Source: an optimization exercise on an open RTL-to-GDS flow (aim: small area and a short achievable clock period). Production flows keep margins and buffers that such runs may drop.
At most, simulation tests tie the RTL to the original design; equivalence was not proved.
Not every run is shown, and edits may drop behaviour that the tests do not exercise.
No functional check of the RTL was part of runs 4 to 7, 10, 11, 14 and 15.
Power and IR drop assume default switching activity.

==> design/flow/design.v <==
module pipeline_sum (
    input clk,
    input [15:0] a, b,
    output [31:0] r
);
  wire [0:0] s0_r15_t = a[15:15];
  wire s0_r15_hz = ~(|b[15:1]);
  wire [1:0] s0_r15_bo;
  assign s0_r15_bo[0] = 1'b0;
  assign s0_r15_bo[1] = (s0_r15_t[0] ^ b[0]) ? b[0] : s0_r15_bo[0];
  wire s0_r15_q = s0_r15_hz & ~s0_r15_bo[1];
  wire [0:0] s0_r15_d;
  assign s0_r15_d[0] = s0_r15_t[0] ^ (s0_r15_q & (b[0] ^ s0_r15_bo[0]));
  wire [15:0] s0_r15_ra = {s0_r15_d, a[14:0]};
  wire [1:0] s0_r14_t = s0_r15_ra[15:14];
  wire s0_r14_hz = ~(|b[15:2]);
  wire [2:0] s0_r14_bo;
  assign s0_r14_bo[0] = 1'b0;
  assign s0_r14_bo[1] = (s0_r14_t[0] ^ b[0]) ? b[0] : s0_r14_bo[0];
  assign s0_r14_bo[2] = (s0_r14_t[1] ^ b[1]) ? b[1] : s0_r14_bo[1];
  wire s0_r14_q = s0_r14_hz & ~s0_r14_bo[2];
  wire [1:0] s0_r14_d;
  assign s0_r14_d[0] = s0_r14_t[0] ^ (s0_r14_q & (b[0] ^ s0_r14_bo[0]));
  assign s0_r14_d[1] = s0_r14_t[1] ^ (s0_r14_q & (b[1] ^ s0_r14_bo[1]));
  wire [15:0] s0_r14_ra = {s0_r14_d, s0_r15_ra[13:0]};
  wire [2:0] s0_r13_t = s0_r14_ra[15:13];
  wire s0_r13_hz = ~(|b[15:3]);
  wire [3:0] s0_r13_bo;
  assign s0_r13_bo[0] = 1'b0;
  assign s0_r13_bo[1] = (s0_r13_t[0] ^ b[0]) ? b[0] : s0_r13_bo[0];
  assign s0_r13_bo[2] = (s0_r13_t[1] ^ b[1]) ? b[1] : s0_r13_bo[1];
  assign s0_r13_bo[3] = (s0_r13_t[2] ^ b[2]) ? b[2] : s0_r13_bo[2];
  wire s0_r13_q = s0_r13_hz & ~s0_r13_bo[3];
  wire [2:0] s0_r13_d;
  assign s0_r13_d[0] = s0_r13_t[0] ^ (s0_r13_q & (b[0] ^ s0_r13_bo[0]));
  assign s0_r13_d[1] = s0_r13_t[1] ^ (s0_r13_q & (b[1] ^ s0_r13_bo[1]));
  assign s0_r13_d[2] = s0_r13_t[2] ^ (s0_r13_q & (b[2] ^ s0_r13_bo[2]));
  wire [15:0] s0_r13_ra = {s0_r13_d, s0_r14_ra[12:0]};
  reg [15:0] ra_c1;
  reg [15:0] bb_c1;
  reg [2:0] ah_c1;
  reg q15_c1;
  reg q14_c1;
  reg q13_c1;
  always_ff @(posedge clk) begin
    ra_c1 <= s0_r13_ra;
    bb_c1 <= b;
    ah_c1 <= a[15:13];
    q15_c1 <= s0_r15_q;
    q14_c1 <= s0_r14_q;
    q13_c1 <= s0_r13_q;
  end
  wire [3:0] s1_r12_t = ra_c1[15:12];
  wire s1_r12_hz = ~(|bb_c1[15:4]);
  wire [4:0] s1_r12_bo;
  assign s1_r12_bo[0] = 1'b0;
  assign s1_r12_bo[1] = (s1_r12_t[0] ^ bb_c1[0]) ? bb_c1[0] : s1_r12_bo[0];
  assign s1_r12_bo[2] = (s1_r12_t[1] ^ bb_c1[1]) ? bb_c1[1] : s1_r12_bo[1];
  assign s1_r12_bo[3] = (s1_r12_t[2] ^ bb_c1[2]) ? bb_c1[2] : s1_r12_bo[2];
  assign s1_r12_bo[4] = (s1_r12_t[3] ^ bb_c1[3]) ? bb_c1[3] : s1_r12_bo[3];
  wire s1_r12_q = s1_r12_hz & ~s1_r12_bo[4];
  wire [3:0] s1_r12_d;
  assign s1_r12_d[0] = s1_r12_t[0] ^ (s1_r12_q & (bb_c1[0] ^ s1_r12_bo[0]));
  assign s1_r12_d[1] = s1_r12_t[1] ^ (s1_r12_q & (bb_c1[1] ^ s1_r12_bo[1]));
  assign s1_r12_d[2] = s1_r12_t[2] ^ (s1_r12_q & (bb_c1[2] ^ s1_r12_bo[2]));
  assign s1_r12_d[3] = s1_r12_t[3] ^ (s1_r12_q & (bb_c1[3] ^ s1_r12_bo[3]));
  wire [15:0] s1_r12_ra = {s1_r12_d, ra_c1[11:0]};
  wire [4:0] s1_r11_t = s1_r12_ra[15:11];
  wire s1_r11_hz = ~(|bb_c1[15:5]);
  wire [5:0] s1_r11_bo;
  assign s1_r11_bo[0] = 1'b0;
  assign s1_r11_bo[1] = (s1_r11_t[0] ^ bb_c1[0]) ? bb_c1[0] : s1_r11_bo[0];
  assign s1_r11_bo[2] = (s1_r11_t[1] ^ bb_c1[1]) ? bb_c1[1] : s1_r11_bo[1];
  assign s1_r11_bo[3] = (s1_r11_t[2] ^ bb_c1[2]) ? bb_c1[2] : s1_r11_bo[2];
  assign s1_r11_bo[4] = (s1_r11_t[3] ^ bb_c1[3]) ? bb_c1[3] : s1_r11_bo[3];
  assign s1_r11_bo[5] = (s1_r11_t[4] ^ bb_c1[4]) ? bb_c1[4] : s1_r11_bo[4];
  wire s1_r11_q = s1_r11_hz & ~s1_r11_bo[5];
  wire [4:0] s1_r11_d;
  assign s1_r11_d[0] = s1_r11_t[0] ^ (s1_r11_q & (bb_c1[0] ^ s1_r11_bo[0]));
  assign s1_r11_d[1] = s1_r11_t[1] ^ (s1_r11_q & (bb_c1[1] ^ s1_r11_bo[1]));
  assign s1_r11_d[2] = s1_r11_t[2] ^ (s1_r11_q & (bb_c1[2] ^ s1_r11_bo[2]));
  assign s1_r11_d[3] = s1_r11_t[3] ^ (s1_r11_q & (bb_c1[3] ^ s1_r11_bo[3]));
  assign s1_r11_d[4] = s1_r11_t[4] ^ (s1_r11_q & (bb_c1[4] ^ s1_r11_bo[4]));
  wire [15:0] s1_r11_ra = {s1_r11_d, s1_r12_ra[10:0]};
  wire [5:0] s1_r10_t = s1_r11_ra[15:10];
  wire s1_r10_hz = ~(|bb_c1[15:6]);
  wire [6:0] s1_r10_bo;
  assign s1_r10_bo[0] = 1'b0;
  assign s1_r10_bo[1] = (s1_r10_t[0] ^ bb_c1[0]) ? bb_c1[0] : s1_r10_bo[0];
  assign s1_r10_bo[2] = (s1_r10_t[1] ^ bb_c1[1]) ? bb_c1[1] : s1_r10_bo[1];
  assign s1_r10_bo[3] = (s1_r10_t[2] ^ bb_c1[2]) ? bb_c1[2] : s1_r10_bo[2];
  assign s1_r10_bo[4] = (s1_r10_t[3] ^ bb_c1[3]) ? bb_c1[3] : s1_r10_bo[3];
  assign s1_r10_bo[5] = (s1_r10_t[4] ^ bb_c1[4]) ? bb_c1[4] : s1_r10_bo[4];
  assign s1_r10_bo[6] = (s1_r10_t[5] ^ bb_c1[5]) ? bb_c1[5] : s1_r10_bo[5];
  wire s1_r10_q = s1_r10_hz & ~s1_r10_bo[6];
  wire [5:0] s1_r10_d;
  assign s1_r10_d[0] = s1_r10_t[0] ^ (s1_r10_q & (bb_c1[0] ^ s1_r10_bo[0]));
  assign s1_r10_d[1] = s1_r10_t[1] ^ (s1_r10_q & (bb_c1[1] ^ s1_r10_bo[1]));
  assign s1_r10_d[2] = s1_r10_t[2] ^ (s1_r10_q & (bb_c1[2] ^ s1_r10_bo[2]));
  assign s1_r10_d[3] = s1_r10_t[3] ^ (s1_r10_q & (bb_c1[3] ^ s1_r10_bo[3]));
  assign s1_r10_d[4] = s1_r10_t[4] ^ (s1_r10_q & (bb_c1[4] ^ s1_r10_bo[4]));
  assign s1_r10_d[5] = s1_r10_t[5] ^ (s1_r10_q & (bb_c1[5] ^ s1_r10_bo[5]));
  wire [15:0] s1_r10_ra = {s1_r10_d, s1_r11_ra[9:0]};
  wire [6:0] s1_r9_t = s1_r10_ra[15:9];
  wire s1_r9_hz = ~(|bb_c1[15:7]);
  wire [7:0] s1_r9_bo;
  assign s1_r9_bo[0] = 1'b0;
  assign s1_r9_bo[1] = (s1_r9_t[0] ^ bb_c1[0]) ? bb_c1[0] : s1_r9_bo[0];
  assign s1_r9_bo[2] = (s1_r9_t[1] ^ bb_c1[1]) ? bb_c1[1] : s1_r9_bo[1];
  assign s1_r9_bo[3] = (s1_r9_t[2] ^ bb_c1[2]) ? bb_c1[2] : s1_r9_bo[2];
  assign s1_r9_bo[4] = (s1_r9_t[3] ^ bb_c1[3]) ? bb_c1[3] : s1_r9_bo[3];
  assign s1_r9_bo[5] = (s1_r9_t[4] ^ bb_c1[4]) ? bb_c1[4] : s1_r9_bo[4];
  assign s1_r9_bo[6] = (s1_r9_t[5] ^ bb_c1[5]) ? bb_c1[5] : s1_r9_bo[5];
  assign s1_r9_bo[7] = (s1_r9_t[6] ^ bb_c1[6]) ? bb_c1[6] : s1_r9_bo[6];
  wire s1_r9_q = s1_r9_hz & ~s1_r9_bo[7];
  wire [6:0] s1_r9_d;
  assign s1_r9_d[0] = s1_r9_t[0] ^ (s1_r9_q & (bb_c1[0] ^ s1_r9_bo[0]));
  assign s1_r9_d[1] = s1_r9_t[1] ^ (s1_r9_q & (bb_c1[1] ^ s1_r9_bo[1]));
  assign s1_r9_d[2] = s1_r9_t[2] ^ (s1_r9_q & (bb_c1[2] ^ s1_r9_bo[2]));
  assign s1_r9_d[3] = s1_r9_t[3] ^ (s1_r9_q & (bb_c1[3] ^ s1_r9_bo[3]));
  assign s1_r9_d[4] = s1_r9_t[4] ^ (s1_r9_q & (bb_c1[4] ^ s1_r9_bo[4]));
  assign s1_r9_d[5] = s1_r9_t[5] ^ (s1_r9_q & (bb_c1[5] ^ s1_r9_bo[5]));
  assign s1_r9_d[6] = s1_r9_t[6] ^ (s1_r9_q & (bb_c1[6] ^ s1_r9_bo[6]));
  wire [15:0] s1_r9_ra = {s1_r9_d, s1_r10_ra[8:0]};
  wire [7:0] s1_r8_t = s1_r9_ra[15:8];
  wire s1_r8_hz = ~(|bb_c1[15:8]);
  wire [8:0] s1_r8_bo;
  assign s1_r8_bo[0] = 1'b0;
  assign s1_r8_bo[1] = (s1_r8_t[0] ^ bb_c1[0]) ? bb_c1[0] : s1_r8_bo[0];
  assign s1_r8_bo[2] = (s1_r8_t[1] ^ bb_c1[1]) ? bb_c1[1] : s1_r8_bo[1];
  assign s1_r8_bo[3] = (s1_r8_t[2] ^ bb_c1[2]) ? bb_c1[2] : s1_r8_bo[2];
  assign s1_r8_bo[4] = (s1_r8_t[3] ^ bb_c1[3]) ? bb_c1[3] : s1_r8_bo[3];
  assign s1_r8_bo[5] = (s1_r8_t[4] ^ bb_c1[4]) ? bb_c1[4] : s1_r8_bo[4];
  assign s1_r8_bo[6] = (s1_r8_t[5] ^ bb_c1[5]) ? bb_c1[5] : s1_r8_bo[5];
  assign s1_r8_bo[7] = (s1_r8_t[6] ^ bb_c1[6]) ? bb_c1[6] : s1_r8_bo[6];
  assign s1_r8_bo[8] = (s1_r8_t[7] ^ bb_c1[7]) ? bb_c1[7] : s1_r8_bo[7];
  wire s1_r8_q = s1_r8_hz & ~s1_r8_bo[8];
  wire [7:0] s1_r8_d;
  assign s1_r8_d[0] = s1_r8_t[0] ^ (s1_r8_q & (bb_c1[0] ^ s1_r8_bo[0]));
  assign s1_r8_d[1] = s1_r8_t[1] ^ (s1_r8_q & (bb_c1[1] ^ s1_r8_bo[1]));
  assign s1_r8_d[2] = s1_r8_t[2] ^ (s1_r8_q & (bb_c1[2] ^ s1_r8_bo[2]));
  assign s1_r8_d[3] = s1_r8_t[3] ^ (s1_r8_q & (bb_c1[3] ^ s1_r8_bo[3]));
  assign s1_r8_d[4] = s1_r8_t[4] ^ (s1_r8_q & (bb_c1[4] ^ s1_r8_bo[4]));
  assign s1_r8_d[5] = s1_r8_t[5] ^ (s1_r8_q & (bb_c1[5] ^ s1_r8_bo[5]));
  assign s1_r8_d[6] = s1_r8_t[6] ^ (s1_r8_q & (bb_c1[6] ^ s1_r8_bo[6]));
  assign s1_r8_d[7] = s1_r8_t[7] ^ (s1_r8_q & (bb_c1[7] ^ s1_r8_bo[7]));
  wire [15:0] s1_r8_ra = {s1_r8_d, s1_r9_ra[7:0]};
  wire [8:0] s1_r7_t = s1_r8_ra[15:7];
  wire s1_r7_hz = ~(|bb_c1[15:9]);
  wire [9:0] s1_r7_bo;
  assign s1_r7_bo[0] = 1'b0;
  assign s1_r7_bo[1] = (s1_r7_t[0] ^ bb_c1[0]) ? bb_c1[0] : s1_r7_bo[0];
  assign s1_r7_bo[2] = (s1_r7_t[1] ^ bb_c1[1]) ? bb_c1[1] : s1_r7_bo[1];
  assign s1_r7_bo[3] = (s1_r7_t[2] ^ bb_c1[2]) ? bb_c1[2] : s1_r7_bo[2];
  assign s1_r7_bo[4] = (s1_r7_t[3] ^ bb_c1[3]) ? bb_c1[3] : s1_r7_bo[3];
  assign s1_r7_bo[5] = (s1_r7_t[4] ^ bb_c1[4]) ? bb_c1[4] : s1_r7_bo[4];
  assign s1_r7_bo[6] = (s1_r7_t[5] ^ bb_c1[5]) ? bb_c1[5] : s1_r7_bo[5];
  assign s1_r7_bo[7] = (s1_r7_t[6] ^ bb_c1[6]) ? bb_c1[6] : s1_r7_bo[6];
  assign s1_r7_bo[8] = (s1_r7_t[7] ^ bb_c1[7]) ? bb_c1[7] : s1_r7_bo[7];
  assign s1_r7_bo[9] = (s1_r7_t[8] ^ bb_c1[8]) ? bb_c1[8] : s1_r7_bo[8];
  wire s1_r7_q = s1_r7_hz & ~s1_r7_bo[9];
  wire [8:0] s1_r7_d;
  assign s1_r7_d[0] = s1_r7_t[0] ^ (s1_r7_q & (bb_c1[0] ^ s1_r7_bo[0]));
  assign s1_r7_d[1] = s1_r7_t[1] ^ (s1_r7_q & (bb_c1[1] ^ s1_r7_bo[1]));
  assign s1_r7_d[2] = s1_r7_t[2] ^ (s1_r7_q & (bb_c1[2] ^ s1_r7_bo[2]));
  assign s1_r7_d[3] = s1_r7_t[3] ^ (s1_r7_q & (bb_c1[3] ^ s1_r7_bo[3]));
  assign s1_r7_d[4] = s1_r7_t[4] ^ (s1_r7_q & (bb_c1[4] ^ s1_r7_bo[4]));
  assign s1_r7_d[5] = s1_r7_t[5] ^ (s1_r7_q & (bb_c1[5] ^ s1_r7_bo[5]));
  assign s1_r7_d[6] = s1_r7_t[6] ^ (s1_r7_q & (bb_c1[6] ^ s1_r7_bo[6]));
  assign s1_r7_d[7] = s1_r7_t[7] ^ (s1_r7_q & (bb_c1[7] ^ s1_r7_bo[7]));
  assign s1_r7_d[8] = s1_r7_t[8] ^ (s1_r7_q & (bb_c1[8] ^ s1_r7_bo[8]));
  wire [15:0] s1_r7_ra = {s1_r7_d, s1_r8_ra[6:0]};
  wire [9:0] s1_r6_t = s1_r7_ra[15:6];
  wire s1_r6_hz = ~(|bb_c1[15:10]);
  wire [10:0] s1_r6_bo;
  assign s1_r6_bo[0] = 1'b0;
  assign s1_r6_bo[1] = (s1_r6_t[0] ^ bb_c1[0]) ? bb_c1[0] : s1_r6_bo[0];
  assign s1_r6_bo[2] = (s1_r6_t[1] ^ bb_c1[1]) ? bb_c1[1] : s1_r6_bo[1];
  assign s1_r6_bo[3] = (s1_r6_t[2] ^ bb_c1[2]) ? bb_c1[2] : s1_r6_bo[2];
  assign s1_r6_bo[4] = (s1_r6_t[3] ^ bb_c1[3]) ? bb_c1[3] : s1_r6_bo[3];
  assign s1_r6_bo[5] = (s1_r6_t[4] ^ bb_c1[4]) ? bb_c1[4] : s1_r6_bo[4];
  assign s1_r6_bo[6] = (s1_r6_t[5] ^ bb_c1[5]) ? bb_c1[5] : s1_r6_bo[5];
  assign s1_r6_bo[7] = (s1_r6_t[6] ^ bb_c1[6]) ? bb_c1[6] : s1_r6_bo[6];
  assign s1_r6_bo[8] = (s1_r6_t[7] ^ bb_c1[7]) ? bb_c1[7] : s1_r6_bo[7];
  assign s1_r6_bo[9] = (s1_r6_t[8] ^ bb_c1[8]) ? bb_c1[8] : s1_r6_bo[8];
  assign s1_r6_bo[10] = (s1_r6_t[9] ^ bb_c1[9]) ? bb_c1[9] : s1_r6_bo[9];
  wire s1_r6_q = s1_r6_hz & ~s1_r6_bo[10];
  wire [9:0] s1_r6_d;
  assign s1_r6_d[0] = s1_r6_t[0] ^ (s1_r6_q & (bb_c1[0] ^ s1_r6_bo[0]));
  assign s1_r6_d[1] = s1_r6_t[1] ^ (s1_r6_q & (bb_c1[1] ^ s1_r6_bo[1]));
  assign s1_r6_d[2] = s1_r6_t[2] ^ (s1_r6_q & (bb_c1[2] ^ s1_r6_bo[2]));
  assign s1_r6_d[3] = s1_r6_t[3] ^ (s1_r6_q & (bb_c1[3] ^ s1_r6_bo[3]));
  assign s1_r6_d[4] = s1_r6_t[4] ^ (s1_r6_q & (bb_c1[4] ^ s1_r6_bo[4]));
  assign s1_r6_d[5] = s1_r6_t[5] ^ (s1_r6_q & (bb_c1[5] ^ s1_r6_bo[5]));
  assign s1_r6_d[6] = s1_r6_t[6] ^ (s1_r6_q & (bb_c1[6] ^ s1_r6_bo[6]));
  assign s1_r6_d[7] = s1_r6_t[7] ^ (s1_r6_q & (bb_c1[7] ^ s1_r6_bo[7]));
  assign s1_r6_d[8] = s1_r6_t[8] ^ (s1_r6_q & (bb_c1[8] ^ s1_r6_bo[8]));
  assign s1_r6_d[9] = s1_r6_t[9] ^ (s1_r6_q & (bb_c1[9] ^ s1_r6_bo[9]));
  wire [15:0] s1_r6_ra = {s1_r6_d, s1_r7_ra[5:0]};
  reg [15:0] ra_c2;
  reg [15:0] bb_c2;
  reg [9:0] ah_c2;
  reg q15_c2;
  reg q14_c2;
  reg q13_c2;
  reg q12_c2;
  reg q11_c2;
  reg q10_c2;
  reg q9_c2;
  reg q8_c2;
  reg q7_c2;
  reg q6_c2;
  always_ff @(posedge clk) begin
    ra_c2 <= s1_r6_ra;
    bb_c2 <= bb_c1;
    ah_c2 <= {ah_c1, ra_c1[12:6]};
    q15_c2 <= q15_c1;
    q14_c2 <= q14_c1;
    q13_c2 <= q13_c1;
    q12_c2 <= s1_r12_q;
    q11_c2 <= s1_r11_q;
    q10_c2 <= s1_r10_q;
    q9_c2 <= s1_r9_q;
    q8_c2 <= s1_r8_q;
    q7_c2 <= s1_r7_q;
    q6_c2 <= s1_r6_q;
  end
  wire [15:0] xa = {ah_c2, ra_c2[5:0]};
  wire [15:0] sh = (bb_c2[15:4] == 12'd0) ? (xa << bb_c2[3:0]) : 16'd0;
  wire [17:0] xs = {2'b0, xa | bb_c2} + {2'b0, xa ^ bb_c2} + {2'b0, sh};
  wire [17:0] ym2 = xs + {1'b0, 1'b0, q15_c2, q14_c2, q13_c2, q12_c2, q11_c2, q10_c2, q9_c2, q8_c2, q7_c2, q6_c2, 1'b0, 1'b0, 1'b0, 1'b0, 1'b0, 1'b0};
  wire [10:0] s2_r5_t = ra_c2[15:5];
  wire s2_r5_hz = ~(|bb_c2[15:11]);
  wire [11:0] s2_r5_bo;
  assign s2_r5_bo[0] = 1'b0;
  assign s2_r5_bo[1] = (s2_r5_t[0] ^ bb_c2[0]) ? bb_c2[0] : s2_r5_bo[0];
  assign s2_r5_bo[2] = (s2_r5_t[1] ^ bb_c2[1]) ? bb_c2[1] : s2_r5_bo[1];
  assign s2_r5_bo[3] = (s2_r5_t[2] ^ bb_c2[2]) ? bb_c2[2] : s2_r5_bo[2];
  assign s2_r5_bo[4] = (s2_r5_t[3] ^ bb_c2[3]) ? bb_c2[3] : s2_r5_bo[3];
  assign s2_r5_bo[5] = (s2_r5_t[4] ^ bb_c2[4]) ? bb_c2[4] : s2_r5_bo[4];
  assign s2_r5_bo[6] = (s2_r5_t[5] ^ bb_c2[5]) ? bb_c2[5] : s2_r5_bo[5];
  assign s2_r5_bo[7] = (s2_r5_t[6] ^ bb_c2[6]) ? bb_c2[6] : s2_r5_bo[6];
  assign s2_r5_bo[8] = (s2_r5_t[7] ^ bb_c2[7]) ? bb_c2[7] : s2_r5_bo[7];
  assign s2_r5_bo[9] = (s2_r5_t[8] ^ bb_c2[8]) ? bb_c2[8] : s2_r5_bo[8];
  assign s2_r5_bo[10] = (s2_r5_t[9] ^ bb_c2[9]) ? bb_c2[9] : s2_r5_bo[9];
  assign s2_r5_bo[11] = (s2_r5_t[10] ^ bb_c2[10]) ? bb_c2[10] : s2_r5_bo[10];
  wire s2_r5_q = s2_r5_hz & ~s2_r5_bo[11];
  wire [10:0] s2_r5_d;
  assign s2_r5_d[0] = s2_r5_t[0] ^ (s2_r5_q & (bb_c2[0] ^ s2_r5_bo[0]));
  assign s2_r5_d[1] = s2_r5_t[1] ^ (s2_r5_q & (bb_c2[1] ^ s2_r5_bo[1]));
  assign s2_r5_d[2] = s2_r5_t[2] ^ (s2_r5_q & (bb_c2[2] ^ s2_r5_bo[2]));
  assign s2_r5_d[3] = s2_r5_t[3] ^ (s2_r5_q & (bb_c2[3] ^ s2_r5_bo[3]));
  assign s2_r5_d[4] = s2_r5_t[4] ^ (s2_r5_q & (bb_c2[4] ^ s2_r5_bo[4]));
  assign s2_r5_d[5] = s2_r5_t[5] ^ (s2_r5_q & (bb_c2[5] ^ s2_r5_bo[5]));
  assign s2_r5_d[6] = s2_r5_t[6] ^ (s2_r5_q & (bb_c2[6] ^ s2_r5_bo[6]));
  assign s2_r5_d[7] = s2_r5_t[7] ^ (s2_r5_q & (bb_c2[7] ^ s2_r5_bo[7]));
  assign s2_r5_d[8] = s2_r5_t[8] ^ (s2_r5_q & (bb_c2[8] ^ s2_r5_bo[8]));
  assign s2_r5_d[9] = s2_r5_t[9] ^ (s2_r5_q & (bb_c2[9] ^ s2_r5_bo[9]));
  assign s2_r5_d[10] = s2_r5_t[10] ^ (s2_r5_q & (bb_c2[10] ^ s2_r5_bo[10]));
  wire [15:0] s2_r5_ra = {s2_r5_d, ra_c2[4:0]};
  wire [11:0] s2_r4_t = s2_r5_ra[15:4];
  wire s2_r4_hz = ~(|bb_c2[15:12]);
  wire [12:0] s2_r4_bo;
  assign s2_r4_bo[0] = 1'b0;
  assign s2_r4_bo[1] = (s2_r4_t[0] ^ bb_c2[0]) ? bb_c2[0] : s2_r4_bo[0];
  assign s2_r4_bo[2] = (s2_r4_t[1] ^ bb_c2[1]) ? bb_c2[1] : s2_r4_bo[1];
  assign s2_r4_bo[3] = (s2_r4_t[2] ^ bb_c2[2]) ? bb_c2[2] : s2_r4_bo[2];
  assign s2_r4_bo[4] = (s2_r4_t[3] ^ bb_c2[3]) ? bb_c2[3] : s2_r4_bo[3];
  assign s2_r4_bo[5] = (s2_r4_t[4] ^ bb_c2[4]) ? bb_c2[4] : s2_r4_bo[4];
  assign s2_r4_bo[6] = (s2_r4_t[5] ^ bb_c2[5]) ? bb_c2[5] : s2_r4_bo[5];
  assign s2_r4_bo[7] = (s2_r4_t[6] ^ bb_c2[6]) ? bb_c2[6] : s2_r4_bo[6];
  assign s2_r4_bo[8] = (s2_r4_t[7] ^ bb_c2[7]) ? bb_c2[7] : s2_r4_bo[7];
  assign s2_r4_bo[9] = (s2_r4_t[8] ^ bb_c2[8]) ? bb_c2[8] : s2_r4_bo[8];
  assign s2_r4_bo[10] = (s2_r4_t[9] ^ bb_c2[9]) ? bb_c2[9] : s2_r4_bo[9];
  assign s2_r4_bo[11] = (s2_r4_t[10] ^ bb_c2[10]) ? bb_c2[10] : s2_r4_bo[10];
  assign s2_r4_bo[12] = (s2_r4_t[11] ^ bb_c2[11]) ? bb_c2[11] : s2_r4_bo[11];
  wire s2_r4_q = s2_r4_hz & ~s2_r4_bo[12];
  wire [11:0] s2_r4_d;
  assign s2_r4_d[0] = s2_r4_t[0] ^ (s2_r4_q & (bb_c2[0] ^ s2_r4_bo[0]));
  assign s2_r4_d[1] = s2_r4_t[1] ^ (s2_r4_q & (bb_c2[1] ^ s2_r4_bo[1]));
  assign s2_r4_d[2] = s2_r4_t[2] ^ (s2_r4_q & (bb_c2[2] ^ s2_r4_bo[2]));
  assign s2_r4_d[3] = s2_r4_t[3] ^ (s2_r4_q & (bb_c2[3] ^ s2_r4_bo[3]));
  assign s2_r4_d[4] = s2_r4_t[4] ^ (s2_r4_q & (bb_c2[4] ^ s2_r4_bo[4]));
  assign s2_r4_d[5] = s2_r4_t[5] ^ (s2_r4_q & (bb_c2[5] ^ s2_r4_bo[5]));
  assign s2_r4_d[6] = s2_r4_t[6] ^ (s2_r4_q & (bb_c2[6] ^ s2_r4_bo[6]));
  assign s2_r4_d[7] = s2_r4_t[7] ^ (s2_r4_q & (bb_c2[7] ^ s2_r4_bo[7]));
  assign s2_r4_d[8] = s2_r4_t[8] ^ (s2_r4_q & (bb_c2[8] ^ s2_r4_bo[8]));
  assign s2_r4_d[9] = s2_r4_t[9] ^ (s2_r4_q & (bb_c2[9] ^ s2_r4_bo[9]));
  assign s2_r4_d[10] = s2_r4_t[10] ^ (s2_r4_q & (bb_c2[10] ^ s2_r4_bo[10]));
  assign s2_r4_d[11] = s2_r4_t[11] ^ (s2_r4_q & (bb_c2[11] ^ s2_r4_bo[11]));
  wire [15:0] s2_r4_ra = {s2_r4_d, s2_r5_ra[3:0]};
  wire [12:0] s2_r3_t = s2_r4_ra[15:3];
  wire s2_r3_hz = ~(|bb_c2[15:13]);
  wire [13:0] s2_r3_bo;
  assign s2_r3_bo[0] = 1'b0;
  assign s2_r3_bo[1] = (s2_r3_t[0] ^ bb_c2[0]) ? bb_c2[0] : s2_r3_bo[0];
  assign s2_r3_bo[2] = (s2_r3_t[1] ^ bb_c2[1]) ? bb_c2[1] : s2_r3_bo[1];
  assign s2_r3_bo[3] = (s2_r3_t[2] ^ bb_c2[2]) ? bb_c2[2] : s2_r3_bo[2];
  assign s2_r3_bo[4] = (s2_r3_t[3] ^ bb_c2[3]) ? bb_c2[3] : s2_r3_bo[3];
  assign s2_r3_bo[5] = (s2_r3_t[4] ^ bb_c2[4]) ? bb_c2[4] : s2_r3_bo[4];
  assign s2_r3_bo[6] = (s2_r3_t[5] ^ bb_c2[5]) ? bb_c2[5] : s2_r3_bo[5];
  assign s2_r3_bo[7] = (s2_r3_t[6] ^ bb_c2[6]) ? bb_c2[6] : s2_r3_bo[6];
  assign s2_r3_bo[8] = (s2_r3_t[7] ^ bb_c2[7]) ? bb_c2[7] : s2_r3_bo[7];
  assign s2_r3_bo[9] = (s2_r3_t[8] ^ bb_c2[8]) ? bb_c2[8] : s2_r3_bo[8];
  assign s2_r3_bo[10] = (s2_r3_t[9] ^ bb_c2[9]) ? bb_c2[9] : s2_r3_bo[9];
  assign s2_r3_bo[11] = (s2_r3_t[10] ^ bb_c2[10]) ? bb_c2[10] : s2_r3_bo[10];
  assign s2_r3_bo[12] = (s2_r3_t[11] ^ bb_c2[11]) ? bb_c2[11] : s2_r3_bo[11];
  assign s2_r3_bo[13] = (s2_r3_t[12] ^ bb_c2[12]) ? bb_c2[12] : s2_r3_bo[12];
  wire s2_r3_q = s2_r3_hz & ~s2_r3_bo[13];
  wire [12:0] s2_r3_d;
  assign s2_r3_d[0] = s2_r3_t[0] ^ (s2_r3_q & (bb_c2[0] ^ s2_r3_bo[0]));
  assign s2_r3_d[1] = s2_r3_t[1] ^ (s2_r3_q & (bb_c2[1] ^ s2_r3_bo[1]));
  assign s2_r3_d[2] = s2_r3_t[2] ^ (s2_r3_q & (bb_c2[2] ^ s2_r3_bo[2]));
  assign s2_r3_d[3] = s2_r3_t[3] ^ (s2_r3_q & (bb_c2[3] ^ s2_r3_bo[3]));
  assign s2_r3_d[4] = s2_r3_t[4] ^ (s2_r3_q & (bb_c2[4] ^ s2_r3_bo[4]));
  assign s2_r3_d[5] = s2_r3_t[5] ^ (s2_r3_q & (bb_c2[5] ^ s2_r3_bo[5]));
  assign s2_r3_d[6] = s2_r3_t[6] ^ (s2_r3_q & (bb_c2[6] ^ s2_r3_bo[6]));
  assign s2_r3_d[7] = s2_r3_t[7] ^ (s2_r3_q & (bb_c2[7] ^ s2_r3_bo[7]));
  assign s2_r3_d[8] = s2_r3_t[8] ^ (s2_r3_q & (bb_c2[8] ^ s2_r3_bo[8]));
  assign s2_r3_d[9] = s2_r3_t[9] ^ (s2_r3_q & (bb_c2[9] ^ s2_r3_bo[9]));
  assign s2_r3_d[10] = s2_r3_t[10] ^ (s2_r3_q & (bb_c2[10] ^ s2_r3_bo[10]));
  assign s2_r3_d[11] = s2_r3_t[11] ^ (s2_r3_q & (bb_c2[11] ^ s2_r3_bo[11]));
  assign s2_r3_d[12] = s2_r3_t[12] ^ (s2_r3_q & (bb_c2[12] ^ s2_r3_bo[12]));
  wire [15:0] s2_r3_ra = {s2_r3_d, s2_r4_ra[2:0]};
  wire [13:0] s2_r2_t = s2_r3_ra[15:2];
  wire s2_r2_hz = ~(|bb_c2[15:14]);
  wire [14:0] s2_r2_bo;
  assign s2_r2_bo[0] = 1'b0;
  assign s2_r2_bo[1] = (s2_r2_t[0] ^ bb_c2[0]) ? bb_c2[0] : s2_r2_bo[0];
  assign s2_r2_bo[2] = (s2_r2_t[1] ^ bb_c2[1]) ? bb_c2[1] : s2_r2_bo[1];
  assign s2_r2_bo[3] = (s2_r2_t[2] ^ bb_c2[2]) ? bb_c2[2] : s2_r2_bo[2];
  assign s2_r2_bo[4] = (s2_r2_t[3] ^ bb_c2[3]) ? bb_c2[3] : s2_r2_bo[3];
  assign s2_r2_bo[5] = (s2_r2_t[4] ^ bb_c2[4]) ? bb_c2[4] : s2_r2_bo[4];
  assign s2_r2_bo[6] = (s2_r2_t[5] ^ bb_c2[5]) ? bb_c2[5] : s2_r2_bo[5];
  assign s2_r2_bo[7] = (s2_r2_t[6] ^ bb_c2[6]) ? bb_c2[6] : s2_r2_bo[6];
  assign s2_r2_bo[8] = (s2_r2_t[7] ^ bb_c2[7]) ? bb_c2[7] : s2_r2_bo[7];
  assign s2_r2_bo[9] = (s2_r2_t[8] ^ bb_c2[8]) ? bb_c2[8] : s2_r2_bo[8];
  assign s2_r2_bo[10] = (s2_r2_t[9] ^ bb_c2[9]) ? bb_c2[9] : s2_r2_bo[9];
  assign s2_r2_bo[11] = (s2_r2_t[10] ^ bb_c2[10]) ? bb_c2[10] : s2_r2_bo[10];
  assign s2_r2_bo[12] = (s2_r2_t[11] ^ bb_c2[11]) ? bb_c2[11] : s2_r2_bo[11];
  assign s2_r2_bo[13] = (s2_r2_t[12] ^ bb_c2[12]) ? bb_c2[12] : s2_r2_bo[12];
  assign s2_r2_bo[14] = (s2_r2_t[13] ^ bb_c2[13]) ? bb_c2[13] : s2_r2_bo[13];
  wire s2_r2_q = s2_r2_hz & ~s2_r2_bo[14];
  wire [13:0] s2_r2_d;
  assign s2_r2_d[0] = s2_r2_t[0] ^ (s2_r2_q & (bb_c2[0] ^ s2_r2_bo[0]));
  assign s2_r2_d[1] = s2_r2_t[1] ^ (s2_r2_q & (bb_c2[1] ^ s2_r2_bo[1]));
  assign s2_r2_d[2] = s2_r2_t[2] ^ (s2_r2_q & (bb_c2[2] ^ s2_r2_bo[2]));
  assign s2_r2_d[3] = s2_r2_t[3] ^ (s2_r2_q & (bb_c2[3] ^ s2_r2_bo[3]));
  assign s2_r2_d[4] = s2_r2_t[4] ^ (s2_r2_q & (bb_c2[4] ^ s2_r2_bo[4]));
  assign s2_r2_d[5] = s2_r2_t[5] ^ (s2_r2_q & (bb_c2[5] ^ s2_r2_bo[5]));
  assign s2_r2_d[6] = s2_r2_t[6] ^ (s2_r2_q & (bb_c2[6] ^ s2_r2_bo[6]));
  assign s2_r2_d[7] = s2_r2_t[7] ^ (s2_r2_q & (bb_c2[7] ^ s2_r2_bo[7]));
  assign s2_r2_d[8] = s2_r2_t[8] ^ (s2_r2_q & (bb_c2[8] ^ s2_r2_bo[8]));
  assign s2_r2_d[9] = s2_r2_t[9] ^ (s2_r2_q & (bb_c2[9] ^ s2_r2_bo[9]));
  assign s2_r2_d[10] = s2_r2_t[10] ^ (s2_r2_q & (bb_c2[10] ^ s2_r2_bo[10]));
  assign s2_r2_d[11] = s2_r2_t[11] ^ (s2_r2_q & (bb_c2[11] ^ s2_r2_bo[11]));
  assign s2_r2_d[12] = s2_r2_t[12] ^ (s2_r2_q & (bb_c2[12] ^ s2_r2_bo[12]));
  assign s2_r2_d[13] = s2_r2_t[13] ^ (s2_r2_q & (bb_c2[13] ^ s2_r2_bo[13]));
  wire [15:0] s2_r2_ra = {s2_r2_d, s2_r3_ra[1:0]};
  wire [14:0] s2_r1_t = s2_r2_ra[15:1];
  wire s2_r1_hz = ~(|bb_c2[15:15]);
  wire [15:0] s2_r1_bo;
  assign s2_r1_bo[0] = 1'b0;
  assign s2_r1_bo[1] = (s2_r1_t[0] ^ bb_c2[0]) ? bb_c2[0] : s2_r1_bo[0];
  assign s2_r1_bo[2] = (s2_r1_t[1] ^ bb_c2[1]) ? bb_c2[1] : s2_r1_bo[1];
  assign s2_r1_bo[3] = (s2_r1_t[2] ^ bb_c2[2]) ? bb_c2[2] : s2_r1_bo[2];
  assign s2_r1_bo[4] = (s2_r1_t[3] ^ bb_c2[3]) ? bb_c2[3] : s2_r1_bo[3];
  assign s2_r1_bo[5] = (s2_r1_t[4] ^ bb_c2[4]) ? bb_c2[4] : s2_r1_bo[4];
  assign s2_r1_bo[6] = (s2_r1_t[5] ^ bb_c2[5]) ? bb_c2[5] : s2_r1_bo[5];
  assign s2_r1_bo[7] = (s2_r1_t[6] ^ bb_c2[6]) ? bb_c2[6] : s2_r1_bo[6];
  assign s2_r1_bo[8] = (s2_r1_t[7] ^ bb_c2[7]) ? bb_c2[7] : s2_r1_bo[7];
  assign s2_r1_bo[9] = (s2_r1_t[8] ^ bb_c2[8]) ? bb_c2[8] : s2_r1_bo[8];
  assign s2_r1_bo[10] = (s2_r1_t[9] ^ bb_c2[9]) ? bb_c2[9] : s2_r1_bo[9];
  assign s2_r1_bo[11] = (s2_r1_t[10] ^ bb_c2[10]) ? bb_c2[10] : s2_r1_bo[10];
  assign s2_r1_bo[12] = (s2_r1_t[11] ^ bb_c2[11]) ? bb_c2[11] : s2_r1_bo[11];
  assign s2_r1_bo[13] = (s2_r1_t[12] ^ bb_c2[12]) ? bb_c2[12] : s2_r1_bo[12];
  assign s2_r1_bo[14] = (s2_r1_t[13] ^ bb_c2[13]) ? bb_c2[13] : s2_r1_bo[13];
  assign s2_r1_bo[15] = (s2_r1_t[14] ^ bb_c2[14]) ? bb_c2[14] : s2_r1_bo[14];
  wire s2_r1_q = s2_r1_hz & ~s2_r1_bo[15];
  wire [14:0] s2_r1_d;
  assign s2_r1_d[0] = s2_r1_t[0] ^ (s2_r1_q & (bb_c2[0] ^ s2_r1_bo[0]));
  assign s2_r1_d[1] = s2_r1_t[1] ^ (s2_r1_q & (bb_c2[1] ^ s2_r1_bo[1]));
  assign s2_r1_d[2] = s2_r1_t[2] ^ (s2_r1_q & (bb_c2[2] ^ s2_r1_bo[2]));
  assign s2_r1_d[3] = s2_r1_t[3] ^ (s2_r1_q & (bb_c2[3] ^ s2_r1_bo[3]));
  assign s2_r1_d[4] = s2_r1_t[4] ^ (s2_r1_q & (bb_c2[4] ^ s2_r1_bo[4]));
  assign s2_r1_d[5] = s2_r1_t[5] ^ (s2_r1_q & (bb_c2[5] ^ s2_r1_bo[5]));
  assign s2_r1_d[6] = s2_r1_t[6] ^ (s2_r1_q & (bb_c2[6] ^ s2_r1_bo[6]));
  assign s2_r1_d[7] = s2_r1_t[7] ^ (s2_r1_q & (bb_c2[7] ^ s2_r1_bo[7]));
  assign s2_r1_d[8] = s2_r1_t[8] ^ (s2_r1_q & (bb_c2[8] ^ s2_r1_bo[8]));
  assign s2_r1_d[9] = s2_r1_t[9] ^ (s2_r1_q & (bb_c2[9] ^ s2_r1_bo[9]));
  assign s2_r1_d[10] = s2_r1_t[10] ^ (s2_r1_q & (bb_c2[10] ^ s2_r1_bo[10]));
  assign s2_r1_d[11] = s2_r1_t[11] ^ (s2_r1_q & (bb_c2[11] ^ s2_r1_bo[11]));
  assign s2_r1_d[12] = s2_r1_t[12] ^ (s2_r1_q & (bb_c2[12] ^ s2_r1_bo[12]));
  assign s2_r1_d[13] = s2_r1_t[13] ^ (s2_r1_q & (bb_c2[13] ^ s2_r1_bo[13]));
  assign s2_r1_d[14] = s2_r1_t[14] ^ (s2_r1_q & (bb_c2[14] ^ s2_r1_bo[14]));
  wire [15:0] s2_r1_ra = {s2_r1_d, s2_r2_ra[0:0]};
  wire [15:0] s2_r0_t = s2_r1_ra[15:0];
  wire s2_r0_hz = 1'b1;
  wire [16:0] s2_r0_bo;
  assign s2_r0_bo[0] = 1'b0;
  assign s2_r0_bo[1] = (s2_r0_t[0] ^ bb_c2[0]) ? bb_c2[0] : s2_r0_bo[0];
  assign s2_r0_bo[2] = (s2_r0_t[1] ^ bb_c2[1]) ? bb_c2[1] : s2_r0_bo[1];
  assign s2_r0_bo[3] = (s2_r0_t[2] ^ bb_c2[2]) ? bb_c2[2] : s2_r0_bo[2];
  assign s2_r0_bo[4] = (s2_r0_t[3] ^ bb_c2[3]) ? bb_c2[3] : s2_r0_bo[3];
  assign s2_r0_bo[5] = (s2_r0_t[4] ^ bb_c2[4]) ? bb_c2[4] : s2_r0_bo[4];
  assign s2_r0_bo[6] = (s2_r0_t[5] ^ bb_c2[5]) ? bb_c2[5] : s2_r0_bo[5];
  assign s2_r0_bo[7] = (s2_r0_t[6] ^ bb_c2[6]) ? bb_c2[6] : s2_r0_bo[6];
  assign s2_r0_bo[8] = (s2_r0_t[7] ^ bb_c2[7]) ? bb_c2[7] : s2_r0_bo[7];
  assign s2_r0_bo[9] = (s2_r0_t[8] ^ bb_c2[8]) ? bb_c2[8] : s2_r0_bo[8];
  assign s2_r0_bo[10] = (s2_r0_t[9] ^ bb_c2[9]) ? bb_c2[9] : s2_r0_bo[9];
  assign s2_r0_bo[11] = (s2_r0_t[10] ^ bb_c2[10]) ? bb_c2[10] : s2_r0_bo[10];
  assign s2_r0_bo[12] = (s2_r0_t[11] ^ bb_c2[11]) ? bb_c2[11] : s2_r0_bo[11];
  assign s2_r0_bo[13] = (s2_r0_t[12] ^ bb_c2[12]) ? bb_c2[12] : s2_r0_bo[12];
  assign s2_r0_bo[14] = (s2_r0_t[13] ^ bb_c2[13]) ? bb_c2[13] : s2_r0_bo[13];
  assign s2_r0_bo[15] = (s2_r0_t[14] ^ bb_c2[14]) ? bb_c2[14] : s2_r0_bo[14];
  assign s2_r0_bo[16] = (s2_r0_t[15] ^ bb_c2[15]) ? bb_c2[15] : s2_r0_bo[15];
  wire s2_r0_q = s2_r0_hz & ~s2_r0_bo[16];
  reg [17:0] y_c3;
  reg q5_c3;
  reg q4_c3;
  reg q3_c3;
  reg q2_c3;
  reg q1_c3;
  reg q0_c3;
  always_ff @(posedge clk) begin
    y_c3 <= ym2;
    q5_c3 <= s2_r5_q;
    q4_c3 <= s2_r4_q;
    q3_c3 <= s2_r3_q;
    q2_c3 <= s2_r2_q;
    q1_c3 <= s2_r1_q;
    q0_c3 <= s2_r0_q;
  end
  wire [17:0] rsum = y_c3 + {1'b0, 1'b0, 1'b0, 1'b0, 1'b0, 1'b0, 1'b0, 1'b0, 1'b0, 1'b0, 1'b0, 1'b0, q5_c3, q4_c3, q3_c3, q2_c3, q1_c3, q0_c3};
  assign r = {14'd0, rsum};
endmodule
==> design/flow/run.sh <==
#!/bin/bash
# synth_recipe.tcl (not shown) runs the flow's synth.tcl, then flattens the netlist and writes it again
# the make line also repeats each setting of config.mk as NAME=value (left out here)
make -C /OpenROAD-flow-scripts/flow DESIGN_CONFIG=/design/flow/config.mk WORK_HOME=/design/flow/orfs CLKGATE_MAP_FILE= SYNTH_SCRIPT=/design/flow/synth_recipe.tcl finish
==> design/flow/config.mk <==
export PLATFORM = sky130hd
export DESIGN_NAME = pipeline_sum
export DESIGN_NICKNAME = pipeline_sum
export VERILOG_FILES = /design/flow/design.v
export SDC_FILE = /design/flow/constraint.sdc
export NUM_CORES = 4
export LEC_CHECK = 0
export ABC_AREA = 1
export CAP_MARGIN = 20
export CORE_MARGIN = 2
export CORE_UTILIZATION = 65
export SLEW_MARGIN = 20
==> design/flow/constraint.sdc <==
create_clock -name core_clock -period 36.0 [get_ports {clk}]
set_input_delay 7.2000 -clock core_clock [delete_from_list [all_inputs] [get_ports {clk}]]
set_output_delay 7.2000 -clock core_clock [all_outputs]
set_load 0.01 [all_outputs]
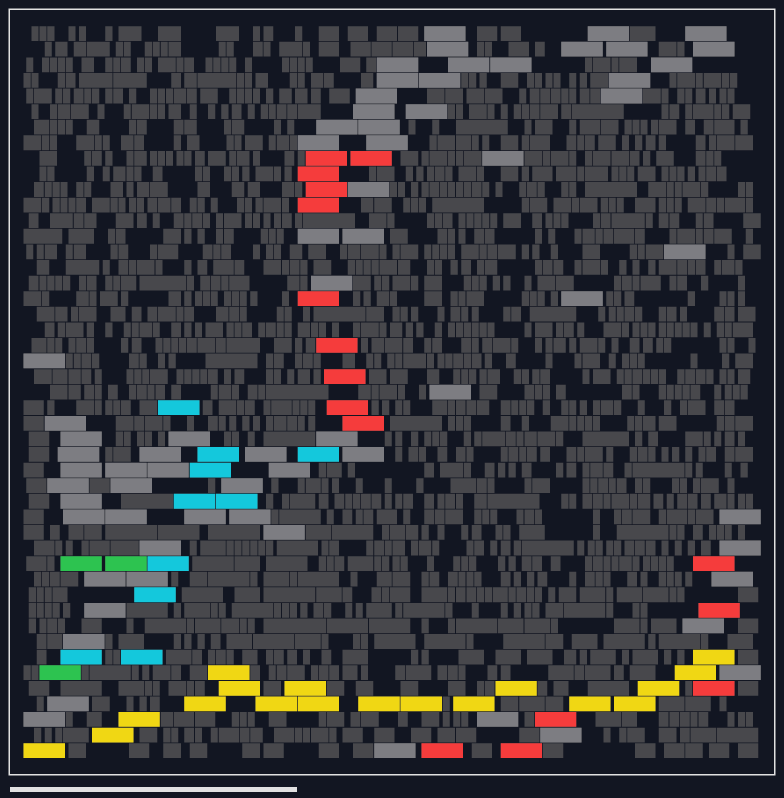
*Sequential cells grouped by signal name, run 1*
Bar = 50 um. Other sequential cells in the stronger grey, the rest of the logic in the fainter grey.
| signal | colour | sequential cells |
|---|---|---|
| ra_c2 | red | 16 |
| ah_c2 | cyan | 10 |
| ah_c1 | green | 3 |
| y_c3 | yellow | 18 |
not coloured: 67

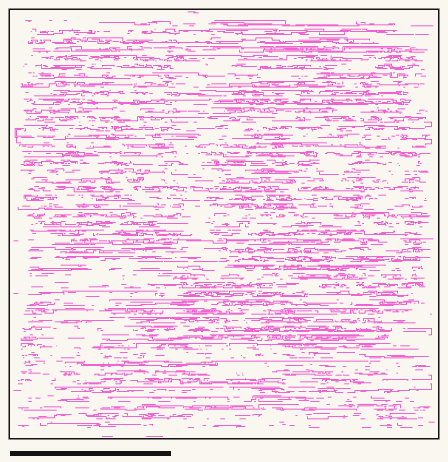
*Signal wires on met1, run 1*
Bar = 50 um.
longest straight run: 52.4 um
main direction: horizontal
share of all routed wire: 43%
wire length on this layer: 10800 um

==> run notes, run 1 <==
Detailed placement ended at an HPWL of 19900 um. Yosys attributes the largest share of cell area to sky130_fd_sc_hd__dfxtp_1, sky130_fd_sc_hd__nand2_1, sky130_fd_sc_hd__xor2_1, sky130_fd_sc_hd__inv_1, sky130_fd_sc_hd__nand3_1. The setup check on the worst reg-to-reg path leaves a slack of 24500 ps. The worst hold path begins at ra_c1[0]$_DFF_P_. Among the stages of the critical path, the cell type that occurs most often is sky130_fd_sc_hd__nand2_1. STA puts the critical path data required time at 36320 ps. The startpoint identified for the worst register-to-register timing path is bb_c2[2]$_DFF_P_. In this run the most used layer during global routing was met2.

The worst pin sits at a relative slew slack of 38.6%. After clock tree synthesis, the repair step resized 0 gates. The die is 133 um wide. The detailed router finished its first iteration with 639 violations.

Global routing used 51.2% of the available met2 tracks. The worst setup path is of the reg -> reg kind. The number of vias per cell is 5.13. After synthesis, the largest area contributor takes up 21.0% of total cell area. For this run, the slowest stage of the critical path takes 920 ps. The remaining global-route overflow was 0.

The worst setup path startpoint was bb_c2[2]$_DFF_P_. Detailed routing inserted a total of 9841 vias. The final critical-path setup slack came out at 24500 ps.

The run finished with no timing, DRC or antenna violations. The final standard cell utilization of the core is 72.1%, and the area growth from synthesis to layout is 9.16%. The net total in the final layout was 1790.

Buffers placed on the I/O ports in this run total 50. For this design, the sink count on the clock tree is 114.
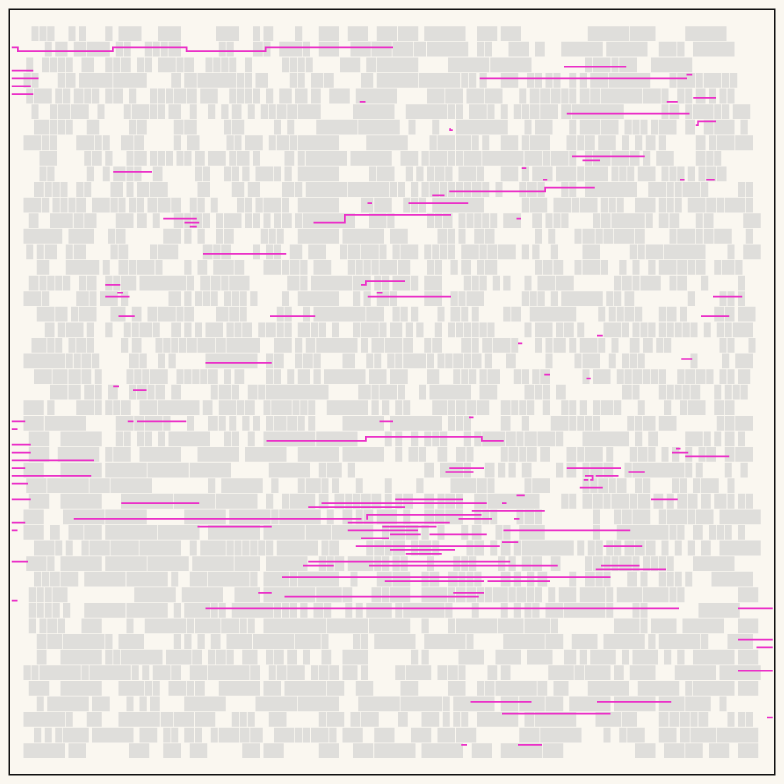
*Met3 routing, run 1*
longest straight run: 82.3 um
wire length on this layer: 1160 um

run 1: layer usage:
metal  vias to the layer above  wire length [um]  part of all wire, %
li1                       5139                 -                    -
met1                      4460             10800                   43
met2                       187             12200                   49
met3                        55              1160                  4.6
met4                         0               906                  3.6
met5                         -                 0                    0
run 1: kinds of logic (layout without fill, tap and decap cells):
kind of cell             Yosys count  in the layout
adder cells (fa/ha/maj)           72             72
other                              1             14
flip-flops                       114            114
AND/OR/NAND/NOR                  831            831
buffers and inverters            355            381
XOR/XNOR                         156            156
AO/OA/AOI/OAI                    130            130
multiplexers                       1              1
run 1: critical path: cells and delay by family (launching register included):
kind | cells | cell delay (ps)
flip-flops | 1 | 920
buffers and inverters | 7 | 1170
AND/OR/NAND/NOR | 95 | 8700
AO/OA/AOI/OAI | 1 | 140
XOR/XNOR | 2 | 440
run 1: cells in the final DEF, fill, tap and decap left out, types with 19 or more instances in the layout:
master / instances
sky130_fd_sc_hd__nand4_1: 19
sky130_fd_sc_hd__nand3_1: 159
sky130_fd_sc_hd__xnor2_1: 28
sky130_fd_sc_hd__xor2_1: 123
sky130_fd_sc_hd__o21ai_0: 49
sky130_fd_sc_hd__a21oi_1: 36
sky130_fd_sc_hd__inv_1: 274
sky130_fd_sc_hd__clkdlybuf4s50_1: 50
sky130_fd_sc_hd__fa_1: 27
sky130_fd_sc_hd__nor2_1: 84
sky130_fd_sc_hd__nand2_2: 33
sky130_fd_sc_hd__ha_1: 44
sky130_fd_sc_hd__dfxtp_1: 114
sky130_fd_sc_hd__nand2_1: 484
run 1: registers in the layout, summed over array words and instances (netlist names), 3 cells and up:
signal / flops
bb_c2: 16
ra_c1: 16
y_c3: 18
bb_c1: 16
ah_c2: 10
ra_c2: 16
ah_c1: 3
run 1: report_power, final:
part | internal (mW) | total, mW | switching [mW]
clock network | 0.106 | 0.174 | 0.0679
registers | 0.141 | 0.155 | 0.0140
logic | 0.0776 | 0.179 | 0.101
run 1: final cells by class:
class	instances	area (um^2)	area share (%)
Sequential cell	114	2280	19.2
Inverter	297	1110	9.39
Clock inverter	14	169	1.42
Timing Repair Buffer	52	515	4.34
Multi-Input combinational cell	1204	7070	59.6
Clock buffer	18	439	3.70
Tap cell	220	275	2.32
### Clock network drawn from the DEF, run 1

Bar = 50 um.
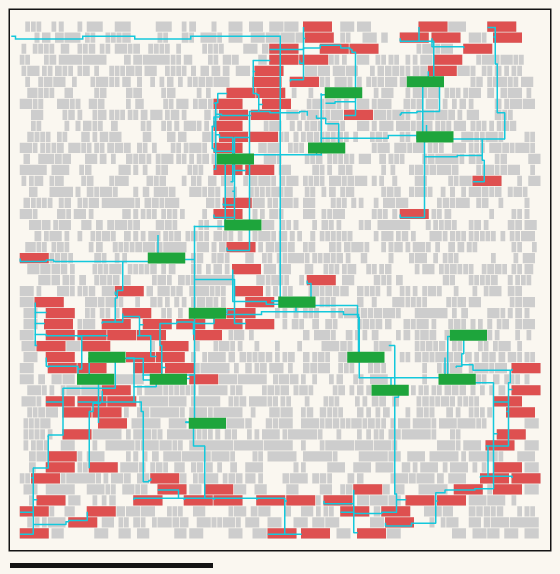

==> run 2: changes to the inputs <==
--- a/design/flow/config.mk
+++ b/design/flow/config.mk
@@ -10,3 +10,3 @@
 export CORE_MARGIN = 2
-export CORE_UTILIZATION = 65
+export CORE_UTILIZATION = 40
 export SLEW_MARGIN = 20
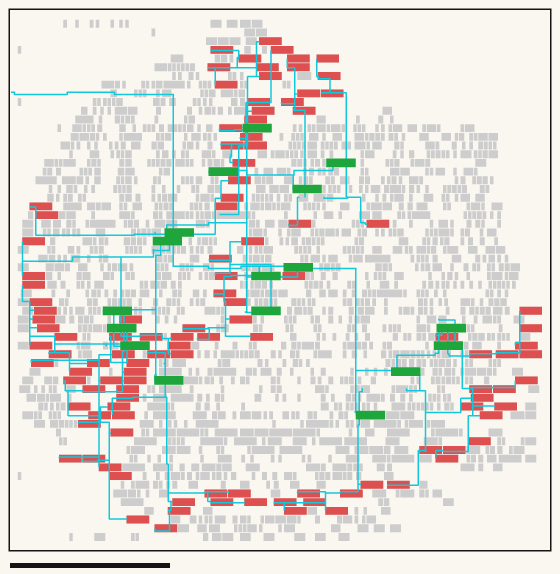
*Clock network drawn from the DEF, run 2*
Bar = 50 um.
[clock-net drivers] green | count: 17
[flip-flops] red | count: 114
[clock wires] cyan | length: 1900 um
routed clock nets: 18
flops lie: widely spread

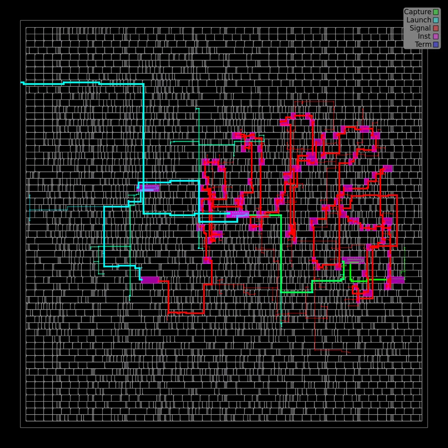
*Worst path highlighted, run 2*
end-of-flow core utilization: 44.7%
fin crit period: 11060 ps
final sum of negative setup slack: 0 ps
setup slack of the critical path after layout: 24940 ps
final instance count without filler cells: 2040

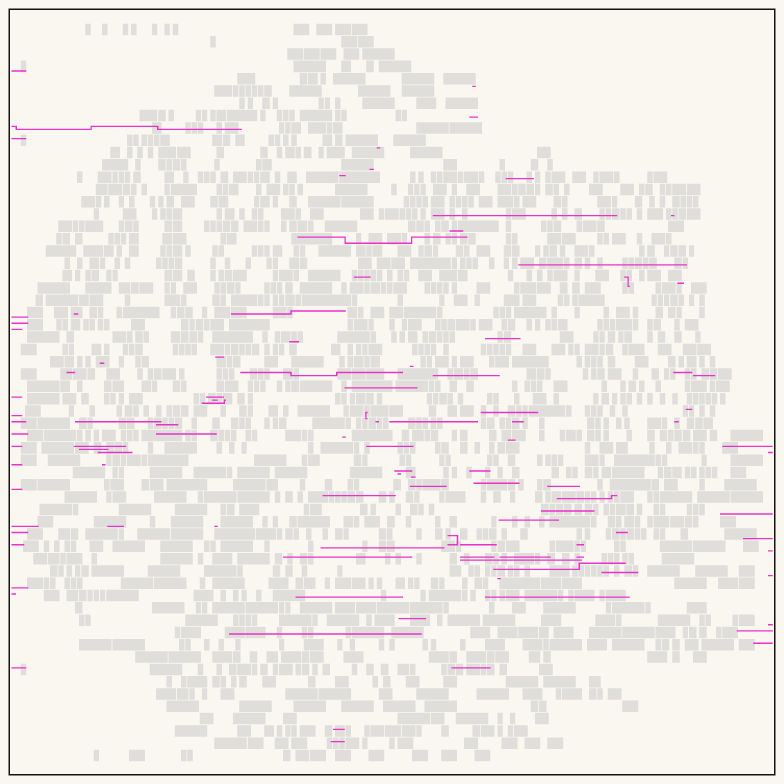
*Met3 routing, run 2*
longest straight run: 42.3 um
nets with wire on the layer: 74
share of all routed wire: 3.5%
wire length on this layer: 888 um

==> run 2 against run 1 <==
Die area is 60% higher. Total power is 1.8% lower. First-iteration DRC count is 12% lower. Synthesized area stayed put. Register-to-register slack better by 440 ps. Wire length is 2.4% higher. Clock skew is 4.2 ps higher. Hold slack hardly changed. Critical path type unchanged. Highest routed layer unchanged.
==> run notes, run 2 <==
The run finished with no timing, DRC or antenna violations. Cell types occupying the most area after synthesis: sky130_fd_sc_hd__dfxtp_1, sky130_fd_sc_hd__nand2_1, sky130_fd_sc_hd__xor2_1, sky130_fd_sc_hd__inv_1, sky130_fd_sc_hd__nand3_1 (unchanged). Number of vias per cell: 4.73 (was 5.13). The tools report the start point of the worst hold path as ra_c1[5]$_DFF_P_ (was ra_c1[0]$_DFF_P_). The estimated wirelength of the detail-placed design was 20800 um (was 19900 um). The run gives 9640 (was 9841) as the overall via count from detail_route. The cell type with the highest occurrence count on the critical path is sky130_fd_sc_hd__nand2_1 (unchanged). The violation count after the first detailed-routing iteration is 563 (was 639). The startpoint of the most critical register-to-register path is bb_c2[1]$_DFF_P_ (was bb_c2[2]$_DFF_P_). The remaining max-slew budget at the tightest pin was 43.1% (was 38.6%). Most common cell after layout, fill and taps aside: sky130_fd_sc_hd__nand2_1 (unchanged). The switching power share of the total is 36.7% (was 36.1%).

The top register by number of flip-flops was y_c3 (unchanged). The share of total power in the clock network is 33.4% (was 34.2%). The portion of total power attributed to sequential cells was 31.1% (was 30.5%). The share of total power in combinational logic is 35.5% (was 35.2%).

The run gives 2280 um^2 (unchanged) as the register cell area after layout. The clock sink count is 114 (unchanged), and the remaining global-route overflow is 0 (unchanged). The required time at the endpoint of the critical path was 36310 ps (was 36320 ps); the register-to-register setup slack was 24940 ps (was 24500 ps). The chip width is 169 um (was 133 um).

The share of the synthesized area in the top cell type is 21.0% (unchanged), and the highest cell delay on the worst timing path is 870 ps (was 920 ps). The internal power component was 0.316 mW (was 0.325 mW). The flip-flop count of the largest register, all copies and words added works out to 18 (unchanged).
## run 2: cells by family (layout without fill, tap and decap cells)
kind of cell,after synthesis,count (layout),share of synthesized area (%)
AND/OR/NAND/NOR,831,831,33.8
buffers and inverters,355,381,14.4
XOR/XNOR,156,156,13.1
AO/OA/AOI/OAI,130,130,7.40
flip-flops,114,114,21.0
adder cells (fa/ha/maj),72,72,10.1
other,1,14,0.0345
multiplexers,1,1,0.0921
## run 2: metal layers
metal	up-vias	global-route usage, %	share of wire [%]
met1	4301	23.8	46
met5	-	0	0
li1	5139	-	-
met3	46	2.76	3.5
met4	0	6.75	2.8
met2	154	32.4	47
## run 2: worst max path at each step
stage	startpoint	endpoint	slack, ps	cells past startpoint
6_report	bb_c2[1]$_DFF_P_	q0_c3$_DFF_P_	24940	102
5_1_grt	bb_c2[1]$_DFF_P_	q0_c3$_DFF_P_	23090	106
4_1_cts	bb_c2[1]$_DFF_P_	q0_c3$_DFF_P_	24900	105
3_5_place_dp	bb_c1[13]$_DFF_P_	ra_c2[6]$_DFF_P_	24960	99
3_3_place_gp	bb_c1[13]$_DFF_P_	ra_c2[6]$_DFF_P_	25160	99
2_1_floorplan	y_c3[0]$_DFF_P_	r[16]	26510	13
## run 2: area by class of cell
class	count	area share (%)
Inverter	297	9.30
Clock buffer	17	3.55
Timing Repair Buffer	52	4.30
Tap cell	341	3.56
Multi-Input combinational cell	1204	59.0
Sequential cell	114	19.0
Clock inverter	15	1.26
## run 2: power by group through the flow
stage,Clock [mW],Sequential (mW),Combinational [mW]
floorplan,0,0.151,0.136
global placement,0,0.158,0.177
detailed placement,0,0.158,0.179
CTS,0.171,0.155,0.180
global route,0.177,0.157,0.203
finish,0.167,0.155,0.177
## run 2: stage by stage
step	hold WS, ps	std cells	utilization, %	setup WS, ps
after CTS	327	2040	44.7	24900
final	326	2040	44.7	24940
after detailed placement	312	2008	42.6	24960
after global routing	336	2040	44.7	23090
after global placement	312	2008	42.6	25160
after floorplan	310	1673	-	26510
## run 2: critical path, delay by kind of cell (launching register included)
| kind | cells | cell delay, ps |
|---|---|---|
| simple gates | 87 | 7790 |
| buf+inv | 8 | 880 |
| flops | 1 | 870 |
| xor+xnor | 4 | 840 |
| compound gates | 3 | 540 |
### Signal wires on met1, run 2

Bar = 50 um.
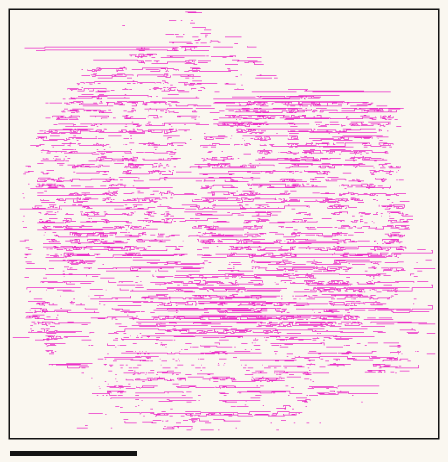

==> run 3: changes to the inputs <==
--- a/design/flow/config.mk
+++ b/design/flow/config.mk
@@ -10,3 +10,4 @@
 export CORE_MARGIN = 2
-export CORE_UTILIZATION = 40
+export CORE_UTILIZATION = 55
+export CTS_BUF_LIST = sky130_fd_sc_hd__clkbuf_8
 export SLEW_MARGIN = 20
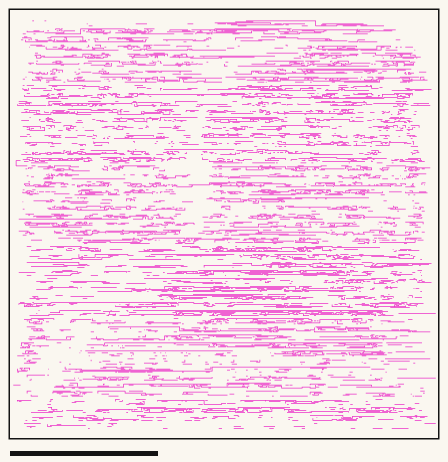
*Signal wires on met1, run 3*
Bar = 50 um.
longest straight run: 93.8 um
main direction: horizontal
wire length on this layer: 11800 um
nets with wire on the layer: 1683
share of all routed wire: 46%
final WL: 25800 um
GR Layer Usage met1: 32.6%
via total after detailed routing: 9731

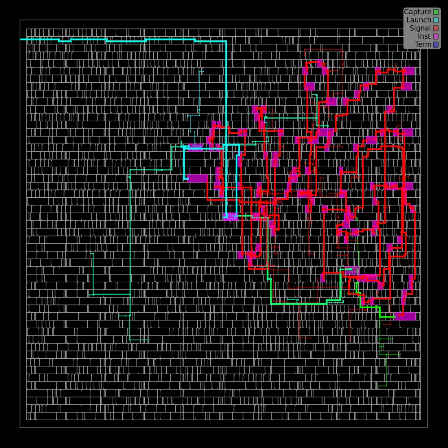
*Worst path highlighted, run 3*
setup slack of the critical path after layout: 24990 ps
end-of-flow core utilization: 60.4%
final instance count without filler cells: 1966
fin crit period: 11010 ps

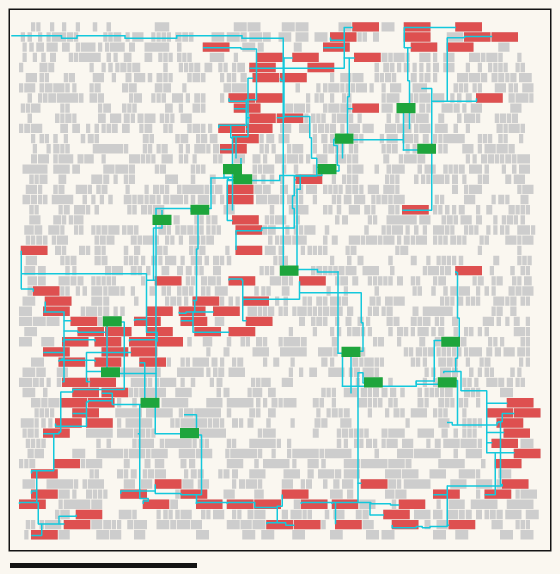
*Clock network drawn from the DEF, run 3*
Bar = 50 um.
[clock-net drivers] green | count: 17
[clock wires] cyan | length: 1840 um
[flip-flops] red | count: 114
flops lie: widely spread
routed clock nets: 18

==> run 3 against run 2 <==
Still clean on timing, DRC and antenna. Die area decreased by 27%. Cell count shrank 3.6%. Synthesized cell count stayed put. Setup slack improved by 49 ps. Via count increased by 0.94%. Sequential share of layout area grew 0.43 points. Maximum frequency is 0.45% higher. Largest cell class unchanged. Highest routed layer unchanged.
==> run notes, run 3 <==
The run finished with no timing, DRC or antenna violations. The share of the synthesized area in the top cell type is 21.0% (unchanged). The chip width was 145 um (was 169 um).

The run gives 0 ps (unchanged) as the setup TNS. Clock insertion delay at the later pin of the skew report: 460 ps (was 430 ps). The tools report the remaining max-slew budget at the tightest pin as 49.9% (was 43.1%). The number of vias per cell came out at 4.95 (was 4.73). The highest cell delay on the worst timing path works out to 770 ps (was 870 ps). The count of final max-slew check failures was 0 (unchanged); the leakage power total was 6.14 nW (was 6.21 nW). The flip-flop count of the largest register, all copies and words added was 18 (unchanged).

The most common cell after layout, fill and taps aside was sky130_fd_sc_hd__nand2_1 (unchanged). The clock sink count came out at 114 (unchanged). The violation count after the first detailed-routing iteration came out at 344 (was 563).

The critical path class was reg -> reg (unchanged). The run gives 0 (unchanged) as the remaining global-route overflow. The top register by number of flip-flops was y_c3 (unchanged). For the combined global-route utilization of all metal layers, the log shows 26.0% (was 18.8%). The estimated wirelength of the detail-placed design was 20800 um (about the same); the pre-CTS setup slack was 24940 ps (was 24960 ps).

The net total in the final layout is 1792 (was 1790). The final worst hold slack was 331 ps (was 326 ps). Commonest cells after routing, fill and taps aside: sky130_fd_sc_hd__nand2_1, sky130_fd_sc_hd__inv_1, sky130_fd_sc_hd__nand3_1, sky130_fd_sc_hd__xor2_1, sky130_fd_sc_hd__dfxtp_1 (unchanged). The total of cells resized after clock tree synthesis was 0 (unchanged). The cell type with the highest occurrence count on the critical path is sky130_fd_sc_hd__nand2_1 (unchanged). The cell with the most instances after synthesis was sky130_fd_sc_hd__nand2_1 (unchanged). The area growth from synthesis to layout works out to 7.84% (was 10.3%). Required time at the endpoint of the critical path: 36360 ps (was 36310 ps).
[run 3: cell counts after synthesis]
No cell type changed its count.
[run 3: logic make-up after synthesis]
logic type | after synthesis | synth area share, %
AOI/OAI and AO/OA | 130 | 7.40
xor gates and xnor gates | 156 | 13.1
adders and majority gates | 72 | 10.1
buffers and inverters | 355 | 14.4
DFF | 114 | 21.0
muxes | 1 | 0.0921
other | 1 | 0.0345
and+or+nand+nor | 831 | 33.8
[run 3: where the power goes]
group	leakage [nW]	switching, mW	total, mW	internal [mW]
combinational	4.99	0.101	0.179	0.0776
sequential	0.955	0.0133	0.154	0.141
clock	0.199	0.0660	0.124	0.0576
[run 3: routing by layer]
layer / track usage (%) / routed length [um] / up-vias
met3: 3.28 / 810 / 37
met1: 32.6 / 11800 / 4387
met2: 45.9 / 12600 / 164
met4: 8.99 / 606 / 0
li1: - / - / 5143
met5: 0 / 0 / -
[run 3: per-stage QoR]
step / std cells / power [mW]
global placement: 1934 / 0.335
global route: 1966 / 0.492
CTS: 1966 / 0.461
floorplan: 1673 / 0.287
finish: 1966 / 0.457
detailed placement: 1934 / 0.337
[run 3: worst max-delay path, delay by kind of cell, from the launching register on]
family / cells / cell delay (ps)
xor gates and xnor gates: 1 / 310
and+or+nand+nor: 97 / 8980
buffers and inverters: 7 / 850
DFF: 1 / 770
[run 3: area by class of cell]
cell class / instances / area (um^2) / share of cell area [%]
timing repair buffer: 54 / 531 / 4.53
sequential: 114 / 2280 / 19.5
inverter: 297 / 1110 / 9.51
clock inverter: 15 / 159 / 1.36
multi-input combinational: 1204 / 7070 / 60.3
clock buffer: 17 / 234 / 2.00
tap: 265 / 332 / 2.83
[run 3: worst paths after layout]
| path | from | to | slack, ps | depth (start not counted) |
|---|---|---|---|---|
| worst max-delay path | bb_c2[3]$_DFF_P_ | q0_c3$_DFF_P_ | 24990 | 105 |
| worst min-delay path | ra_c1[1]$_DFF_P_ | ra_c2[1]$_DFF_P_ | 330 | 0 |
| worst max register to register | bb_c2[3]$_DFF_P_ | q0_c3$_DFF_P_ | 24990 | 105 |
| worst min register to register | ra_c1[1]$_DFF_P_ | ra_c2[1]$_DFF_P_ | 330 | 0 |
### Met3 routing, run 3

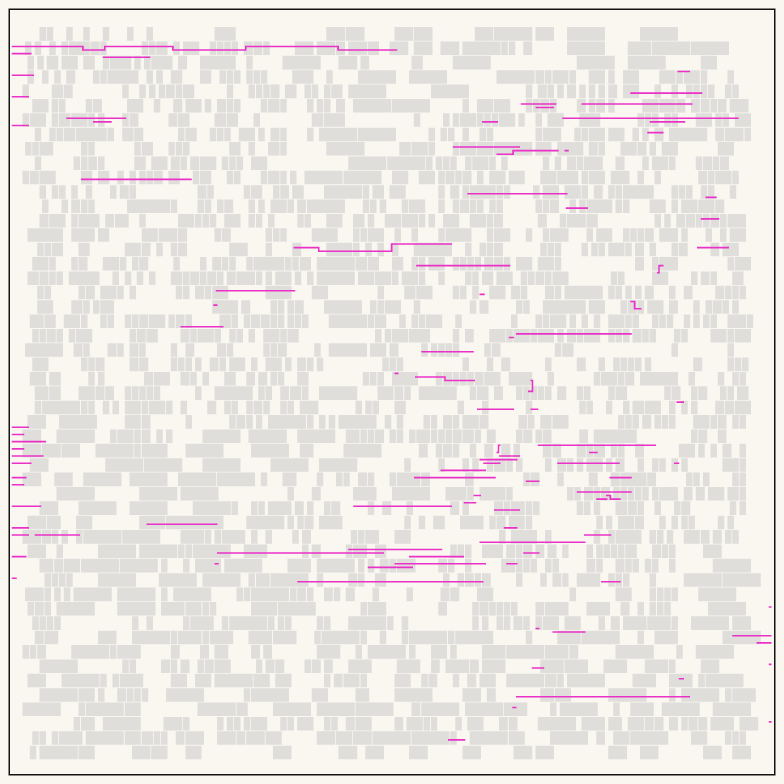

==> run 4: changes to the inputs <==
--- a/design/flow/design.v
+++ b/design/flow/design.v
@@ -38,5 +38,20 @@
   wire [15:0] s0_r13_ra = {s0_r13_d, s0_r14_ra[12:0]};
+  wire [3:0] s0_r12_t = s0_r13_ra[15:12];
+  wire s0_r12_hz = ~(|b[15:4]);
+  wire [4:0] s0_r12_bo;
+  assign s0_r12_bo[0] = 1'b0;
+  assign s0_r12_bo[1] = (s0_r12_t[0] ^ b[0]) ? b[0] : s0_r12_bo[0];
+  assign s0_r12_bo[2] = (s0_r12_t[1] ^ b[1]) ? b[1] : s0_r12_bo[1];
+  assign s0_r12_bo[3] = (s0_r12_t[2] ^ b[2]) ? b[2] : s0_r12_bo[2];
+  assign s0_r12_bo[4] = (s0_r12_t[3] ^ b[3]) ? b[3] : s0_r12_bo[3];
+  wire s0_r12_q = s0_r12_hz & ~s0_r12_bo[4];
+  wire [3:0] s0_r12_d;
+  assign s0_r12_d[0] = s0_r12_t[0] ^ (s0_r12_q & (b[0] ^ s0_r12_bo[0]));
+  assign s0_r12_d[1] = s0_r12_t[1] ^ (s0_r12_q & (b[1] ^ s0_r12_bo[1]));
+  assign s0_r12_d[2] = s0_r12_t[2] ^ (s0_r12_q & (b[2] ^ s0_r12_bo[2]));
+  assign s0_r12_d[3] = s0_r12_t[3] ^ (s0_r12_q & (b[3] ^ s0_r12_bo[3]));
+  wire [15:0] s0_r12_ra = {s0_r12_d, s0_r13_ra[11:0]};
   reg [15:0] ra_c1;
   reg [15:0] bb_c1;
-  reg [2:0] ah_c1;
+  reg [3:0] ah_c1;
   reg q15_c1;
@@ -44,6 +59,7 @@
   reg q13_c1;
+  reg q12_c1;
   always_ff @(posedge clk) begin
-    ra_c1 <= s0_r13_ra;
+    ra_c1 <= s0_r12_ra;
     bb_c1 <= b;
-    ah_c1 <= a[15:13];
+    ah_c1 <= a[15:12];
     q15_c1 <= s0_r15_q;
@@ -51,19 +67,5 @@
     q13_c1 <= s0_r13_q;
+    q12_c1 <= s0_r12_q;
   end
-  wire [3:0] s1_r12_t = ra_c1[15:12];
-  wire s1_r12_hz = ~(|bb_c1[15:4]);
-  wire [4:0] s1_r12_bo;
-  assign s1_r12_bo[0] = 1'b0;
-  assign s1_r12_bo[1] = (s1_r12_t[0] ^ bb_c1[0]) ? bb_c1[0] : s1_r12_bo[0];
-  assign s1_r12_bo[2] = (s1_r12_t[1] ^ bb_c1[1]) ? bb_c1[1] : s1_r12_bo[1];
-  assign s1_r12_bo[3] = (s1_r12_t[2] ^ bb_c1[2]) ? bb_c1[2] : s1_r12_bo[2];
-  assign s1_r12_bo[4] = (s1_r12_t[3] ^ bb_c1[3]) ? bb_c1[3] : s1_r12_bo[3];
-  wire s1_r12_q = s1_r12_hz & ~s1_r12_bo[4];
-  wire [3:0] s1_r12_d;
-  assign s1_r12_d[0] = s1_r12_t[0] ^ (s1_r12_q & (bb_c1[0] ^ s1_r12_bo[0]));
-  assign s1_r12_d[1] = s1_r12_t[1] ^ (s1_r12_q & (bb_c1[1] ^ s1_r12_bo[1]));
-  assign s1_r12_d[2] = s1_r12_t[2] ^ (s1_r12_q & (bb_c1[2] ^ s1_r12_bo[2]));
-  assign s1_r12_d[3] = s1_r12_t[3] ^ (s1_r12_q & (bb_c1[3] ^ s1_r12_bo[3]));
-  wire [15:0] s1_r12_ra = {s1_r12_d, ra_c1[11:0]};
-  wire [4:0] s1_r11_t = s1_r12_ra[15:11];
+  wire [4:0] s1_r11_t = ra_c1[15:11];
   wire s1_r11_hz = ~(|bb_c1[15:5]);
@@ -83,3 +85,3 @@
   assign s1_r11_d[4] = s1_r11_t[4] ^ (s1_r11_q & (bb_c1[4] ^ s1_r11_bo[4]));
-  wire [15:0] s1_r11_ra = {s1_r11_d, s1_r12_ra[10:0]};
+  wire [15:0] s1_r11_ra = {s1_r11_d, ra_c1[10:0]};
   wire [5:0] s1_r10_t = s1_r11_ra[15:10];
@@ -215,3 +217,3 @@
     bb_c2 <= bb_c1;
-    ah_c2 <= {ah_c1, ra_c1[12:6]};
+    ah_c2 <= {ah_c1, ra_c1[11:6]};
     q15_c2 <= q15_c1;
@@ -219,3 +221,3 @@
     q13_c2 <= q13_c1;
-    q12_c2 <= s1_r12_q;
+    q12_c2 <= q12_c1;
     q11_c2 <= s1_r11_q;
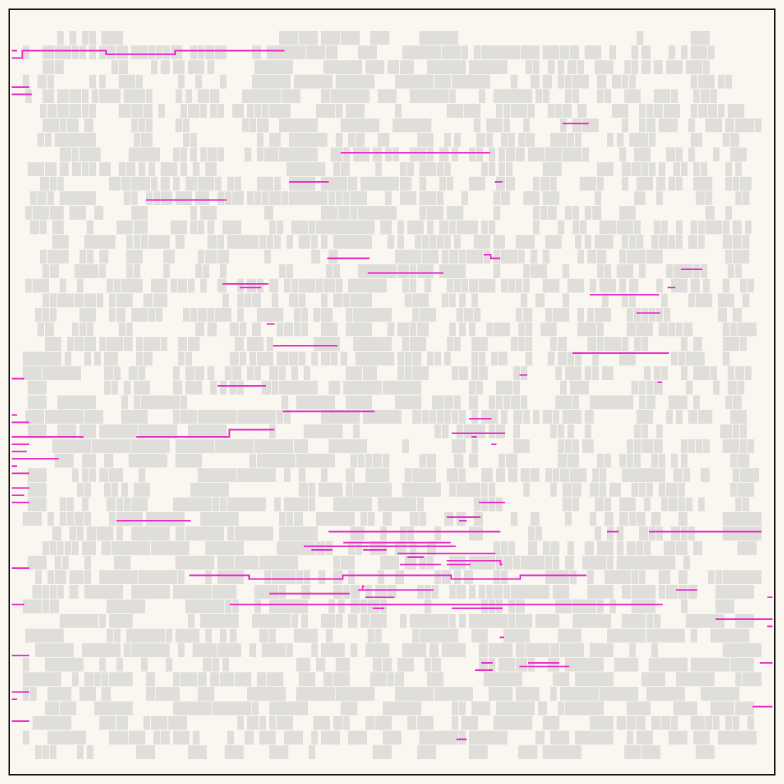
*Met3 routing, run 4*
nets with wire on the layer: 63
longest straight run: 80.5 um
via total after detailed routing: 9378
final WL: 23500 um
met3 usage: 4.64%

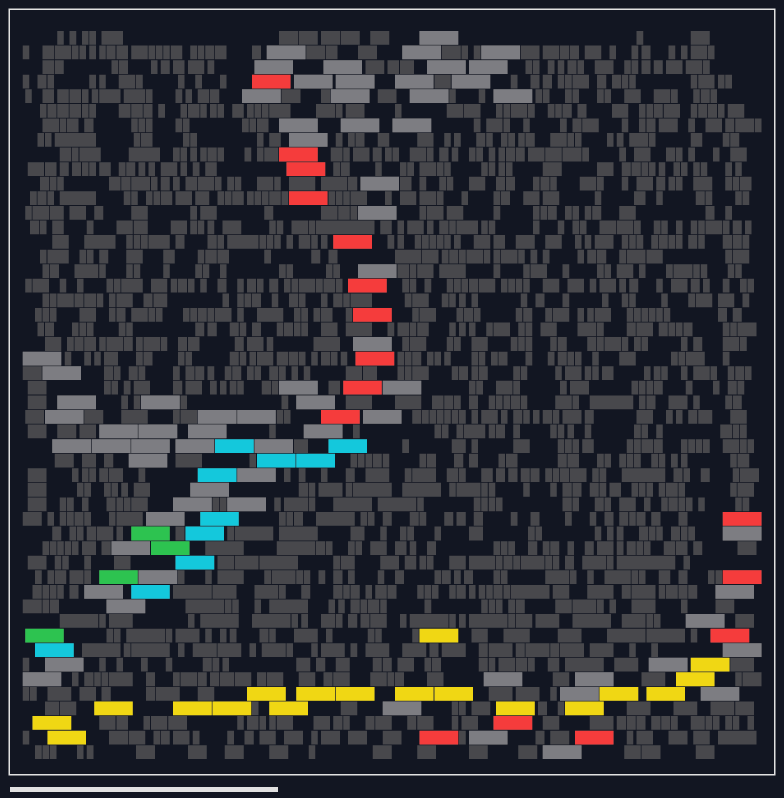
*Sequential cells grouped by signal name, run 4*
Bar = 50 um. Other sequential cells in the stronger grey, the rest of the logic in the fainter grey.
| signal | colour | sequential cells |
|---|---|---|
| ra_c2 | red | 16 |
| y_c3 | yellow | 18 |
| ah_c2 | cyan | 10 |
| ah_c1 | green | 4 |
not coloured: 68

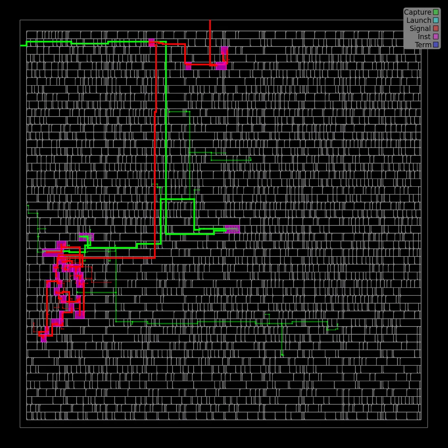
*Worst path highlighted, run 4*
setup slack of the critical path after layout: 24670 ps
end-of-flow core utilization: 61.5%

==> run 4 against run 3 <==
Still clean. Combinational power decreased by 2%. Via count decreased by 3.6%. Hold slack got worse by 6.4 ps. Clock power about the same. Register-to-register slack got worse by 210 ps. Non-clock buffer count decreased by 1. First-iteration DRC count decreased by 0.58%. Sequential share of layout area increased by 0.67 points. Maximum frequency decreased by 2.8%. Setup slack got worse by 320 ps. Critical path type is now in -> reg. Largest power group unchanged.
==> run notes, run 4 <==
The clock sink count is 116 (was 114), and the count of non-filler cells in the finished layout is 1889 (was 1966). The clock-pin slew on the worst setup and hold paths is 70 ps (was 80 ps), and the final critical path time including I/O delays and setup is 11330 ps (was 11010 ps). The clock insertion delay at the later pin of the skew report is 440 ps (was 460 ps). The required time at the endpoint of the critical path was 36320 ps (was 36360 ps); the average detailed-routed wire length per instance was 12.4 um (was 13.1 um). Number of nets with antenna violations after routing: 0 (unchanged). Cell types occupying the most area after synthesis: sky130_fd_sc_hd__dfxtp_1, sky130_fd_sc_hd__nand2_1, sky130_fd_sc_hd__xor2_1, sky130_fd_sc_hd__inv_1, sky130_fd_sc_hd__nand3_1 (unchanged).

The tools report the setup TNS as 0 ps (unchanged). The run finished with no timing, DRC or antenna violations. The portion of the post-synthesis area used by sequential elements is 22.0% (was 21.0%). Library cell occupying the most area in the post-synthesis netlist: sky130_fd_sc_hd__dfxtp_1 (unchanged).

The cell total after placement came out at 1857 (was 1934). The tools report the max-capacitance violation count as 0 (unchanged). The actual slew at the worst max-slew pin works out to 808 ps (was 750 ps). The critical path class is in -> reg (was reg -> reg). The endpoint of the most critical register-to-register path was q0_c3$_DFF_P_ (unchanged).

The tools report the worst setup path endpoint as ra_c1[14]$_DFF_P_ (was q0_c3$_DFF_P_). The total of buffers placed on input and output ports was 50 (unchanged). The overall power consumption was 0.454 mW (was 0.457 mW). Most common cell after layout, fill and taps aside: sky130_fd_sc_hd__nand2_1 (unchanged). The cell count of the worst reg-to-reg path is 99 (was 105), and the sum of buffers and inverters on the critical path is 4 (was 7).

The count of final max-slew check failures came out at 0 (unchanged). The wire length of the first global-routing pass is 40100 um (was 42600 um). The chip width works out to 143 um (was 145 um). The remaining global-route overflow was 0 (unchanged). The cell type with the highest occurrence count on the critical path is sky130_fd_sc_hd__nand2_1 (unchanged). The share of the synthesized area in the top cell type was 22.0% (was 21.0%). The combined global-route utilization of all metal layers was 24.5% (was 26.0%); the total of cells resized after clock tree synthesis was 0 (unchanged). Pre-CTS setup slack: 24220 ps (was 24940 ps). Startpoint of the most critical register-to-register path: bb_c2[2]$_DFF_P_ (was bb_c2[3]$_DFF_P_). The worst setup path startpoint was b[10] (was bb_c2[3]$_DFF_P_). The flip-flop count of the largest register, all copies and words added is 18 (unchanged).

For the violation count after the first detailed-routing iteration, the log shows 342 (was 344). The tools report the estimated wirelength of the detail-placed design as 19200 um (was 20800 um). The instance count on the critical path works out to 27 (was 105). The die span in y is 143 um (was 145 um), and the largest net degree at the start of global routing is 31 (was 29). The run gives 1 (unchanged) as the total number of yosys warnings.

The number of synthesized register bits is 116 (was 114), and the remaining max-slew budget at the tightest pin is 46.0% (was 49.9%). The tools report the number of remaining DRC errors as 0 (unchanged). The run gives 1746 (was 1792) as the net total in the final layout.

The top register by number of flip-flops is y_c3 (unchanged). The run gives 0.0882 GHz (was 0.0908 GHz) as the timing-limited maximum frequency. The area growth from synthesis to layout was 9.23% (was 7.84%). The cell with the most instances after synthesis is sky130_fd_sc_hd__nand2_1 (unchanged). The cell class contributing the biggest share of worst-path delay is simple AND/OR/NAND/NOR gates (unchanged).

The register-to-register setup slack is 24780 ps (was 24990 ps). The highest cell delay on the worst timing path was 540 ps (was 770 ps). Commonest cells after routing, fill and taps aside: sky130_fd_sc_hd__nand2_1, sky130_fd_sc_hd__inv_1, sky130_fd_sc_hd__nand3_1, sky130_fd_sc_hd__xor2_1, sky130_fd_sc_hd__dfxtp_1 (unchanged).
==> run 4: cell count changes in the layout (fill, tap and decap cells not counted), moves of 4 or more <==
cell / change
sky130_fd_sc_hd__nand3_2: +6
sky130_fd_sc_hd__or2_2: +6
sky130_fd_sc_hd__nand2_1: -27
sky130_fd_sc_hd__inv_2: -7
sky130_fd_sc_hd__o21ai_0: +4
sky130_fd_sc_hd__nand3_1: -10
sky130_fd_sc_hd__nand2_2: -7
sky130_fd_sc_hd__nor2_1: -5
==> run 4: final cells by class <==
class | count | area, um^2
fillers | 1844 | 7230
multi-input cells | 1168 | 6920
flip-flops and latches | 116 | 2320
inverters | 286 | 1080
repair buffers | 53 | 523
well taps | 234 | 293
clock buffers | 17 | 234
clock inverters | 15 | 170
==> run 4: logic make-up after synthesis <==
group	synth area share, %
AOI/OAI and AO/OA	8.02
xor gates and xnor gates	12.9
adders and majority gates	10.5
buffers and inverters	13.0
DFF	22.0
muxes	0.0948
other	0.0355
and+or+nand+nor	33.4
==> run 4: worst min path at each step <==
stage	from	endpoint	depth (start not counted)
after global routing	ah_c1[0]$_DFF_P_	ah_c2[6]$_DFF_P_	0
after global placement	ra_c1[3]$_DFF_P_	ra_c2[3]$_DFF_P_	0
after CTS	ra_c1[4]$_DFF_P_	ra_c2[4]$_DFF_P_	0
after detailed placement	ah_c1[0]$_DFF_P_	ah_c2[6]$_DFF_P_	0
after floorplan	ah_c1[0]$_DFF_P_	ah_c2[6]$_DFF_P_	0
final	ra_c1[4]$_DFF_P_	ra_c2[4]$_DFF_P_	0
==> run 4: power by group <==
part | leakage (nW) | switching [mW] | internal, mW
combinational | 4.83 | 0.0978 | 0.0768
sequential | 0.972 | 0.0134 | 0.143
clock | 0.211 | 0.0587 | 0.0635
total | 6.01 | 0.170 | 0.284
==> run 4: layer usage <==
layer | GRT usage, % | part of all wire, % | vias to the layer above
met5 | 0 | 0 | -
met1 | 31.4 | 47 | 4200
li1 | - | - | 5026
met2 | 42.7 | 48 | 125
met3 | 4.64 | 3.2 | 27
met4 | 5.78 | 1.7 | 0
### Clock network drawn from the DEF, run 4

Bar = 50 um.
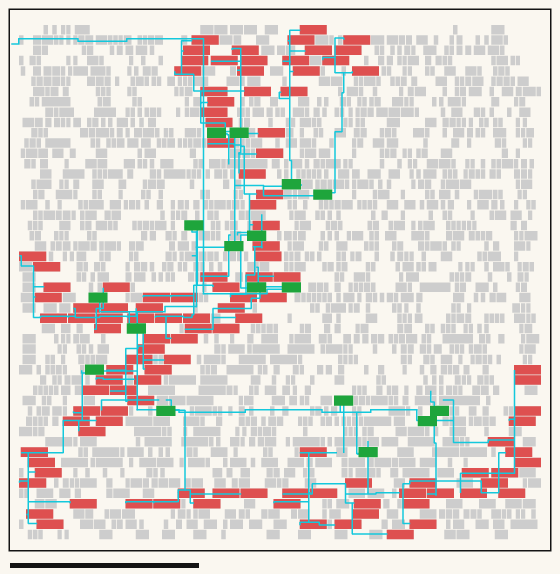

==> run 5: changes to the inputs <==
--- a/design/flow/design.v
+++ b/design/flow/design.v
@@ -201,5 +201,34 @@
   wire [15:0] s1_r6_ra = {s1_r6_d, s1_r7_ra[5:0]};
+  wire [10:0] s1_r5_t = s1_r6_ra[15:5];
+  wire s1_r5_hz = ~(|bb_c1[15:11]);
+  wire [11:0] s1_r5_bo;
+  assign s1_r5_bo[0] = 1'b0;
+  assign s1_r5_bo[1] = (s1_r5_t[0] ^ bb_c1[0]) ? bb_c1[0] : s1_r5_bo[0];
+  assign s1_r5_bo[2] = (s1_r5_t[1] ^ bb_c1[1]) ? bb_c1[1] : s1_r5_bo[1];
+  assign s1_r5_bo[3] = (s1_r5_t[2] ^ bb_c1[2]) ? bb_c1[2] : s1_r5_bo[2];
+  assign s1_r5_bo[4] = (s1_r5_t[3] ^ bb_c1[3]) ? bb_c1[3] : s1_r5_bo[3];
+  assign s1_r5_bo[5] = (s1_r5_t[4] ^ bb_c1[4]) ? bb_c1[4] : s1_r5_bo[4];
+  assign s1_r5_bo[6] = (s1_r5_t[5] ^ bb_c1[5]) ? bb_c1[5] : s1_r5_bo[5];
+  assign s1_r5_bo[7] = (s1_r5_t[6] ^ bb_c1[6]) ? bb_c1[6] : s1_r5_bo[6];
+  assign s1_r5_bo[8] = (s1_r5_t[7] ^ bb_c1[7]) ? bb_c1[7] : s1_r5_bo[7];
+  assign s1_r5_bo[9] = (s1_r5_t[8] ^ bb_c1[8]) ? bb_c1[8] : s1_r5_bo[8];
+  assign s1_r5_bo[10] = (s1_r5_t[9] ^ bb_c1[9]) ? bb_c1[9] : s1_r5_bo[9];
+  assign s1_r5_bo[11] = (s1_r5_t[10] ^ bb_c1[10]) ? bb_c1[10] : s1_r5_bo[10];
+  wire s1_r5_q = s1_r5_hz & ~s1_r5_bo[11];
+  wire [10:0] s1_r5_d;
+  assign s1_r5_d[0] = s1_r5_t[0] ^ (s1_r5_q & (bb_c1[0] ^ s1_r5_bo[0]));
+  assign s1_r5_d[1] = s1_r5_t[1] ^ (s1_r5_q & (bb_c1[1] ^ s1_r5_bo[1]));
+  assign s1_r5_d[2] = s1_r5_t[2] ^ (s1_r5_q & (bb_c1[2] ^ s1_r5_bo[2]));
+  assign s1_r5_d[3] = s1_r5_t[3] ^ (s1_r5_q & (bb_c1[3] ^ s1_r5_bo[3]));
+  assign s1_r5_d[4] = s1_r5_t[4] ^ (s1_r5_q & (bb_c1[4] ^ s1_r5_bo[4]));
+  assign s1_r5_d[5] = s1_r5_t[5] ^ (s1_r5_q & (bb_c1[5] ^ s1_r5_bo[5]));
+  assign s1_r5_d[6] = s1_r5_t[6] ^ (s1_r5_q & (bb_c1[6] ^ s1_r5_bo[6]));
+  assign s1_r5_d[7] = s1_r5_t[7] ^ (s1_r5_q & (bb_c1[7] ^ s1_r5_bo[7]));
+  assign s1_r5_d[8] = s1_r5_t[8] ^ (s1_r5_q & (bb_c1[8] ^ s1_r5_bo[8]));
+  assign s1_r5_d[9] = s1_r5_t[9] ^ (s1_r5_q & (bb_c1[9] ^ s1_r5_bo[9]));
+  assign s1_r5_d[10] = s1_r5_t[10] ^ (s1_r5_q & (bb_c1[10] ^ s1_r5_bo[10]));
+  wire [15:0] s1_r5_ra = {s1_r5_d, s1_r6_ra[4:0]};
   reg [15:0] ra_c2;
   reg [15:0] bb_c2;
-  reg [9:0] ah_c2;
+  reg [10:0] ah_c2;
   reg q15_c2;
@@ -214,6 +243,7 @@
   reg q6_c2;
+  reg q5_c2;
   always_ff @(posedge clk) begin
-    ra_c2 <= s1_r6_ra;
+    ra_c2 <= s1_r5_ra;
     bb_c2 <= bb_c1;
-    ah_c2 <= {ah_c1, ra_c1[11:6]};
+    ah_c2 <= {ah_c1, ra_c1[11:5]};
     q15_c2 <= q15_c1;
@@ -228,37 +258,9 @@
     q6_c2 <= s1_r6_q;
+    q5_c2 <= s1_r5_q;
   end
-  wire [15:0] xa = {ah_c2, ra_c2[5:0]};
+  wire [15:0] xa = {ah_c2, ra_c2[4:0]};
   wire [15:0] sh = (bb_c2[15:4] == 12'd0) ? (xa << bb_c2[3:0]) : 16'd0;
   wire [17:0] xs = {2'b0, xa | bb_c2} + {2'b0, xa ^ bb_c2} + {2'b0, sh};
-  wire [17:0] ym2 = xs + {1'b0, 1'b0, q15_c2, q14_c2, q13_c2, q12_c2, q11_c2, q10_c2, q9_c2, q8_c2, q7_c2, q6_c2, 1'b0, 1'b0, 1'b0, 1'b0, 1'b0, 1'b0};
-  wire [10:0] s2_r5_t = ra_c2[15:5];
-  wire s2_r5_hz = ~(|bb_c2[15:11]);
-  wire [11:0] s2_r5_bo;
-  assign s2_r5_bo[0] = 1'b0;
-  assign s2_r5_bo[1] = (s2_r5_t[0] ^ bb_c2[0]) ? bb_c2[0] : s2_r5_bo[0];
-  assign s2_r5_bo[2] = (s2_r5_t[1] ^ bb_c2[1]) ? bb_c2[1] : s2_r5_bo[1];
-  assign s2_r5_bo[3] = (s2_r5_t[2] ^ bb_c2[2]) ? bb_c2[2] : s2_r5_bo[2];
-  assign s2_r5_bo[4] = (s2_r5_t[3] ^ bb_c2[3]) ? bb_c2[3] : s2_r5_bo[3];
-  assign s2_r5_bo[5] = (s2_r5_t[4] ^ bb_c2[4]) ? bb_c2[4] : s2_r5_bo[4];
-  assign s2_r5_bo[6] = (s2_r5_t[5] ^ bb_c2[5]) ? bb_c2[5] : s2_r5_bo[5];
-  assign s2_r5_bo[7] = (s2_r5_t[6] ^ bb_c2[6]) ? bb_c2[6] : s2_r5_bo[6];
-  assign s2_r5_bo[8] = (s2_r5_t[7] ^ bb_c2[7]) ? bb_c2[7] : s2_r5_bo[7];
-  assign s2_r5_bo[9] = (s2_r5_t[8] ^ bb_c2[8]) ? bb_c2[8] : s2_r5_bo[8];
-  assign s2_r5_bo[10] = (s2_r5_t[9] ^ bb_c2[9]) ? bb_c2[9] : s2_r5_bo[9];
-  assign s2_r5_bo[11] = (s2_r5_t[10] ^ bb_c2[10]) ? bb_c2[10] : s2_r5_bo[10];
-  wire s2_r5_q = s2_r5_hz & ~s2_r5_bo[11];
-  wire [10:0] s2_r5_d;
-  assign s2_r5_d[0] = s2_r5_t[0] ^ (s2_r5_q & (bb_c2[0] ^ s2_r5_bo[0]));
-  assign s2_r5_d[1] = s2_r5_t[1] ^ (s2_r5_q & (bb_c2[1] ^ s2_r5_bo[1]));
-  assign s2_r5_d[2] = s2_r5_t[2] ^ (s2_r5_q & (bb_c2[2] ^ s2_r5_bo[2]));
-  assign s2_r5_d[3] = s2_r5_t[3] ^ (s2_r5_q & (bb_c2[3] ^ s2_r5_bo[3]));
-  assign s2_r5_d[4] = s2_r5_t[4] ^ (s2_r5_q & (bb_c2[4] ^ s2_r5_bo[4]));
-  assign s2_r5_d[5] = s2_r5_t[5] ^ (s2_r5_q & (bb_c2[5] ^ s2_r5_bo[5]));
-  assign s2_r5_d[6] = s2_r5_t[6] ^ (s2_r5_q & (bb_c2[6] ^ s2_r5_bo[6]));
-  assign s2_r5_d[7] = s2_r5_t[7] ^ (s2_r5_q & (bb_c2[7] ^ s2_r5_bo[7]));
-  assign s2_r5_d[8] = s2_r5_t[8] ^ (s2_r5_q & (bb_c2[8] ^ s2_r5_bo[8]));
-  assign s2_r5_d[9] = s2_r5_t[9] ^ (s2_r5_q & (bb_c2[9] ^ s2_r5_bo[9]));
-  assign s2_r5_d[10] = s2_r5_t[10] ^ (s2_r5_q & (bb_c2[10] ^ s2_r5_bo[10]));
-  wire [15:0] s2_r5_ra = {s2_r5_d, ra_c2[4:0]};
-  wire [11:0] s2_r4_t = s2_r5_ra[15:4];
+  wire [17:0] ym2 = xs + {1'b0, 1'b0, q15_c2, q14_c2, q13_c2, q12_c2, q11_c2, q10_c2, q9_c2, q8_c2, q7_c2, q6_c2, q5_c2, 1'b0, 1'b0, 1'b0, 1'b0, 1'b0};
+  wire [11:0] s2_r4_t = ra_c2[15:4];
   wire s2_r4_hz = ~(|bb_c2[15:12]);
@@ -292,3 +294,3 @@
   assign s2_r4_d[11] = s2_r4_t[11] ^ (s2_r4_q & (bb_c2[11] ^ s2_r4_bo[11]));
-  wire [15:0] s2_r4_ra = {s2_r4_d, s2_r5_ra[3:0]};
+  wire [15:0] s2_r4_ra = {s2_r4_d, ra_c2[3:0]};
   wire [12:0] s2_r3_t = s2_r4_ra[15:3];
@@ -420,3 +422,2 @@
   reg [17:0] y_c3;
-  reg q5_c3;
   reg q4_c3;
@@ -428,3 +429,2 @@
     y_c3 <= ym2;
-    q5_c3 <= s2_r5_q;
     q4_c3 <= s2_r4_q;
@@ -435,3 +435,3 @@
   end
-  wire [17:0] rsum = y_c3 + {1'b0, 1'b0, 1'b0, 1'b0, 1'b0, 1'b0, 1'b0, 1'b0, 1'b0, 1'b0, 1'b0, 1'b0, q5_c3, q4_c3, q3_c3, q2_c3, q1_c3, q0_c3};
+  wire [17:0] rsum = y_c3 + {1'b0, 1'b0, 1'b0, 1'b0, 1'b0, 1'b0, 1'b0, 1'b0, 1'b0, 1'b0, 1'b0, 1'b0, 1'b0, q4_c3, q3_c3, q2_c3, q1_c3, q0_c3};
   assign r = {14'd0, rsum};
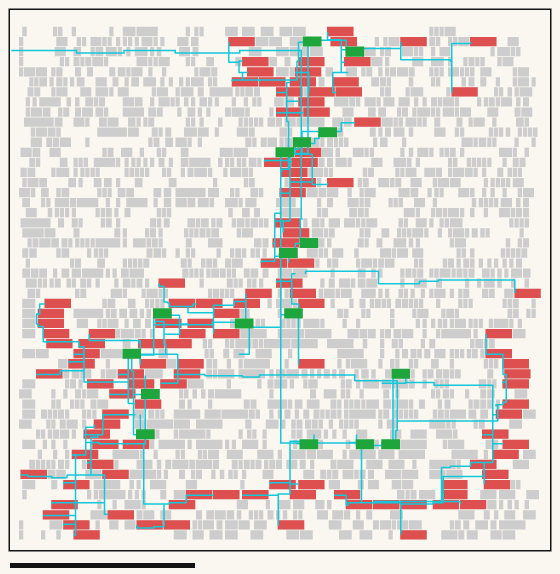
*Clock network drawn from the DEF, run 5*
Bar = 50 um.
[clock-net drivers] green | count: 17
[clock wires] cyan | length: 1680 um
[flip-flops] red | count: 117
flops lie: widely spread
routed clock nets: 18
Skew-Pair Late Insertion Delay: 450 ps
power in the clock group: 0.119 mW
final worst clock skew: 23.5 ps

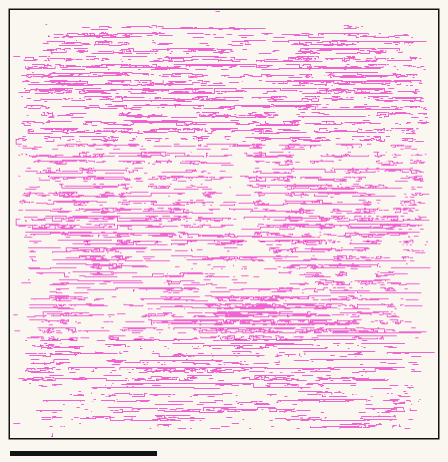
*Signal wires on met1, run 5*
Bar = 50 um.
share of all routed wire: 47%
wire length on this layer: 12100 um
nets with wire on the layer: 1677
main direction: horizontal

==> run 5 against run 4 <==
Clock power is essentially flat. Largest power group unchanged. First-iteration DRC count up 34%. Still clean. Largest cell class unchanged. Synthesized cell count up 2.9%. Critical path depth increased by 1. Flip-flop and latch count increased by 1.
==> run notes, run 5 <==
The flow ran to the end and the layout has no timing, DRC or antenna violations. The tools report the setup TNS as 0 ps (unchanged). Worst setup path startpoint: b[10] (unchanged). The top register by number of flip-flops was y_c3 (unchanged).

The tools report the worst setup path endpoint as ra_c1[14]$_DFF_P_ (unchanged). The highest cell delay on the worst timing path is 490 ps (was 540 ps). For the number of nets with antenna violations after routing, the log shows 0 (unchanged). The overall via count from detail_route was 9833 (was 9378); the number of vias per cell was 5.00 (was 4.96). The run gives 25580 ps (was 24780 ps) as the register-to-register setup slack. Cell types occupying the most area after synthesis: sky130_fd_sc_hd__dfxtp_1, sky130_fd_sc_hd__nand2_1, sky130_fd_sc_hd__xor2_1, sky130_fd_sc_hd__inv_1, sky130_fd_sc_hd__nand3_1 (unchanged). The clock root buffer is sky130_fd_sc_hd__clkbuf_8 (unchanged). The wire length of the first global-routing pass is 43000 um (was 40100 um). The portion of the post-synthesis area used by sequential elements was 21.2% (was 22.0%); the final routed wirelength across all metal layers was 25800 um (was 23500 um). The run gives 65 (unchanged) as the I/O pin total. The timing-limited maximum frequency is 0.0873 GHz (was 0.0882 GHz), and the total of buffers placed on input and output ports is 50 (unchanged). The share of the synthesized area in the top cell type came out at 21.2% (was 22.0%). Startpoint of the most critical register-to-register path: bb_c2[1]$_DFF_P_ (was bb_c2[2]$_DFF_P_). The net total in the final layout came out at 1792 (was 1746). The tools report the endpoint of the most critical register-to-register path as q0_c3$_DFF_P_ (unchanged). The cell count of the worst reg-to-reg path was 90 (was 99); the register cell area after layout was 2340 um^2 (was 2320 um^2).

The number of flops mapped to enable cells by yosys is 0 (unchanged), and the largest net degree at the start of global routing is 33 (was 31). Cell type with the highest occurrence count on the critical path: sky130_fd_sc_hd__nand2_1 (unchanged). Total number of yosys warnings: 1 (unchanged).

The total of cells resized after clock tree synthesis is 0 (unchanged), and the actual slew at the worst max-slew pin is 892 ps (was 808 ps). The start point of the worst hold path was q13_c1$_DFF_P_ (was ra_c1[4]$_DFF_P_). The cell with the most instances after synthesis is sky130_fd_sc_hd__nand2_1 (unchanged). Synth cell count leaders: sky130_fd_sc_hd__nand2_1, sky130_fd_sc_hd__inv_1, sky130_fd_sc_hd__nand3_1 (unchanged). The most common cell after layout, fill and taps aside was sky130_fd_sc_hd__nand2_1 (unchanged). Chip width: 146 um (was 143 um). The clock-pin slew on the worst setup and hold paths is 90 ps (was 70 ps), and the worst hold path cell count is 0 (unchanged). The leakage power total is 6.16 nW (was 6.01 nW), and the multi-input logic area is 7460 um^2 (was 6920 um^2). The number of remaining DRC errors came out at 0 (unchanged). Max-capacitance violation count: 0 (unchanged). The flip-flop count of the largest register, all copies and words added was 18 (unchanged). Commonest cells after routing, fill and taps aside: sky130_fd_sc_hd__nand2_1, sky130_fd_sc_hd__inv_1, sky130_fd_sc_hd__nand3_1, sky130_fd_sc_hd__xor2_1, sky130_fd_sc_hd__dfxtp_1 (unchanged). The final critical path time including I/O delays and setup was 11450 ps (was 11330 ps); the remaining global-route overflow was 0 (unchanged). The combined global-route utilization of all metal layers was 24.6% (was 24.5%); the summed instance area of the synthesized netlist was 11100 um^2 (was 10600 um^2).

The number of synthesized register bits is 117 (was 116). The fill cell instance count of the final layout came out at 1904 (was 1844). The average detailed-routed wire length per instance was 13.1 um (was 12.4 um). The library cell occupying the most area in the post-synthesis netlist was sky130_fd_sc_hd__dfxtp_1 (unchanged). The clock sink count is 117 (was 116), and the violation count after the first detailed-routing iteration is 458 (was 342).

The estimated wirelength of the detail-placed design came out at 20800 um (was 19200 um). Die span in y: 146 um (was 143 um).
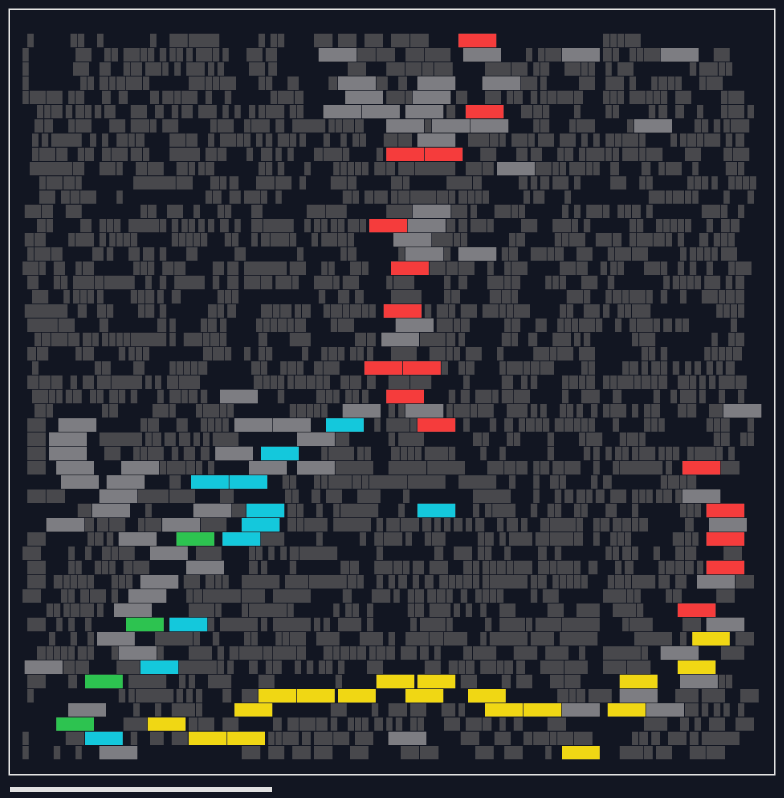
*Sequential cells grouped by signal name, run 5*
Bar = 50 um. Other sequential cells in the stronger grey, the rest of the logic in the fainter grey.
| signal | colour | sequential cells |
|---|---|---|
| y_c3 | yellow | 18 |
| ah_c2 | cyan | 11 |
| ra_c2 | red | 16 |
| ah_c1 | green | 4 |
end-of-flow core utilization: 61.6%
flip-flop and latch share of the layout cell area: 19.4%
Flop+latch power: 0.159 mW

run 5: how the worst min path moves through the flow:
stage	end	slack [ps]
3_3_place_gp	ah_c2[10]$_DFF_P_	310
4_1_cts	ah_c2[8]$_DFF_P_	320
5_1_grt	q13_c2$_DFF_P_	330
3_5_place_dp	q13_c2$_DFF_P_	310
2_1_floorplan	ah_c2[10]$_DFF_P_	310
6_report	q13_c2$_DFF_P_	320
run 5: area by class of cell:
type / count / share of cell area, %
diodes: 1 / 0.0207
clock inverters: 14 / 1.14
repair buffers: 55 / 4.46
inverters: 269 / 8.41
well taps: 265 / 2.75
multi-input cells: 1229 / 61.8
flip-flops and latches: 117 / 19.4
clock buffers: 18 / 2.05
run 5: layer usage:
layer / share of wire, % / global-route usage, %
met5: 0 / 0
met4: 2.1 / 7.70
met3: 3.2 / 3.48
met2: 48 / 42.6
met1: 47 / 31.8
run 5: cell families after synthesis:
| family | synth area share (%) |
|---|---|
| other | 0.0339 |
| multiplexers | 0.181 |
| adder cells (fa/ha/maj) | 9.81 |
| flip-flops | 21.2 |
| XOR/XNOR | 15.8 |
| buffers and inverters | 11.9 |
| AND/OR/NAND/NOR | 34.7 |
| AO/OA/AOI/OAI | 6.43 |
run 5: worst max-delay path, delay by kind of cell:
kind,cells,cell delay (ps)
AND/OR/NAND/NOR,16,2260
AO/OA/AOI/OAI,6,1280
buffers and inverters,4,680
XOR/XNOR,2,340
run 5: per-stage QoR:
stage	hold WS (ps)	utilization, %	cells	total power [mW]	worst slack, ps
after floorplan	310	-	1667	0.294	25590
after global placement	310	59.6	1935	0.342	24200
after detailed placement	312	59.6	1935	0.345	24090
after CTS	320	61.6	1967	0.464	24520
after global routing	328	61.6	1967	0.496	23920
final	325	61.6	1968	0.460	24550
run 5: report_power, final:
group / switching [mW] / internal (mW)
Clock: 0.0657 / 0.0529
Combinational: 0.102 / 0.0800
Sequential: 0.0145 / 0.144
Total: 0.183 / 0.277
### Worst path highlighted, run 5

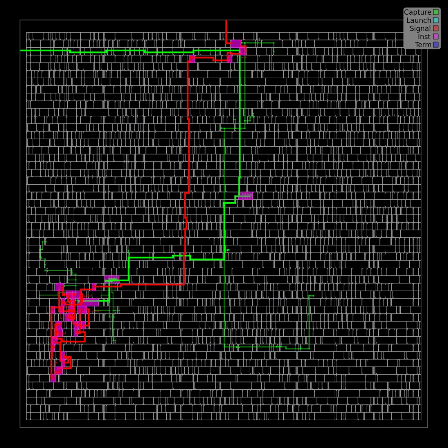

==> run 6: changes to the inputs <==
--- a/design/flow/design.v
+++ b/design/flow/design.v
@@ -421,18 +421,18 @@
   wire s2_r0_q = s2_r0_hz & ~s2_r0_bo[16];
-  reg [17:0] y_c3;
-  reg q4_c3;
-  reg q3_c3;
-  reg q2_c3;
-  reg q1_c3;
-  reg q0_c3;
-  always_ff @(posedge clk) begin
-    y_c3 <= ym2;
-    q4_c3 <= s2_r4_q;
-    q3_c3 <= s2_r3_q;
-    q2_c3 <= s2_r2_q;
-    q1_c3 <= s2_r1_q;
-    q0_c3 <= s2_r0_q;
-  end
-  wire [17:0] rsum = y_c3 + {1'b0, 1'b0, 1'b0, 1'b0, 1'b0, 1'b0, 1'b0, 1'b0, 1'b0, 1'b0, 1'b0, 1'b0, 1'b0, q4_c3, q3_c3, q2_c3, q1_c3, q0_c3};
-  assign r = {14'd0, rsum};
+  wire [6:0] ml = {1'b0, ym2[5:0]} + {1'b0, 1'b0, s2_r4_q, s2_r3_q, s2_r2_q, s2_r1_q, 1'b0};
+  wire [6:0] mpa;
+  assign mpa[0] = 1'b1;
+  assign mpa[1] = mpa[0] & ml[0];
+  assign mpa[2] = mpa[1] & ml[1];
+  assign mpa[3] = mpa[2] & ml[2];
+  assign mpa[4] = mpa[3] & ml[3];
+  assign mpa[5] = mpa[4] & ml[4];
+  assign mpa[6] = mpa[5] & ml[5];
+  wire [6:0] lo7 = ml ^ ({7{s2_r0_q}} & mpa);
+  wire [11:0] h0 = ym2[17:6];
+  wire [11:0] h1 = h0 + 12'd1;
+  wire [17:0] rs = {lo7[6] ? h1 : h0, lo7[5:0]};
+  reg [17:0] rr_c3;
+  always_ff @(posedge clk) rr_c3 <= rs;
+  assign r = {14'd0, rr_c3};
 endmodule
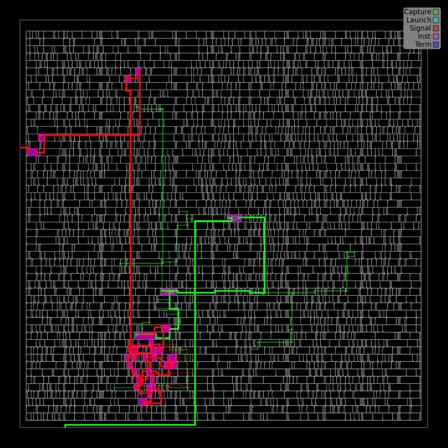
*Worst path highlighted, run 6*
setup slack of the critical path after layout: 24350 ps
end-of-flow core utilization: 59.2%
final instance count without filler cells: 2071
fin crit period: 11650 ps

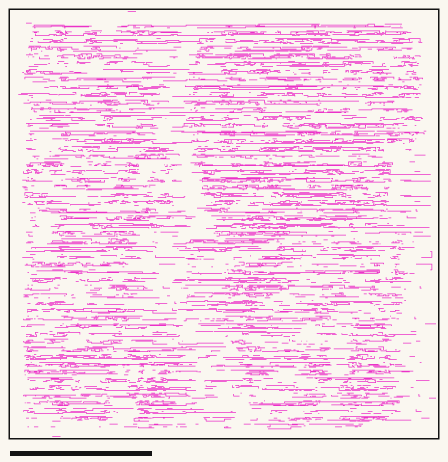
*Signal wires on met1, run 6*
Bar = 50 um.
nets with wire on the layer: 1759
wire length on this layer: 12800 um
longest straight run: 63.5 um
main direction: horizontal
share of all routed wire: 48%

==> run 6 against run 5 <==
Maximum frequency is 1.7% lower. Utilization is 2.4 points lower. Cell count is 5.2% higher. Clock power is 34% lower. Combinational power is 17% higher. Critical path depth is 1 lower. Flip-flop and latch count is 5 lower. Synthesized cell count is 7.4% higher. Count of clock-buffer cells in the layout is 8 lower. Hold slack better by 10 ps. Critical path type unchanged. Largest power group unchanged.
==> run notes, run 6 <==
The flow ran to the end and the layout has no timing, DRC or antenna violations. The met3 track demand over resource in global routing came out at 2.71% (was 3.48%). The chip width came out at 151 um (was 146 um). The tools report the summed instance area of the synthesized netlist as 11900 um^2 (was 11100 um^2). The instance count on the critical path came out at 27 (was 28). For the remaining max-slew budget at the tightest pin, the log shows 42.7% (was 40.4%). The number of remaining DRC errors is 0 (unchanged), and the actual slew at the worst max-slew pin is 857 ps (was 892 ps). The wire length of the first global-routing pass is 44200 um (was 43000 um), and the number of flops mapped to enable cells by yosys is 0 (unchanged).

The number of antenna repair diodes came out at 0 (was 1). The critical path class was in -> reg (unchanged). Highest cell delay on the worst timing path: 530 ps (was 490 ps).

Cell types occupying the most area after synthesis: sky130_fd_sc_hd__dfxtp_1, sky130_fd_sc_hd__nand2_1, sky130_fd_sc_hd__inv_1, sky130_fd_sc_hd__xor2_1, sky130_fd_sc_hd__nand3_1 (was sky130_fd_sc_hd__dfxtp_1, sky130_fd_sc_hd__nand2_1, sky130_fd_sc_hd__xor2_1, sky130_fd_sc_hd__inv_1, sky130_fd_sc_hd__nand3_1). Worst hold path cell count: 0 (unchanged). The die span in y works out to 151 um (was 146 um). Commonest cells after routing, fill and taps aside: sky130_fd_sc_hd__nand2_1, sky130_fd_sc_hd__inv_1, sky130_fd_sc_hd__nand3_1, sky130_fd_sc_hd__xor2_1, sky130_fd_sc_hd__dfxtp_1 (unchanged). The total of cells resized after clock tree synthesis is 0 (unchanged).

The average detailed-routed wire length per instance is 12.8 um (was 13.1 um), and the cell count of the worst reg-to-reg path is 80 (was 90). Most common cell after layout, fill and taps aside: sky130_fd_sc_hd__nand2_1 (unchanged). Register cell area after layout: 2240 um^2 (was 2340 um^2). The run gives 41.5% (was 42.6%) as the met2 demand-to-capacity share in global routing. Total of buffers placed on input and output ports: 50 (unchanged).

The top register by number of flip-flops is rr_c3 (was y_c3). The setup TNS was 0 ps (unchanged); the multi-input logic area was 7990 um^2 (was 7460 um^2). The sum of buffers and inverters on the critical path works out to 4 (unchanged). The tools report the max-capacitance violation count as 0 (unchanged). For the combined global-route utilization of all metal layers, the log shows 24.2% (was 24.6%). The portion of the post-synthesis area used by sequential elements came out at 18.9% (was 21.2%).

Cell class contributing the biggest share of worst-path delay: simple AND/OR/NAND/NOR gates (unchanged). Violation count after the first detailed-routing iteration: 418 (was 458). The area growth from synthesis to layout is 5.11% (was 9.02%), and the number of vias per cell is 5.00 (about the same). The leakage power total came out at 6.51 nW (was 6.16 nW). The count of final max-slew check failures is 0 (unchanged), and the total number of yosys warnings is 1 (unchanged). The I/O pin total is 65 (unchanged), and the largest net degree at the start of global routing is 33 (unchanged). The fill cell instance count of the final layout came out at 2141 (was 1904). Cell with the most instances after synthesis: sky130_fd_sc_hd__nand2_1 (unchanged). The timing-limited maximum frequency was 0.0859 GHz (was 0.0873 GHz); the number of nets with antenna violations after routing was 0 (unchanged).

The number of synthesized register bits is 112 (was 117), and the register-to-register setup slack is 25270 ps (was 25580 ps). The clock-pin slew on the worst setup and hold paths works out to 120 ps (was 90 ps). Synth cell count leaders: sky130_fd_sc_hd__nand2_1, sky130_fd_sc_hd__inv_1, sky130_fd_sc_hd__nand3_1 (unchanged). Final routed wirelength across all metal layers: 26600 um (was 25800 um). The logs give 0 (unchanged) for the remaining global-route overflow and 22200 um (was 20800 um) for the estimated wirelength of the detail-placed design. The library cell occupying the most area in the post-synthesis netlist was sky130_fd_sc_hd__dfxtp_1 (unchanged).
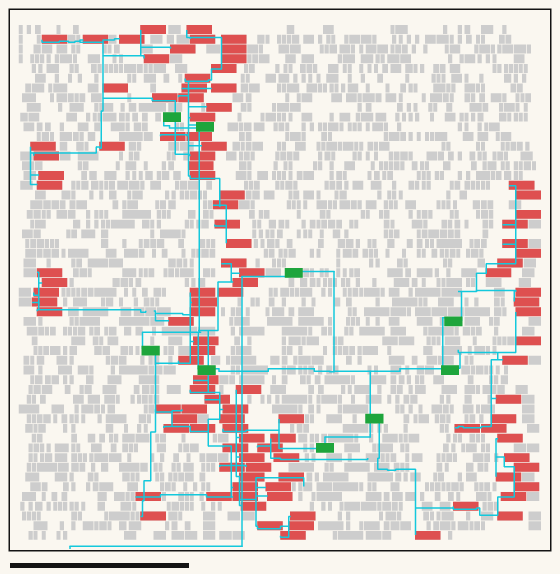
*Clock network drawn from the DEF, run 6*
Bar = 50 um.
[clock wires] cyan | length: 1450 um
[flip-flops] red | count: 112
[clock-net drivers] green | count: 9
flops lie: widely spread
routed clock nets: 10
final worst clock skew: 21.5 ps
Skew-Pair Late Insertion Delay: 410 ps
Clk network pwr share: 17.8%

==> run 6: changes by cell type after synthesis, moves of 13 or more <==
cell	change
sky130_fd_sc_hd__inv_1	+35
sky130_fd_sc_hd__nand2_1	+33
sky130_fd_sc_hd__nand2_4	+22
sky130_fd_sc_hd__nand3_1	+15
sky130_fd_sc_hd__xor2_1	-14
sky130_fd_sc_hd__nand2_2	+13
==> run 6: worst paths after layout <==
path               startpoint           endpoint
min          ah_c1[0]$_DFF_P_   ah_c2[7]$_DFF_P_
max reg2reg  bb_c2[3]$_DFF_P_   rr_c3[7]$_DFF_P_
min reg2reg  ah_c1[0]$_DFF_P_   ah_c2[7]$_DFF_P_
max                      b[4]  ra_c1[14]$_DFF_P_
==> run 6: area by class of cell <==
cell class,count,area share (%)
Timing Repair Buffer,55,4.31
Sequential cell,112,18.0
Inverter,306,9.37
Tap cell,275,2.75
Clock inverter,6,0.551
Clock buffer,10,1.10
Multi-Input combinational cell,1307,64.0
==> run 6: per-layer routing <==
layer	up-vias	routed length [um]
li1	5473	-
met1	4677	12800
met2	168	12500
met3	29	826
met4	0	492
met5	-	0
==> run 6: through the flow <==
stage | cells | setup WS, ps | total power, mW
final | 2071 | 24350 | 0.440
after global routing | 2071 | 23790 | 0.480
after CTS | 2071 | 24380 | 0.445
after detailed placement | 2055 | 23950 | 0.366
after global placement | 2055 | 24220 | 0.362
after floorplan | 1790 | 25680 | 0.316
==> run 6: report_power, final <==
part           internal, mW  leakage [nW]  switching [mW]  total, mW
Combinational        0.0876          5.47           0.125      0.213
Sequential            0.139         0.939         0.00983      0.149
Clock                0.0296         0.101          0.0487     0.0783
==> run 6: cells by family (layout without fill, tap and decap cells) <==
group	count (synthesis)	count (layout)	share of synthesized area [%]
AND/OR/NAND/NOR	942	942	38.5
buffers and inverters	371	377	14.3
XOR/XNOR	160	160	12.9
AO/OA/AOI/OAI	118	118	5.94
flip-flops	112	112	18.9
adder cells (fa/ha/maj)	71	71	9.24
multiplexers	2	2	0.168
other	1	14	0.0316
### Met3 routing, run 6

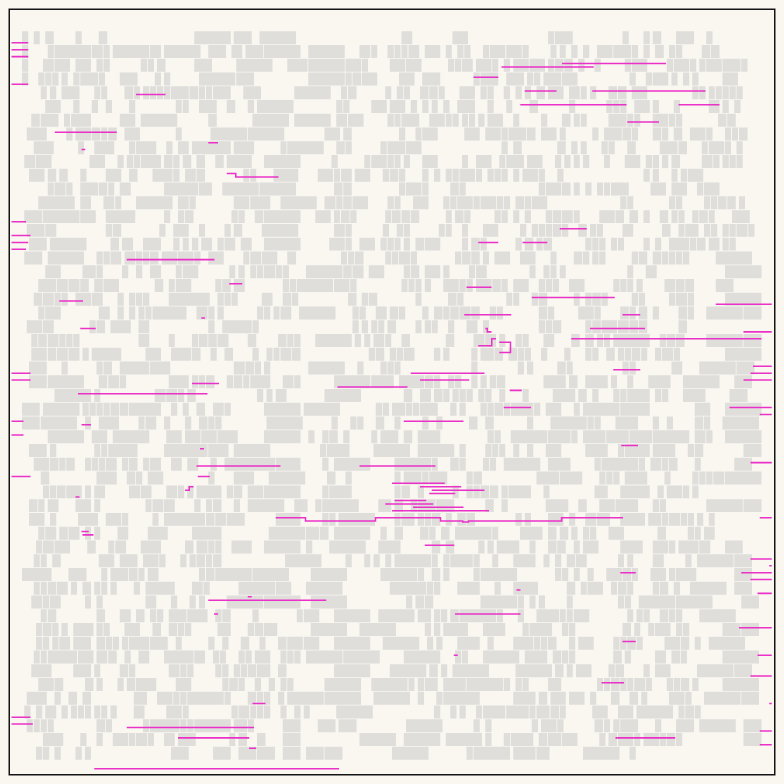

==> run 7: changes to the inputs <==
--- a/design/flow/design.v
+++ b/design/flow/design.v
@@ -38,20 +38,5 @@
   wire [15:0] s0_r13_ra = {s0_r13_d, s0_r14_ra[12:0]};
-  wire [3:0] s0_r12_t = s0_r13_ra[15:12];
-  wire s0_r12_hz = ~(|b[15:4]);
-  wire [4:0] s0_r12_bo;
-  assign s0_r12_bo[0] = 1'b0;
-  assign s0_r12_bo[1] = (s0_r12_t[0] ^ b[0]) ? b[0] : s0_r12_bo[0];
-  assign s0_r12_bo[2] = (s0_r12_t[1] ^ b[1]) ? b[1] : s0_r12_bo[1];
-  assign s0_r12_bo[3] = (s0_r12_t[2] ^ b[2]) ? b[2] : s0_r12_bo[2];
-  assign s0_r12_bo[4] = (s0_r12_t[3] ^ b[3]) ? b[3] : s0_r12_bo[3];
-  wire s0_r12_q = s0_r12_hz & ~s0_r12_bo[4];
-  wire [3:0] s0_r12_d;
-  assign s0_r12_d[0] = s0_r12_t[0] ^ (s0_r12_q & (b[0] ^ s0_r12_bo[0]));
-  assign s0_r12_d[1] = s0_r12_t[1] ^ (s0_r12_q & (b[1] ^ s0_r12_bo[1]));
-  assign s0_r12_d[2] = s0_r12_t[2] ^ (s0_r12_q & (b[2] ^ s0_r12_bo[2]));
-  assign s0_r12_d[3] = s0_r12_t[3] ^ (s0_r12_q & (b[3] ^ s0_r12_bo[3]));
-  wire [15:0] s0_r12_ra = {s0_r12_d, s0_r13_ra[11:0]};
   reg [15:0] ra_c1;
   reg [15:0] bb_c1;
-  reg [3:0] ah_c1;
+  reg [2:0] ah_c1;
   reg q15_c1;
@@ -59,7 +44,6 @@
   reg q13_c1;
-  reg q12_c1;
   always_ff @(posedge clk) begin
-    ra_c1 <= s0_r12_ra;
+    ra_c1 <= s0_r13_ra;
     bb_c1 <= b;
-    ah_c1 <= a[15:12];
+    ah_c1 <= a[15:13];
     q15_c1 <= s0_r15_q;
@@ -67,5 +51,19 @@
     q13_c1 <= s0_r13_q;
-    q12_c1 <= s0_r12_q;
   end
-  wire [4:0] s1_r11_t = ra_c1[15:11];
+  wire [3:0] s1_r12_t = ra_c1[15:12];
+  wire s1_r12_hz = ~(|bb_c1[15:4]);
+  wire [4:0] s1_r12_bo;
+  assign s1_r12_bo[0] = 1'b0;
+  assign s1_r12_bo[1] = (s1_r12_t[0] ^ bb_c1[0]) ? bb_c1[0] : s1_r12_bo[0];
+  assign s1_r12_bo[2] = (s1_r12_t[1] ^ bb_c1[1]) ? bb_c1[1] : s1_r12_bo[1];
+  assign s1_r12_bo[3] = (s1_r12_t[2] ^ bb_c1[2]) ? bb_c1[2] : s1_r12_bo[2];
+  assign s1_r12_bo[4] = (s1_r12_t[3] ^ bb_c1[3]) ? bb_c1[3] : s1_r12_bo[3];
+  wire s1_r12_q = s1_r12_hz & ~s1_r12_bo[4];
+  wire [3:0] s1_r12_d;
+  assign s1_r12_d[0] = s1_r12_t[0] ^ (s1_r12_q & (bb_c1[0] ^ s1_r12_bo[0]));
+  assign s1_r12_d[1] = s1_r12_t[1] ^ (s1_r12_q & (bb_c1[1] ^ s1_r12_bo[1]));
+  assign s1_r12_d[2] = s1_r12_t[2] ^ (s1_r12_q & (bb_c1[2] ^ s1_r12_bo[2]));
+  assign s1_r12_d[3] = s1_r12_t[3] ^ (s1_r12_q & (bb_c1[3] ^ s1_r12_bo[3]));
+  wire [15:0] s1_r12_ra = {s1_r12_d, ra_c1[11:0]};
+  wire [4:0] s1_r11_t = s1_r12_ra[15:11];
   wire s1_r11_hz = ~(|bb_c1[15:5]);
@@ -85,3 +83,3 @@
   assign s1_r11_d[4] = s1_r11_t[4] ^ (s1_r11_q & (bb_c1[4] ^ s1_r11_bo[4]));
-  wire [15:0] s1_r11_ra = {s1_r11_d, ra_c1[10:0]};
+  wire [15:0] s1_r11_ra = {s1_r11_d, s1_r12_ra[10:0]};
   wire [5:0] s1_r10_t = s1_r11_ra[15:10];
@@ -247,3 +245,3 @@
     bb_c2 <= bb_c1;
-    ah_c2 <= {ah_c1, ra_c1[11:5]};
+    ah_c2 <= {ah_c1, ra_c1[12:5]};
     q15_c2 <= q15_c1;
@@ -251,3 +249,3 @@
     q13_c2 <= q13_c1;
-    q12_c2 <= q12_c1;
+    q12_c2 <= s1_r12_q;
     q11_c2 <= s1_r11_q;
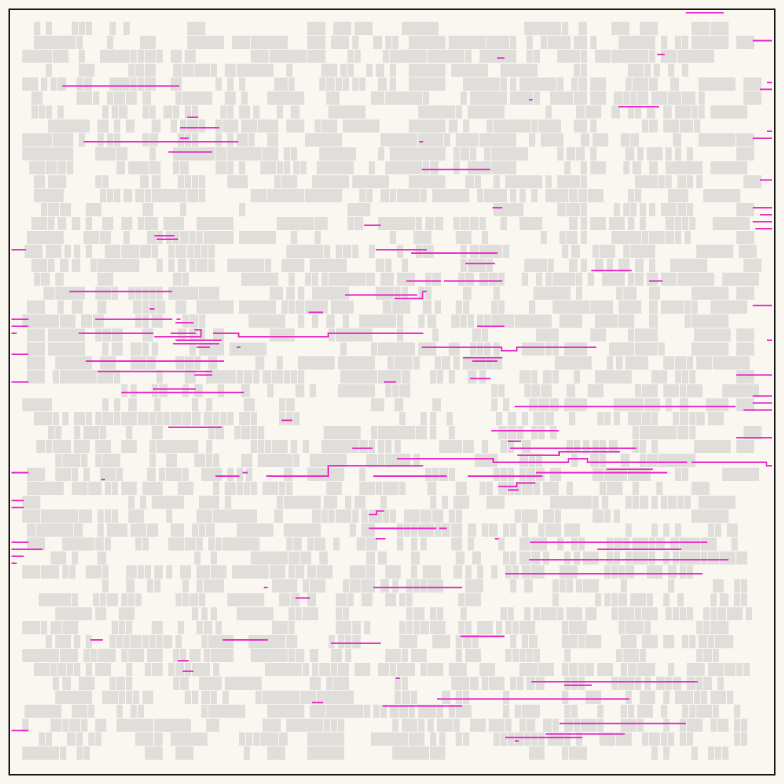
*Met3 routing, run 7*
nets with wire on the layer: 101
longest straight run: 42.8 um
share of all routed wire: 4.4%
main direction: horizontal
wire length on this layer: 1210 um
met3 usage: 3.43%
final WL: 27500 um
via total after detailed routing: 10.0k

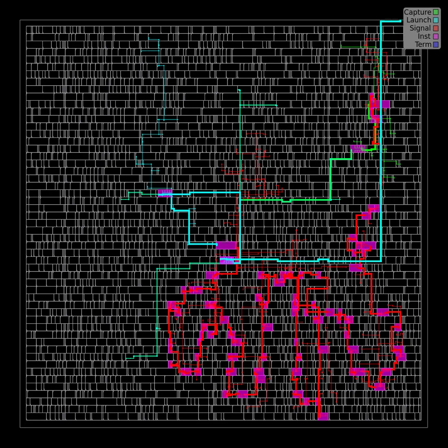
*Worst path highlighted, run 7*
fin crit period: 10750 ps
setup slack of the critical path after layout: 25250 ps
final instance count without filler cells: 2027

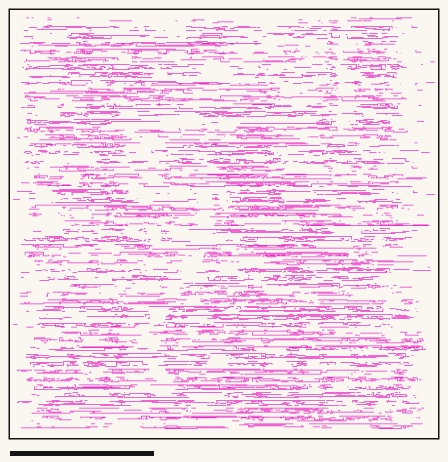
*Signal wires on met1, run 7*
Bar = 50 um.
main direction: horizontal
nets with wire on the layer: 1732
longest straight run: 37.7 um
wire length on this layer: 12900 um
GR Layer Usage met1: 34.2%

==> run 7 against run 6 <==
Still clean on timing, DRC and antenna. Flip-flop and latch count shrank 2. Via count shrank 3.1%. Global-route usage rose by 1.4 points. Cell area decreased by 1.7%. Cell count is 2.1% lower. Total power grew 0.90%. First-iteration DRC count is 13% higher. Sequential power about the same. Critical path depth up 57. Count of clock-buffer cells in the layout decreased by 1. Sequential share of layout area about the same. Register-to-register slack got worse by 20 ps. Critical endpoint is now rr_c3[7]$_DFF_P_. Largest cell class unchanged.
==> run notes, run 7 <==
The critical path class is reg -> reg (was in -> reg). The run finished with no timing, DRC or antenna violations. The total of buffers placed on input and output ports is 50 (unchanged). The cell type with the highest occurrence count on the critical path was sky130_fd_sc_hd__nand2_1 (unchanged).

For the violation count after the first detailed-routing iteration, the log shows 474 (was 418). The portion of the post-synthesis area used by sequential elements is 19.0% (was 18.9%), and the count of final max-slew check failures is 0 (unchanged). The share of the synthesized area in the top cell type was 19.0% (was 18.9%); the average detailed-routed wire length per instance was 13.6 um (was 12.8 um).

The tools report the clock root buffer as sky130_fd_sc_hd__clkbuf_8 (unchanged). The logs give 45300 um (was 44200 um) for the wire length of the first global-routing pass and 36350 ps (was 36300 ps) for the required time at the endpoint of the critical path. The total of cells resized after clock tree synthesis was 0 (unchanged); the remaining max-slew budget at the tightest pin was 41.4% (was 42.7%). Synth cell count leaders: sky130_fd_sc_hd__nand2_1, sky130_fd_sc_hd__inv_1, sky130_fd_sc_hd__nand3_1 (unchanged).

The net total in the final layout is 1852 (was 1895), and the estimated wirelength of the detail-placed design is 22800 um (was 22200 um). The run gives 0 (unchanged) as the remaining global-route overflow. Cell types occupying the most area after synthesis: sky130_fd_sc_hd__dfxtp_1, sky130_fd_sc_hd__nand2_1, sky130_fd_sc_hd__xor2_1, sky130_fd_sc_hd__inv_1, sky130_fd_sc_hd__nand3_1 (was sky130_fd_sc_hd__dfxtp_1, sky130_fd_sc_hd__nand2_1, sky130_fd_sc_hd__inv_1, sky130_fd_sc_hd__xor2_1, sky130_fd_sc_hd__nand3_1).

The chip width is 149 um (was 151 um). Clock-pin slew on the worst setup and hold paths: 120 ps (about the same). The actual slew at the worst max-slew pin came out at 876 ps (was 857 ps).

The run gives 6.29 nW (was 6.51 nW) as the leakage power total. Most common cell after layout, fill and taps aside: sky130_fd_sc_hd__nand2_1 (unchanged). The worst setup path startpoint is bb_c2[2]$_DFF_P_ (was b[4]). The total number of yosys warnings was 1 (unchanged). Top register by number of flip-flops: rr_c3 (unchanged).
-- run 7: cells by family (layout without fill, tap and decap cells) --
| group | after synthesis | count (layout) | share of synthesized area [%] |
|---|---|---|---|
| mux | 2 | 2 | 0.173 |
| xor+xnor | 172 | 172 | 14.5 |
| buf+inv | 347 | 362 | 13.6 |
| compound gates | 130 | 130 | 7.22 |
| other cells | 1 | 14 | 0.0324 |
| flops | 110 | 110 | 19.0 |
| simple gates | 890 | 890 | 35.9 |
| fa+ha+maj | 72 | 72 | 9.59 |
-- run 7: path summary, 6_finish.rpt --
path                           end  depth (start not counted)
setup / recovery  rr_c3[7]$_DFF_P_                         84
hold / removal      q14_c2$_DFF_P_                          0
setup reg to reg  rr_c3[7]$_DFF_P_                         84
hold reg to reg     q14_c2$_DFF_P_                          0
-- run 7: metal layers --
layer	routed length, um	vias up	track usage, %
met3	1210	42	3.43
met5	0	-	0
li1	-	5334	-
met2	12500	206	42.5
met1	12900	4445	34.2
met4	803	0	8.95
-- run 7: area by class of cell --
cell class              instances  area [um^2]
clock buffers                   9          124
inverters                     292         1120
clock inverters                 7          106
repair buffers                 54          531
flip-flops and latches        110         2200
fillers                      2088         8540
multi-input cells            1280         7860
well taps                     275          344
-- run 7: power breakdown --
part	switching, mW	internal [mW]
registers	0.0104	0.137
clock network	0.0498	0.0345
logic	0.125	0.0879
total	0.185	0.260
-- run 7: stage by stage --
stage | power, mW | cell area [um^2] | setup slack, ps | instances | util [%]
after floorplan | 0.310 | 11600 | 26930 | 1737 | -
after global placement | 0.363 | 12100 | 25640 | 2011 | 57.9
after detailed placement | 0.364 | 12100 | 25380 | 2011 | 57.9
after CTS | 0.449 | 12300 | 25330 | 2027 | 59.0
after global routing | 0.483 | 12300 | 23810 | 2027 | 59.0
final | 0.444 | 12300 | 25250 | 2027 | 59.0
-- run 7: critical path: cells and delay by family (launching register included) --
kind / cells / cell delay, ps
buf+inv: 7 / 1150
flops: 1 / 830
simple gates: 67 / 6540
xor+xnor: 3 / 530
fa+ha+maj: 2 / 670
compound gates: 5 / 970
### Clock network drawn from the DEF, run 7

Bar = 50 um.
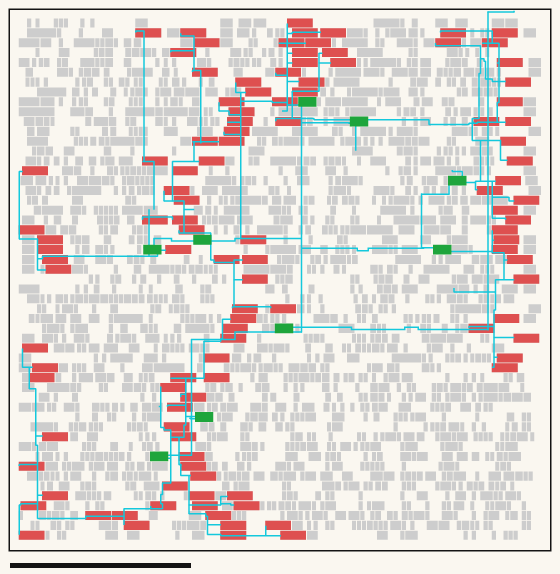

==> run 8: changes to the inputs <==
--- a/design/flow/design.v
+++ b/design/flow/design.v
@@ -199,34 +199,5 @@
   wire [15:0] s1_r6_ra = {s1_r6_d, s1_r7_ra[5:0]};
-  wire [10:0] s1_r5_t = s1_r6_ra[15:5];
-  wire s1_r5_hz = ~(|bb_c1[15:11]);
-  wire [11:0] s1_r5_bo;
-  assign s1_r5_bo[0] = 1'b0;
-  assign s1_r5_bo[1] = (s1_r5_t[0] ^ bb_c1[0]) ? bb_c1[0] : s1_r5_bo[0];
-  assign s1_r5_bo[2] = (s1_r5_t[1] ^ bb_c1[1]) ? bb_c1[1] : s1_r5_bo[1];
-  assign s1_r5_bo[3] = (s1_r5_t[2] ^ bb_c1[2]) ? bb_c1[2] : s1_r5_bo[2];
-  assign s1_r5_bo[4] = (s1_r5_t[3] ^ bb_c1[3]) ? bb_c1[3] : s1_r5_bo[3];
-  assign s1_r5_bo[5] = (s1_r5_t[4] ^ bb_c1[4]) ? bb_c1[4] : s1_r5_bo[4];
-  assign s1_r5_bo[6] = (s1_r5_t[5] ^ bb_c1[5]) ? bb_c1[5] : s1_r5_bo[5];
-  assign s1_r5_bo[7] = (s1_r5_t[6] ^ bb_c1[6]) ? bb_c1[6] : s1_r5_bo[6];
-  assign s1_r5_bo[8] = (s1_r5_t[7] ^ bb_c1[7]) ? bb_c1[7] : s1_r5_bo[7];
-  assign s1_r5_bo[9] = (s1_r5_t[8] ^ bb_c1[8]) ? bb_c1[8] : s1_r5_bo[8];
-  assign s1_r5_bo[10] = (s1_r5_t[9] ^ bb_c1[9]) ? bb_c1[9] : s1_r5_bo[9];
-  assign s1_r5_bo[11] = (s1_r5_t[10] ^ bb_c1[10]) ? bb_c1[10] : s1_r5_bo[10];
-  wire s1_r5_q = s1_r5_hz & ~s1_r5_bo[11];
-  wire [10:0] s1_r5_d;
-  assign s1_r5_d[0] = s1_r5_t[0] ^ (s1_r5_q & (bb_c1[0] ^ s1_r5_bo[0]));
-  assign s1_r5_d[1] = s1_r5_t[1] ^ (s1_r5_q & (bb_c1[1] ^ s1_r5_bo[1]));
-  assign s1_r5_d[2] = s1_r5_t[2] ^ (s1_r5_q & (bb_c1[2] ^ s1_r5_bo[2]));
-  assign s1_r5_d[3] = s1_r5_t[3] ^ (s1_r5_q & (bb_c1[3] ^ s1_r5_bo[3]));
-  assign s1_r5_d[4] = s1_r5_t[4] ^ (s1_r5_q & (bb_c1[4] ^ s1_r5_bo[4]));
-  assign s1_r5_d[5] = s1_r5_t[5] ^ (s1_r5_q & (bb_c1[5] ^ s1_r5_bo[5]));
-  assign s1_r5_d[6] = s1_r5_t[6] ^ (s1_r5_q & (bb_c1[6] ^ s1_r5_bo[6]));
-  assign s1_r5_d[7] = s1_r5_t[7] ^ (s1_r5_q & (bb_c1[7] ^ s1_r5_bo[7]));
-  assign s1_r5_d[8] = s1_r5_t[8] ^ (s1_r5_q & (bb_c1[8] ^ s1_r5_bo[8]));
-  assign s1_r5_d[9] = s1_r5_t[9] ^ (s1_r5_q & (bb_c1[9] ^ s1_r5_bo[9]));
-  assign s1_r5_d[10] = s1_r5_t[10] ^ (s1_r5_q & (bb_c1[10] ^ s1_r5_bo[10]));
-  wire [15:0] s1_r5_ra = {s1_r5_d, s1_r6_ra[4:0]};
   reg [15:0] ra_c2;
   reg [15:0] bb_c2;
-  reg [10:0] ah_c2;
+  reg [9:0] ah_c2;
   reg q15_c2;
@@ -241,7 +212,6 @@
   reg q6_c2;
-  reg q5_c2;
   always_ff @(posedge clk) begin
-    ra_c2 <= s1_r5_ra;
+    ra_c2 <= s1_r6_ra;
     bb_c2 <= bb_c1;
-    ah_c2 <= {ah_c1, ra_c1[12:5]};
+    ah_c2 <= {ah_c1, ra_c1[12:6]};
     q15_c2 <= q15_c1;
@@ -256,9 +226,37 @@
     q6_c2 <= s1_r6_q;
-    q5_c2 <= s1_r5_q;
   end
-  wire [15:0] xa = {ah_c2, ra_c2[4:0]};
+  wire [15:0] xa = {ah_c2, ra_c2[5:0]};
   wire [15:0] sh = (bb_c2[15:4] == 12'd0) ? (xa << bb_c2[3:0]) : 16'd0;
   wire [17:0] xs = {2'b0, xa | bb_c2} + {2'b0, xa ^ bb_c2} + {2'b0, sh};
-  wire [17:0] ym2 = xs + {1'b0, 1'b0, q15_c2, q14_c2, q13_c2, q12_c2, q11_c2, q10_c2, q9_c2, q8_c2, q7_c2, q6_c2, q5_c2, 1'b0, 1'b0, 1'b0, 1'b0, 1'b0};
-  wire [11:0] s2_r4_t = ra_c2[15:4];
+  wire [17:0] ym2 = xs + {1'b0, 1'b0, q15_c2, q14_c2, q13_c2, q12_c2, q11_c2, q10_c2, q9_c2, q8_c2, q7_c2, q6_c2, 1'b0, 1'b0, 1'b0, 1'b0, 1'b0, 1'b0};
+  wire [10:0] s2_r5_t = ra_c2[15:5];
+  wire s2_r5_hz = ~(|bb_c2[15:11]);
+  wire [11:0] s2_r5_bo;
+  assign s2_r5_bo[0] = 1'b0;
+  assign s2_r5_bo[1] = (s2_r5_t[0] ^ bb_c2[0]) ? bb_c2[0] : s2_r5_bo[0];
+  assign s2_r5_bo[2] = (s2_r5_t[1] ^ bb_c2[1]) ? bb_c2[1] : s2_r5_bo[1];
+  assign s2_r5_bo[3] = (s2_r5_t[2] ^ bb_c2[2]) ? bb_c2[2] : s2_r5_bo[2];
+  assign s2_r5_bo[4] = (s2_r5_t[3] ^ bb_c2[3]) ? bb_c2[3] : s2_r5_bo[3];
+  assign s2_r5_bo[5] = (s2_r5_t[4] ^ bb_c2[4]) ? bb_c2[4] : s2_r5_bo[4];
+  assign s2_r5_bo[6] = (s2_r5_t[5] ^ bb_c2[5]) ? bb_c2[5] : s2_r5_bo[5];
+  assign s2_r5_bo[7] = (s2_r5_t[6] ^ bb_c2[6]) ? bb_c2[6] : s2_r5_bo[6];
+  assign s2_r5_bo[8] = (s2_r5_t[7] ^ bb_c2[7]) ? bb_c2[7] : s2_r5_bo[7];
+  assign s2_r5_bo[9] = (s2_r5_t[8] ^ bb_c2[8]) ? bb_c2[8] : s2_r5_bo[8];
+  assign s2_r5_bo[10] = (s2_r5_t[9] ^ bb_c2[9]) ? bb_c2[9] : s2_r5_bo[9];
+  assign s2_r5_bo[11] = (s2_r5_t[10] ^ bb_c2[10]) ? bb_c2[10] : s2_r5_bo[10];
+  wire s2_r5_q = s2_r5_hz & ~s2_r5_bo[11];
+  wire [10:0] s2_r5_d;
+  assign s2_r5_d[0] = s2_r5_t[0] ^ (s2_r5_q & (bb_c2[0] ^ s2_r5_bo[0]));
+  assign s2_r5_d[1] = s2_r5_t[1] ^ (s2_r5_q & (bb_c2[1] ^ s2_r5_bo[1]));
+  assign s2_r5_d[2] = s2_r5_t[2] ^ (s2_r5_q & (bb_c2[2] ^ s2_r5_bo[2]));
+  assign s2_r5_d[3] = s2_r5_t[3] ^ (s2_r5_q & (bb_c2[3] ^ s2_r5_bo[3]));
+  assign s2_r5_d[4] = s2_r5_t[4] ^ (s2_r5_q & (bb_c2[4] ^ s2_r5_bo[4]));
+  assign s2_r5_d[5] = s2_r5_t[5] ^ (s2_r5_q & (bb_c2[5] ^ s2_r5_bo[5]));
+  assign s2_r5_d[6] = s2_r5_t[6] ^ (s2_r5_q & (bb_c2[6] ^ s2_r5_bo[6]));
+  assign s2_r5_d[7] = s2_r5_t[7] ^ (s2_r5_q & (bb_c2[7] ^ s2_r5_bo[7]));
+  assign s2_r5_d[8] = s2_r5_t[8] ^ (s2_r5_q & (bb_c2[8] ^ s2_r5_bo[8]));
+  assign s2_r5_d[9] = s2_r5_t[9] ^ (s2_r5_q & (bb_c2[9] ^ s2_r5_bo[9]));
+  assign s2_r5_d[10] = s2_r5_t[10] ^ (s2_r5_q & (bb_c2[10] ^ s2_r5_bo[10]));
+  wire [15:0] s2_r5_ra = {s2_r5_d, ra_c2[4:0]};
+  wire [11:0] s2_r4_t = s2_r5_ra[15:4];
   wire s2_r4_hz = ~(|bb_c2[15:12]);
@@ -292,3 +290,3 @@
   assign s2_r4_d[11] = s2_r4_t[11] ^ (s2_r4_q & (bb_c2[11] ^ s2_r4_bo[11]));
-  wire [15:0] s2_r4_ra = {s2_r4_d, ra_c2[3:0]};
+  wire [15:0] s2_r4_ra = {s2_r4_d, s2_r5_ra[3:0]};
   wire [12:0] s2_r3_t = s2_r4_ra[15:3];
@@ -361,76 +359,85 @@
   wire [15:0] s2_r2_ra = {s2_r2_d, s2_r3_ra[1:0]};
-  wire [14:0] s2_r1_t = s2_r2_ra[15:1];
-  wire s2_r1_hz = ~(|bb_c2[15:15]);
-  wire [15:0] s2_r1_bo;
-  assign s2_r1_bo[0] = 1'b0;
-  assign s2_r1_bo[1] = (s2_r1_t[0] ^ bb_c2[0]) ? bb_c2[0] : s2_r1_bo[0];
-  assign s2_r1_bo[2] = (s2_r1_t[1] ^ bb_c2[1]) ? bb_c2[1] : s2_r1_bo[1];
-  assign s2_r1_bo[3] = (s2_r1_t[2] ^ bb_c2[2]) ? bb_c2[2] : s2_r1_bo[2];
-  assign s2_r1_bo[4] = (s2_r1_t[3] ^ bb_c2[3]) ? bb_c2[3] : s2_r1_bo[3];
-  assign s2_r1_bo[5] = (s2_r1_t[4] ^ bb_c2[4]) ? bb_c2[4] : s2_r1_bo[4];
-  assign s2_r1_bo[6] = (s2_r1_t[5] ^ bb_c2[5]) ? bb_c2[5] : s2_r1_bo[5];
-  assign s2_r1_bo[7] = (s2_r1_t[6] ^ bb_c2[6]) ? bb_c2[6] : s2_r1_bo[6];
-  assign s2_r1_bo[8] = (s2_r1_t[7] ^ bb_c2[7]) ? bb_c2[7] : s2_r1_bo[7];
-  assign s2_r1_bo[9] = (s2_r1_t[8] ^ bb_c2[8]) ? bb_c2[8] : s2_r1_bo[8];
-  assign s2_r1_bo[10] = (s2_r1_t[9] ^ bb_c2[9]) ? bb_c2[9] : s2_r1_bo[9];
-  assign s2_r1_bo[11] = (s2_r1_t[10] ^ bb_c2[10]) ? bb_c2[10] : s2_r1_bo[10];
-  assign s2_r1_bo[12] = (s2_r1_t[11] ^ bb_c2[11]) ? bb_c2[11] : s2_r1_bo[11];
-  assign s2_r1_bo[13] = (s2_r1_t[12] ^ bb_c2[12]) ? bb_c2[12] : s2_r1_bo[12];
-  assign s2_r1_bo[14] = (s2_r1_t[13] ^ bb_c2[13]) ? bb_c2[13] : s2_r1_bo[13];
-  assign s2_r1_bo[15] = (s2_r1_t[14] ^ bb_c2[14]) ? bb_c2[14] : s2_r1_bo[14];
-  wire s2_r1_q = s2_r1_hz & ~s2_r1_bo[15];
-  wire [14:0] s2_r1_d;
-  assign s2_r1_d[0] = s2_r1_t[0] ^ (s2_r1_q & (bb_c2[0] ^ s2_r1_bo[0]));
-  assign s2_r1_d[1] = s2_r1_t[1] ^ (s2_r1_q & (bb_c2[1] ^ s2_r1_bo[1]));
-  assign s2_r1_d[2] = s2_r1_t[2] ^ (s2_r1_q & (bb_c2[2] ^ s2_r1_bo[2]));
-  assign s2_r1_d[3] = s2_r1_t[3] ^ (s2_r1_q & (bb_c2[3] ^ s2_r1_bo[3]));
-  assign s2_r1_d[4] = s2_r1_t[4] ^ (s2_r1_q & (bb_c2[4] ^ s2_r1_bo[4]));
-  assign s2_r1_d[5] = s2_r1_t[5] ^ (s2_r1_q & (bb_c2[5] ^ s2_r1_bo[5]));
-  assign s2_r1_d[6] = s2_r1_t[6] ^ (s2_r1_q & (bb_c2[6] ^ s2_r1_bo[6]));
-  assign s2_r1_d[7] = s2_r1_t[7] ^ (s2_r1_q & (bb_c2[7] ^ s2_r1_bo[7]));
-  assign s2_r1_d[8] = s2_r1_t[8] ^ (s2_r1_q & (bb_c2[8] ^ s2_r1_bo[8]));
-  assign s2_r1_d[9] = s2_r1_t[9] ^ (s2_r1_q & (bb_c2[9] ^ s2_r1_bo[9]));
-  assign s2_r1_d[10] = s2_r1_t[10] ^ (s2_r1_q & (bb_c2[10] ^ s2_r1_bo[10]));
-  assign s2_r1_d[11] = s2_r1_t[11] ^ (s2_r1_q & (bb_c2[11] ^ s2_r1_bo[11]));
-  assign s2_r1_d[12] = s2_r1_t[12] ^ (s2_r1_q & (bb_c2[12] ^ s2_r1_bo[12]));
-  assign s2_r1_d[13] = s2_r1_t[13] ^ (s2_r1_q & (bb_c2[13] ^ s2_r1_bo[13]));
-  assign s2_r1_d[14] = s2_r1_t[14] ^ (s2_r1_q & (bb_c2[14] ^ s2_r1_bo[14]));
-  wire [15:0] s2_r1_ra = {s2_r1_d, s2_r2_ra[0:0]};
-  wire [15:0] s2_r0_t = s2_r1_ra[15:0];
-  wire s2_r0_hz = 1'b1;
-  wire [16:0] s2_r0_bo;
-  assign s2_r0_bo[0] = 1'b0;
-  assign s2_r0_bo[1] = (s2_r0_t[0] ^ bb_c2[0]) ? bb_c2[0] : s2_r0_bo[0];
-  assign s2_r0_bo[2] = (s2_r0_t[1] ^ bb_c2[1]) ? bb_c2[1] : s2_r0_bo[1];
-  assign s2_r0_bo[3] = (s2_r0_t[2] ^ bb_c2[2]) ? bb_c2[2] : s2_r0_bo[2];
-  assign s2_r0_bo[4] = (s2_r0_t[3] ^ bb_c2[3]) ? bb_c2[3] : s2_r0_bo[3];
-  assign s2_r0_bo[5] = (s2_r0_t[4] ^ bb_c2[4]) ? bb_c2[4] : s2_r0_bo[4];
-  assign s2_r0_bo[6] = (s2_r0_t[5] ^ bb_c2[5]) ? bb_c2[5] : s2_r0_bo[5];
-  assign s2_r0_bo[7] = (s2_r0_t[6] ^ bb_c2[6]) ? bb_c2[6] : s2_r0_bo[6];
-  assign s2_r0_bo[8] = (s2_r0_t[7] ^ bb_c2[7]) ? bb_c2[7] : s2_r0_bo[7];
-  assign s2_r0_bo[9] = (s2_r0_t[8] ^ bb_c2[8]) ? bb_c2[8] : s2_r0_bo[8];
-  assign s2_r0_bo[10] = (s2_r0_t[9] ^ bb_c2[9]) ? bb_c2[9] : s2_r0_bo[9];
-  assign s2_r0_bo[11] = (s2_r0_t[10] ^ bb_c2[10]) ? bb_c2[10] : s2_r0_bo[10];
-  assign s2_r0_bo[12] = (s2_r0_t[11] ^ bb_c2[11]) ? bb_c2[11] : s2_r0_bo[11];
-  assign s2_r0_bo[13] = (s2_r0_t[12] ^ bb_c2[12]) ? bb_c2[12] : s2_r0_bo[12];
-  assign s2_r0_bo[14] = (s2_r0_t[13] ^ bb_c2[13]) ? bb_c2[13] : s2_r0_bo[13];
-  assign s2_r0_bo[15] = (s2_r0_t[14] ^ bb_c2[14]) ? bb_c2[14] : s2_r0_bo[14];
-  assign s2_r0_bo[16] = (s2_r0_t[15] ^ bb_c2[15]) ? bb_c2[15] : s2_r0_bo[15];
-  wire s2_r0_q = s2_r0_hz & ~s2_r0_bo[16];
-  wire [6:0] ml = {1'b0, ym2[5:0]} + {1'b0, 1'b0, s2_r4_q, s2_r3_q, s2_r2_q, s2_r1_q, 1'b0};
-  wire [6:0] mpa;
-  assign mpa[0] = 1'b1;
-  assign mpa[1] = mpa[0] & ml[0];
-  assign mpa[2] = mpa[1] & ml[1];
-  assign mpa[3] = mpa[2] & ml[2];
-  assign mpa[4] = mpa[3] & ml[3];
-  assign mpa[5] = mpa[4] & ml[4];
-  assign mpa[6] = mpa[5] & ml[5];
-  wire [6:0] lo7 = ml ^ ({7{s2_r0_q}} & mpa);
+  wire [15:0] s2_x4_t = s2_r2_ra;
+  wire [17:0] s2_x4_b1 = {2'b0, bb_c2};
+  wire [17:0] s2_x4_b2 = {1'b0, bb_c2, 1'b0};
+  wire [17:0] s2_x4_b3 = s2_x4_b1 + s2_x4_b2;
+  wire [16:0] s2_x4_c1;
+  assign s2_x4_c1[0] = 1'b0;
+  assign s2_x4_c1[1] = (s2_x4_t[0] ^ s2_x4_b1[0]) ? s2_x4_b1[0] : s2_x4_c1[0];
+  assign s2_x4_c1[2] = (s2_x4_t[1] ^ s2_x4_b1[1]) ? s2_x4_b1[1] : s2_x4_c1[1];
+  assign s2_x4_c1[3] = (s2_x4_t[2] ^ s2_x4_b1[2]) ? s2_x4_b1[2] : s2_x4_c1[2];
+  assign s2_x4_c1[4] = (s2_x4_t[3] ^ s2_x4_b1[3]) ? s2_x4_b1[3] : s2_x4_c1[3];
+  assign s2_x4_c1[5] = (s2_x4_t[4] ^ s2_x4_b1[4]) ? s2_x4_b1[4] : s2_x4_c1[4];
+  assign s2_x4_c1[6] = (s2_x4_t[5] ^ s2_x4_b1[5]) ? s2_x4_b1[5] : s2_x4_c1[5];
+  assign s2_x4_c1[7] = (s2_x4_t[6] ^ s2_x4_b1[6]) ? s2_x4_b1[6] : s2_x4_c1[6];
+  assign s2_x4_c1[8] = (s2_x4_t[7] ^ s2_x4_b1[7]) ? s2_x4_b1[7] : s2_x4_c1[7];
+  assign s2_x4_c1[9] = (s2_x4_t[8] ^ s2_x4_b1[8]) ? s2_x4_b1[8] : s2_x4_c1[8];
+  assign s2_x4_c1[10] = (s2_x4_t[9] ^ s2_x4_b1[9]) ? s2_x4_b1[9] : s2_x4_c1[9];
+  assign s2_x4_c1[11] = (s2_x4_t[10] ^ s2_x4_b1[10]) ? s2_x4_b1[10] : s2_x4_c1[10];
+  assign s2_x4_c1[12] = (s2_x4_t[11] ^ s2_x4_b1[11]) ? s2_x4_b1[11] : s2_x4_c1[11];
+  assign s2_x4_c1[13] = (s2_x4_t[12] ^ s2_x4_b1[12]) ? s2_x4_b1[12] : s2_x4_c1[12];
+  assign s2_x4_c1[14] = (s2_x4_t[13] ^ s2_x4_b1[13]) ? s2_x4_b1[13] : s2_x4_c1[13];
+  assign s2_x4_c1[15] = (s2_x4_t[14] ^ s2_x4_b1[14]) ? s2_x4_b1[14] : s2_x4_c1[14];
+  assign s2_x4_c1[16] = (s2_x4_t[15] ^ s2_x4_b1[15]) ? s2_x4_b1[15] : s2_x4_c1[15];
+  wire s2_x4_ge1 = ~(|s2_x4_b1[17:16]) & ~s2_x4_c1[16];
+  wire [16:0] s2_x4_c2;
+  assign s2_x4_c2[0] = 1'b0;
+  assign s2_x4_c2[1] = (s2_x4_t[0] ^ s2_x4_b2[0]) ? s2_x4_b2[0] : s2_x4_c2[0];
+  assign s2_x4_c2[2] = (s2_x4_t[1] ^ s2_x4_b2[1]) ? s2_x4_b2[1] : s2_x4_c2[1];
+  assign s2_x4_c2[3] = (s2_x4_t[2] ^ s2_x4_b2[2]) ? s2_x4_b2[2] : s2_x4_c2[2];
+  assign s2_x4_c2[4] = (s2_x4_t[3] ^ s2_x4_b2[3]) ? s2_x4_b2[3] : s2_x4_c2[3];
+  assign s2_x4_c2[5] = (s2_x4_t[4] ^ s2_x4_b2[4]) ? s2_x4_b2[4] : s2_x4_c2[4];
+  assign s2_x4_c2[6] = (s2_x4_t[5] ^ s2_x4_b2[5]) ? s2_x4_b2[5] : s2_x4_c2[5];
+  assign s2_x4_c2[7] = (s2_x4_t[6] ^ s2_x4_b2[6]) ? s2_x4_b2[6] : s2_x4_c2[6];
+  assign s2_x4_c2[8] = (s2_x4_t[7] ^ s2_x4_b2[7]) ? s2_x4_b2[7] : s2_x4_c2[7];
+  assign s2_x4_c2[9] = (s2_x4_t[8] ^ s2_x4_b2[8]) ? s2_x4_b2[8] : s2_x4_c2[8];
+  assign s2_x4_c2[10] = (s2_x4_t[9] ^ s2_x4_b2[9]) ? s2_x4_b2[9] : s2_x4_c2[9];
+  assign s2_x4_c2[11] = (s2_x4_t[10] ^ s2_x4_b2[10]) ? s2_x4_b2[10] : s2_x4_c2[10];
+  assign s2_x4_c2[12] = (s2_x4_t[11] ^ s2_x4_b2[11]) ? s2_x4_b2[11] : s2_x4_c2[11];
+  assign s2_x4_c2[13] = (s2_x4_t[12] ^ s2_x4_b2[12]) ? s2_x4_b2[12] : s2_x4_c2[12];
+  assign s2_x4_c2[14] = (s2_x4_t[13] ^ s2_x4_b2[13]) ? s2_x4_b2[13] : s2_x4_c2[13];
+  assign s2_x4_c2[15] = (s2_x4_t[14] ^ s2_x4_b2[14]) ? s2_x4_b2[14] : s2_x4_c2[14];
+  assign s2_x4_c2[16] = (s2_x4_t[15] ^ s2_x4_b2[15]) ? s2_x4_b2[15] : s2_x4_c2[15];
+  wire s2_x4_ge2 = ~(|s2_x4_b2[17:16]) & ~s2_x4_c2[16];
+  wire [16:0] s2_x4_c3;
+  assign s2_x4_c3[0] = 1'b0;
+  assign s2_x4_c3[1] = (s2_x4_t[0] ^ s2_x4_b3[0]) ? s2_x4_b3[0] : s2_x4_c3[0];
+  assign s2_x4_c3[2] = (s2_x4_t[1] ^ s2_x4_b3[1]) ? s2_x4_b3[1] : s2_x4_c3[1];
+  assign s2_x4_c3[3] = (s2_x4_t[2] ^ s2_x4_b3[2]) ? s2_x4_b3[2] : s2_x4_c3[2];
+  assign s2_x4_c3[4] = (s2_x4_t[3] ^ s2_x4_b3[3]) ? s2_x4_b3[3] : s2_x4_c3[3];
+  assign s2_x4_c3[5] = (s2_x4_t[4] ^ s2_x4_b3[4]) ? s2_x4_b3[4] : s2_x4_c3[4];
+  assign s2_x4_c3[6] = (s2_x4_t[5] ^ s2_x4_b3[5]) ? s2_x4_b3[5] : s2_x4_c3[5];
+  assign s2_x4_c3[7] = (s2_x4_t[6] ^ s2_x4_b3[6]) ? s2_x4_b3[6] : s2_x4_c3[6];
+  assign s2_x4_c3[8] = (s2_x4_t[7] ^ s2_x4_b3[7]) ? s2_x4_b3[7] : s2_x4_c3[7];
+  assign s2_x4_c3[9] = (s2_x4_t[8] ^ s2_x4_b3[8]) ? s2_x4_b3[8] : s2_x4_c3[8];
+  assign s2_x4_c3[10] = (s2_x4_t[9] ^ s2_x4_b3[9]) ? s2_x4_b3[9] : s2_x4_c3[9];
+  assign s2_x4_c3[11] = (s2_x4_t[10] ^ s2_x4_b3[10]) ? s2_x4_b3[10] : s2_x4_c3[10];
+  assign s2_x4_c3[12] = (s2_x4_t[11] ^ s2_x4_b3[11]) ? s2_x4_b3[11] : s2_x4_c3[11];
+  assign s2_x4_c3[13] = (s2_x4_t[12] ^ s2_x4_b3[12]) ? s2_x4_b3[12] : s2_x4_c3[12];
+  assign s2_x4_c3[14] = (s2_x4_t[13] ^ s2_x4_b3[13]) ? s2_x4_b3[13] : s2_x4_c3[13];
+  assign s2_x4_c3[15] = (s2_x4_t[14] ^ s2_x4_b3[14]) ? s2_x4_b3[14] : s2_x4_c3[14];
+  assign s2_x4_c3[16] = (s2_x4_t[15] ^ s2_x4_b3[15]) ? s2_x4_b3[15] : s2_x4_c3[15];
+  wire s2_x4_ge3 = ~(|s2_x4_b3[17:16]) & ~s2_x4_c3[16];
+  wire s2_x4_q1 = s2_x4_ge2;
+  wire s2_x4_q0 = s2_x4_q1 ? s2_x4_ge3 : s2_x4_ge1;
+  wire [6:0] ml = {1'b0, ym2[5:0]} + {1'b0, s2_r5_q, s2_r4_q, s2_r3_q, s2_r2_q, 1'b0, 1'b0};
+  wire lc1 = ml[0] & s2_x4_q0;
+  wire lc2 = (ml[1] & s2_x4_q1) | ((ml[1] | s2_x4_q1) & lc1);
+  wire [6:0] lo7;
+  assign lo7[0] = ml[0] ^ s2_x4_q0;
+  assign lo7[1] = ml[1] ^ s2_x4_q1 ^ lc1;
+  assign lo7[2] = ml[2] ^ (lc2 & (1'b1));
+  assign lo7[3] = ml[3] ^ (lc2 & (&ml[2:2]));
+  assign lo7[4] = ml[4] ^ (lc2 & (&ml[3:2]));
+  assign lo7[5] = ml[5] ^ (lc2 & (&ml[4:2]));
+  assign lo7[6] = ml[6] ^ (lc2 & (&ml[5:2]));
   wire [11:0] h0 = ym2[17:6];
-  wire [11:0] h1 = h0 + 12'd1;
-  wire [17:0] rs = {lo7[6] ? h1 : h0, lo7[5:0]};
-  reg [17:0] rr_c3;
-  always_ff @(posedge clk) rr_c3 <= rs;
-  assign r = {14'd0, rr_c3};
+  reg [6:0] lo_c3;
+  reg [11:0] hi_c3;
+  always_ff @(posedge clk) begin
+    lo_c3 <= lo7;
+    hi_c3 <= h0;
+  end
+  wire [11:0] hs = hi_c3 + {11'd0, lo_c3[6]};
+  assign r = {14'd0, hs, lo_c3[5:0]};
 endmodule
==> design/flow/flow/run.sh (new file) <==
#!/bin/bash
set -euo pipefail
MARGIN=25
bash standard.sh SETUP_SLACK_MARGIN=$MARGIN SETUP_MOVE_SEQUENCE=sizeup,swap SKIP_GATE_CLONING=1 \
  "BUFFER_PORTS_ARGS=-buffer_cell sky130_fd_sc_hd__buf_1" finish > make_finish.log 2>&1
==> design/flow/standard.sh (new file) <==
#!/bin/bash
# synth_recipe.tcl (not shown) runs the flow's synth.tcl, then flattens the netlist and writes it again
# the make line also repeats each setting of config.mk as NAME=value (left out here)
make -C /OpenROAD-flow-scripts/flow DESIGN_CONFIG=/design/flow/config.mk WORK_HOME=/design/flow/orfs CLKGATE_MAP_FILE= SYNTH_SCRIPT=/design/flow/synth_recipe.tcl "${@:-finish}"
--- a/design/flow/config.mk
+++ b/design/flow/config.mk
@@ -11,3 +11,2 @@
 export CORE_UTILIZATION = 55
-export CTS_BUF_LIST = sky130_fd_sc_hd__clkbuf_8
 export SLEW_MARGIN = 20
removed: design/flow/run.sh
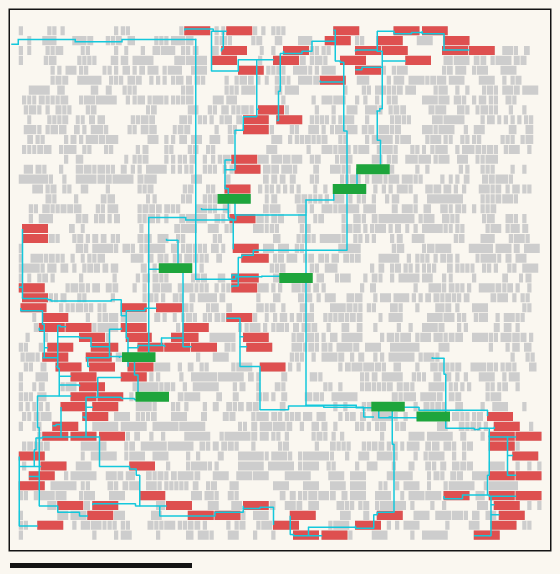
*Clock network drawn from the DEF, run 8*
Bar = 50 um.
[flip-flops] red | count: 109
[clock-net drivers] green | count: 9
[clock wires] cyan | length: 1560 um
routed clock nets: 10
flops lie: widely spread

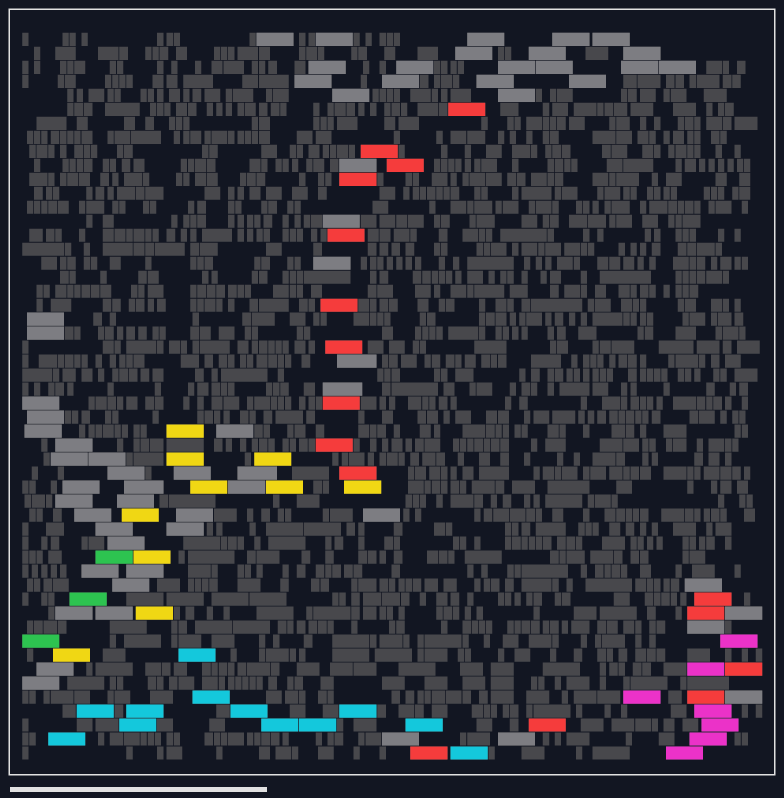
*Sequential cells grouped by signal name, run 8*
Bar = 50 um. Other sequential cells in the stronger grey, the rest of the logic in the fainter grey.
| signal | colour | sequential cells |
|---|---|---|
| ah_c1 | green | 3 |
| ah_c2 | yellow | 10 |
| ra_c2 | red | 16 |
| hi_c3 | cyan | 12 |
| lo_c3 | magenta | 7 |
not coloured: 61

==> run 8 against run 7 <==
Still clean. Cell area increased by 0.46%. Utilization increased by 1.6 points. Synthesized cell count increased by 3.1%. Clock power increased by 22%. Global-route usage increased by 0.60 points.
==> run notes, run 8 <==
For the setup TNS, the log shows 0 ps (unchanged). The power in combinational cells was 0.177 mW (was 0.213 mW); the number of nets with antenna violations after routing was 0 (unchanged). Clock insertion delay at the later pin of the skew report: 360 ps (was 400 ps). The run gives 11500 um^2 (was 11600 um^2) as the summed instance area of the synthesized netlist. The tools report the worst setup path startpoint as bb_c2[1]$_DFF_P_ (was bb_c2[2]$_DFF_P_). The portion of total power attributed to sequential cells was 34.7% (was 33.2%); the timing-limited maximum frequency was 0.100 GHz (was 0.0930 GHz). Actual slew at the worst max-slew pin: 657 ps (was 876 ps). The remaining max-slew budget at the tightest pin was 56.1% (was 41.4%); the die span in y was 149 um (about the same). The logs give 2070 (was 2027) for the count of non-filler cells in the finished layout and 0 (unchanged) for the max-capacitance violation count.

Internal power component: 0.251 mW (was 0.260 mW). The switching power share of the total is 41.4% (was 41.6%). The instance area at placement was 11800 um^2 (was 12100 um^2). Violation count after the first detailed-routing iteration: 544 (was 474). The logs give 60.6% (was 59.0%) for the final standard cell utilization of the core and 6.56 nW (was 6.29 nW) for the leakage power total.

The number of antenna repair diodes is 0 (unchanged). The average detailed-routed wire length per instance was 13.8 um (was 13.6 um). The flow ran to the end and the layout has no timing, DRC or antenna violations. Most common cell after layout, fill and taps aside: sky130_fd_sc_hd__nand2_1 (unchanged). The endpoint of the most critical register-to-register path is lo_c3[6]$_DFF_P_ (was rr_c3[7]$_DFF_P_). Commonest cells after routing, fill and taps aside: sky130_fd_sc_hd__nand2_1, sky130_fd_sc_hd__inv_1, sky130_fd_sc_hd__nand3_1, sky130_fd_sc_hd__dfxtp_1, sky130_fd_sc_hd__xor2_1 (was sky130_fd_sc_hd__nand2_1, sky130_fd_sc_hd__inv_1, sky130_fd_sc_hd__nand3_1, sky130_fd_sc_hd__xor2_1, sky130_fd_sc_hd__dfxtp_1). The total of buffers placed on input and output ports is 50 (unchanged). Chip width: 149 um (about the same).
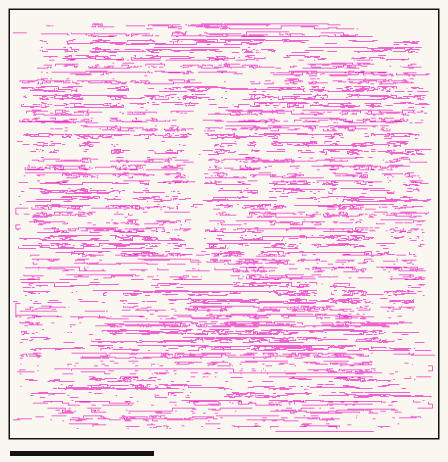
*Signal wires on met1, run 8*
Bar = 50 um.
main direction: horizontal
wire length on this layer: 12400 um
longest straight run: 56.1 um
GR Layer Usage met1: 32.2%
via total after detailed routing: 10.7k
final WL: 28700 um

==> run 8: cell count changes after synthesis, moves of 26 or more <==
cell	change
sky130_fd_sc_hd__nand3_1	+48
sky130_fd_sc_hd__nor2_1	-38
sky130_fd_sc_hd__nand2_2	-26
sky130_fd_sc_hd__nand2_1	+27
sky130_fd_sc_hd__xor2_1	-26
sky130_fd_sc_hd__ha_1	+27
sky130_fd_sc_hd__a21oi_1	+30
==> run 8: area by class of cell <==
| type | count | area (um^2) | area share, % |
|---|---|---|---|
| tap | 270 | 338 | 2.74 |
| multi-input combinational | 1310 | 8070 | 65.4 |
| clock buffer | 9 | 225 | 1.83 |
| inverter | 312 | 1190 | 9.68 |
| clock inverter | 7 | 80.1 | 0.649 |
| timing repair buffer | 53 | 243 | 1.97 |
| sequential | 109 | 2190 | 17.7 |
==> run 8: worst min-delay path by stage <==
stage / depth (start not counted) / start / end
after floorplan: 0 / ah_c1[0]$_DFF_P_ / ah_c2[7]$_DFF_P_
after global placement: 0 / ra_c1[2]$_DFF_P_ / ra_c2[2]$_DFF_P_
after detailed placement: 0 / ra_c1[1]$_DFF_P_ / ra_c2[1]$_DFF_P_
after CTS: 0 / ah_c1[0]$_DFF_P_ / ah_c2[7]$_DFF_P_
after global routing: 0 / q14_c1$_DFF_P_ / q14_c2$_DFF_P_
final: 0 / ah_c1[0]$_DFF_P_ / ah_c2[7]$_DFF_P_
==> run 8: logic make-up (layout without fill, tap and decap cells) <==
logic type,after synthesis,count (layout),share of synthesized area (%)
AO/OA/AOI/OAI,180,180,9.05
AND/OR/NAND/NOR,877,877,34.6
other,1,14,0.0327
adder cells (fa/ha/maj),101,101,12.9
multiplexers,2,2,0.174
XOR/XNOR,136,136,11.2
buffers and inverters,372,381,13.0
flip-flops,109,109,19.0
==> run 8: critical path: cells and delay by family (launching register included) <==
family,cells,cell delay (ps)
flip-flops,1,360
AND/OR/NAND/NOR,80,6910
adder cells (fa/ha/maj),2,360
AO/OA/AOI/OAI,4,940
XOR/XNOR,3,540
buffers and inverters,6,670
==> run 8: routing by layer <==
metal / up-vias / part of all wire (%) / wire length, um / GRT usage, %
met5: - / 0 / 0 / 0
met4: 0 / 3.7 / 1070 / 10.9
met3: 46 / 4.0 / 1130 / 3.04
met2: 189 / 49 / 14000 / 46.5
met1: 4869 / 43 / 12400 / 32.2
li1: 5561 / - / - / -
### Met3 routing, run 8

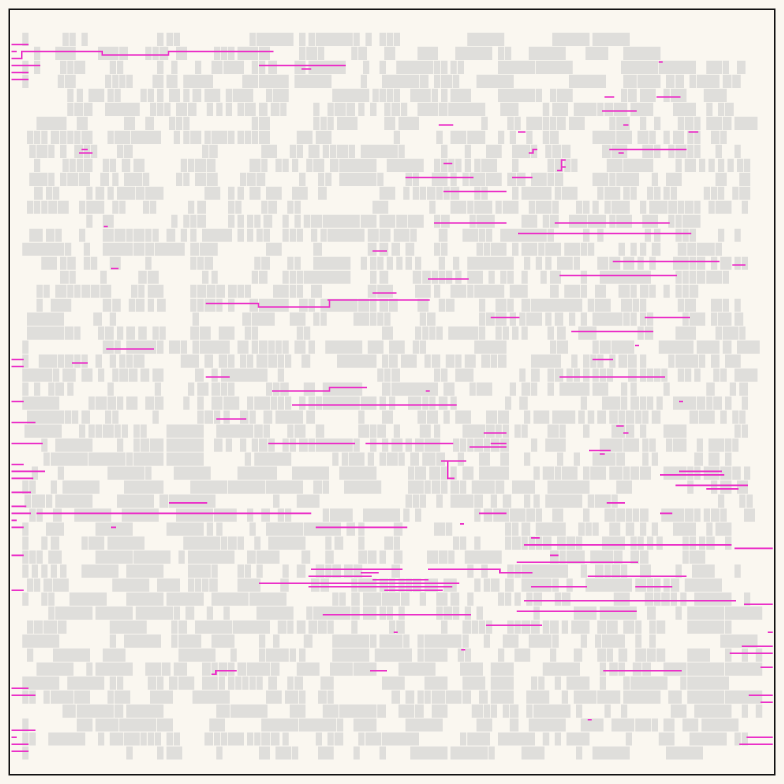

==> run 9: changes to the inputs <==
==> design/flow/flow/run.sh (replaced) <==
#!/bin/bash
# Own layout flow: the standard ORFS flow (standard.sh, unchanged synthesis),
# with the timing repair steps asked to reach a setup slack of SETUP_SLACK_MARGIN
# ns (against the design's own clock and constraints) using gate sizing and pin
# swaps only, so that the few high-fanout drivers on the critical paths are sized
# for their real wire load.
set -euo pipefail
MARGIN=25
bash standard.sh SETUP_SLACK_MARGIN=$MARGIN SETUP_MOVE_SEQUENCE=sizeup,swap SKIP_GATE_CLONING=1 finish > make_finish.log 2>&1
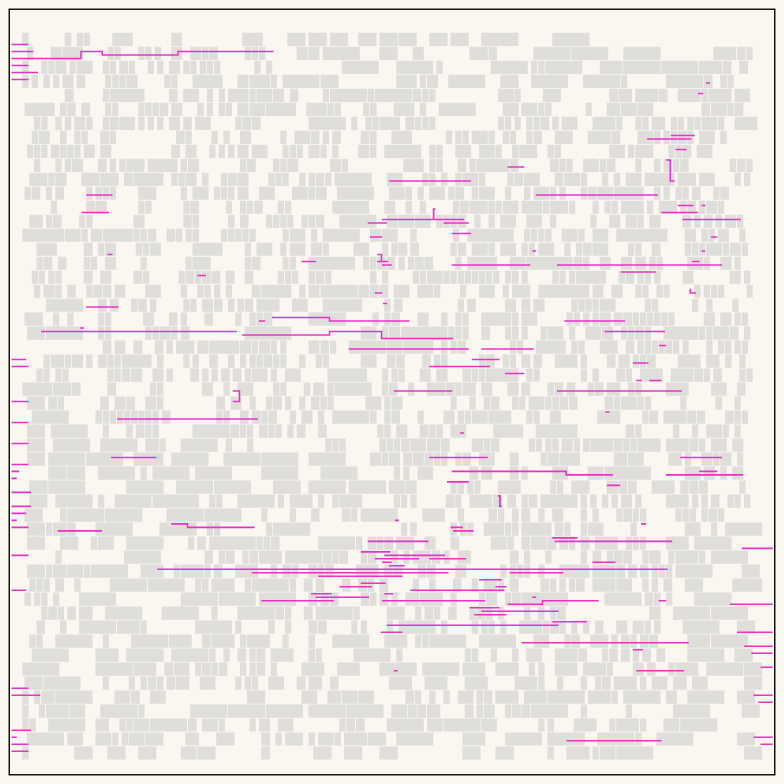
*Met3 routing, run 9*
wire length on this layer: 1220 um
nets with wire on the layer: 105

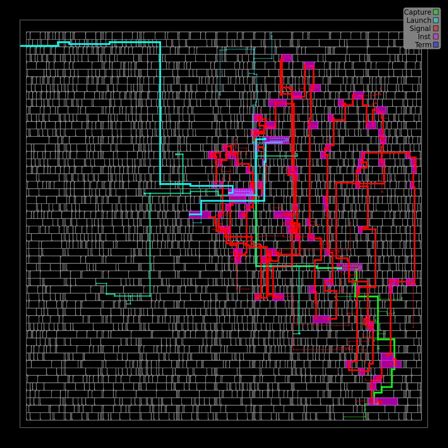
*Worst path highlighted, run 9*
fin crit period: 9980 ps
setup slack of the critical path after layout: 26020 ps

==> run 9 against run 8 <==
Synthesized area unchanged. Wire length increased by 1.2%. First-iteration DRC count shrank 13%. Critical path depth is 2 lower. Sequential share of layout area is 0.47 points lower. Utilization is 1.6 points higher. Combinational power rose by 9%. Still clean on timing, DRC and antenna. Global-route usage increased by 0.69 points. Non-clock buffer count stayed put.
==> run notes, run 9 <==
The flow ran to the end and the layout has no timing, DRC or antenna violations. Net total in the final layout: 1928 (unchanged). The cell with the most instances after synthesis was sky130_fd_sc_hd__nand2_1 (unchanged). The cell count after synthesis was 1778 (unchanged); the sum of buffers and inverters on the critical path was 4 (was 6). The cell class contributing the biggest share of worst-path delay was simple AND/OR/NAND/NOR gates (unchanged). The total of buffers placed on input and output ports is 50 (unchanged).

Actual slew at the worst max-slew pin: 665 ps (was 657 ps). The share of the synthesized area in the top cell type works out to 19.0% (unchanged). Cell types occupying the most area after synthesis: sky130_fd_sc_hd__dfxtp_1, sky130_fd_sc_hd__nand2_1, sky130_fd_sc_hd__inv_1, sky130_fd_sc_hd__nand3_1, sky130_fd_sc_hd__ha_1 (unchanged). For the number of remaining DRC errors, the log shows 0 (unchanged). Clock skew: 12.3 ps (was 11.0 ps). The run gives 0 ps (unchanged) as the setup TNS. The highest cell delay on the worst timing path was 590 ps (was 400 ps); the die span in y was 149 um (unchanged). For the largest net degree at the start of global routing, the log shows 32 (unchanged).

Synth cell count leaders: sky130_fd_sc_hd__nand2_1, sky130_fd_sc_hd__inv_1, sky130_fd_sc_hd__nand3_1 (unchanged). Cell type with the highest occurrence count on the critical path: sky130_fd_sc_hd__nand2_1 (unchanged). For the amount of wire on met3 after detailed routing, the log shows 1220 um (was 1130 um). The uppermost signal routing layer after detailed routing was met4 (unchanged). The most common cell after layout, fill and taps aside is sky130_fd_sc_hd__nand2_1 (unchanged).

The area growth from synthesis to layout was 10.2% (was 7.44%). The combined global-route utilization of all metal layers came out at 26.9% (was 26.2%). The final standard cell utilization of the core was 62.2% (was 60.6%).

For the max-capacitance violation count, the log shows 0 (unchanged). Library cell occupying the most area in the post-synthesis netlist: sky130_fd_sc_hd__dfxtp_1 (unchanged). The leakage power total is 6.69 nW (was 6.56 nW), and the routed wire length on met2 is 14200 um (was 14000 um). The chip width works out to 149 um (unchanged). The tools report the clock root buffer as sky130_fd_sc_hd__clkbuf_16 (unchanged).

The average detailed-routed wire length per instance came out at 14.0 um (was 13.8 um). The required time at the endpoint of the critical path is 36240 ps (was 36230 ps). Critical path class: reg -> reg (unchanged).

The number of nets with antenna violations after routing was 0 (unchanged). Clock-pin slew on the worst setup and hold paths: 80 ps (about the same). The tools report the summed instance area of the synthesized netlist as 11500 um^2 (unchanged).

The logs give 29000 um (was 28700 um) for the final routed wirelength across all metal layers and 19.0% (unchanged) for the portion of the post-synthesis area used by sequential elements. The overall via count from detail_route is 10.7k (about the same), and the remaining global-route overflow is 0 (unchanged). The number of antenna repair diodes was 0 (unchanged). The total number of yosys warnings is 1 (unchanged). The number of flops mapped to enable cells by yosys was 0 (unchanged).

The number of synthesized register bits was 109 (unchanged); the number of vias per cell was 5.17 (was 5.15). The met1 wire length was 12700 um (was 12400 um). The tools report the wire length of the first global-routing pass as 47600 um (was 46300 um). I/O pin total: 65 (unchanged). The tools report the count of non-filler cells in the finished layout as 2070 (unchanged).

The logs give 55.6% (was 56.1%) for the remaining max-slew budget at the tightest pin and 23400 um (was 23200 um) for the estimated wirelength of the detail-placed design. The violation count after the first detailed-routing iteration was 475 (was 544); the clock sink count was 109 (unchanged). For the pre-CTS setup slack, the log shows 25270 ps (was 25110 ps). The tools report the count of final max-slew check failures as 0 (unchanged).
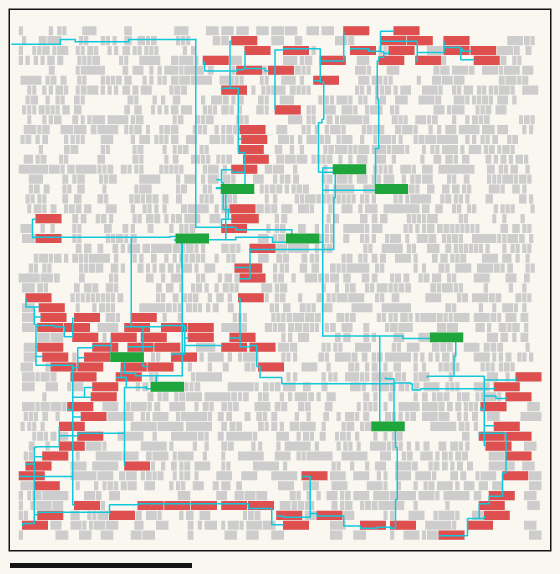
*Clock network drawn from the DEF, run 9*
Bar = 50 um.
[flip-flops] red | count: 109
[clock wires] cyan | length: 1570 um
[clock-net drivers] green | count: 9
routed clock nets: 10
Clk network pwr share: 23.1%
power in the clock group: 0.103 mW
Skew-Pair Late Insertion Delay: 370 ps

[run 9: cell counts after synthesis]
Identical to the previous run, type by type.
[run 9: layout make-up]
cell class                      count  area, um^2
Timing Repair Buffer               53         556
Clock inverter                      7        75.1
Inverter                          312        1200
Multi-Input combinational cell   1310        8080
Sequential cell                   109        2180
Fill cell                        2017        7700
Clock buffer                        9         225
Tap cell                          270         338
[run 9: path summary, 6_finish.rpt]
check	start	to	slack (ps)	cells after the start
setup / recovery	bb_c2[3]$_DFF_P_	lo_c3[5]$_DFF_P_	26020	93
hold / removal	q15_c1$_DFF_P_	q15_c2$_DFF_P_	330	0
setup reg to reg	bb_c2[3]$_DFF_P_	lo_c3[5]$_DFF_P_	26020	93
hold reg to reg	q15_c1$_DFF_P_	q15_c2$_DFF_P_	330	0
[run 9: timing repair]
action,CTS,global route
gates resized for setup,0,66
hold buffers,0,0
endpoints found under the hold margin,0,0
setup buffers,0,0
setup endpoints to repair,0,7
[run 9: metal layers]
layer  vias up  GRT usage (%)
met2       225           48.5
met3        52           3.34
li1       5565              -
met5         -              0
met4         0           9.19
met1      4865           33.0
[run 9: cells by family after synthesis]
family,share of synthesized area (%)
AO/OA/AOI/OAI,9.05
XOR/XNOR,11.2
adder cells (fa/ha/maj),12.9
flip-flops,19.0
other,0.0327
multiplexers,0.174
buffers and inverters,13.0
AND/OR/NAND/NOR,34.6
[run 9: where the power goes]
part           switching (mW)  total (mW)  internal, mW
Clock                  0.0534       0.103        0.0494
Combinational           0.112       0.193        0.0805
Sequential             0.0131       0.149         0.136
[run 9: stage by stage]
step	instance area, um^2	hold slack, ps	power [mW]
detailed placement	12100	313	0.338
floorplan	11500	310	0.287
global placement	12100	311	0.337
CTS	12400	331	0.441
global route	12700	335	0.478
finish	12700	326	0.444
### Sequential cells grouped by signal name, run 9

Bar = 50 um. Other sequential cells in the stronger grey, the rest of the logic in the fainter grey.
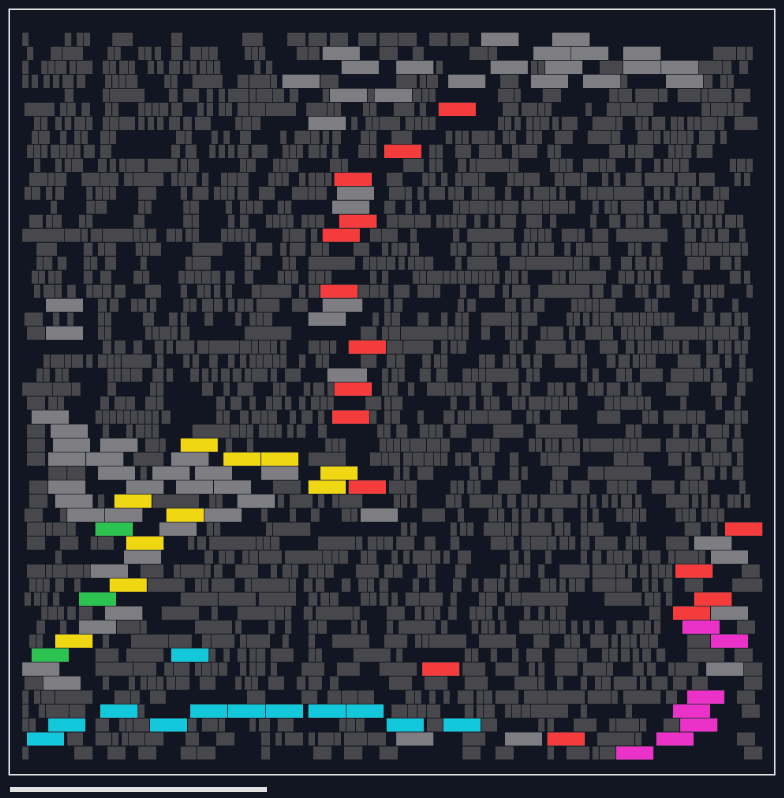

==> run 10: changes to the inputs <==
--- a/design/flow/design.v
+++ b/design/flow/design.v
@@ -25,30 +25,28 @@
   wire [15:0] s0_r14_ra = {s0_r14_d, s0_r15_ra[13:0]};
-  wire [2:0] s0_r13_t = s0_r14_ra[15:13];
-  wire s0_r13_hz = ~(|b[15:3]);
-  wire [3:0] s0_r13_bo;
-  assign s0_r13_bo[0] = 1'b0;
-  assign s0_r13_bo[1] = (s0_r13_t[0] ^ b[0]) ? b[0] : s0_r13_bo[0];
-  assign s0_r13_bo[2] = (s0_r13_t[1] ^ b[1]) ? b[1] : s0_r13_bo[1];
-  assign s0_r13_bo[3] = (s0_r13_t[2] ^ b[2]) ? b[2] : s0_r13_bo[2];
-  wire s0_r13_q = s0_r13_hz & ~s0_r13_bo[3];
-  wire [2:0] s0_r13_d;
-  assign s0_r13_d[0] = s0_r13_t[0] ^ (s0_r13_q & (b[0] ^ s0_r13_bo[0]));
-  assign s0_r13_d[1] = s0_r13_t[1] ^ (s0_r13_q & (b[1] ^ s0_r13_bo[1]));
-  assign s0_r13_d[2] = s0_r13_t[2] ^ (s0_r13_q & (b[2] ^ s0_r13_bo[2]));
-  wire [15:0] s0_r13_ra = {s0_r13_d, s0_r14_ra[12:0]};
   reg [15:0] ra_c1;
   reg [15:0] bb_c1;
-  reg [2:0] ah_c1;
+  reg [1:0] ah_c1;
   reg q15_c1;
   reg q14_c1;
-  reg q13_c1;
   always_ff @(posedge clk) begin
-    ra_c1 <= s0_r13_ra;
+    ra_c1 <= s0_r14_ra;
     bb_c1 <= b;
-    ah_c1 <= a[15:13];
+    ah_c1 <= a[15:14];
     q15_c1 <= s0_r15_q;
     q14_c1 <= s0_r14_q;
-    q13_c1 <= s0_r13_q;
   end
-  wire [3:0] s1_r12_t = ra_c1[15:12];
+  wire [2:0] s1_r13_t = ra_c1[15:13];
+  wire s1_r13_hz = ~(|bb_c1[15:3]);
+  wire [3:0] s1_r13_bo;
+  assign s1_r13_bo[0] = 1'b0;
+  assign s1_r13_bo[1] = (s1_r13_t[0] ^ bb_c1[0]) ? bb_c1[0] : s1_r13_bo[0];
+  assign s1_r13_bo[2] = (s1_r13_t[1] ^ bb_c1[1]) ? bb_c1[1] : s1_r13_bo[1];
+  assign s1_r13_bo[3] = (s1_r13_t[2] ^ bb_c1[2]) ? bb_c1[2] : s1_r13_bo[2];
+  wire s1_r13_q = s1_r13_hz & ~s1_r13_bo[3];
+  wire [2:0] s1_r13_d;
+  assign s1_r13_d[0] = s1_r13_t[0] ^ (s1_r13_q & (bb_c1[0] ^ s1_r13_bo[0]));
+  assign s1_r13_d[1] = s1_r13_t[1] ^ (s1_r13_q & (bb_c1[1] ^ s1_r13_bo[1]));
+  assign s1_r13_d[2] = s1_r13_t[2] ^ (s1_r13_q & (bb_c1[2] ^ s1_r13_bo[2]));
+  wire [15:0] s1_r13_ra = {s1_r13_d, ra_c1[12:0]};
+  wire [3:0] s1_r12_t = s1_r13_ra[15:12];
   wire s1_r12_hz = ~(|bb_c1[15:4]);
@@ -66,3 +64,3 @@
   assign s1_r12_d[3] = s1_r12_t[3] ^ (s1_r12_q & (bb_c1[3] ^ s1_r12_bo[3]));
-  wire [15:0] s1_r12_ra = {s1_r12_d, ra_c1[11:0]};
+  wire [15:0] s1_r12_ra = {s1_r12_d, s1_r13_ra[11:0]};
   wire [4:0] s1_r11_t = s1_r12_ra[15:11];
@@ -215,6 +213,6 @@
     bb_c2 <= bb_c1;
-    ah_c2 <= {ah_c1, ra_c1[12:6]};
+    ah_c2 <= {ah_c1, ra_c1[13:6]};
     q15_c2 <= q15_c1;
     q14_c2 <= q14_c1;
-    q13_c2 <= q13_c1;
+    q13_c2 <= s1_r13_q;
     q12_c2 <= s1_r12_q;
==> design/flow/flow/run.sh (replaced) <==
#!/bin/bash
set -euo pipefail
MARGIN=25
bash standard.sh SETUP_SLACK_MARGIN=$MARGIN SETUP_MOVE_SEQUENCE=sizeup,swap SKIP_GATE_CLONING=1 \
  "BUFFER_PORTS_ARGS=-buffer_cell sky130_fd_sc_hd__buf_1" finish > make_finish.log 2>&1
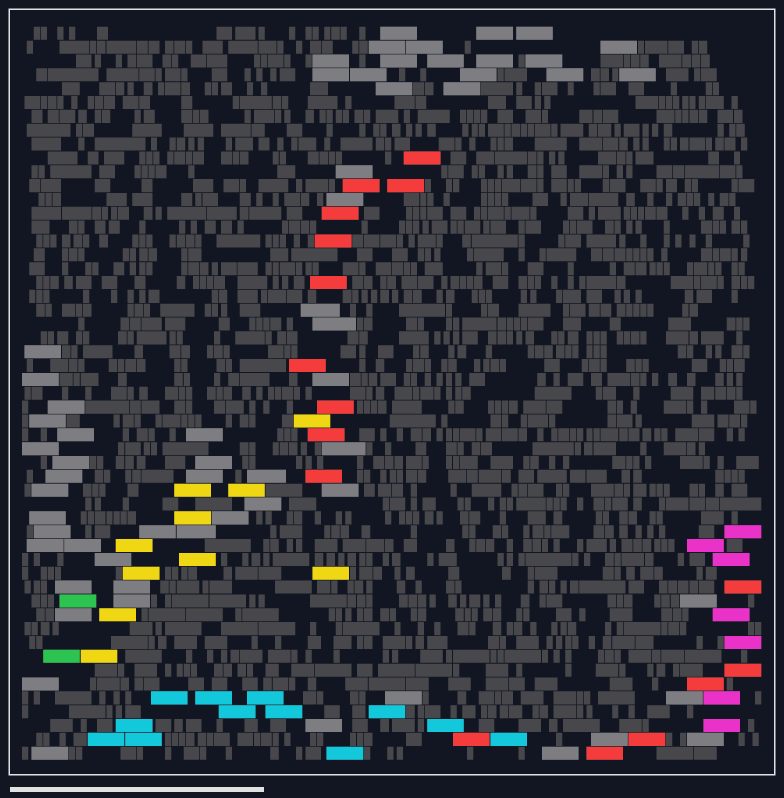
*Sequential cells grouped by signal name, run 10*
Bar = 50 um. Other sequential cells in the stronger grey, the rest of the logic in the fainter grey.
| signal | colour | sequential cells |
|---|---|---|
| ah_c2 | yellow | 10 |
| hi_c3 | cyan | 12 |
| ra_c2 | red | 16 |
| ah_c1 | green | 2 |
| lo_c3 | magenta | 7 |
not coloured: 60

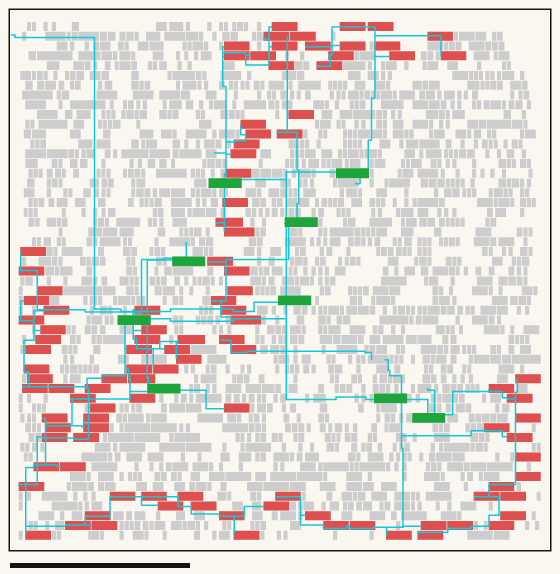
*Clock network drawn from the DEF, run 10*
Bar = 50 um.
[clock-net drivers] green | count: 9
[clock wires] cyan | length: 1560 um
[flip-flops] red | count: 107
flops lie: widely spread
routed clock nets: 10
Clk network pwr share: 24.4%
power in the clock group: 0.106 mW

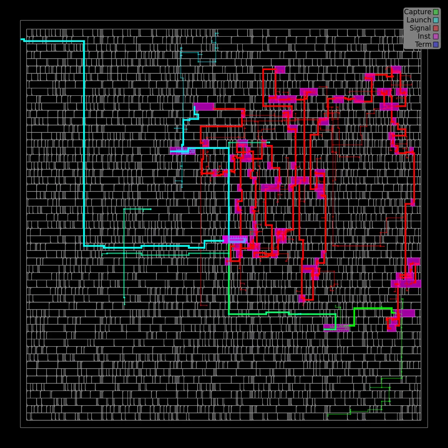
*Worst path highlighted, run 10*
setup slack of the critical path after layout: 26090 ps
fin crit period: 9910 ps
final instance count without filler cells: 2029
end-of-flow core utilization: 60.0%

==> run 10 against run 9 <==
Still clean on timing, DRC and antenna. Count of clock-buffer cells in the layout stayed put. Wire length is 2.3% higher. Hold slack better by 7.3 ps. Cell count is 2.0% lower. Register-to-register slack better by 70 ps. Sequential power hardly changed. Synthesized area is 2.2% higher. Largest cell class unchanged.
==> run notes, run 10 <==
The flow ran to the end and the layout has no timing, DRC or antenna violations. For the required time at the endpoint of the critical path, the log shows 36240 ps (about the same). The tools report the summed instance area of the synthesized netlist as 11700 um^2 (was 11500 um^2).

The cell type with the highest occurrence count on the critical path was sky130_fd_sc_hd__nand2_1 (unchanged). The pre-CTS setup slack is 24650 ps (was 25270 ps), and the combined global-route utilization of all metal layers is 27.1% (was 26.9%). The critical path class was reg -> reg (unchanged). Commonest cells after routing, fill and taps aside: sky130_fd_sc_hd__nand2_1, sky130_fd_sc_hd__inv_1, sky130_fd_sc_hd__nand3_1, sky130_fd_sc_hd__xor2_1, sky130_fd_sc_hd__dfxtp_1 (was sky130_fd_sc_hd__nand2_1, sky130_fd_sc_hd__inv_1, sky130_fd_sc_hd__nand3_1, sky130_fd_sc_hd__dfxtp_1, sky130_fd_sc_hd__xor2_1).

The endpoint of the most critical register-to-register path is lo_c3[5]$_DFF_P_ (unchanged). The number of synthesized register bits is 107 (was 109). The logs give 24000 um (was 23400 um) for the estimated wirelength of the detail-placed design and 0 (unchanged) for the number of antenna repair diodes.

Most common cell after layout, fill and taps aside: sky130_fd_sc_hd__nand2_1 (unchanged). The cell class contributing the biggest share of worst-path delay is simple AND/OR/NAND/NOR gates (unchanged). The total number of yosys warnings is 1 (unchanged), and the overall via count from detail_route is 10.5k (was 10.7k).

The number of vias per cell is 5.16 (was 5.17). Synth cell count leaders: sky130_fd_sc_hd__nand2_1, sky130_fd_sc_hd__inv_1, sky130_fd_sc_hd__nand3_1 (unchanged). Start point of the worst hold path: ah_c1[1]$_DFF_P_ (was q15_c1$_DFF_P_).

The max-capacitance violation count was 0 (unchanged). The run gives 29700 um (was 29000 um) as the final routed wirelength across all metal layers. The worst-case hold path end point was ah_c2[9]$_DFF_P_ (was q15_c2$_DFF_P_). Area growth from synthesis to layout: 7.18% (was 10.2%). The number of nets with antenna violations after routing came out at 0 (unchanged). Setup TNS: 0 ps (unchanged).

The startpoint of the most critical register-to-register path was bb_c2[7]$_DFF_P_ (was bb_c2[3]$_DFF_P_). The register-to-register setup slack was 26090 ps (was 26020 ps). Largest net degree at the start of global routing: 32 (unchanged).

Cell types occupying the most area after synthesis: sky130_fd_sc_hd__dfxtp_1, sky130_fd_sc_hd__nand2_1, sky130_fd_sc_hd__xor2_1, sky130_fd_sc_hd__inv_1, sky130_fd_sc_hd__ha_1 (was sky130_fd_sc_hd__dfxtp_1, sky130_fd_sc_hd__nand2_1, sky130_fd_sc_hd__inv_1, sky130_fd_sc_hd__nand3_1, sky130_fd_sc_hd__ha_1). The die span in y was 150 um (was 149 um); the overall power consumption was 0.434 mW (was 0.444 mW). The actual slew at the worst max-slew pin came out at 868 ps (was 665 ps).

The portion of the post-synthesis area used by sequential elements is 18.2% (was 19.0%). The number of remaining DRC errors was 0 (unchanged); the highest cell delay on the worst timing path was 710 ps (was 590 ps). The remaining max-slew budget at the tightest pin is 41.6% (was 55.6%). The logs give 6.47 nW (was 6.69 nW) for the leakage power total and 1726 (was 1778) for the cell count after synthesis.

Worst setup path startpoint: bb_c2[7]$_DFF_P_ (was bb_c2[3]$_DFF_P_). The average detailed-routed wire length per instance was 14.6 um (was 14.0 um). For the post-route cell area, the log shows 12600 um^2 (was 12700 um^2). The wire length of the first global-routing pass is 47900 um (was 47600 um), and the number of flops mapped to enable cells by yosys is 0 (unchanged).

The chip width was 150 um (was 149 um). Sum of buffers and inverters on the critical path: 5 (was 4). The tools report the remaining global-route overflow as 0 (unchanged).

For the clock sink count, the log shows 107 (was 109). The clock-pin slew on the worst setup and hold paths was 90 ps (was 80 ps); the share of the synthesized area in the top cell type was 18.2% (was 19.0%). The clock skew is 16.2 ps (was 12.3 ps). The run gives 2013 (was 2054) as the cell total after placement.
-- run 10: how the worst max path moves through the flow --
stage	endpoint	slack, ps	cells past startpoint
finish	lo_c3[5]$_DFF_P_	26090	76
global route	lo_c3[5]$_DFF_P_	24900	98
CTS	lo_c3[5]$_DFF_P_	25020	85
detailed placement	lo_c3[5]$_DFF_P_	24650	85
global placement	lo_c3[5]$_DFF_P_	24960	87
floorplan	lo_c3[5]$_DFF_P_	27350	94
-- run 10: timing repair --
item | in CTS | in global routing
gates resized for setup | 2 | 73
hold buffers | 0 | 0
setup endpoints to repair | 6 | 7
cloned | 0 | 0
pin swaps | 0 | 10
-- run 10: per-layer routing --
layer / vias up / track usage, % / share of wire, %
met5: - / 0 / 0
met3: 48 / 3.15 / 3.8
met1: 4775 / 33.2 / 43
met2: 205 / 49.5 / 50
met4: 0 / 8.44 / 2.4
li1: 5441 / - / -
-- run 10: worst reg2reg max path: cells and delay by family (launching register included) --
family	cells	cell delay [ps]
AND/OR/NAND/NOR	61	5870
AO/OA/AOI/OAI	5	1150
XOR/XNOR	3	770
buffers and inverters	5	760
flip-flops	1	710
adder cells (fa/ha/maj)	2	530
-- run 10: cell families after synthesis --
kind of cell | after synthesis | share of synthesized area, %
other | 1 | 0.0319
AOI/OAI and AO/OA | 170 | 8.47
xor gates and xnor gates | 159 | 13.7
adders and majority gates | 101 | 12.6
DFF | 107 | 18.2
buffers and inverters | 341 | 12.9
and+or+nand+nor | 846 | 34.0
muxes | 1 | 0.0853
-- run 10: power breakdown --
part / internal, mW / switching [mW]
Combinational: 0.0678 / 0.113
Sequential: 0.134 / 0.0134
Clock: 0.0507 / 0.0551
Total: 0.252 / 0.182
-- run 10: final cells by class --
cell class              count  area (um^2)  share of cell area, %
flip-flops and latches    107         2150                   17.1
clock buffers               9          225                   1.79
well taps                 275          344                   2.73
clock inverters             7         93.8                  0.746
repair buffers             56          265                   2.11
inverters                 284         1130                   9.02
multi-input cells        1291         8370                   66.5
### Signal wires on met1, run 10

Bar = 50 um.
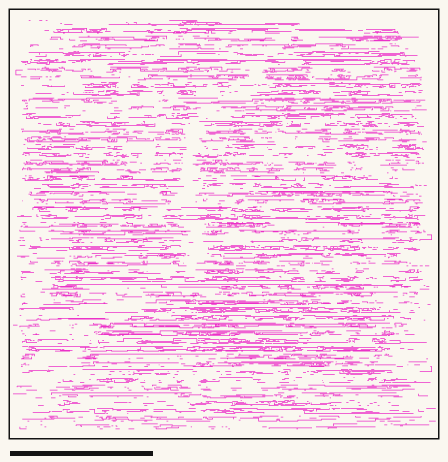

==> run 11: changes to the inputs <==
--- a/design/flow/design.v
+++ b/design/flow/design.v
@@ -197,5 +197,34 @@
   wire [15:0] s1_r6_ra = {s1_r6_d, s1_r7_ra[5:0]};
+  wire [10:0] s1_r5_t = s1_r6_ra[15:5];
+  wire s1_r5_hz = ~(|bb_c1[15:11]);
+  wire [11:0] s1_r5_bo;
+  assign s1_r5_bo[0] = 1'b0;
+  assign s1_r5_bo[1] = (s1_r5_t[0] ^ bb_c1[0]) ? bb_c1[0] : s1_r5_bo[0];
+  assign s1_r5_bo[2] = (s1_r5_t[1] ^ bb_c1[1]) ? bb_c1[1] : s1_r5_bo[1];
+  assign s1_r5_bo[3] = (s1_r5_t[2] ^ bb_c1[2]) ? bb_c1[2] : s1_r5_bo[2];
+  assign s1_r5_bo[4] = (s1_r5_t[3] ^ bb_c1[3]) ? bb_c1[3] : s1_r5_bo[3];
+  assign s1_r5_bo[5] = (s1_r5_t[4] ^ bb_c1[4]) ? bb_c1[4] : s1_r5_bo[4];
+  assign s1_r5_bo[6] = (s1_r5_t[5] ^ bb_c1[5]) ? bb_c1[5] : s1_r5_bo[5];
+  assign s1_r5_bo[7] = (s1_r5_t[6] ^ bb_c1[6]) ? bb_c1[6] : s1_r5_bo[6];
+  assign s1_r5_bo[8] = (s1_r5_t[7] ^ bb_c1[7]) ? bb_c1[7] : s1_r5_bo[7];
+  assign s1_r5_bo[9] = (s1_r5_t[8] ^ bb_c1[8]) ? bb_c1[8] : s1_r5_bo[8];
+  assign s1_r5_bo[10] = (s1_r5_t[9] ^ bb_c1[9]) ? bb_c1[9] : s1_r5_bo[9];
+  assign s1_r5_bo[11] = (s1_r5_t[10] ^ bb_c1[10]) ? bb_c1[10] : s1_r5_bo[10];
+  wire s1_r5_q = s1_r5_hz & ~s1_r5_bo[11];
+  wire [10:0] s1_r5_d;
+  assign s1_r5_d[0] = s1_r5_t[0] ^ (s1_r5_q & (bb_c1[0] ^ s1_r5_bo[0]));
+  assign s1_r5_d[1] = s1_r5_t[1] ^ (s1_r5_q & (bb_c1[1] ^ s1_r5_bo[1]));
+  assign s1_r5_d[2] = s1_r5_t[2] ^ (s1_r5_q & (bb_c1[2] ^ s1_r5_bo[2]));
+  assign s1_r5_d[3] = s1_r5_t[3] ^ (s1_r5_q & (bb_c1[3] ^ s1_r5_bo[3]));
+  assign s1_r5_d[4] = s1_r5_t[4] ^ (s1_r5_q & (bb_c1[4] ^ s1_r5_bo[4]));
+  assign s1_r5_d[5] = s1_r5_t[5] ^ (s1_r5_q & (bb_c1[5] ^ s1_r5_bo[5]));
+  assign s1_r5_d[6] = s1_r5_t[6] ^ (s1_r5_q & (bb_c1[6] ^ s1_r5_bo[6]));
+  assign s1_r5_d[7] = s1_r5_t[7] ^ (s1_r5_q & (bb_c1[7] ^ s1_r5_bo[7]));
+  assign s1_r5_d[8] = s1_r5_t[8] ^ (s1_r5_q & (bb_c1[8] ^ s1_r5_bo[8]));
+  assign s1_r5_d[9] = s1_r5_t[9] ^ (s1_r5_q & (bb_c1[9] ^ s1_r5_bo[9]));
+  assign s1_r5_d[10] = s1_r5_t[10] ^ (s1_r5_q & (bb_c1[10] ^ s1_r5_bo[10]));
+  wire [15:0] s1_r5_ra = {s1_r5_d, s1_r6_ra[4:0]};
   reg [15:0] ra_c2;
   reg [15:0] bb_c2;
-  reg [9:0] ah_c2;
+  reg [10:0] ah_c2;
   reg q15_c2;
@@ -210,6 +239,7 @@
   reg q6_c2;
+  reg q5_c2;
   always_ff @(posedge clk) begin
-    ra_c2 <= s1_r6_ra;
+    ra_c2 <= s1_r5_ra;
     bb_c2 <= bb_c1;
-    ah_c2 <= {ah_c1, ra_c1[13:6]};
+    ah_c2 <= {ah_c1, ra_c1[13:5]};
     q15_c2 <= q15_c1;
@@ -224,37 +254,9 @@
     q6_c2 <= s1_r6_q;
+    q5_c2 <= s1_r5_q;
   end
-  wire [15:0] xa = {ah_c2, ra_c2[5:0]};
+  wire [15:0] xa = {ah_c2, ra_c2[4:0]};
   wire [15:0] sh = (bb_c2[15:4] == 12'd0) ? (xa << bb_c2[3:0]) : 16'd0;
   wire [17:0] xs = {2'b0, xa | bb_c2} + {2'b0, xa ^ bb_c2} + {2'b0, sh};
-  wire [17:0] ym2 = xs + {1'b0, 1'b0, q15_c2, q14_c2, q13_c2, q12_c2, q11_c2, q10_c2, q9_c2, q8_c2, q7_c2, q6_c2, 1'b0, 1'b0, 1'b0, 1'b0, 1'b0, 1'b0};
-  wire [10:0] s2_r5_t = ra_c2[15:5];
-  wire s2_r5_hz = ~(|bb_c2[15:11]);
-  wire [11:0] s2_r5_bo;
-  assign s2_r5_bo[0] = 1'b0;
-  assign s2_r5_bo[1] = (s2_r5_t[0] ^ bb_c2[0]) ? bb_c2[0] : s2_r5_bo[0];
-  assign s2_r5_bo[2] = (s2_r5_t[1] ^ bb_c2[1]) ? bb_c2[1] : s2_r5_bo[1];
-  assign s2_r5_bo[3] = (s2_r5_t[2] ^ bb_c2[2]) ? bb_c2[2] : s2_r5_bo[2];
-  assign s2_r5_bo[4] = (s2_r5_t[3] ^ bb_c2[3]) ? bb_c2[3] : s2_r5_bo[3];
-  assign s2_r5_bo[5] = (s2_r5_t[4] ^ bb_c2[4]) ? bb_c2[4] : s2_r5_bo[4];
-  assign s2_r5_bo[6] = (s2_r5_t[5] ^ bb_c2[5]) ? bb_c2[5] : s2_r5_bo[5];
-  assign s2_r5_bo[7] = (s2_r5_t[6] ^ bb_c2[6]) ? bb_c2[6] : s2_r5_bo[6];
-  assign s2_r5_bo[8] = (s2_r5_t[7] ^ bb_c2[7]) ? bb_c2[7] : s2_r5_bo[7];
-  assign s2_r5_bo[9] = (s2_r5_t[8] ^ bb_c2[8]) ? bb_c2[8] : s2_r5_bo[8];
-  assign s2_r5_bo[10] = (s2_r5_t[9] ^ bb_c2[9]) ? bb_c2[9] : s2_r5_bo[9];
-  assign s2_r5_bo[11] = (s2_r5_t[10] ^ bb_c2[10]) ? bb_c2[10] : s2_r5_bo[10];
-  wire s2_r5_q = s2_r5_hz & ~s2_r5_bo[11];
-  wire [10:0] s2_r5_d;
-  assign s2_r5_d[0] = s2_r5_t[0] ^ (s2_r5_q & (bb_c2[0] ^ s2_r5_bo[0]));
-  assign s2_r5_d[1] = s2_r5_t[1] ^ (s2_r5_q & (bb_c2[1] ^ s2_r5_bo[1]));
-  assign s2_r5_d[2] = s2_r5_t[2] ^ (s2_r5_q & (bb_c2[2] ^ s2_r5_bo[2]));
-  assign s2_r5_d[3] = s2_r5_t[3] ^ (s2_r5_q & (bb_c2[3] ^ s2_r5_bo[3]));
-  assign s2_r5_d[4] = s2_r5_t[4] ^ (s2_r5_q & (bb_c2[4] ^ s2_r5_bo[4]));
-  assign s2_r5_d[5] = s2_r5_t[5] ^ (s2_r5_q & (bb_c2[5] ^ s2_r5_bo[5]));
-  assign s2_r5_d[6] = s2_r5_t[6] ^ (s2_r5_q & (bb_c2[6] ^ s2_r5_bo[6]));
-  assign s2_r5_d[7] = s2_r5_t[7] ^ (s2_r5_q & (bb_c2[7] ^ s2_r5_bo[7]));
-  assign s2_r5_d[8] = s2_r5_t[8] ^ (s2_r5_q & (bb_c2[8] ^ s2_r5_bo[8]));
-  assign s2_r5_d[9] = s2_r5_t[9] ^ (s2_r5_q & (bb_c2[9] ^ s2_r5_bo[9]));
-  assign s2_r5_d[10] = s2_r5_t[10] ^ (s2_r5_q & (bb_c2[10] ^ s2_r5_bo[10]));
-  wire [15:0] s2_r5_ra = {s2_r5_d, ra_c2[4:0]};
-  wire [11:0] s2_r4_t = s2_r5_ra[15:4];
+  wire [17:0] ym2 = xs + {1'b0, 1'b0, q15_c2, q14_c2, q13_c2, q12_c2, q11_c2, q10_c2, q9_c2, q8_c2, q7_c2, q6_c2, q5_c2, 1'b0, 1'b0, 1'b0, 1'b0, 1'b0};
+  wire [11:0] s2_r4_t = ra_c2[15:4];
   wire s2_r4_hz = ~(|bb_c2[15:12]);
@@ -288,3 +290,3 @@
   assign s2_r4_d[11] = s2_r4_t[11] ^ (s2_r4_q & (bb_c2[11] ^ s2_r4_bo[11]));
-  wire [15:0] s2_r4_ra = {s2_r4_d, s2_r5_ra[3:0]};
+  wire [15:0] s2_r4_ra = {s2_r4_d, ra_c2[3:0]};
   wire [12:0] s2_r3_t = s2_r4_ra[15:3];
@@ -420,3 +422,3 @@
   wire s2_x4_q0 = s2_x4_q1 ? s2_x4_ge3 : s2_x4_ge1;
-  wire [6:0] ml = {1'b0, ym2[5:0]} + {1'b0, s2_r5_q, s2_r4_q, s2_r3_q, s2_r2_q, 1'b0, 1'b0};
+  wire [6:0] ml = {1'b0, ym2[5:0]} + {1'b0, 1'b0, s2_r4_q, s2_r3_q, s2_r2_q, 1'b0, 1'b0};
   wire lc1 = ml[0] & s2_x4_q0;
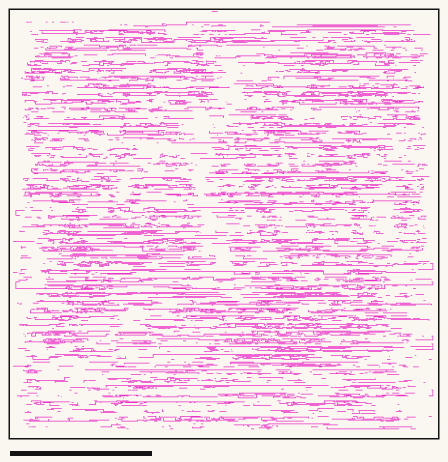
*Signal wires on met1, run 11*
Bar = 50 um.
share of all routed wire: 46%
wire length on this layer: 13500 um
via total after detailed routing: 10.3k
final WL: 29500 um
GR Layer Usage met1: 34.4%

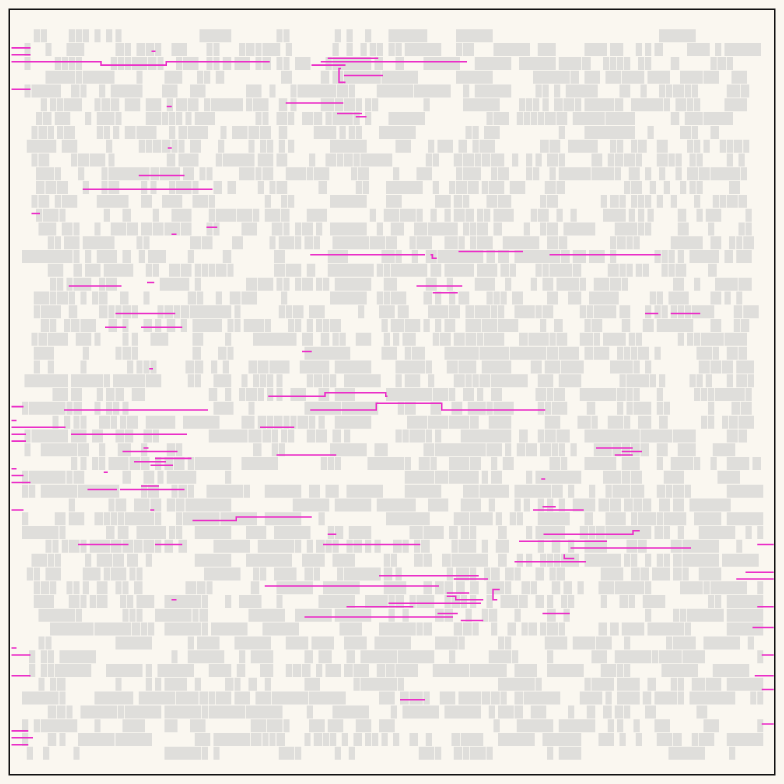
*Met3 routing, run 11*
longest straight run: 34.0 um
wire length on this layer: 872 um
met3 usage: 2.64%

==> run 11 against run 10 <==
Highest routed layer unchanged. Cell count decreased by 1.3%. Die area increased by 0.67%. Non-clock buffer count unchanged. Sequential share of layout area decreased by 0.16 points. Clock skew decreased by 0.80 ps. Total power increased by 3.0%. Flip-flop and latch count increased by 2.
==> run notes, run 11 <==
The run finished with no timing, DRC or antenna violations. The clock root buffer was sky130_fd_sc_hd__clkbuf_16 (unchanged). The total number of yosys warnings is 1 (unchanged). The number of nets with antenna violations after routing is 0 (unchanged), and the clock sink count is 109 (was 107). The logs give 25030 ps (was 24650 ps) for the pre-CTS setup slack and 11800 um^2 (was 11700 um^2) for the summed instance area of the synthesized netlist. The die span in y is 151 um (was 150 um), and the largest net degree at the start of global routing is 31 (was 32).

The actual slew at the worst max-slew pin came out at 673 ps (was 868 ps). The critical path class is reg -> reg (unchanged). The total of buffers placed on input and output ports came out at 50 (unchanged). Cell with the most instances after synthesis: sky130_fd_sc_hd__nand2_1 (unchanged).

The clock insertion delay at the later pin of the skew report is 370 ps (was 380 ps). The library cell occupying the most area in the post-synthesis netlist is sky130_fd_sc_hd__dfxtp_1 (unchanged). The met2 demand-to-capacity share in global routing came out at 47.3% (was 49.5%). The count of final max-slew check failures was 0 (unchanged); the chip width was 151 um (was 150 um). The sum of buffers and inverters on the critical path is 7 (was 5), and the I/O pin total is 65 (unchanged). The cell type with the highest occurrence count on the critical path is sky130_fd_sc_hd__nand2_2 (was sky130_fd_sc_hd__nand2_1).

Commonest cells after routing, fill and taps aside: sky130_fd_sc_hd__nand2_1, sky130_fd_sc_hd__inv_1, sky130_fd_sc_hd__nand3_1, sky130_fd_sc_hd__nand2_2, sky130_fd_sc_hd__dfxtp_1 (was sky130_fd_sc_hd__nand2_1, sky130_fd_sc_hd__inv_1, sky130_fd_sc_hd__nand3_1, sky130_fd_sc_hd__xor2_1, sky130_fd_sc_hd__dfxtp_1). The max-capacitance violation count was 0 (unchanged). Most common cell after layout, fill and taps aside: sky130_fd_sc_hd__nand2_1 (unchanged). The number of remaining DRC errors is 0 (unchanged), and the number of flops mapped to enable cells by yosys is 0 (unchanged). The cell class contributing the biggest share of worst-path delay was simple AND/OR/NAND/NOR gates (unchanged).

Wire length of the first global-routing pass: 46900 um (was 47900 um). The fill cell instance count of the final layout was 2102 (was 2068). The number of antenna repair diodes was 0 (unchanged).

The required time at the endpoint of the critical path is 36240 ps (about the same).
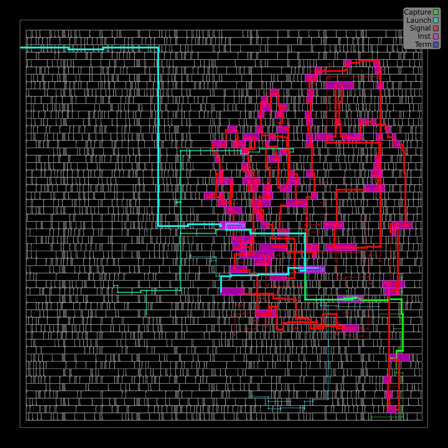
*Worst path highlighted, run 11*
fin crit period: 10610 ps
setup slack of the critical path after layout: 25390 ps
final instance count without filler cells: 2003
end-of-flow core utilization: 61.5%

## run 11: through the flow
step / hold slack, ps / instances / utilization, %
global placement: 313 / 1987 / 56.9
detailed placement: 312 / 1987 / 56.9
global route: 336 / 2003 / 61.5
floorplan: 310 / 1708 / -
finish: 332 / 2003 / 61.5
CTS: 335 / 2003 / 58.5
## run 11: cell type report
class | instances | area, um^2 | area share [%]
multi-input combinational | 1260 | 8680 | 66.9
sequential | 109 | 2200 | 17.0
inverter | 287 | 1190 | 9.15
tap | 275 | 344 | 2.65
timing repair buffer | 56 | 236 | 1.82
clock buffer | 9 | 225 | 1.74
clock inverter | 7 | 103 | 0.791
## run 11: metal layers
layer | vias to the layer above | share of wire (%) | routed length, um
met4 | 0 | 1.2 | 354
met1 | 4733 | 46 | 13500
met5 | - | 0 | 0
met3 | 23 | 3.0 | 872
met2 | 173 | 50 | 14800
li1 | 5341 | - | -
## run 11: path summary, 6_finish.rpt
check,from,to,cells past startpoint
worst max-delay path,bb_c2[1]$_DFF_P_,lo_c3[5]$_DFF_P_,102
worst min-delay path,ra_c1[4]$_DFF_P_,ra_c2[4]$_DFF_P_,0
worst max register to register,bb_c2[1]$_DFF_P_,lo_c3[5]$_DFF_P_,102
worst min register to register,ra_c1[4]$_DFF_P_,ra_c2[4]$_DFF_P_,0
## run 11: worst reg2reg max path, delay by kind of cell, from the launching register on
kind	cells	cell delay, ps
flip-flops	1	440
XOR/XNOR	4	750
buffers and inverters	7	550
AND/OR/NAND/NOR	74	5880
adder cells (fa/ha/maj)	2	560
AO/OA/AOI/OAI	15	2320
## run 11: power by group
group | internal (mW) | switching (mW)
logic | 0.0702 | 0.119
registers | 0.136 | 0.0123
clock network | 0.0520 | 0.0571
total | 0.258 | 0.188
## run 11: repair_timing
item                                    4_1_cts  5_1_grt
endpoints found under the setup margin        1       19
gates resized for setup                       1      162
hold buffers                                  0        0
pin swaps                                     0       63
cloned                                        0        0
## run 11: cell families after synthesis
logic type / Yosys count / share of synthesized area [%]
adder cells (fa/ha/maj): 99 / 12.4
AO/OA/AOI/OAI: 173 / 8.66
XOR/XNOR: 130 / 11.5
other: 1 / 0.0317
AND/OR/NAND/NOR: 842 / 35.6
multiplexers: 2 / 0.169
flip-flops: 109 / 18.5
buffers and inverters: 339 / 13.2
### Sequential cells grouped by signal name, run 11

Bar = 50 um. Other sequential cells in the stronger grey, the rest of the logic in the fainter grey.
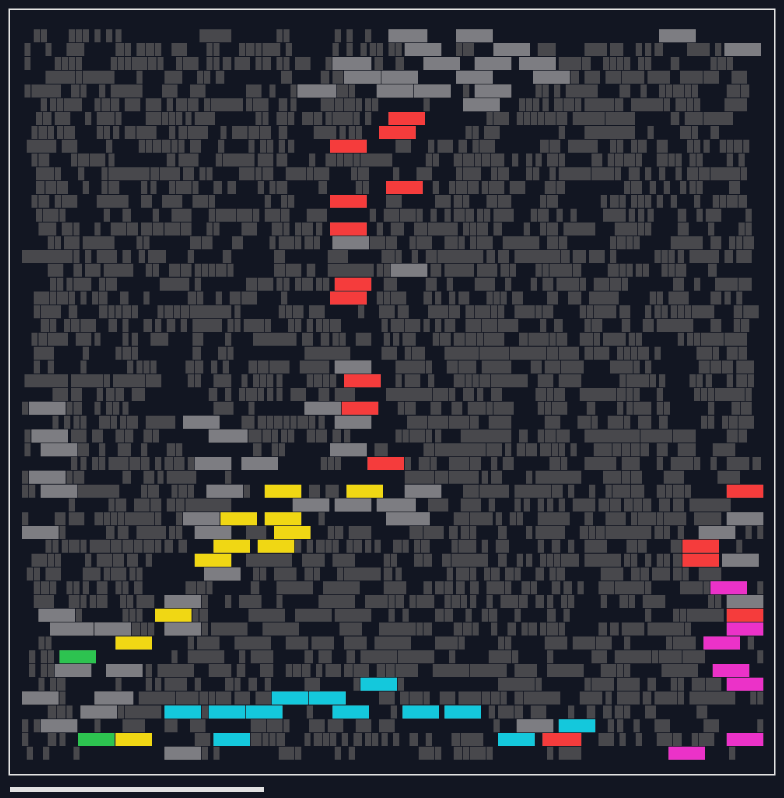

==> run 12: changes to the inputs <==
--- a/design/flow/design.v
+++ b/design/flow/design.v
@@ -25,28 +25,30 @@
   wire [15:0] s0_r14_ra = {s0_r14_d, s0_r15_ra[13:0]};
+  wire [2:0] s0_r13_t = s0_r14_ra[15:13];
+  wire s0_r13_hz = ~(|b[15:3]);
+  wire [3:0] s0_r13_bo;
+  assign s0_r13_bo[0] = 1'b0;
+  assign s0_r13_bo[1] = (s0_r13_t[0] ^ b[0]) ? b[0] : s0_r13_bo[0];
+  assign s0_r13_bo[2] = (s0_r13_t[1] ^ b[1]) ? b[1] : s0_r13_bo[1];
+  assign s0_r13_bo[3] = (s0_r13_t[2] ^ b[2]) ? b[2] : s0_r13_bo[2];
+  wire s0_r13_q = s0_r13_hz & ~s0_r13_bo[3];
+  wire [2:0] s0_r13_d;
+  assign s0_r13_d[0] = s0_r13_t[0] ^ (s0_r13_q & (b[0] ^ s0_r13_bo[0]));
+  assign s0_r13_d[1] = s0_r13_t[1] ^ (s0_r13_q & (b[1] ^ s0_r13_bo[1]));
+  assign s0_r13_d[2] = s0_r13_t[2] ^ (s0_r13_q & (b[2] ^ s0_r13_bo[2]));
+  wire [15:0] s0_r13_ra = {s0_r13_d, s0_r14_ra[12:0]};
   reg [15:0] ra_c1;
   reg [15:0] bb_c1;
-  reg [1:0] ah_c1;
+  reg [2:0] ah_c1;
   reg q15_c1;
   reg q14_c1;
+  reg q13_c1;
   always_ff @(posedge clk) begin
-    ra_c1 <= s0_r14_ra;
+    ra_c1 <= s0_r13_ra;
     bb_c1 <= b;
-    ah_c1 <= a[15:14];
+    ah_c1 <= a[15:13];
     q15_c1 <= s0_r15_q;
     q14_c1 <= s0_r14_q;
+    q13_c1 <= s0_r13_q;
   end
-  wire [2:0] s1_r13_t = ra_c1[15:13];
-  wire s1_r13_hz = ~(|bb_c1[15:3]);
-  wire [3:0] s1_r13_bo;
-  assign s1_r13_bo[0] = 1'b0;
-  assign s1_r13_bo[1] = (s1_r13_t[0] ^ bb_c1[0]) ? bb_c1[0] : s1_r13_bo[0];
-  assign s1_r13_bo[2] = (s1_r13_t[1] ^ bb_c1[1]) ? bb_c1[1] : s1_r13_bo[1];
-  assign s1_r13_bo[3] = (s1_r13_t[2] ^ bb_c1[2]) ? bb_c1[2] : s1_r13_bo[2];
-  wire s1_r13_q = s1_r13_hz & ~s1_r13_bo[3];
-  wire [2:0] s1_r13_d;
-  assign s1_r13_d[0] = s1_r13_t[0] ^ (s1_r13_q & (bb_c1[0] ^ s1_r13_bo[0]));
-  assign s1_r13_d[1] = s1_r13_t[1] ^ (s1_r13_q & (bb_c1[1] ^ s1_r13_bo[1]));
-  assign s1_r13_d[2] = s1_r13_t[2] ^ (s1_r13_q & (bb_c1[2] ^ s1_r13_bo[2]));
-  wire [15:0] s1_r13_ra = {s1_r13_d, ra_c1[12:0]};
-  wire [3:0] s1_r12_t = s1_r13_ra[15:12];
+  wire [3:0] s1_r12_t = ra_c1[15:12];
   wire s1_r12_hz = ~(|bb_c1[15:4]);
@@ -64,3 +66,3 @@
   assign s1_r12_d[3] = s1_r12_t[3] ^ (s1_r12_q & (bb_c1[3] ^ s1_r12_bo[3]));
-  wire [15:0] s1_r12_ra = {s1_r12_d, s1_r13_ra[11:0]};
+  wire [15:0] s1_r12_ra = {s1_r12_d, ra_c1[11:0]};
   wire [4:0] s1_r11_t = s1_r12_ra[15:11];
@@ -243,6 +245,6 @@
     bb_c2 <= bb_c1;
-    ah_c2 <= {ah_c1, ra_c1[13:5]};
+    ah_c2 <= {ah_c1, ra_c1[12:5]};
     q15_c2 <= q15_c1;
     q14_c2 <= q14_c1;
-    q13_c2 <= s1_r13_q;
+    q13_c2 <= q13_c1;
     q12_c2 <= s1_r12_q;
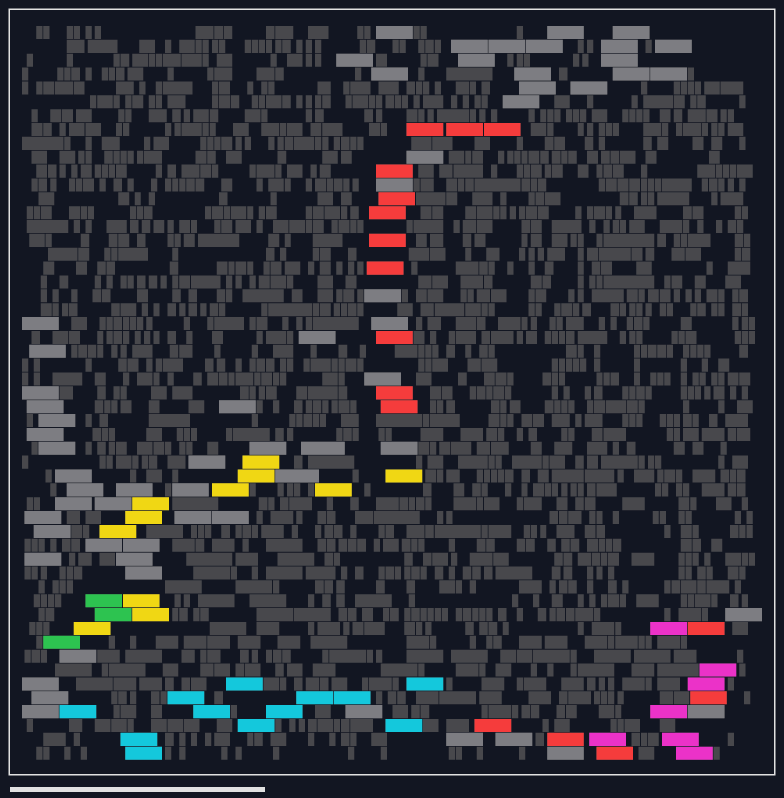
*Sequential cells grouped by signal name, run 12*
Bar = 50 um. Other sequential cells in the stronger grey, the rest of the logic in the fainter grey.
| signal | colour | sequential cells |
|---|---|---|
| ah_c2 | yellow | 11 |
| lo_c3 | magenta | 7 |
| hi_c3 | cyan | 12 |
| ah_c1 | green | 3 |
| ra_c2 | red | 16 |
not coloured: 62

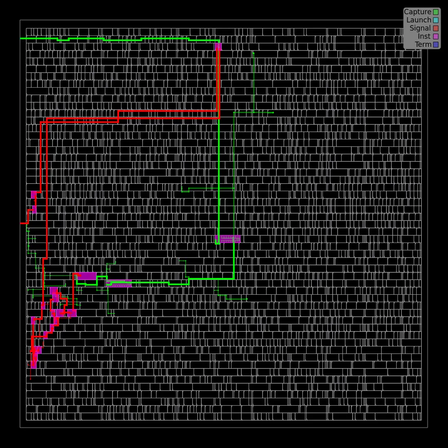
*Worst path highlighted, run 12*
setup slack of the critical path after layout: 26010 ps
fin crit period: 9990 ps
final instance count without filler cells: 2013

==> run 12 against run 11 <==
Largest cell class unchanged. Flip-flop and latch count is 2 higher. Total power is 4.7% lower. Utilization is 2.5 points lower. Critical path depth is 85 lower. Critical endpoint is now ra_c1[14]$_DFF_P_. Global-route usage is 0.88 points lower. Setup slack better by 620 ps. Hold slack worse by 2.0 ps. Non-clock buffer count is 4 lower. Register-to-register slack better by 640 ps. Count of clock-buffer cells in the layout is 1 higher.
==> run notes, run 12 <==
The run finished with no timing, DRC or antenna violations. The tools report the fill cell instance count of the final layout as 2115 (was 2102). The switching power share of the total came out at 40.7% (was 42.2%). The startpoint of the most critical register-to-register path is bb_c2[2]$_DFF_P_ (was bb_c2[1]$_DFF_P_).

For the portion of total power attributed to sequential cells, the log shows 35.5% (was 33.2%). The required time at the endpoint of the critical path was 36250 ps (was 36240 ps); the register-to-register setup slack was 26030 ps (was 25390 ps). The portion of the post-synthesis area used by sequential elements was 19.0% (was 18.5%). The met2 demand-to-capacity share in global routing is 45.1% (was 47.3%). Commonest cells after routing, fill and taps aside: sky130_fd_sc_hd__nand2_1, sky130_fd_sc_hd__inv_1, sky130_fd_sc_hd__nand3_1, sky130_fd_sc_hd__dfxtp_1, sky130_fd_sc_hd__xor2_1 (was sky130_fd_sc_hd__nand2_1, sky130_fd_sc_hd__inv_1, sky130_fd_sc_hd__nand3_1, sky130_fd_sc_hd__nand2_2, sky130_fd_sc_hd__dfxtp_1). The run gives 47.3% (was 54.9%) as the remaining max-slew budget at the tightest pin. The tools report the summed instance area of the synthesized netlist as 11700 um^2 (was 11800 um^2). The clock skew is 12.2 ps (was 15.4 ps), and the number of vias per cell is 5.05 (was 5.13).

The average detailed-routed wire length per instance works out to 13.9 um (was 14.7 um). The logs give 32.5% (was 34.4%) for the global routing usage on met1 and 0.173 mW (was 0.188 mW) for the switching power total. The uppermost signal routing layer after detailed routing was met4 (unchanged). The count of hold-fix buffers inserted at cts came out at 0 (unchanged). The number of synthesized register bits came out at 111 (was 109). The run gives 65 (unchanged) as the I/O pin total. Cell types occupying the most area after synthesis: sky130_fd_sc_hd__dfxtp_1, sky130_fd_sc_hd__nand2_1, sky130_fd_sc_hd__inv_1, sky130_fd_sc_hd__ha_1, sky130_fd_sc_hd__xor2_1 (was sky130_fd_sc_hd__dfxtp_1, sky130_fd_sc_hd__nand2_1, sky130_fd_sc_hd__ha_1, sky130_fd_sc_hd__xor2_1, sky130_fd_sc_hd__inv_1). The number of antenna repair diodes was 0 (unchanged). The share of the synthesized area in the top cell type works out to 19.0% (was 18.5%). The worst-case hold path end point was q13_c2$_DFF_P_ (was ra_c2[4]$_DFF_P_). Endpoint of the most critical register-to-register path: lo_c3[5]$_DFF_P_ (unchanged).

The logs give 0 (unchanged) for the number of remaining DRC errors and 2.56% (was 2.64%) for the met3 track demand over resource in global routing. Remaining global-route overflow: 0 (unchanged). The clock-pin slew on the worst setup and hold paths is 80 ps (was 90 ps).

The total number of yosys warnings was 1 (unchanged); the worst hold path cell count was 0 (unchanged). The total of buffers placed on input and output ports is 50 (unchanged). The critical path class was in -> reg (was reg -> reg). Share of total power in combinational logic: 40.7% (was 42.4%).

The largest net degree at the start of global routing is 32 (was 31).
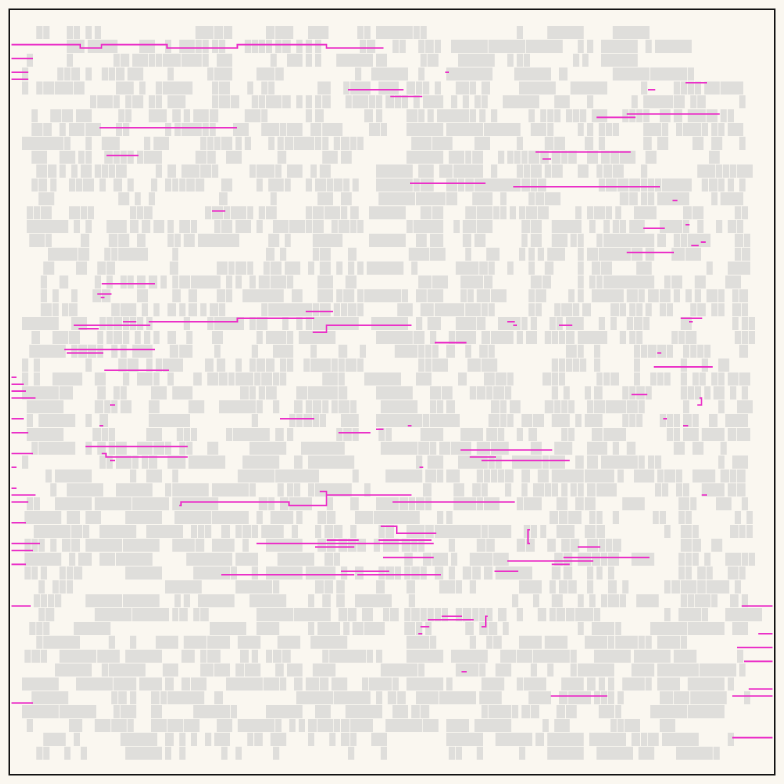
*Met3 routing, run 12*
wire length on this layer: 869 um
nets with wire on the layer: 84
share of all routed wire: 3.1%
longest straight run: 34.5 um

[run 12: changes by cell type after synthesis, sizes merged, moves of 6 or more]
cell   change
nand3      +9
nand2     +15
buf        +6
o21ai      +6
xnor2      +6
nor2      -14
[run 12: critical path, delay by kind of cell]
kind / cells / cell delay, ps
and+or+nand+nor: 10 / 2080
AOI/OAI and AO/OA: 3 / 580
buffers and inverters: 3 / 210
xor gates and xnor gates: 1 / 160
[run 12: cell families after synthesis]
logic type,after synthesis,share of synthesized area (%)
xor gates and xnor gates,132,11.4
DFF,111,19.0
AOI/OAI and AO/OA,168,8.18
muxes,2,0.171
other,1,0.0320
adders and majority gates,100,12.6
buffers and inverters,344,13.2
and+or+nand+nor,854,35.5
[run 12: worst max-delay path by stage]
stage / start / end / slack, ps / cells after the start
final: b[4] / ra_c1[14]$_DFF_P_ / 26010 / 17
after global routing: bb_c2[0]$_DFF_P_ / lo_c3[6]$_DFF_P_ / 24950 / 103
after CTS: bb_c2[2]$_DFF_P_ / lo_c3[5]$_DFF_P_ / 25350 / 97
after detailed placement: bb_c2[2]$_DFF_P_ / lo_c3[5]$_DFF_P_ / 25360 / 97
after global placement: b[4] / ra_c1[14]$_DFF_P_ / 25630 / 17
after floorplan: b[10] / ra_c1[14]$_DFF_P_ / 26750 / 16
[run 12: stage by stage]
stage	instances	hold WS [ps]	setup slack [ps]
finish	2013	330	26010
CTS	2013	323	25350
detailed placement	1997	312	25360
floorplan	1725	310	26750
global placement	1997	310	25630
global route	2013	331	24950
[run 12: power groups by stage]
stage	Clock (mW)	Sequential, mW	Combinational [mW]
6_report	0.101	0.151	0.173
5_1_grt	0.107	0.153	0.197
4_1_cts	0.103	0.151	0.172
3_5_place_dp	0	0.154	0.171
3_3_place_gp	0	0.154	0.169
2_1_floorplan	0	0.148	0.145
[run 12: final cells by class]
| type | count | area, um^2 | share of cell area (%) |
|---|---|---|---|
| clock inverter | 6 | 72.6 | 0.587 |
| inverter | 289 | 1130 | 9.12 |
| timing repair buffer | 52 | 215 | 1.74 |
| multi-input combinational | 1270 | 8140 | 65.9 |
| clock buffer | 10 | 229 | 1.85 |
| tap | 275 | 344 | 2.78 |
| sequential | 111 | 2230 | 18.0 |
### Clock network drawn from the DEF, run 12

Bar = 50 um.
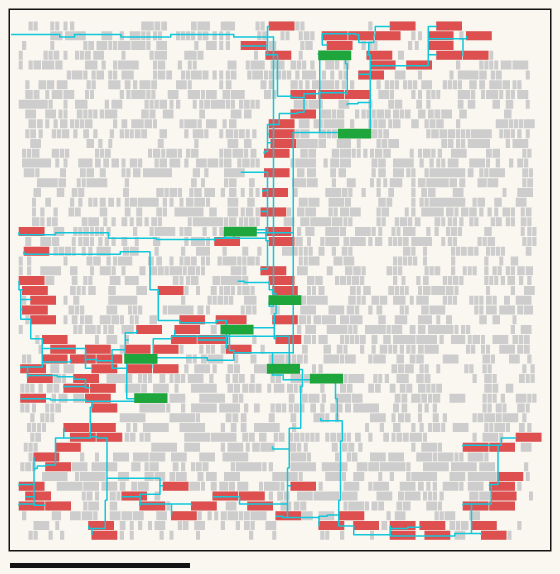

==> run 13: changes to the inputs <==
==> design/flow/flow/run.sh (replaced) <==
#!/bin/bash
set -euo pipefail
MARGIN=25.5
PLAT="$FLOW_HOME/platforms/sky130hd/config.mk"
BASE=$(sed -n '/^export DONT_USE_CELLS += /,/^#/p' "$PLAT" | grep -o 'sky130_fd_sc_hd__[a-z0-9_]*' | tr '\n' ' ')
EXTRA=""
for c in maj3_1 maj3_2 maj3_4 fa_1 fa_2 fa_4 fah_1 fahcin_1 fahcon_1 ha_1 ha_2 ha_4; do
  EXTRA="$EXTRA sky130_fd_sc_hd__$c"
done
bash standard.sh SETUP_SLACK_MARGIN=$MARGIN SETUP_MOVE_SEQUENCE=sizeup,swap SKIP_GATE_CLONING=1 \
  "BUFFER_PORTS_ARGS=-buffer_cell sky130_fd_sc_hd__buf_1" \
  "DONT_USE_CELLS=$BASE$EXTRA" finish > make_finish.log 2>&1
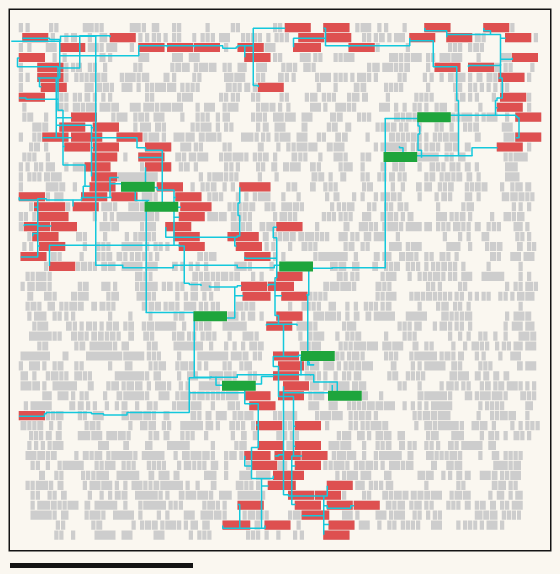
*Clock network drawn from the DEF, run 13*
Bar = 50 um.
[flip-flops] red | count: 111
[clock-net drivers] green | count: 9
[clock wires] cyan | length: 1540 um
routed clock nets: 10

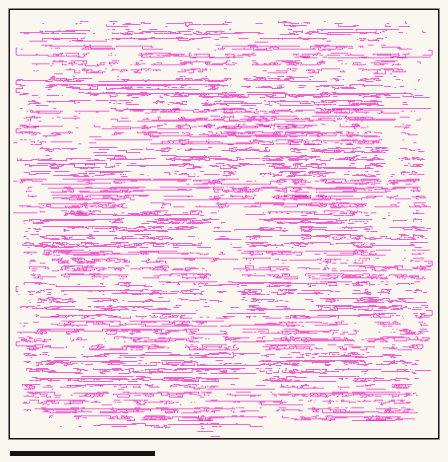
*Signal wires on met1, run 13*
Bar = 50 um.
nets with wire on the layer: 1842
main direction: horizontal
longest straight run: 57.0 um
share of all routed wire: 44%
wire length on this layer: 13000 um
GR Layer Usage met1: 33.4%
final WL: 29600 um
via total after detailed routing: 11.3k

==> run 13 against run 12 <==
Utilization is 1.3 points higher. Via count is 11% higher. Register-to-register slack better by 440 ps. First-iteration DRC count is 27% higher. Clock power is 11% higher. Sequential share of layout area is 0.44 points higher. Die area is 3.1% lower. Cell area is 1.3% lower. Global-route usage is 2.1 points higher. Synthesized cell count is 12% higher. Clock skew is 4.2 ps higher. Flip-flop and latch count stayed put. Critical path type is now reg -> out. Highest routed layer unchanged.
==> run notes, run 13 <==
The tools report the largest net degree at the start of global routing as 31 (was 32). The run gives 1964 (was 1864) as the net total in the final layout. The area growth from synthesis to layout is 7.57% (was 5.53%), and the count of non-filler cells in the finished layout is 2206 (was 2013). The tools report the pre-CTS setup slack as 26020 ps (was 25360 ps). Synth cell count leaders: sky130_fd_sc_hd__nand2_1, sky130_fd_sc_hd__inv_1, sky130_fd_sc_hd__nand3_1 (unchanged).

The logs give 0.246 mW (was 0.252 mW) for the internal power component and 370 ps (was 360 ps) for the clock insertion delay at the later pin of the skew report. The number of antenna repair diodes was 0 (unchanged). The number of remaining DRC errors was 0 (unchanged); the worst hold path cell count was 0 (unchanged). Clock skew: 16.4 ps (was 12.2 ps). The remaining max-slew budget at the tightest pin is 26.0% (was 47.3%), and the register cell area after layout is 2250 um^2 (was 2230 um^2). The portion of total power attributed to sequential cells is 36.1% (was 35.5%), and the cell total after placement is 2190 (was 1997).

The number of vias per cell was 5.12 (was 5.05). Final standard cell utilization of the core: 60.3% (was 59.0%). The cell type with the highest occurrence count on the critical path is sky130_fd_sc_hd__nor2_1. The switching power total was 0.166 mW (was 0.173 mW).

The library cell occupying the most area in the post-synthesis netlist was sky130_fd_sc_hd__dfxtp_1 (unchanged). The final worst hold slack is 330 ps (about the same), and the combined global-route utilization of all metal layers is 27.5% (was 25.4%). Total of buffers placed on input and output ports: 50 (unchanged). The estimated wirelength of the detail-placed design is 23500 um (was 22800 um). The run finished with no timing, DRC or antenna violations.

The summed instance area of the synthesized netlist was 11300 um^2 (was 11700 um^2). Cell count of the worst reg-to-reg path: 86 (was 91). Fill cell instance count of the final layout: 2071 (was 2115). Sum of buffers and inverters on the critical path: 4 (was 3). The tools report the instance area at placement as 11600 um^2 (was 11900 um^2). Most common cell after layout, fill and taps aside: sky130_fd_sc_hd__nand2_1 (unchanged). The share of total power in combinational logic was 36.8% (was 40.7%); the cell count after synthesis was 1915 (was 1712). The cell with the most instances after synthesis was sky130_fd_sc_hd__nand2_1 (unchanged). The remaining global-route overflow was 0 (unchanged); the count of final max-slew check failures was 0 (unchanged). The instance count on the critical path was 15 (was 17). The I/O pin total is 65 (unchanged), and the actual slew at the worst max-slew pin is 1100 ps (was 789 ps). The switching power share of the total is 40.3% (was 40.7%). The max-capacitance violation count is 0 (unchanged), and the final critical path time including I/O delays and setup is 9790 ps (was 9990 ps). The tools report the timing-limited maximum frequency as 0.102 GHz (was 0.100 GHz). The share of total power in the clock network came out at 27.1% (was 23.7%).

The number of synthesized register bits is 111 (unchanged). The tools report the count of hold-fix buffers inserted at cts as 0 (unchanged). The share of the synthesized area in the top cell type came out at 19.6% (was 19.0%).

The cell class contributing the biggest share of worst-path delay was simple AND/OR/NAND/NOR gates (unchanged). Cell types occupying the most area after synthesis: sky130_fd_sc_hd__dfxtp_1, sky130_fd_sc_hd__nand2_1, sky130_fd_sc_hd__xor2_1, sky130_fd_sc_hd__inv_1, sky130_fd_sc_hd__nand3_1 (was sky130_fd_sc_hd__dfxtp_1, sky130_fd_sc_hd__nand2_1, sky130_fd_sc_hd__inv_1, sky130_fd_sc_hd__ha_1, sky130_fd_sc_hd__xor2_1). Required time at the endpoint of the critical path: 28800 ps (was 36250 ps). The tools report the setup TNS as 0 ps (unchanged). The overall power consumption is 0.412 mW (was 0.426 mW), and the post-route cell area is 12200 um^2 (was 12400 um^2). The clock-pin slew on the worst setup and hold paths works out to 80 ps (about the same).
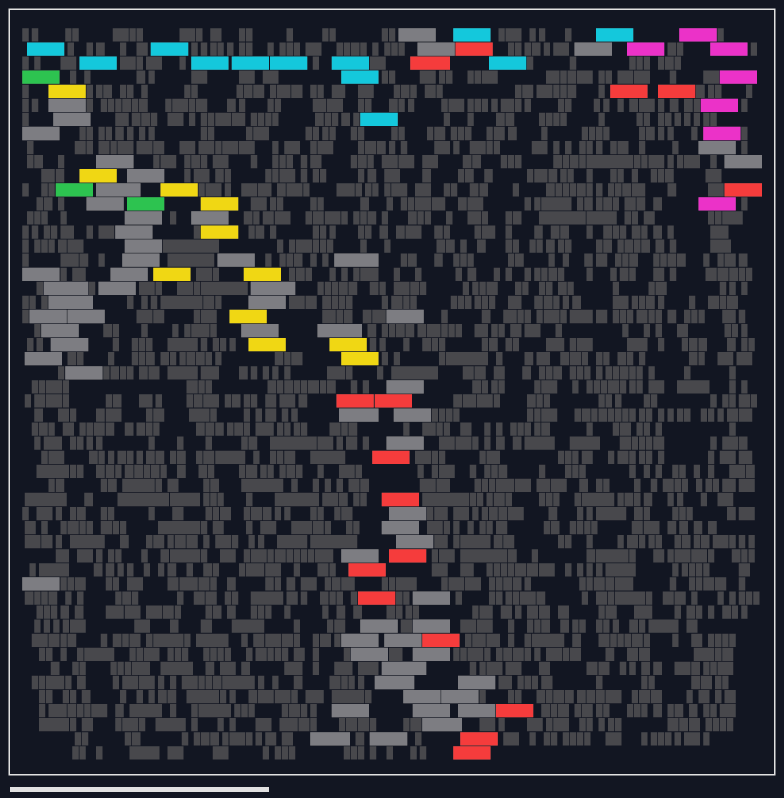
*Sequential cells grouped by signal name, run 13*
Bar = 50 um. Other sequential cells in the stronger grey, the rest of the logic in the fainter grey.
| signal | colour | sequential cells |
|---|---|---|
| ah_c2 | yellow | 11 |
| ra_c2 | red | 16 |
| ah_c1 | green | 3 |
| lo_c3 | magenta | 7 |
| hi_c3 | cyan | 12 |

==> run 13: cell types whose count changed in the layout (fill, tap and decap cells not counted), moves of 29 or more <==
cell,change
sky130_fd_sc_hd__nand2_1,+158
sky130_fd_sc_hd__nor2_1,+92
sky130_fd_sc_hd__ha_1,-68
sky130_fd_sc_hd__nand3_1,+33
sky130_fd_sc_hd__fa_1,-29
sky130_fd_sc_hd__inv_1,+41
==> run 13: final timing paths <==
| kind | slack [ps] | endpoint | from |
|---|---|---|---|
| max | 26210 | r[17] | lo_c3[6]$_DFF_P_ |
| min | 330 | ra_c2[3]$_DFF_P_ | ra_c1[3]$_DFF_P_ |
| max reg2reg | 26470 | ra_c2[14]$_DFF_P_ | bb_c1[7]$_DFF_P_ |
| min reg2reg | 330 | ra_c2[3]$_DFF_P_ | ra_c1[3]$_DFF_P_ |
==> run 13: logic make-up (layout without fill, tap and decap cells) <==
family,count (synthesis),in the layout,synth area share [%]
xor gates and xnor gates,160,160,13.8
buffers and inverters,379,387,13.9
other,1,14,0.0331
and+or+nand+nor,1094,1094,43.4
AOI/OAI and AO/OA,168,168,9.03
muxes,2,2,0.176
DFF,111,111,19.6
==> run 13: routing by layer <==
layer | up-vias | part of all wire [%] | global-route usage (%) | wire length, um
li1 | 5954 | - | - | -
met5 | - | 0 | 0 | 0
met3 | 54 | 5.0 | 4.48 | 1480
met1 | 5040 | 44 | 33.4 | 13000
met2 | 237 | 48 | 48.5 | 14100
met4 | 0 | 3.7 | 10.9 | 1110
==> run 13: power groups by stage <==
stage	clock network, mW	logic, mW	registers [mW]
3_3_place_gp	0	0.147	0.151
6_report	0.112	0.152	0.149
5_1_grt	0.118	0.173	0.151
3_5_place_dp	0	0.148	0.151
4_1_cts	0.114	0.149	0.148
2_1_floorplan	0	0.127	0.144
==> run 13: layout make-up <==
class	instances	area share (%)
Multi-Input combinational cell	1438	64.0
Sequential cell	111	18.5
Inverter	316	10.2
Tap cell	270	2.77
Timing Repair Buffer	55	1.88
Clock buffer	9	1.85
Clock inverter	7	0.882
==> run 13: repair_timing <==
action,4_1_cts,5_1_grt
buffers inserted,0,0
endpoints found under the setup margin,0,19
gates resized for setup,0,72
### Worst path highlighted, run 13

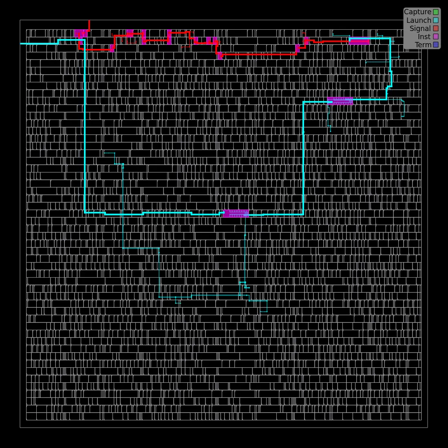

==> run 14: changes to the inputs <==
--- a/design/flow/design.v
+++ b/design/flow/design.v
@@ -424,6 +424,6 @@
   wire s2_x4_q0 = s2_x4_q1 ? s2_x4_ge3 : s2_x4_ge1;
-  wire [6:0] ml = {1'b0, ym2[5:0]} + {1'b0, 1'b0, s2_r4_q, s2_r3_q, s2_r2_q, 1'b0, 1'b0};
+  wire [8:0] ml = {1'b0, ym2[7:0]} + {1'b0, 1'b0, 1'b0, 1'b0, s2_r4_q, s2_r3_q, s2_r2_q, 1'b0, 1'b0};
   wire lc1 = ml[0] & s2_x4_q0;
   wire lc2 = (ml[1] & s2_x4_q1) | ((ml[1] | s2_x4_q1) & lc1);
-  wire [6:0] lo7;
+  wire [8:0] lo7;
   assign lo7[0] = ml[0] ^ s2_x4_q0;
@@ -435,5 +435,7 @@
   assign lo7[6] = ml[6] ^ (lc2 & (&ml[5:2]));
-  wire [11:0] h0 = ym2[17:6];
-  reg [6:0] lo_c3;
-  reg [11:0] hi_c3;
+  assign lo7[7] = ml[7] ^ (lc2 & (&ml[6:2]));
+  assign lo7[8] = ml[8] ^ (lc2 & (&ml[7:2]));
+  wire [9:0] h0 = ym2[17:8];
+  reg [8:0] lo_c3;
+  reg [9:0] hi_c3;
   always_ff @(posedge clk) begin
@@ -442,4 +444,4 @@
   end
-  wire [11:0] hs = hi_c3 + {11'd0, lo_c3[6]};
-  assign r = {14'd0, hs, lo_c3[5:0]};
+  wire [9:0] hs = hi_c3 + {9'd0, lo_c3[8]};
+  assign r = {14'd0, hs, lo_c3[7:0]};
 endmodule
==> design/flow/flow/run.sh (replaced) <==
#!/bin/bash
set -euo pipefail
MARGIN=${MARGIN:-25}
bash standard.sh SETUP_SLACK_MARGIN=$MARGIN SETUP_MOVE_SEQUENCE=sizeup,swap SKIP_GATE_CLONING=1 \
  "BUFFER_PORTS_ARGS=-buffer_cell sky130_fd_sc_hd__buf_1" finish > make_finish.log 2>&1
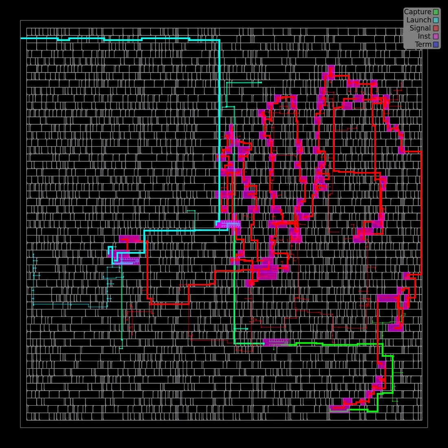
*Worst path highlighted, run 14*
end-of-flow core utilization: 59.5%
fin crit period: 9980 ps
final instance count without filler cells: 2014
setup slack of the critical path after layout: 26020 ps

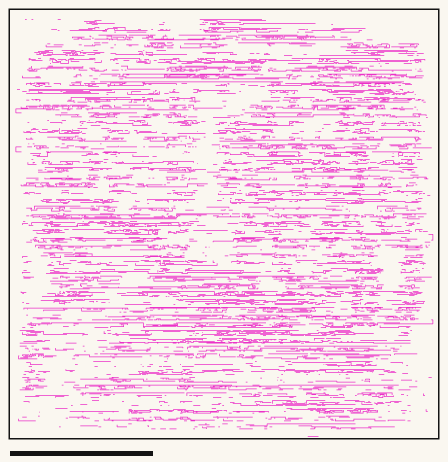
*Signal wires on met1, run 14*
Bar = 50 um.
longest straight run: 63.9 um
wire length on this layer: 12700 um

==> run 14 against run 13 <==
Synthesized area grew 2.9%. Wire length shrank 6.7%. Highest routed layer is now met5. Cell count shrank 8.7%. First-iteration DRC count shrank 31%. Still clean. Critical path depth grew 86. Total power grew 5.4%.
==> run notes, run 14 <==
The number of flops mapped to enable cells by yosys came out at 0 (unchanged). The run finished with no timing, DRC or antenna violations. The logs give 111 (unchanged) for the clock sink count and 25.0% (was 27.1%) for the share of total power in the clock network.

Switching power total: 0.178 mW (was 0.166 mW). Clock root buffer: sky130_fd_sc_hd__clkbuf_16 (unchanged). The run gives 19.0% (was 19.6%) as the portion of the post-synthesis area used by sequential elements. The wire length of the first global-routing pass is 45500 um (was 48600 um), and the estimated wirelength of the detail-placed design is 22700 um (was 23500 um). The multi-input logic area was 8190 um^2 (was 7800 um^2).

The total of buffers placed on input and output ports was 50 (unchanged). Library cell occupying the most area in the post-synthesis netlist: sky130_fd_sc_hd__dfxtp_1 (unchanged). The switching power share of the total is 41.0% (was 40.3%), and the I/O pin total is 65 (unchanged). Most common cell after layout, fill and taps aside: sky130_fd_sc_hd__nand2_1 (unchanged). The power in combinational cells came out at 0.177 mW (was 0.152 mW).

Synth cell count leaders: sky130_fd_sc_hd__nand2_1, sky130_fd_sc_hd__inv_1, sky130_fd_sc_hd__nand3_1 (unchanged). The clock-pin slew on the worst setup and hold paths came out at 90 ps (was 80 ps). Number of vias per cell: 5.03 (was 5.12). For the required time at the endpoint of the critical path, the log shows 36270 ps (was 28800 ps). The area growth from synthesis to layout came out at 6.71% (was 7.57%). For the count of final max-slew check failures, the log shows 0 (unchanged). Commonest cells after routing, fill and taps aside: sky130_fd_sc_hd__nand2_1, sky130_fd_sc_hd__inv_1, sky130_fd_sc_hd__nand3_1, sky130_fd_sc_hd__dfxtp_1, sky130_fd_sc_hd__xor2_1 (was sky130_fd_sc_hd__nand2_1, sky130_fd_sc_hd__inv_1, sky130_fd_sc_hd__nand3_1, sky130_fd_sc_hd__nor2_1, sky130_fd_sc_hd__xor2_1). Cell types occupying the most area after synthesis: sky130_fd_sc_hd__dfxtp_1, sky130_fd_sc_hd__nand2_1, sky130_fd_sc_hd__inv_1, sky130_fd_sc_hd__xor2_1, sky130_fd_sc_hd__ha_1 (was sky130_fd_sc_hd__dfxtp_1, sky130_fd_sc_hd__nand2_1, sky130_fd_sc_hd__xor2_1, sky130_fd_sc_hd__inv_1, sky130_fd_sc_hd__nand3_1).

The remaining max-slew budget at the tightest pin is 49.5% (was 26.0%), and the actual slew at the worst max-slew pin is 755 ps (was 1100 ps). Number of nets with antenna violations after routing: 0 (unchanged). For the clock skew, the log shows 13.5 ps (was 16.4 ps).
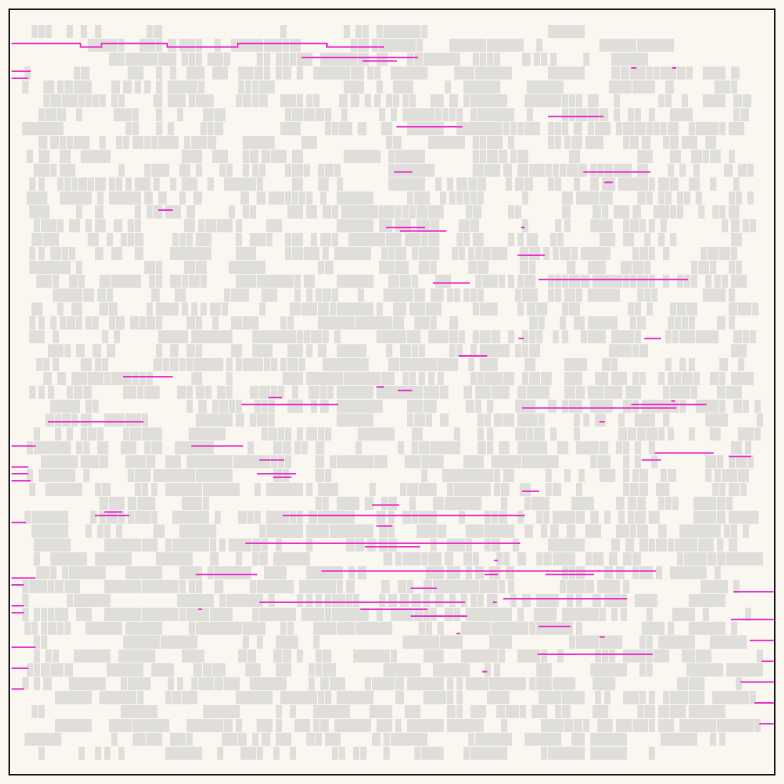
*Met3 routing, run 14*
wire length on this layer: 777 um
main direction: horizontal
share of all routed wire: 2.8%
met3 usage: 3.02%
final WL: 27600 um
via total after detailed routing: 10.1k

run 14: changes by cell type in the layout (fill, tap and decap cells not counted), sizes merged, moves of 7 or more:
cell,delta
a21oi,+17
a31oi,-7
fa,+30
ha,+68
inv,-28
nand2,-126
nand3,-36
nor2,-79
xor2,-21
run 14: critical path, delay by kind of cell, from the launching register on:
kind / cells / cell delay (ps)
DFF: 1 / 330
and+or+nand+nor: 76 / 5950
adders and majority gates: 3 / 580
AOI/OAI and AO/OA: 12 / 1840
buffers and inverters: 8 / 690
xor gates and xnor gates: 2 / 460
run 14: routing by layer:
metal	wire, um	global-route usage [%]	vias to the layer above
met5	12	0	-
met4	723	8.63	2
met3	777	3.02	38
met2	13400	45.2	116
met1	12700	32.2	4613
li1	-	-	5363
run 14: per-stage QoR:
stage               util [%]  area (um^2)  instances  hold WS, ps  setup WS, ps
floorplan                  -        11700       1723          310         26920
global placement        56.7        11900       1998          309         25550
detailed placement      56.7        11900       1998          312         25280
CTS                     58.3        12200       2014          335         25230
global route            59.5        12500       2014          338         24970
finish                  59.5        12500       2014          333         26020
run 14: area by class of cell:
| type | instances | share of cell area, % |
|---|---|---|
| Clock inverter | 7 | 0.823 |
| Tap cell | 275 | 2.76 |
| Timing Repair Buffer | 55 | 1.94 |
| Sequential cell | 111 | 17.9 |
| Multi-Input combinational cell | 1268 | 65.7 |
| Clock buffer | 9 | 1.81 |
| Inverter | 289 | 9.07 |
run 14: cells by family after synthesis:
| kind of cell | after synthesis | synth area share (%) |
|---|---|---|
| other cells | 1 | 0.0321 |
| buf+inv | 344 | 12.9 |
| fa+ha+maj | 100 | 12.6 |
| compound gates | 165 | 8.24 |
| xor+xnor | 133 | 11.5 |
| flops | 111 | 19.0 |
| mux | 5 | 0.429 |
| simple gates | 851 | 35.3 |
run 14: final timing paths:
path / slack (ps) / endpoint / start / cells past startpoint
max: 26020 / lo_c3[8]$_DFF_P_ / bb_c2[0]$_DFF_P_ / 101
min: 330 / ra_c2[4]$_DFF_P_ / ra_c1[4]$_DFF_P_ / 0
max reg2reg: 26020 / lo_c3[8]$_DFF_P_ / bb_c2[0]$_DFF_P_ / 101
min reg2reg: 330 / ra_c2[4]$_DFF_P_ / ra_c1[4]$_DFF_P_ / 0
run 14: repair_timing:
item | 4_1_cts | 5_1_grt
setup endpoints to repair | 0 | 9
gates resized for setup | 0 | 68
setup buffers | 0 | 0
### Sequential cells grouped by signal name, run 14

Bar = 50 um. Other sequential cells in the stronger grey, the rest of the logic in the fainter grey.
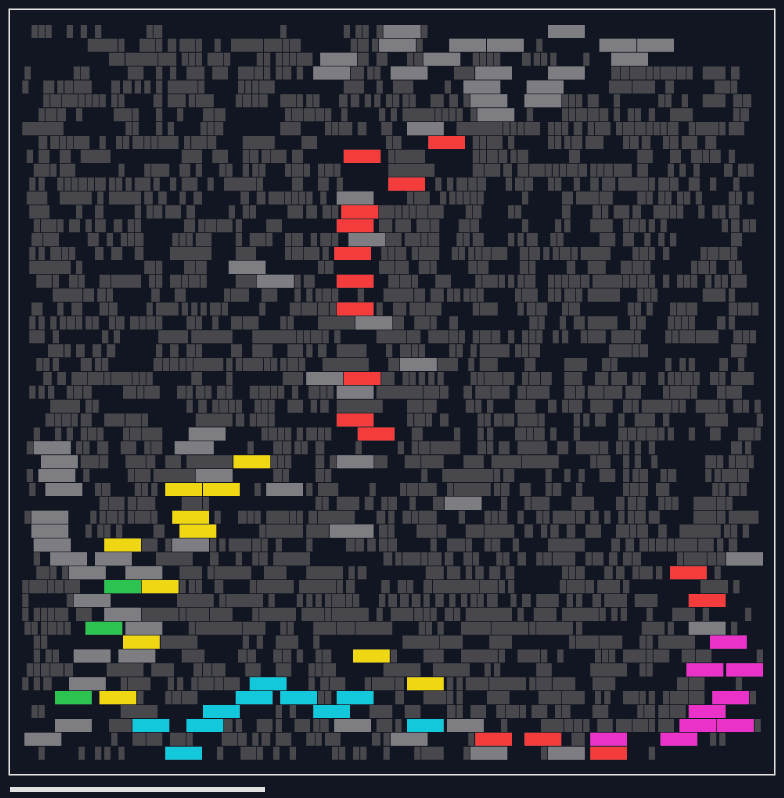

==> run 15: changes to the inputs <==
--- a/design/flow/design.v
+++ b/design/flow/design.v
@@ -38,5 +38,20 @@
   wire [15:0] s0_r13_ra = {s0_r13_d, s0_r14_ra[12:0]};
+  wire [3:0] s0_r12_t = s0_r13_ra[15:12];
+  wire s0_r12_hz = ~(|b[15:4]);
+  wire [4:0] s0_r12_bo;
+  assign s0_r12_bo[0] = 1'b0;
+  assign s0_r12_bo[1] = (s0_r12_t[0] ^ b[0]) ? b[0] : s0_r12_bo[0];
+  assign s0_r12_bo[2] = (s0_r12_t[1] ^ b[1]) ? b[1] : s0_r12_bo[1];
+  assign s0_r12_bo[3] = (s0_r12_t[2] ^ b[2]) ? b[2] : s0_r12_bo[2];
+  assign s0_r12_bo[4] = (s0_r12_t[3] ^ b[3]) ? b[3] : s0_r12_bo[3];
+  wire s0_r12_q = s0_r12_hz & ~s0_r12_bo[4];
+  wire [3:0] s0_r12_d;
+  assign s0_r12_d[0] = s0_r12_t[0] ^ (s0_r12_q & (b[0] ^ s0_r12_bo[0]));
+  assign s0_r12_d[1] = s0_r12_t[1] ^ (s0_r12_q & (b[1] ^ s0_r12_bo[1]));
+  assign s0_r12_d[2] = s0_r12_t[2] ^ (s0_r12_q & (b[2] ^ s0_r12_bo[2]));
+  assign s0_r12_d[3] = s0_r12_t[3] ^ (s0_r12_q & (b[3] ^ s0_r12_bo[3]));
+  wire [15:0] s0_r12_ra = {s0_r12_d, s0_r13_ra[11:0]};
   reg [15:0] ra_c1;
   reg [15:0] bb_c1;
-  reg [2:0] ah_c1;
+  reg [3:0] ah_c1;
   reg q15_c1;
@@ -44,6 +59,7 @@
   reg q13_c1;
+  reg q12_c1;
   always_ff @(posedge clk) begin
-    ra_c1 <= s0_r13_ra;
+    ra_c1 <= s0_r12_ra;
     bb_c1 <= b;
-    ah_c1 <= a[15:13];
+    ah_c1 <= a[15:12];
     q15_c1 <= s0_r15_q;
@@ -51,19 +67,5 @@
     q13_c1 <= s0_r13_q;
+    q12_c1 <= s0_r12_q;
   end
-  wire [3:0] s1_r12_t = ra_c1[15:12];
-  wire s1_r12_hz = ~(|bb_c1[15:4]);
-  wire [4:0] s1_r12_bo;
-  assign s1_r12_bo[0] = 1'b0;
-  assign s1_r12_bo[1] = (s1_r12_t[0] ^ bb_c1[0]) ? bb_c1[0] : s1_r12_bo[0];
-  assign s1_r12_bo[2] = (s1_r12_t[1] ^ bb_c1[1]) ? bb_c1[1] : s1_r12_bo[1];
-  assign s1_r12_bo[3] = (s1_r12_t[2] ^ bb_c1[2]) ? bb_c1[2] : s1_r12_bo[2];
-  assign s1_r12_bo[4] = (s1_r12_t[3] ^ bb_c1[3]) ? bb_c1[3] : s1_r12_bo[3];
-  wire s1_r12_q = s1_r12_hz & ~s1_r12_bo[4];
-  wire [3:0] s1_r12_d;
-  assign s1_r12_d[0] = s1_r12_t[0] ^ (s1_r12_q & (bb_c1[0] ^ s1_r12_bo[0]));
-  assign s1_r12_d[1] = s1_r12_t[1] ^ (s1_r12_q & (bb_c1[1] ^ s1_r12_bo[1]));
-  assign s1_r12_d[2] = s1_r12_t[2] ^ (s1_r12_q & (bb_c1[2] ^ s1_r12_bo[2]));
-  assign s1_r12_d[3] = s1_r12_t[3] ^ (s1_r12_q & (bb_c1[3] ^ s1_r12_bo[3]));
-  wire [15:0] s1_r12_ra = {s1_r12_d, ra_c1[11:0]};
-  wire [4:0] s1_r11_t = s1_r12_ra[15:11];
+  wire [4:0] s1_r11_t = ra_c1[15:11];
   wire s1_r11_hz = ~(|bb_c1[15:5]);
@@ -83,3 +85,3 @@
   assign s1_r11_d[4] = s1_r11_t[4] ^ (s1_r11_q & (bb_c1[4] ^ s1_r11_bo[4]));
-  wire [15:0] s1_r11_ra = {s1_r11_d, s1_r12_ra[10:0]};
+  wire [15:0] s1_r11_ra = {s1_r11_d, ra_c1[10:0]};
   wire [5:0] s1_r10_t = s1_r11_ra[15:10];
@@ -245,3 +247,3 @@
     bb_c2 <= bb_c1;
-    ah_c2 <= {ah_c1, ra_c1[12:5]};
+    ah_c2 <= {ah_c1, ra_c1[11:5]};
     q15_c2 <= q15_c1;
@@ -249,3 +251,3 @@
     q13_c2 <= q13_c1;
-    q12_c2 <= s1_r12_q;
+    q12_c2 <= q12_c1;
     q11_c2 <= s1_r11_q;
@@ -424,6 +426,6 @@
   wire s2_x4_q0 = s2_x4_q1 ? s2_x4_ge3 : s2_x4_ge1;
-  wire [8:0] ml = {1'b0, ym2[7:0]} + {1'b0, 1'b0, 1'b0, 1'b0, s2_r4_q, s2_r3_q, s2_r2_q, 1'b0, 1'b0};
+  wire [6:0] ml = {1'b0, ym2[5:0]} + {1'b0, 1'b0, s2_r4_q, s2_r3_q, s2_r2_q, 1'b0, 1'b0};
   wire lc1 = ml[0] & s2_x4_q0;
   wire lc2 = (ml[1] & s2_x4_q1) | ((ml[1] | s2_x4_q1) & lc1);
-  wire [8:0] lo7;
+  wire [6:0] lo7;
   assign lo7[0] = ml[0] ^ s2_x4_q0;
@@ -435,7 +437,5 @@
   assign lo7[6] = ml[6] ^ (lc2 & (&ml[5:2]));
-  assign lo7[7] = ml[7] ^ (lc2 & (&ml[6:2]));
-  assign lo7[8] = ml[8] ^ (lc2 & (&ml[7:2]));
-  wire [9:0] h0 = ym2[17:8];
-  reg [8:0] lo_c3;
-  reg [9:0] hi_c3;
+  wire [11:0] h0 = ym2[17:6];
+  reg [6:0] lo_c3;
+  reg [11:0] hi_c3;
   always_ff @(posedge clk) begin
@@ -444,4 +444,4 @@
   end
-  wire [9:0] hs = hi_c3 + {9'd0, lo_c3[8]};
-  assign r = {14'd0, hs, lo_c3[7:0]};
+  wire [11:0] hs = hi_c3 + {11'd0, lo_c3[6]};
+  assign r = {14'd0, hs, lo_c3[5:0]};
 endmodule
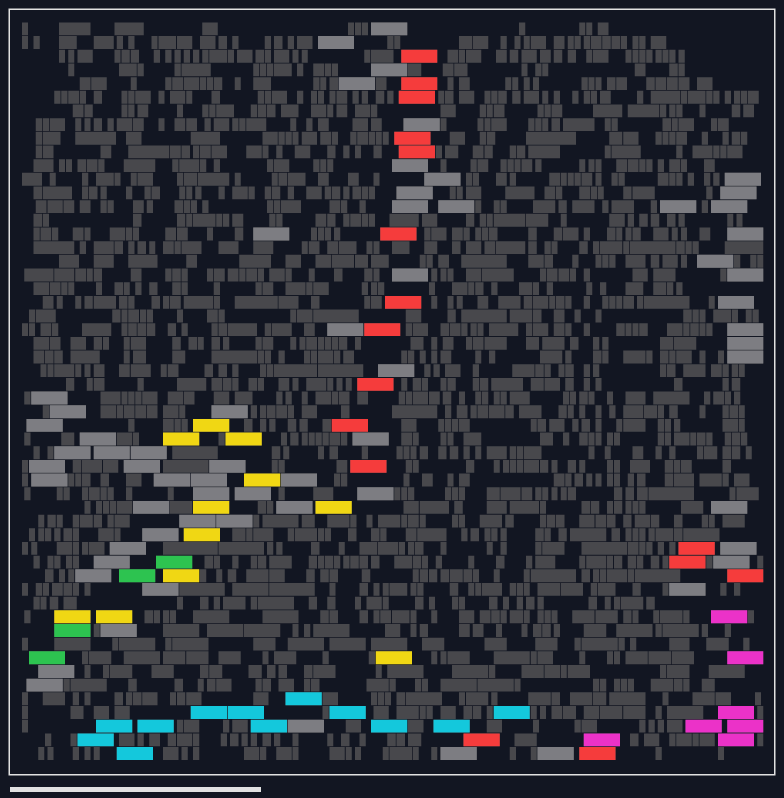
*Sequential cells grouped by signal name, run 15*
Bar = 50 um. Other sequential cells in the stronger grey, the rest of the logic in the fainter grey.
| signal | colour | sequential cells |
|---|---|---|
| ra_c2 | red | 16 |
| hi_c3 | cyan | 12 |
| ah_c1 | green | 4 |
| lo_c3 | magenta | 7 |
| ah_c2 | yellow | 11 |
area taken by flip-flops and latches: 2260 um^2
end-of-flow core utilization: 59.4%
flip-flop and latch share of the layout cell area: 17.6%
Flop+latch power: 0.152 mW

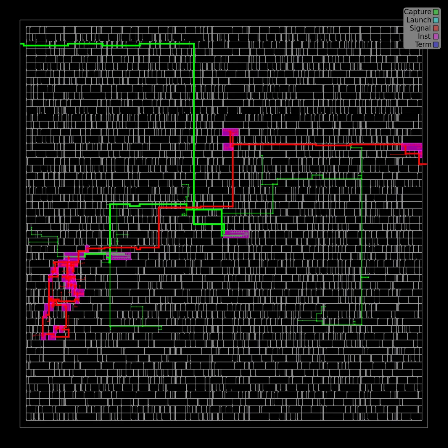
*Worst path highlighted, run 15*
fin crit period: 10560 ps
setup slack of the critical path after layout: 25440 ps

==> run 15 against run 14 <==
Utilization fell by 0.078 points. Clock skew decreased by 1.8 ps. Synthesized cell count increased by 0.88%. Global-route usage shrank 0.88 points. Register-to-register slack better by 220 ps. First-iteration DRC count is 5.2% higher. Die area up 3.1%. Critical path depth down 73. Combinational power fell by 2%. Total power up 14%. Via count grew 0.71%. Critical endpoint is now ra_c1[14]$_DFF_P_. Largest power group unchanged.
==> run notes, run 15 <==
The sum of buffers and inverters on the critical path is 4 (was 8). The run gives 1070 um (was 777 um) as the amount of wire on met3 after detailed routing. The logs give 22200 um (was 22700 um) for the estimated wirelength of the detail-placed design and 1889 (was 1865) for the net total in the final layout. Pre-CTS setup slack: 24210 ps (was 25280 ps). The startpoint of the most critical register-to-register path was bb_c2[1]$_DFF_P_ (was bb_c2[0]$_DFF_P_). The count of non-filler cells in the finished layout was 2052 (was 2014).

Start point of the worst hold path: ra_c1[4]$_DFF_P_ (unchanged). Synth cell count leaders: sky130_fd_sc_hd__nand2_1, sky130_fd_sc_hd__inv_1, sky130_fd_sc_hd__nand3_1 (unchanged). The endpoint of the most critical register-to-register path was lo_c3[5]$_DFF_P_ (was lo_c3[8]$_DFF_P_). The clock root buffer was sky130_fd_sc_hd__clkbuf_16 (unchanged). The run finished with no timing, DRC or antenna violations.

The number of flops mapped to enable cells by yosys is 0 (unchanged). Total number of yosys warnings: 1 (unchanged). The share of the synthesized area in the top cell type works out to 18.8% (was 19.0%). For the leakage power total, the log shows 6.57 nW (was 6.34 nW).

The setup TNS is 0 ps (unchanged), and the required time at the endpoint of the critical path is 36310 ps (was 36270 ps). The portion of the post-synthesis area used by sequential elements came out at 18.8% (was 19.0%). Cell with the most instances after synthesis: sky130_fd_sc_hd__nand2_1 (unchanged). The critical path class is in -> reg (was reg -> reg).

Most common cell after layout, fill and taps aside: sky130_fd_sc_hd__nand2_1 (unchanged). The logs give 0 (unchanged) for the number of buffers added for setup after CTS and 24.7% (was 25.5%) for the combined global-route utilization of all metal layers. The actual slew at the worst max-slew pin was 770 ps (was 755 ps); the average detailed-routed wire length per instance was 13.3 um (was 13.7 um). Cell count after synthesis: 1725 (was 1710).

The number of synthesized register bits is 113 (was 111). The post-route cell area is 12900 um^2 (was 12500 um^2), and the area growth from synthesis to layout is 6.93% (was 6.71%). Cell total after placement: 2019 (was 1998). The timing-limited maximum frequency is 0.0947 GHz (was 0.100 GHz). Commonest cells after routing, fill and taps aside: sky130_fd_sc_hd__nand2_1, sky130_fd_sc_hd__inv_1, sky130_fd_sc_hd__nand3_1, sky130_fd_sc_hd__dfxtp_1, sky130_fd_sc_hd__xor2_1 (unchanged).

The clock insertion delay at the later pin of the skew report came out at 430 ps (was 370 ps). The violation count after the first detailed-routing iteration was 424 (was 403). The run gives 0 (unchanged) as the remaining global-route overflow.

Library cell occupying the most area in the post-synthesis netlist: sky130_fd_sc_hd__dfxtp_1 (unchanged). Highest cell delay on the worst timing path: 390 ps (was 360 ps). For the number of nets with antenna violations after routing, the log shows 0 (unchanged). Cell type with the highest occurrence count on the critical path: sky130_fd_sc_hd__nand2_1 (was sky130_fd_sc_hd__nand2_2). The tools report the met1 wire length as 12600 um (was 12700 um). Instance count on the critical path: 28 (was 101). The tools report the worst setup path endpoint as ra_c1[14]$_DFF_P_ (was lo_c3[8]$_DFF_P_).

The remaining max-slew budget at the tightest pin is 48.5% (was 49.5%), and the wire length of the first global-routing pass is 46900 um (was 45500 um). For the overall power consumption, the log shows 0.496 mW (was 0.435 mW). The clock sink count is 113 (was 111).

The uppermost signal routing layer after detailed routing is met5 (unchanged). The clock skew is 11.7 ps (was 13.5 ps), and the chip width is 152 um (was 150 um). The die span in y was 152 um (was 150 um). The register-to-register setup slack was 26240 ps (was 26020 ps).
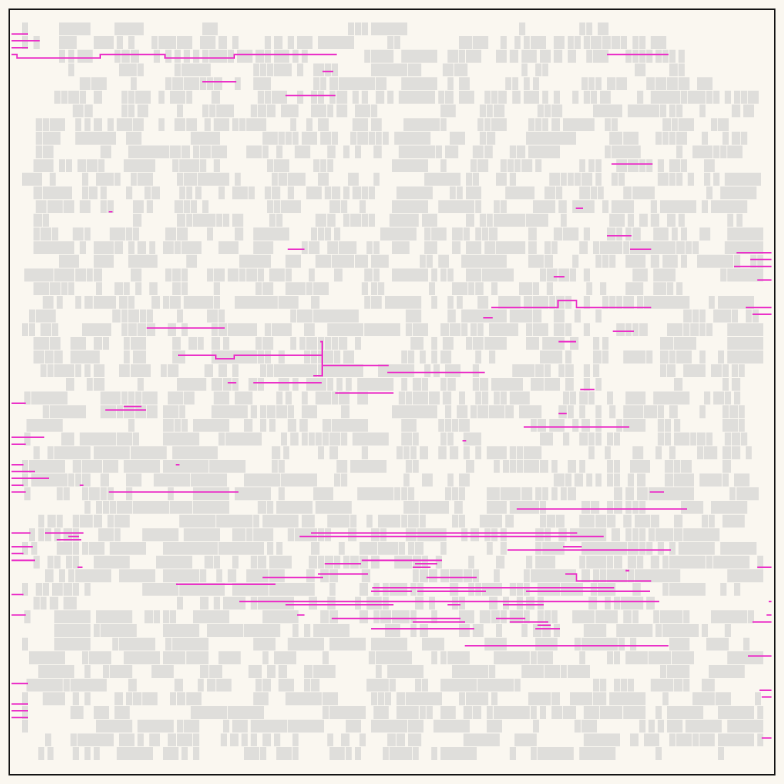
*Met3 routing, run 15*
longest straight run: 83.3 um
main direction: horizontal
wire length on this layer: 1070 um
nets with wire on the layer: 82

## run 15: cell types whose count changed after synthesis, moves of 7 or more
cell                      previous run  this run
sky130_fd_sc_hd__o21ai_0            58        65
sky130_fd_sc_hd__nand2_2            68        79
sky130_fd_sc_hd__inv_1             244       236
sky130_fd_sc_hd__nand2_4            16        26
sky130_fd_sc_hd__inv_2              30        41
sky130_fd_sc_hd__nand2_1           441       427
sky130_fd_sc_hd__nand3_1           143       127
## run 15: power by group
| part | switching, mW | total [mW] | internal [mW] |
|---|---|---|---|
| registers | 0.0112 | 0.152 | 0.141 |
| clock network | 0.0725 | 0.171 | 0.0983 |
| logic | 0.109 | 0.173 | 0.0649 |
| total | 0.192 | 0.496 | 0.304 |
## run 15: final cells by class
cell class | count | area (um^2)
fill | 2127 | 8810
multi-input combinational | 1264 | 8240
sequential | 113 | 2260
inverter | 306 | 1200
clock buffer | 17 | 425
tap | 280 | 350
timing repair buffer | 56 | 240
clock inverter | 15 | 160
antenna | 1 | 2.50
## run 15: worst min path at each step
stage	slack [ps]	cells after the start	end
floorplan	310	0	ah_c2[10]$_DFF_P_
global placement	310	0	ra_c2[0]$_DFF_P_
detailed placement	310	0	ra_c2[0]$_DFF_P_
CTS	330	0	ra_c2[0]$_DFF_P_
global route	330	0	ra_c2[0]$_DFF_P_
finish	330	0	ra_c2[4]$_DFF_P_
## run 15: worst register-to-register path: cells and delay by family (launching register included)
family	cells	cell delay [ps]
AOI/OAI and AO/OA	12	1740
xor gates and xnor gates	1	160
adders and majority gates	2	580
DFF	1	300
and+or+nand+nor	76	6130
buffers and inverters	7	730
## run 15: kinds of logic after synthesis
| kind of cell | synth area share (%) |
|---|---|
| mux | 0.166 |
| simple gates | 34.9 |
| compound gates | 8.65 |
| other cells | 0.0311 |
| xor+xnor | 11.5 |
| fa+ha+maj | 12.1 |
| flops | 18.8 |
| buf+inv | 13.9 |
## run 15: repair_timing
item	4_1_cts	5_1_grt
pin swaps	0	4
hold buffers	0	0
resized for setup	4	19
endpoints found under the setup margin	4	9
## run 15: routing by layer
layer,up-vias,track usage (%)
met1,4613,31.5
li1,5405,-
met4,2,7.39
met5,-,0
met3,29,4.31
met2,155,42.7

[port drivers added, routing unchanged]
The results above use ideal ports. As a check the final layouts listed here were re-extracted and re-timed, cells and wires unchanged.
Step 1: set_driving_cell puts a clkbuf_16 on clk and a buf_2 on each other input, an assumption about the parent block.
Step 2, shift: input delay + t, output delay - t, t = (earliest + latest rising clock arrival at the registers) / 2. This alone moves slack from input paths to output paths.
Three values: ideal, step 1, step 2; two values: the first two.
run	t, ns	setup WS [ns]	worst setup path after step 2
run 1	0.467	24.500 / 24.500 / 24.500	register to register
run 2	0.469	24.937 / 24.937 / 24.937	register to register
run 3	0.494	24.986 / 24.986 / 24.986	register to register
run 4	0.480	24.667 / 24.681 / 24.201	input to register
run 5	0.479	24.546 / 24.561 / 24.083	input to register
run 6	0.437	24.352 / 24.370 / 23.933	input to register
run 7	0.446	25.248 / 25.248 / 25.248	register to register
run 8	0.406	26.034 / 26.034 / 26.034	register to register
run 9	0.412	26.023 / 26.023 / 25.757	input to register
run 10	0.419	26.088 / 26.088 / 26.088	register to register
run 11	0.416	25.392 / 25.392 / 25.392	register to register
run 12	0.400	26.010 / 26.033 / 25.636	input to register
run 13	0.412	26.210 / 26.161 / 26.250	input to register
run 14	0.409	26.018 / 26.018 / 26.018	register to register
run 15	0.474	25.435 / 25.464 / 24.990	input to register
After both steps every run listed still meets setup and hold. The setup slack of run 4, which loses most, moves by +0.014 ns with the drivers and by -0.466 ns with both steps.
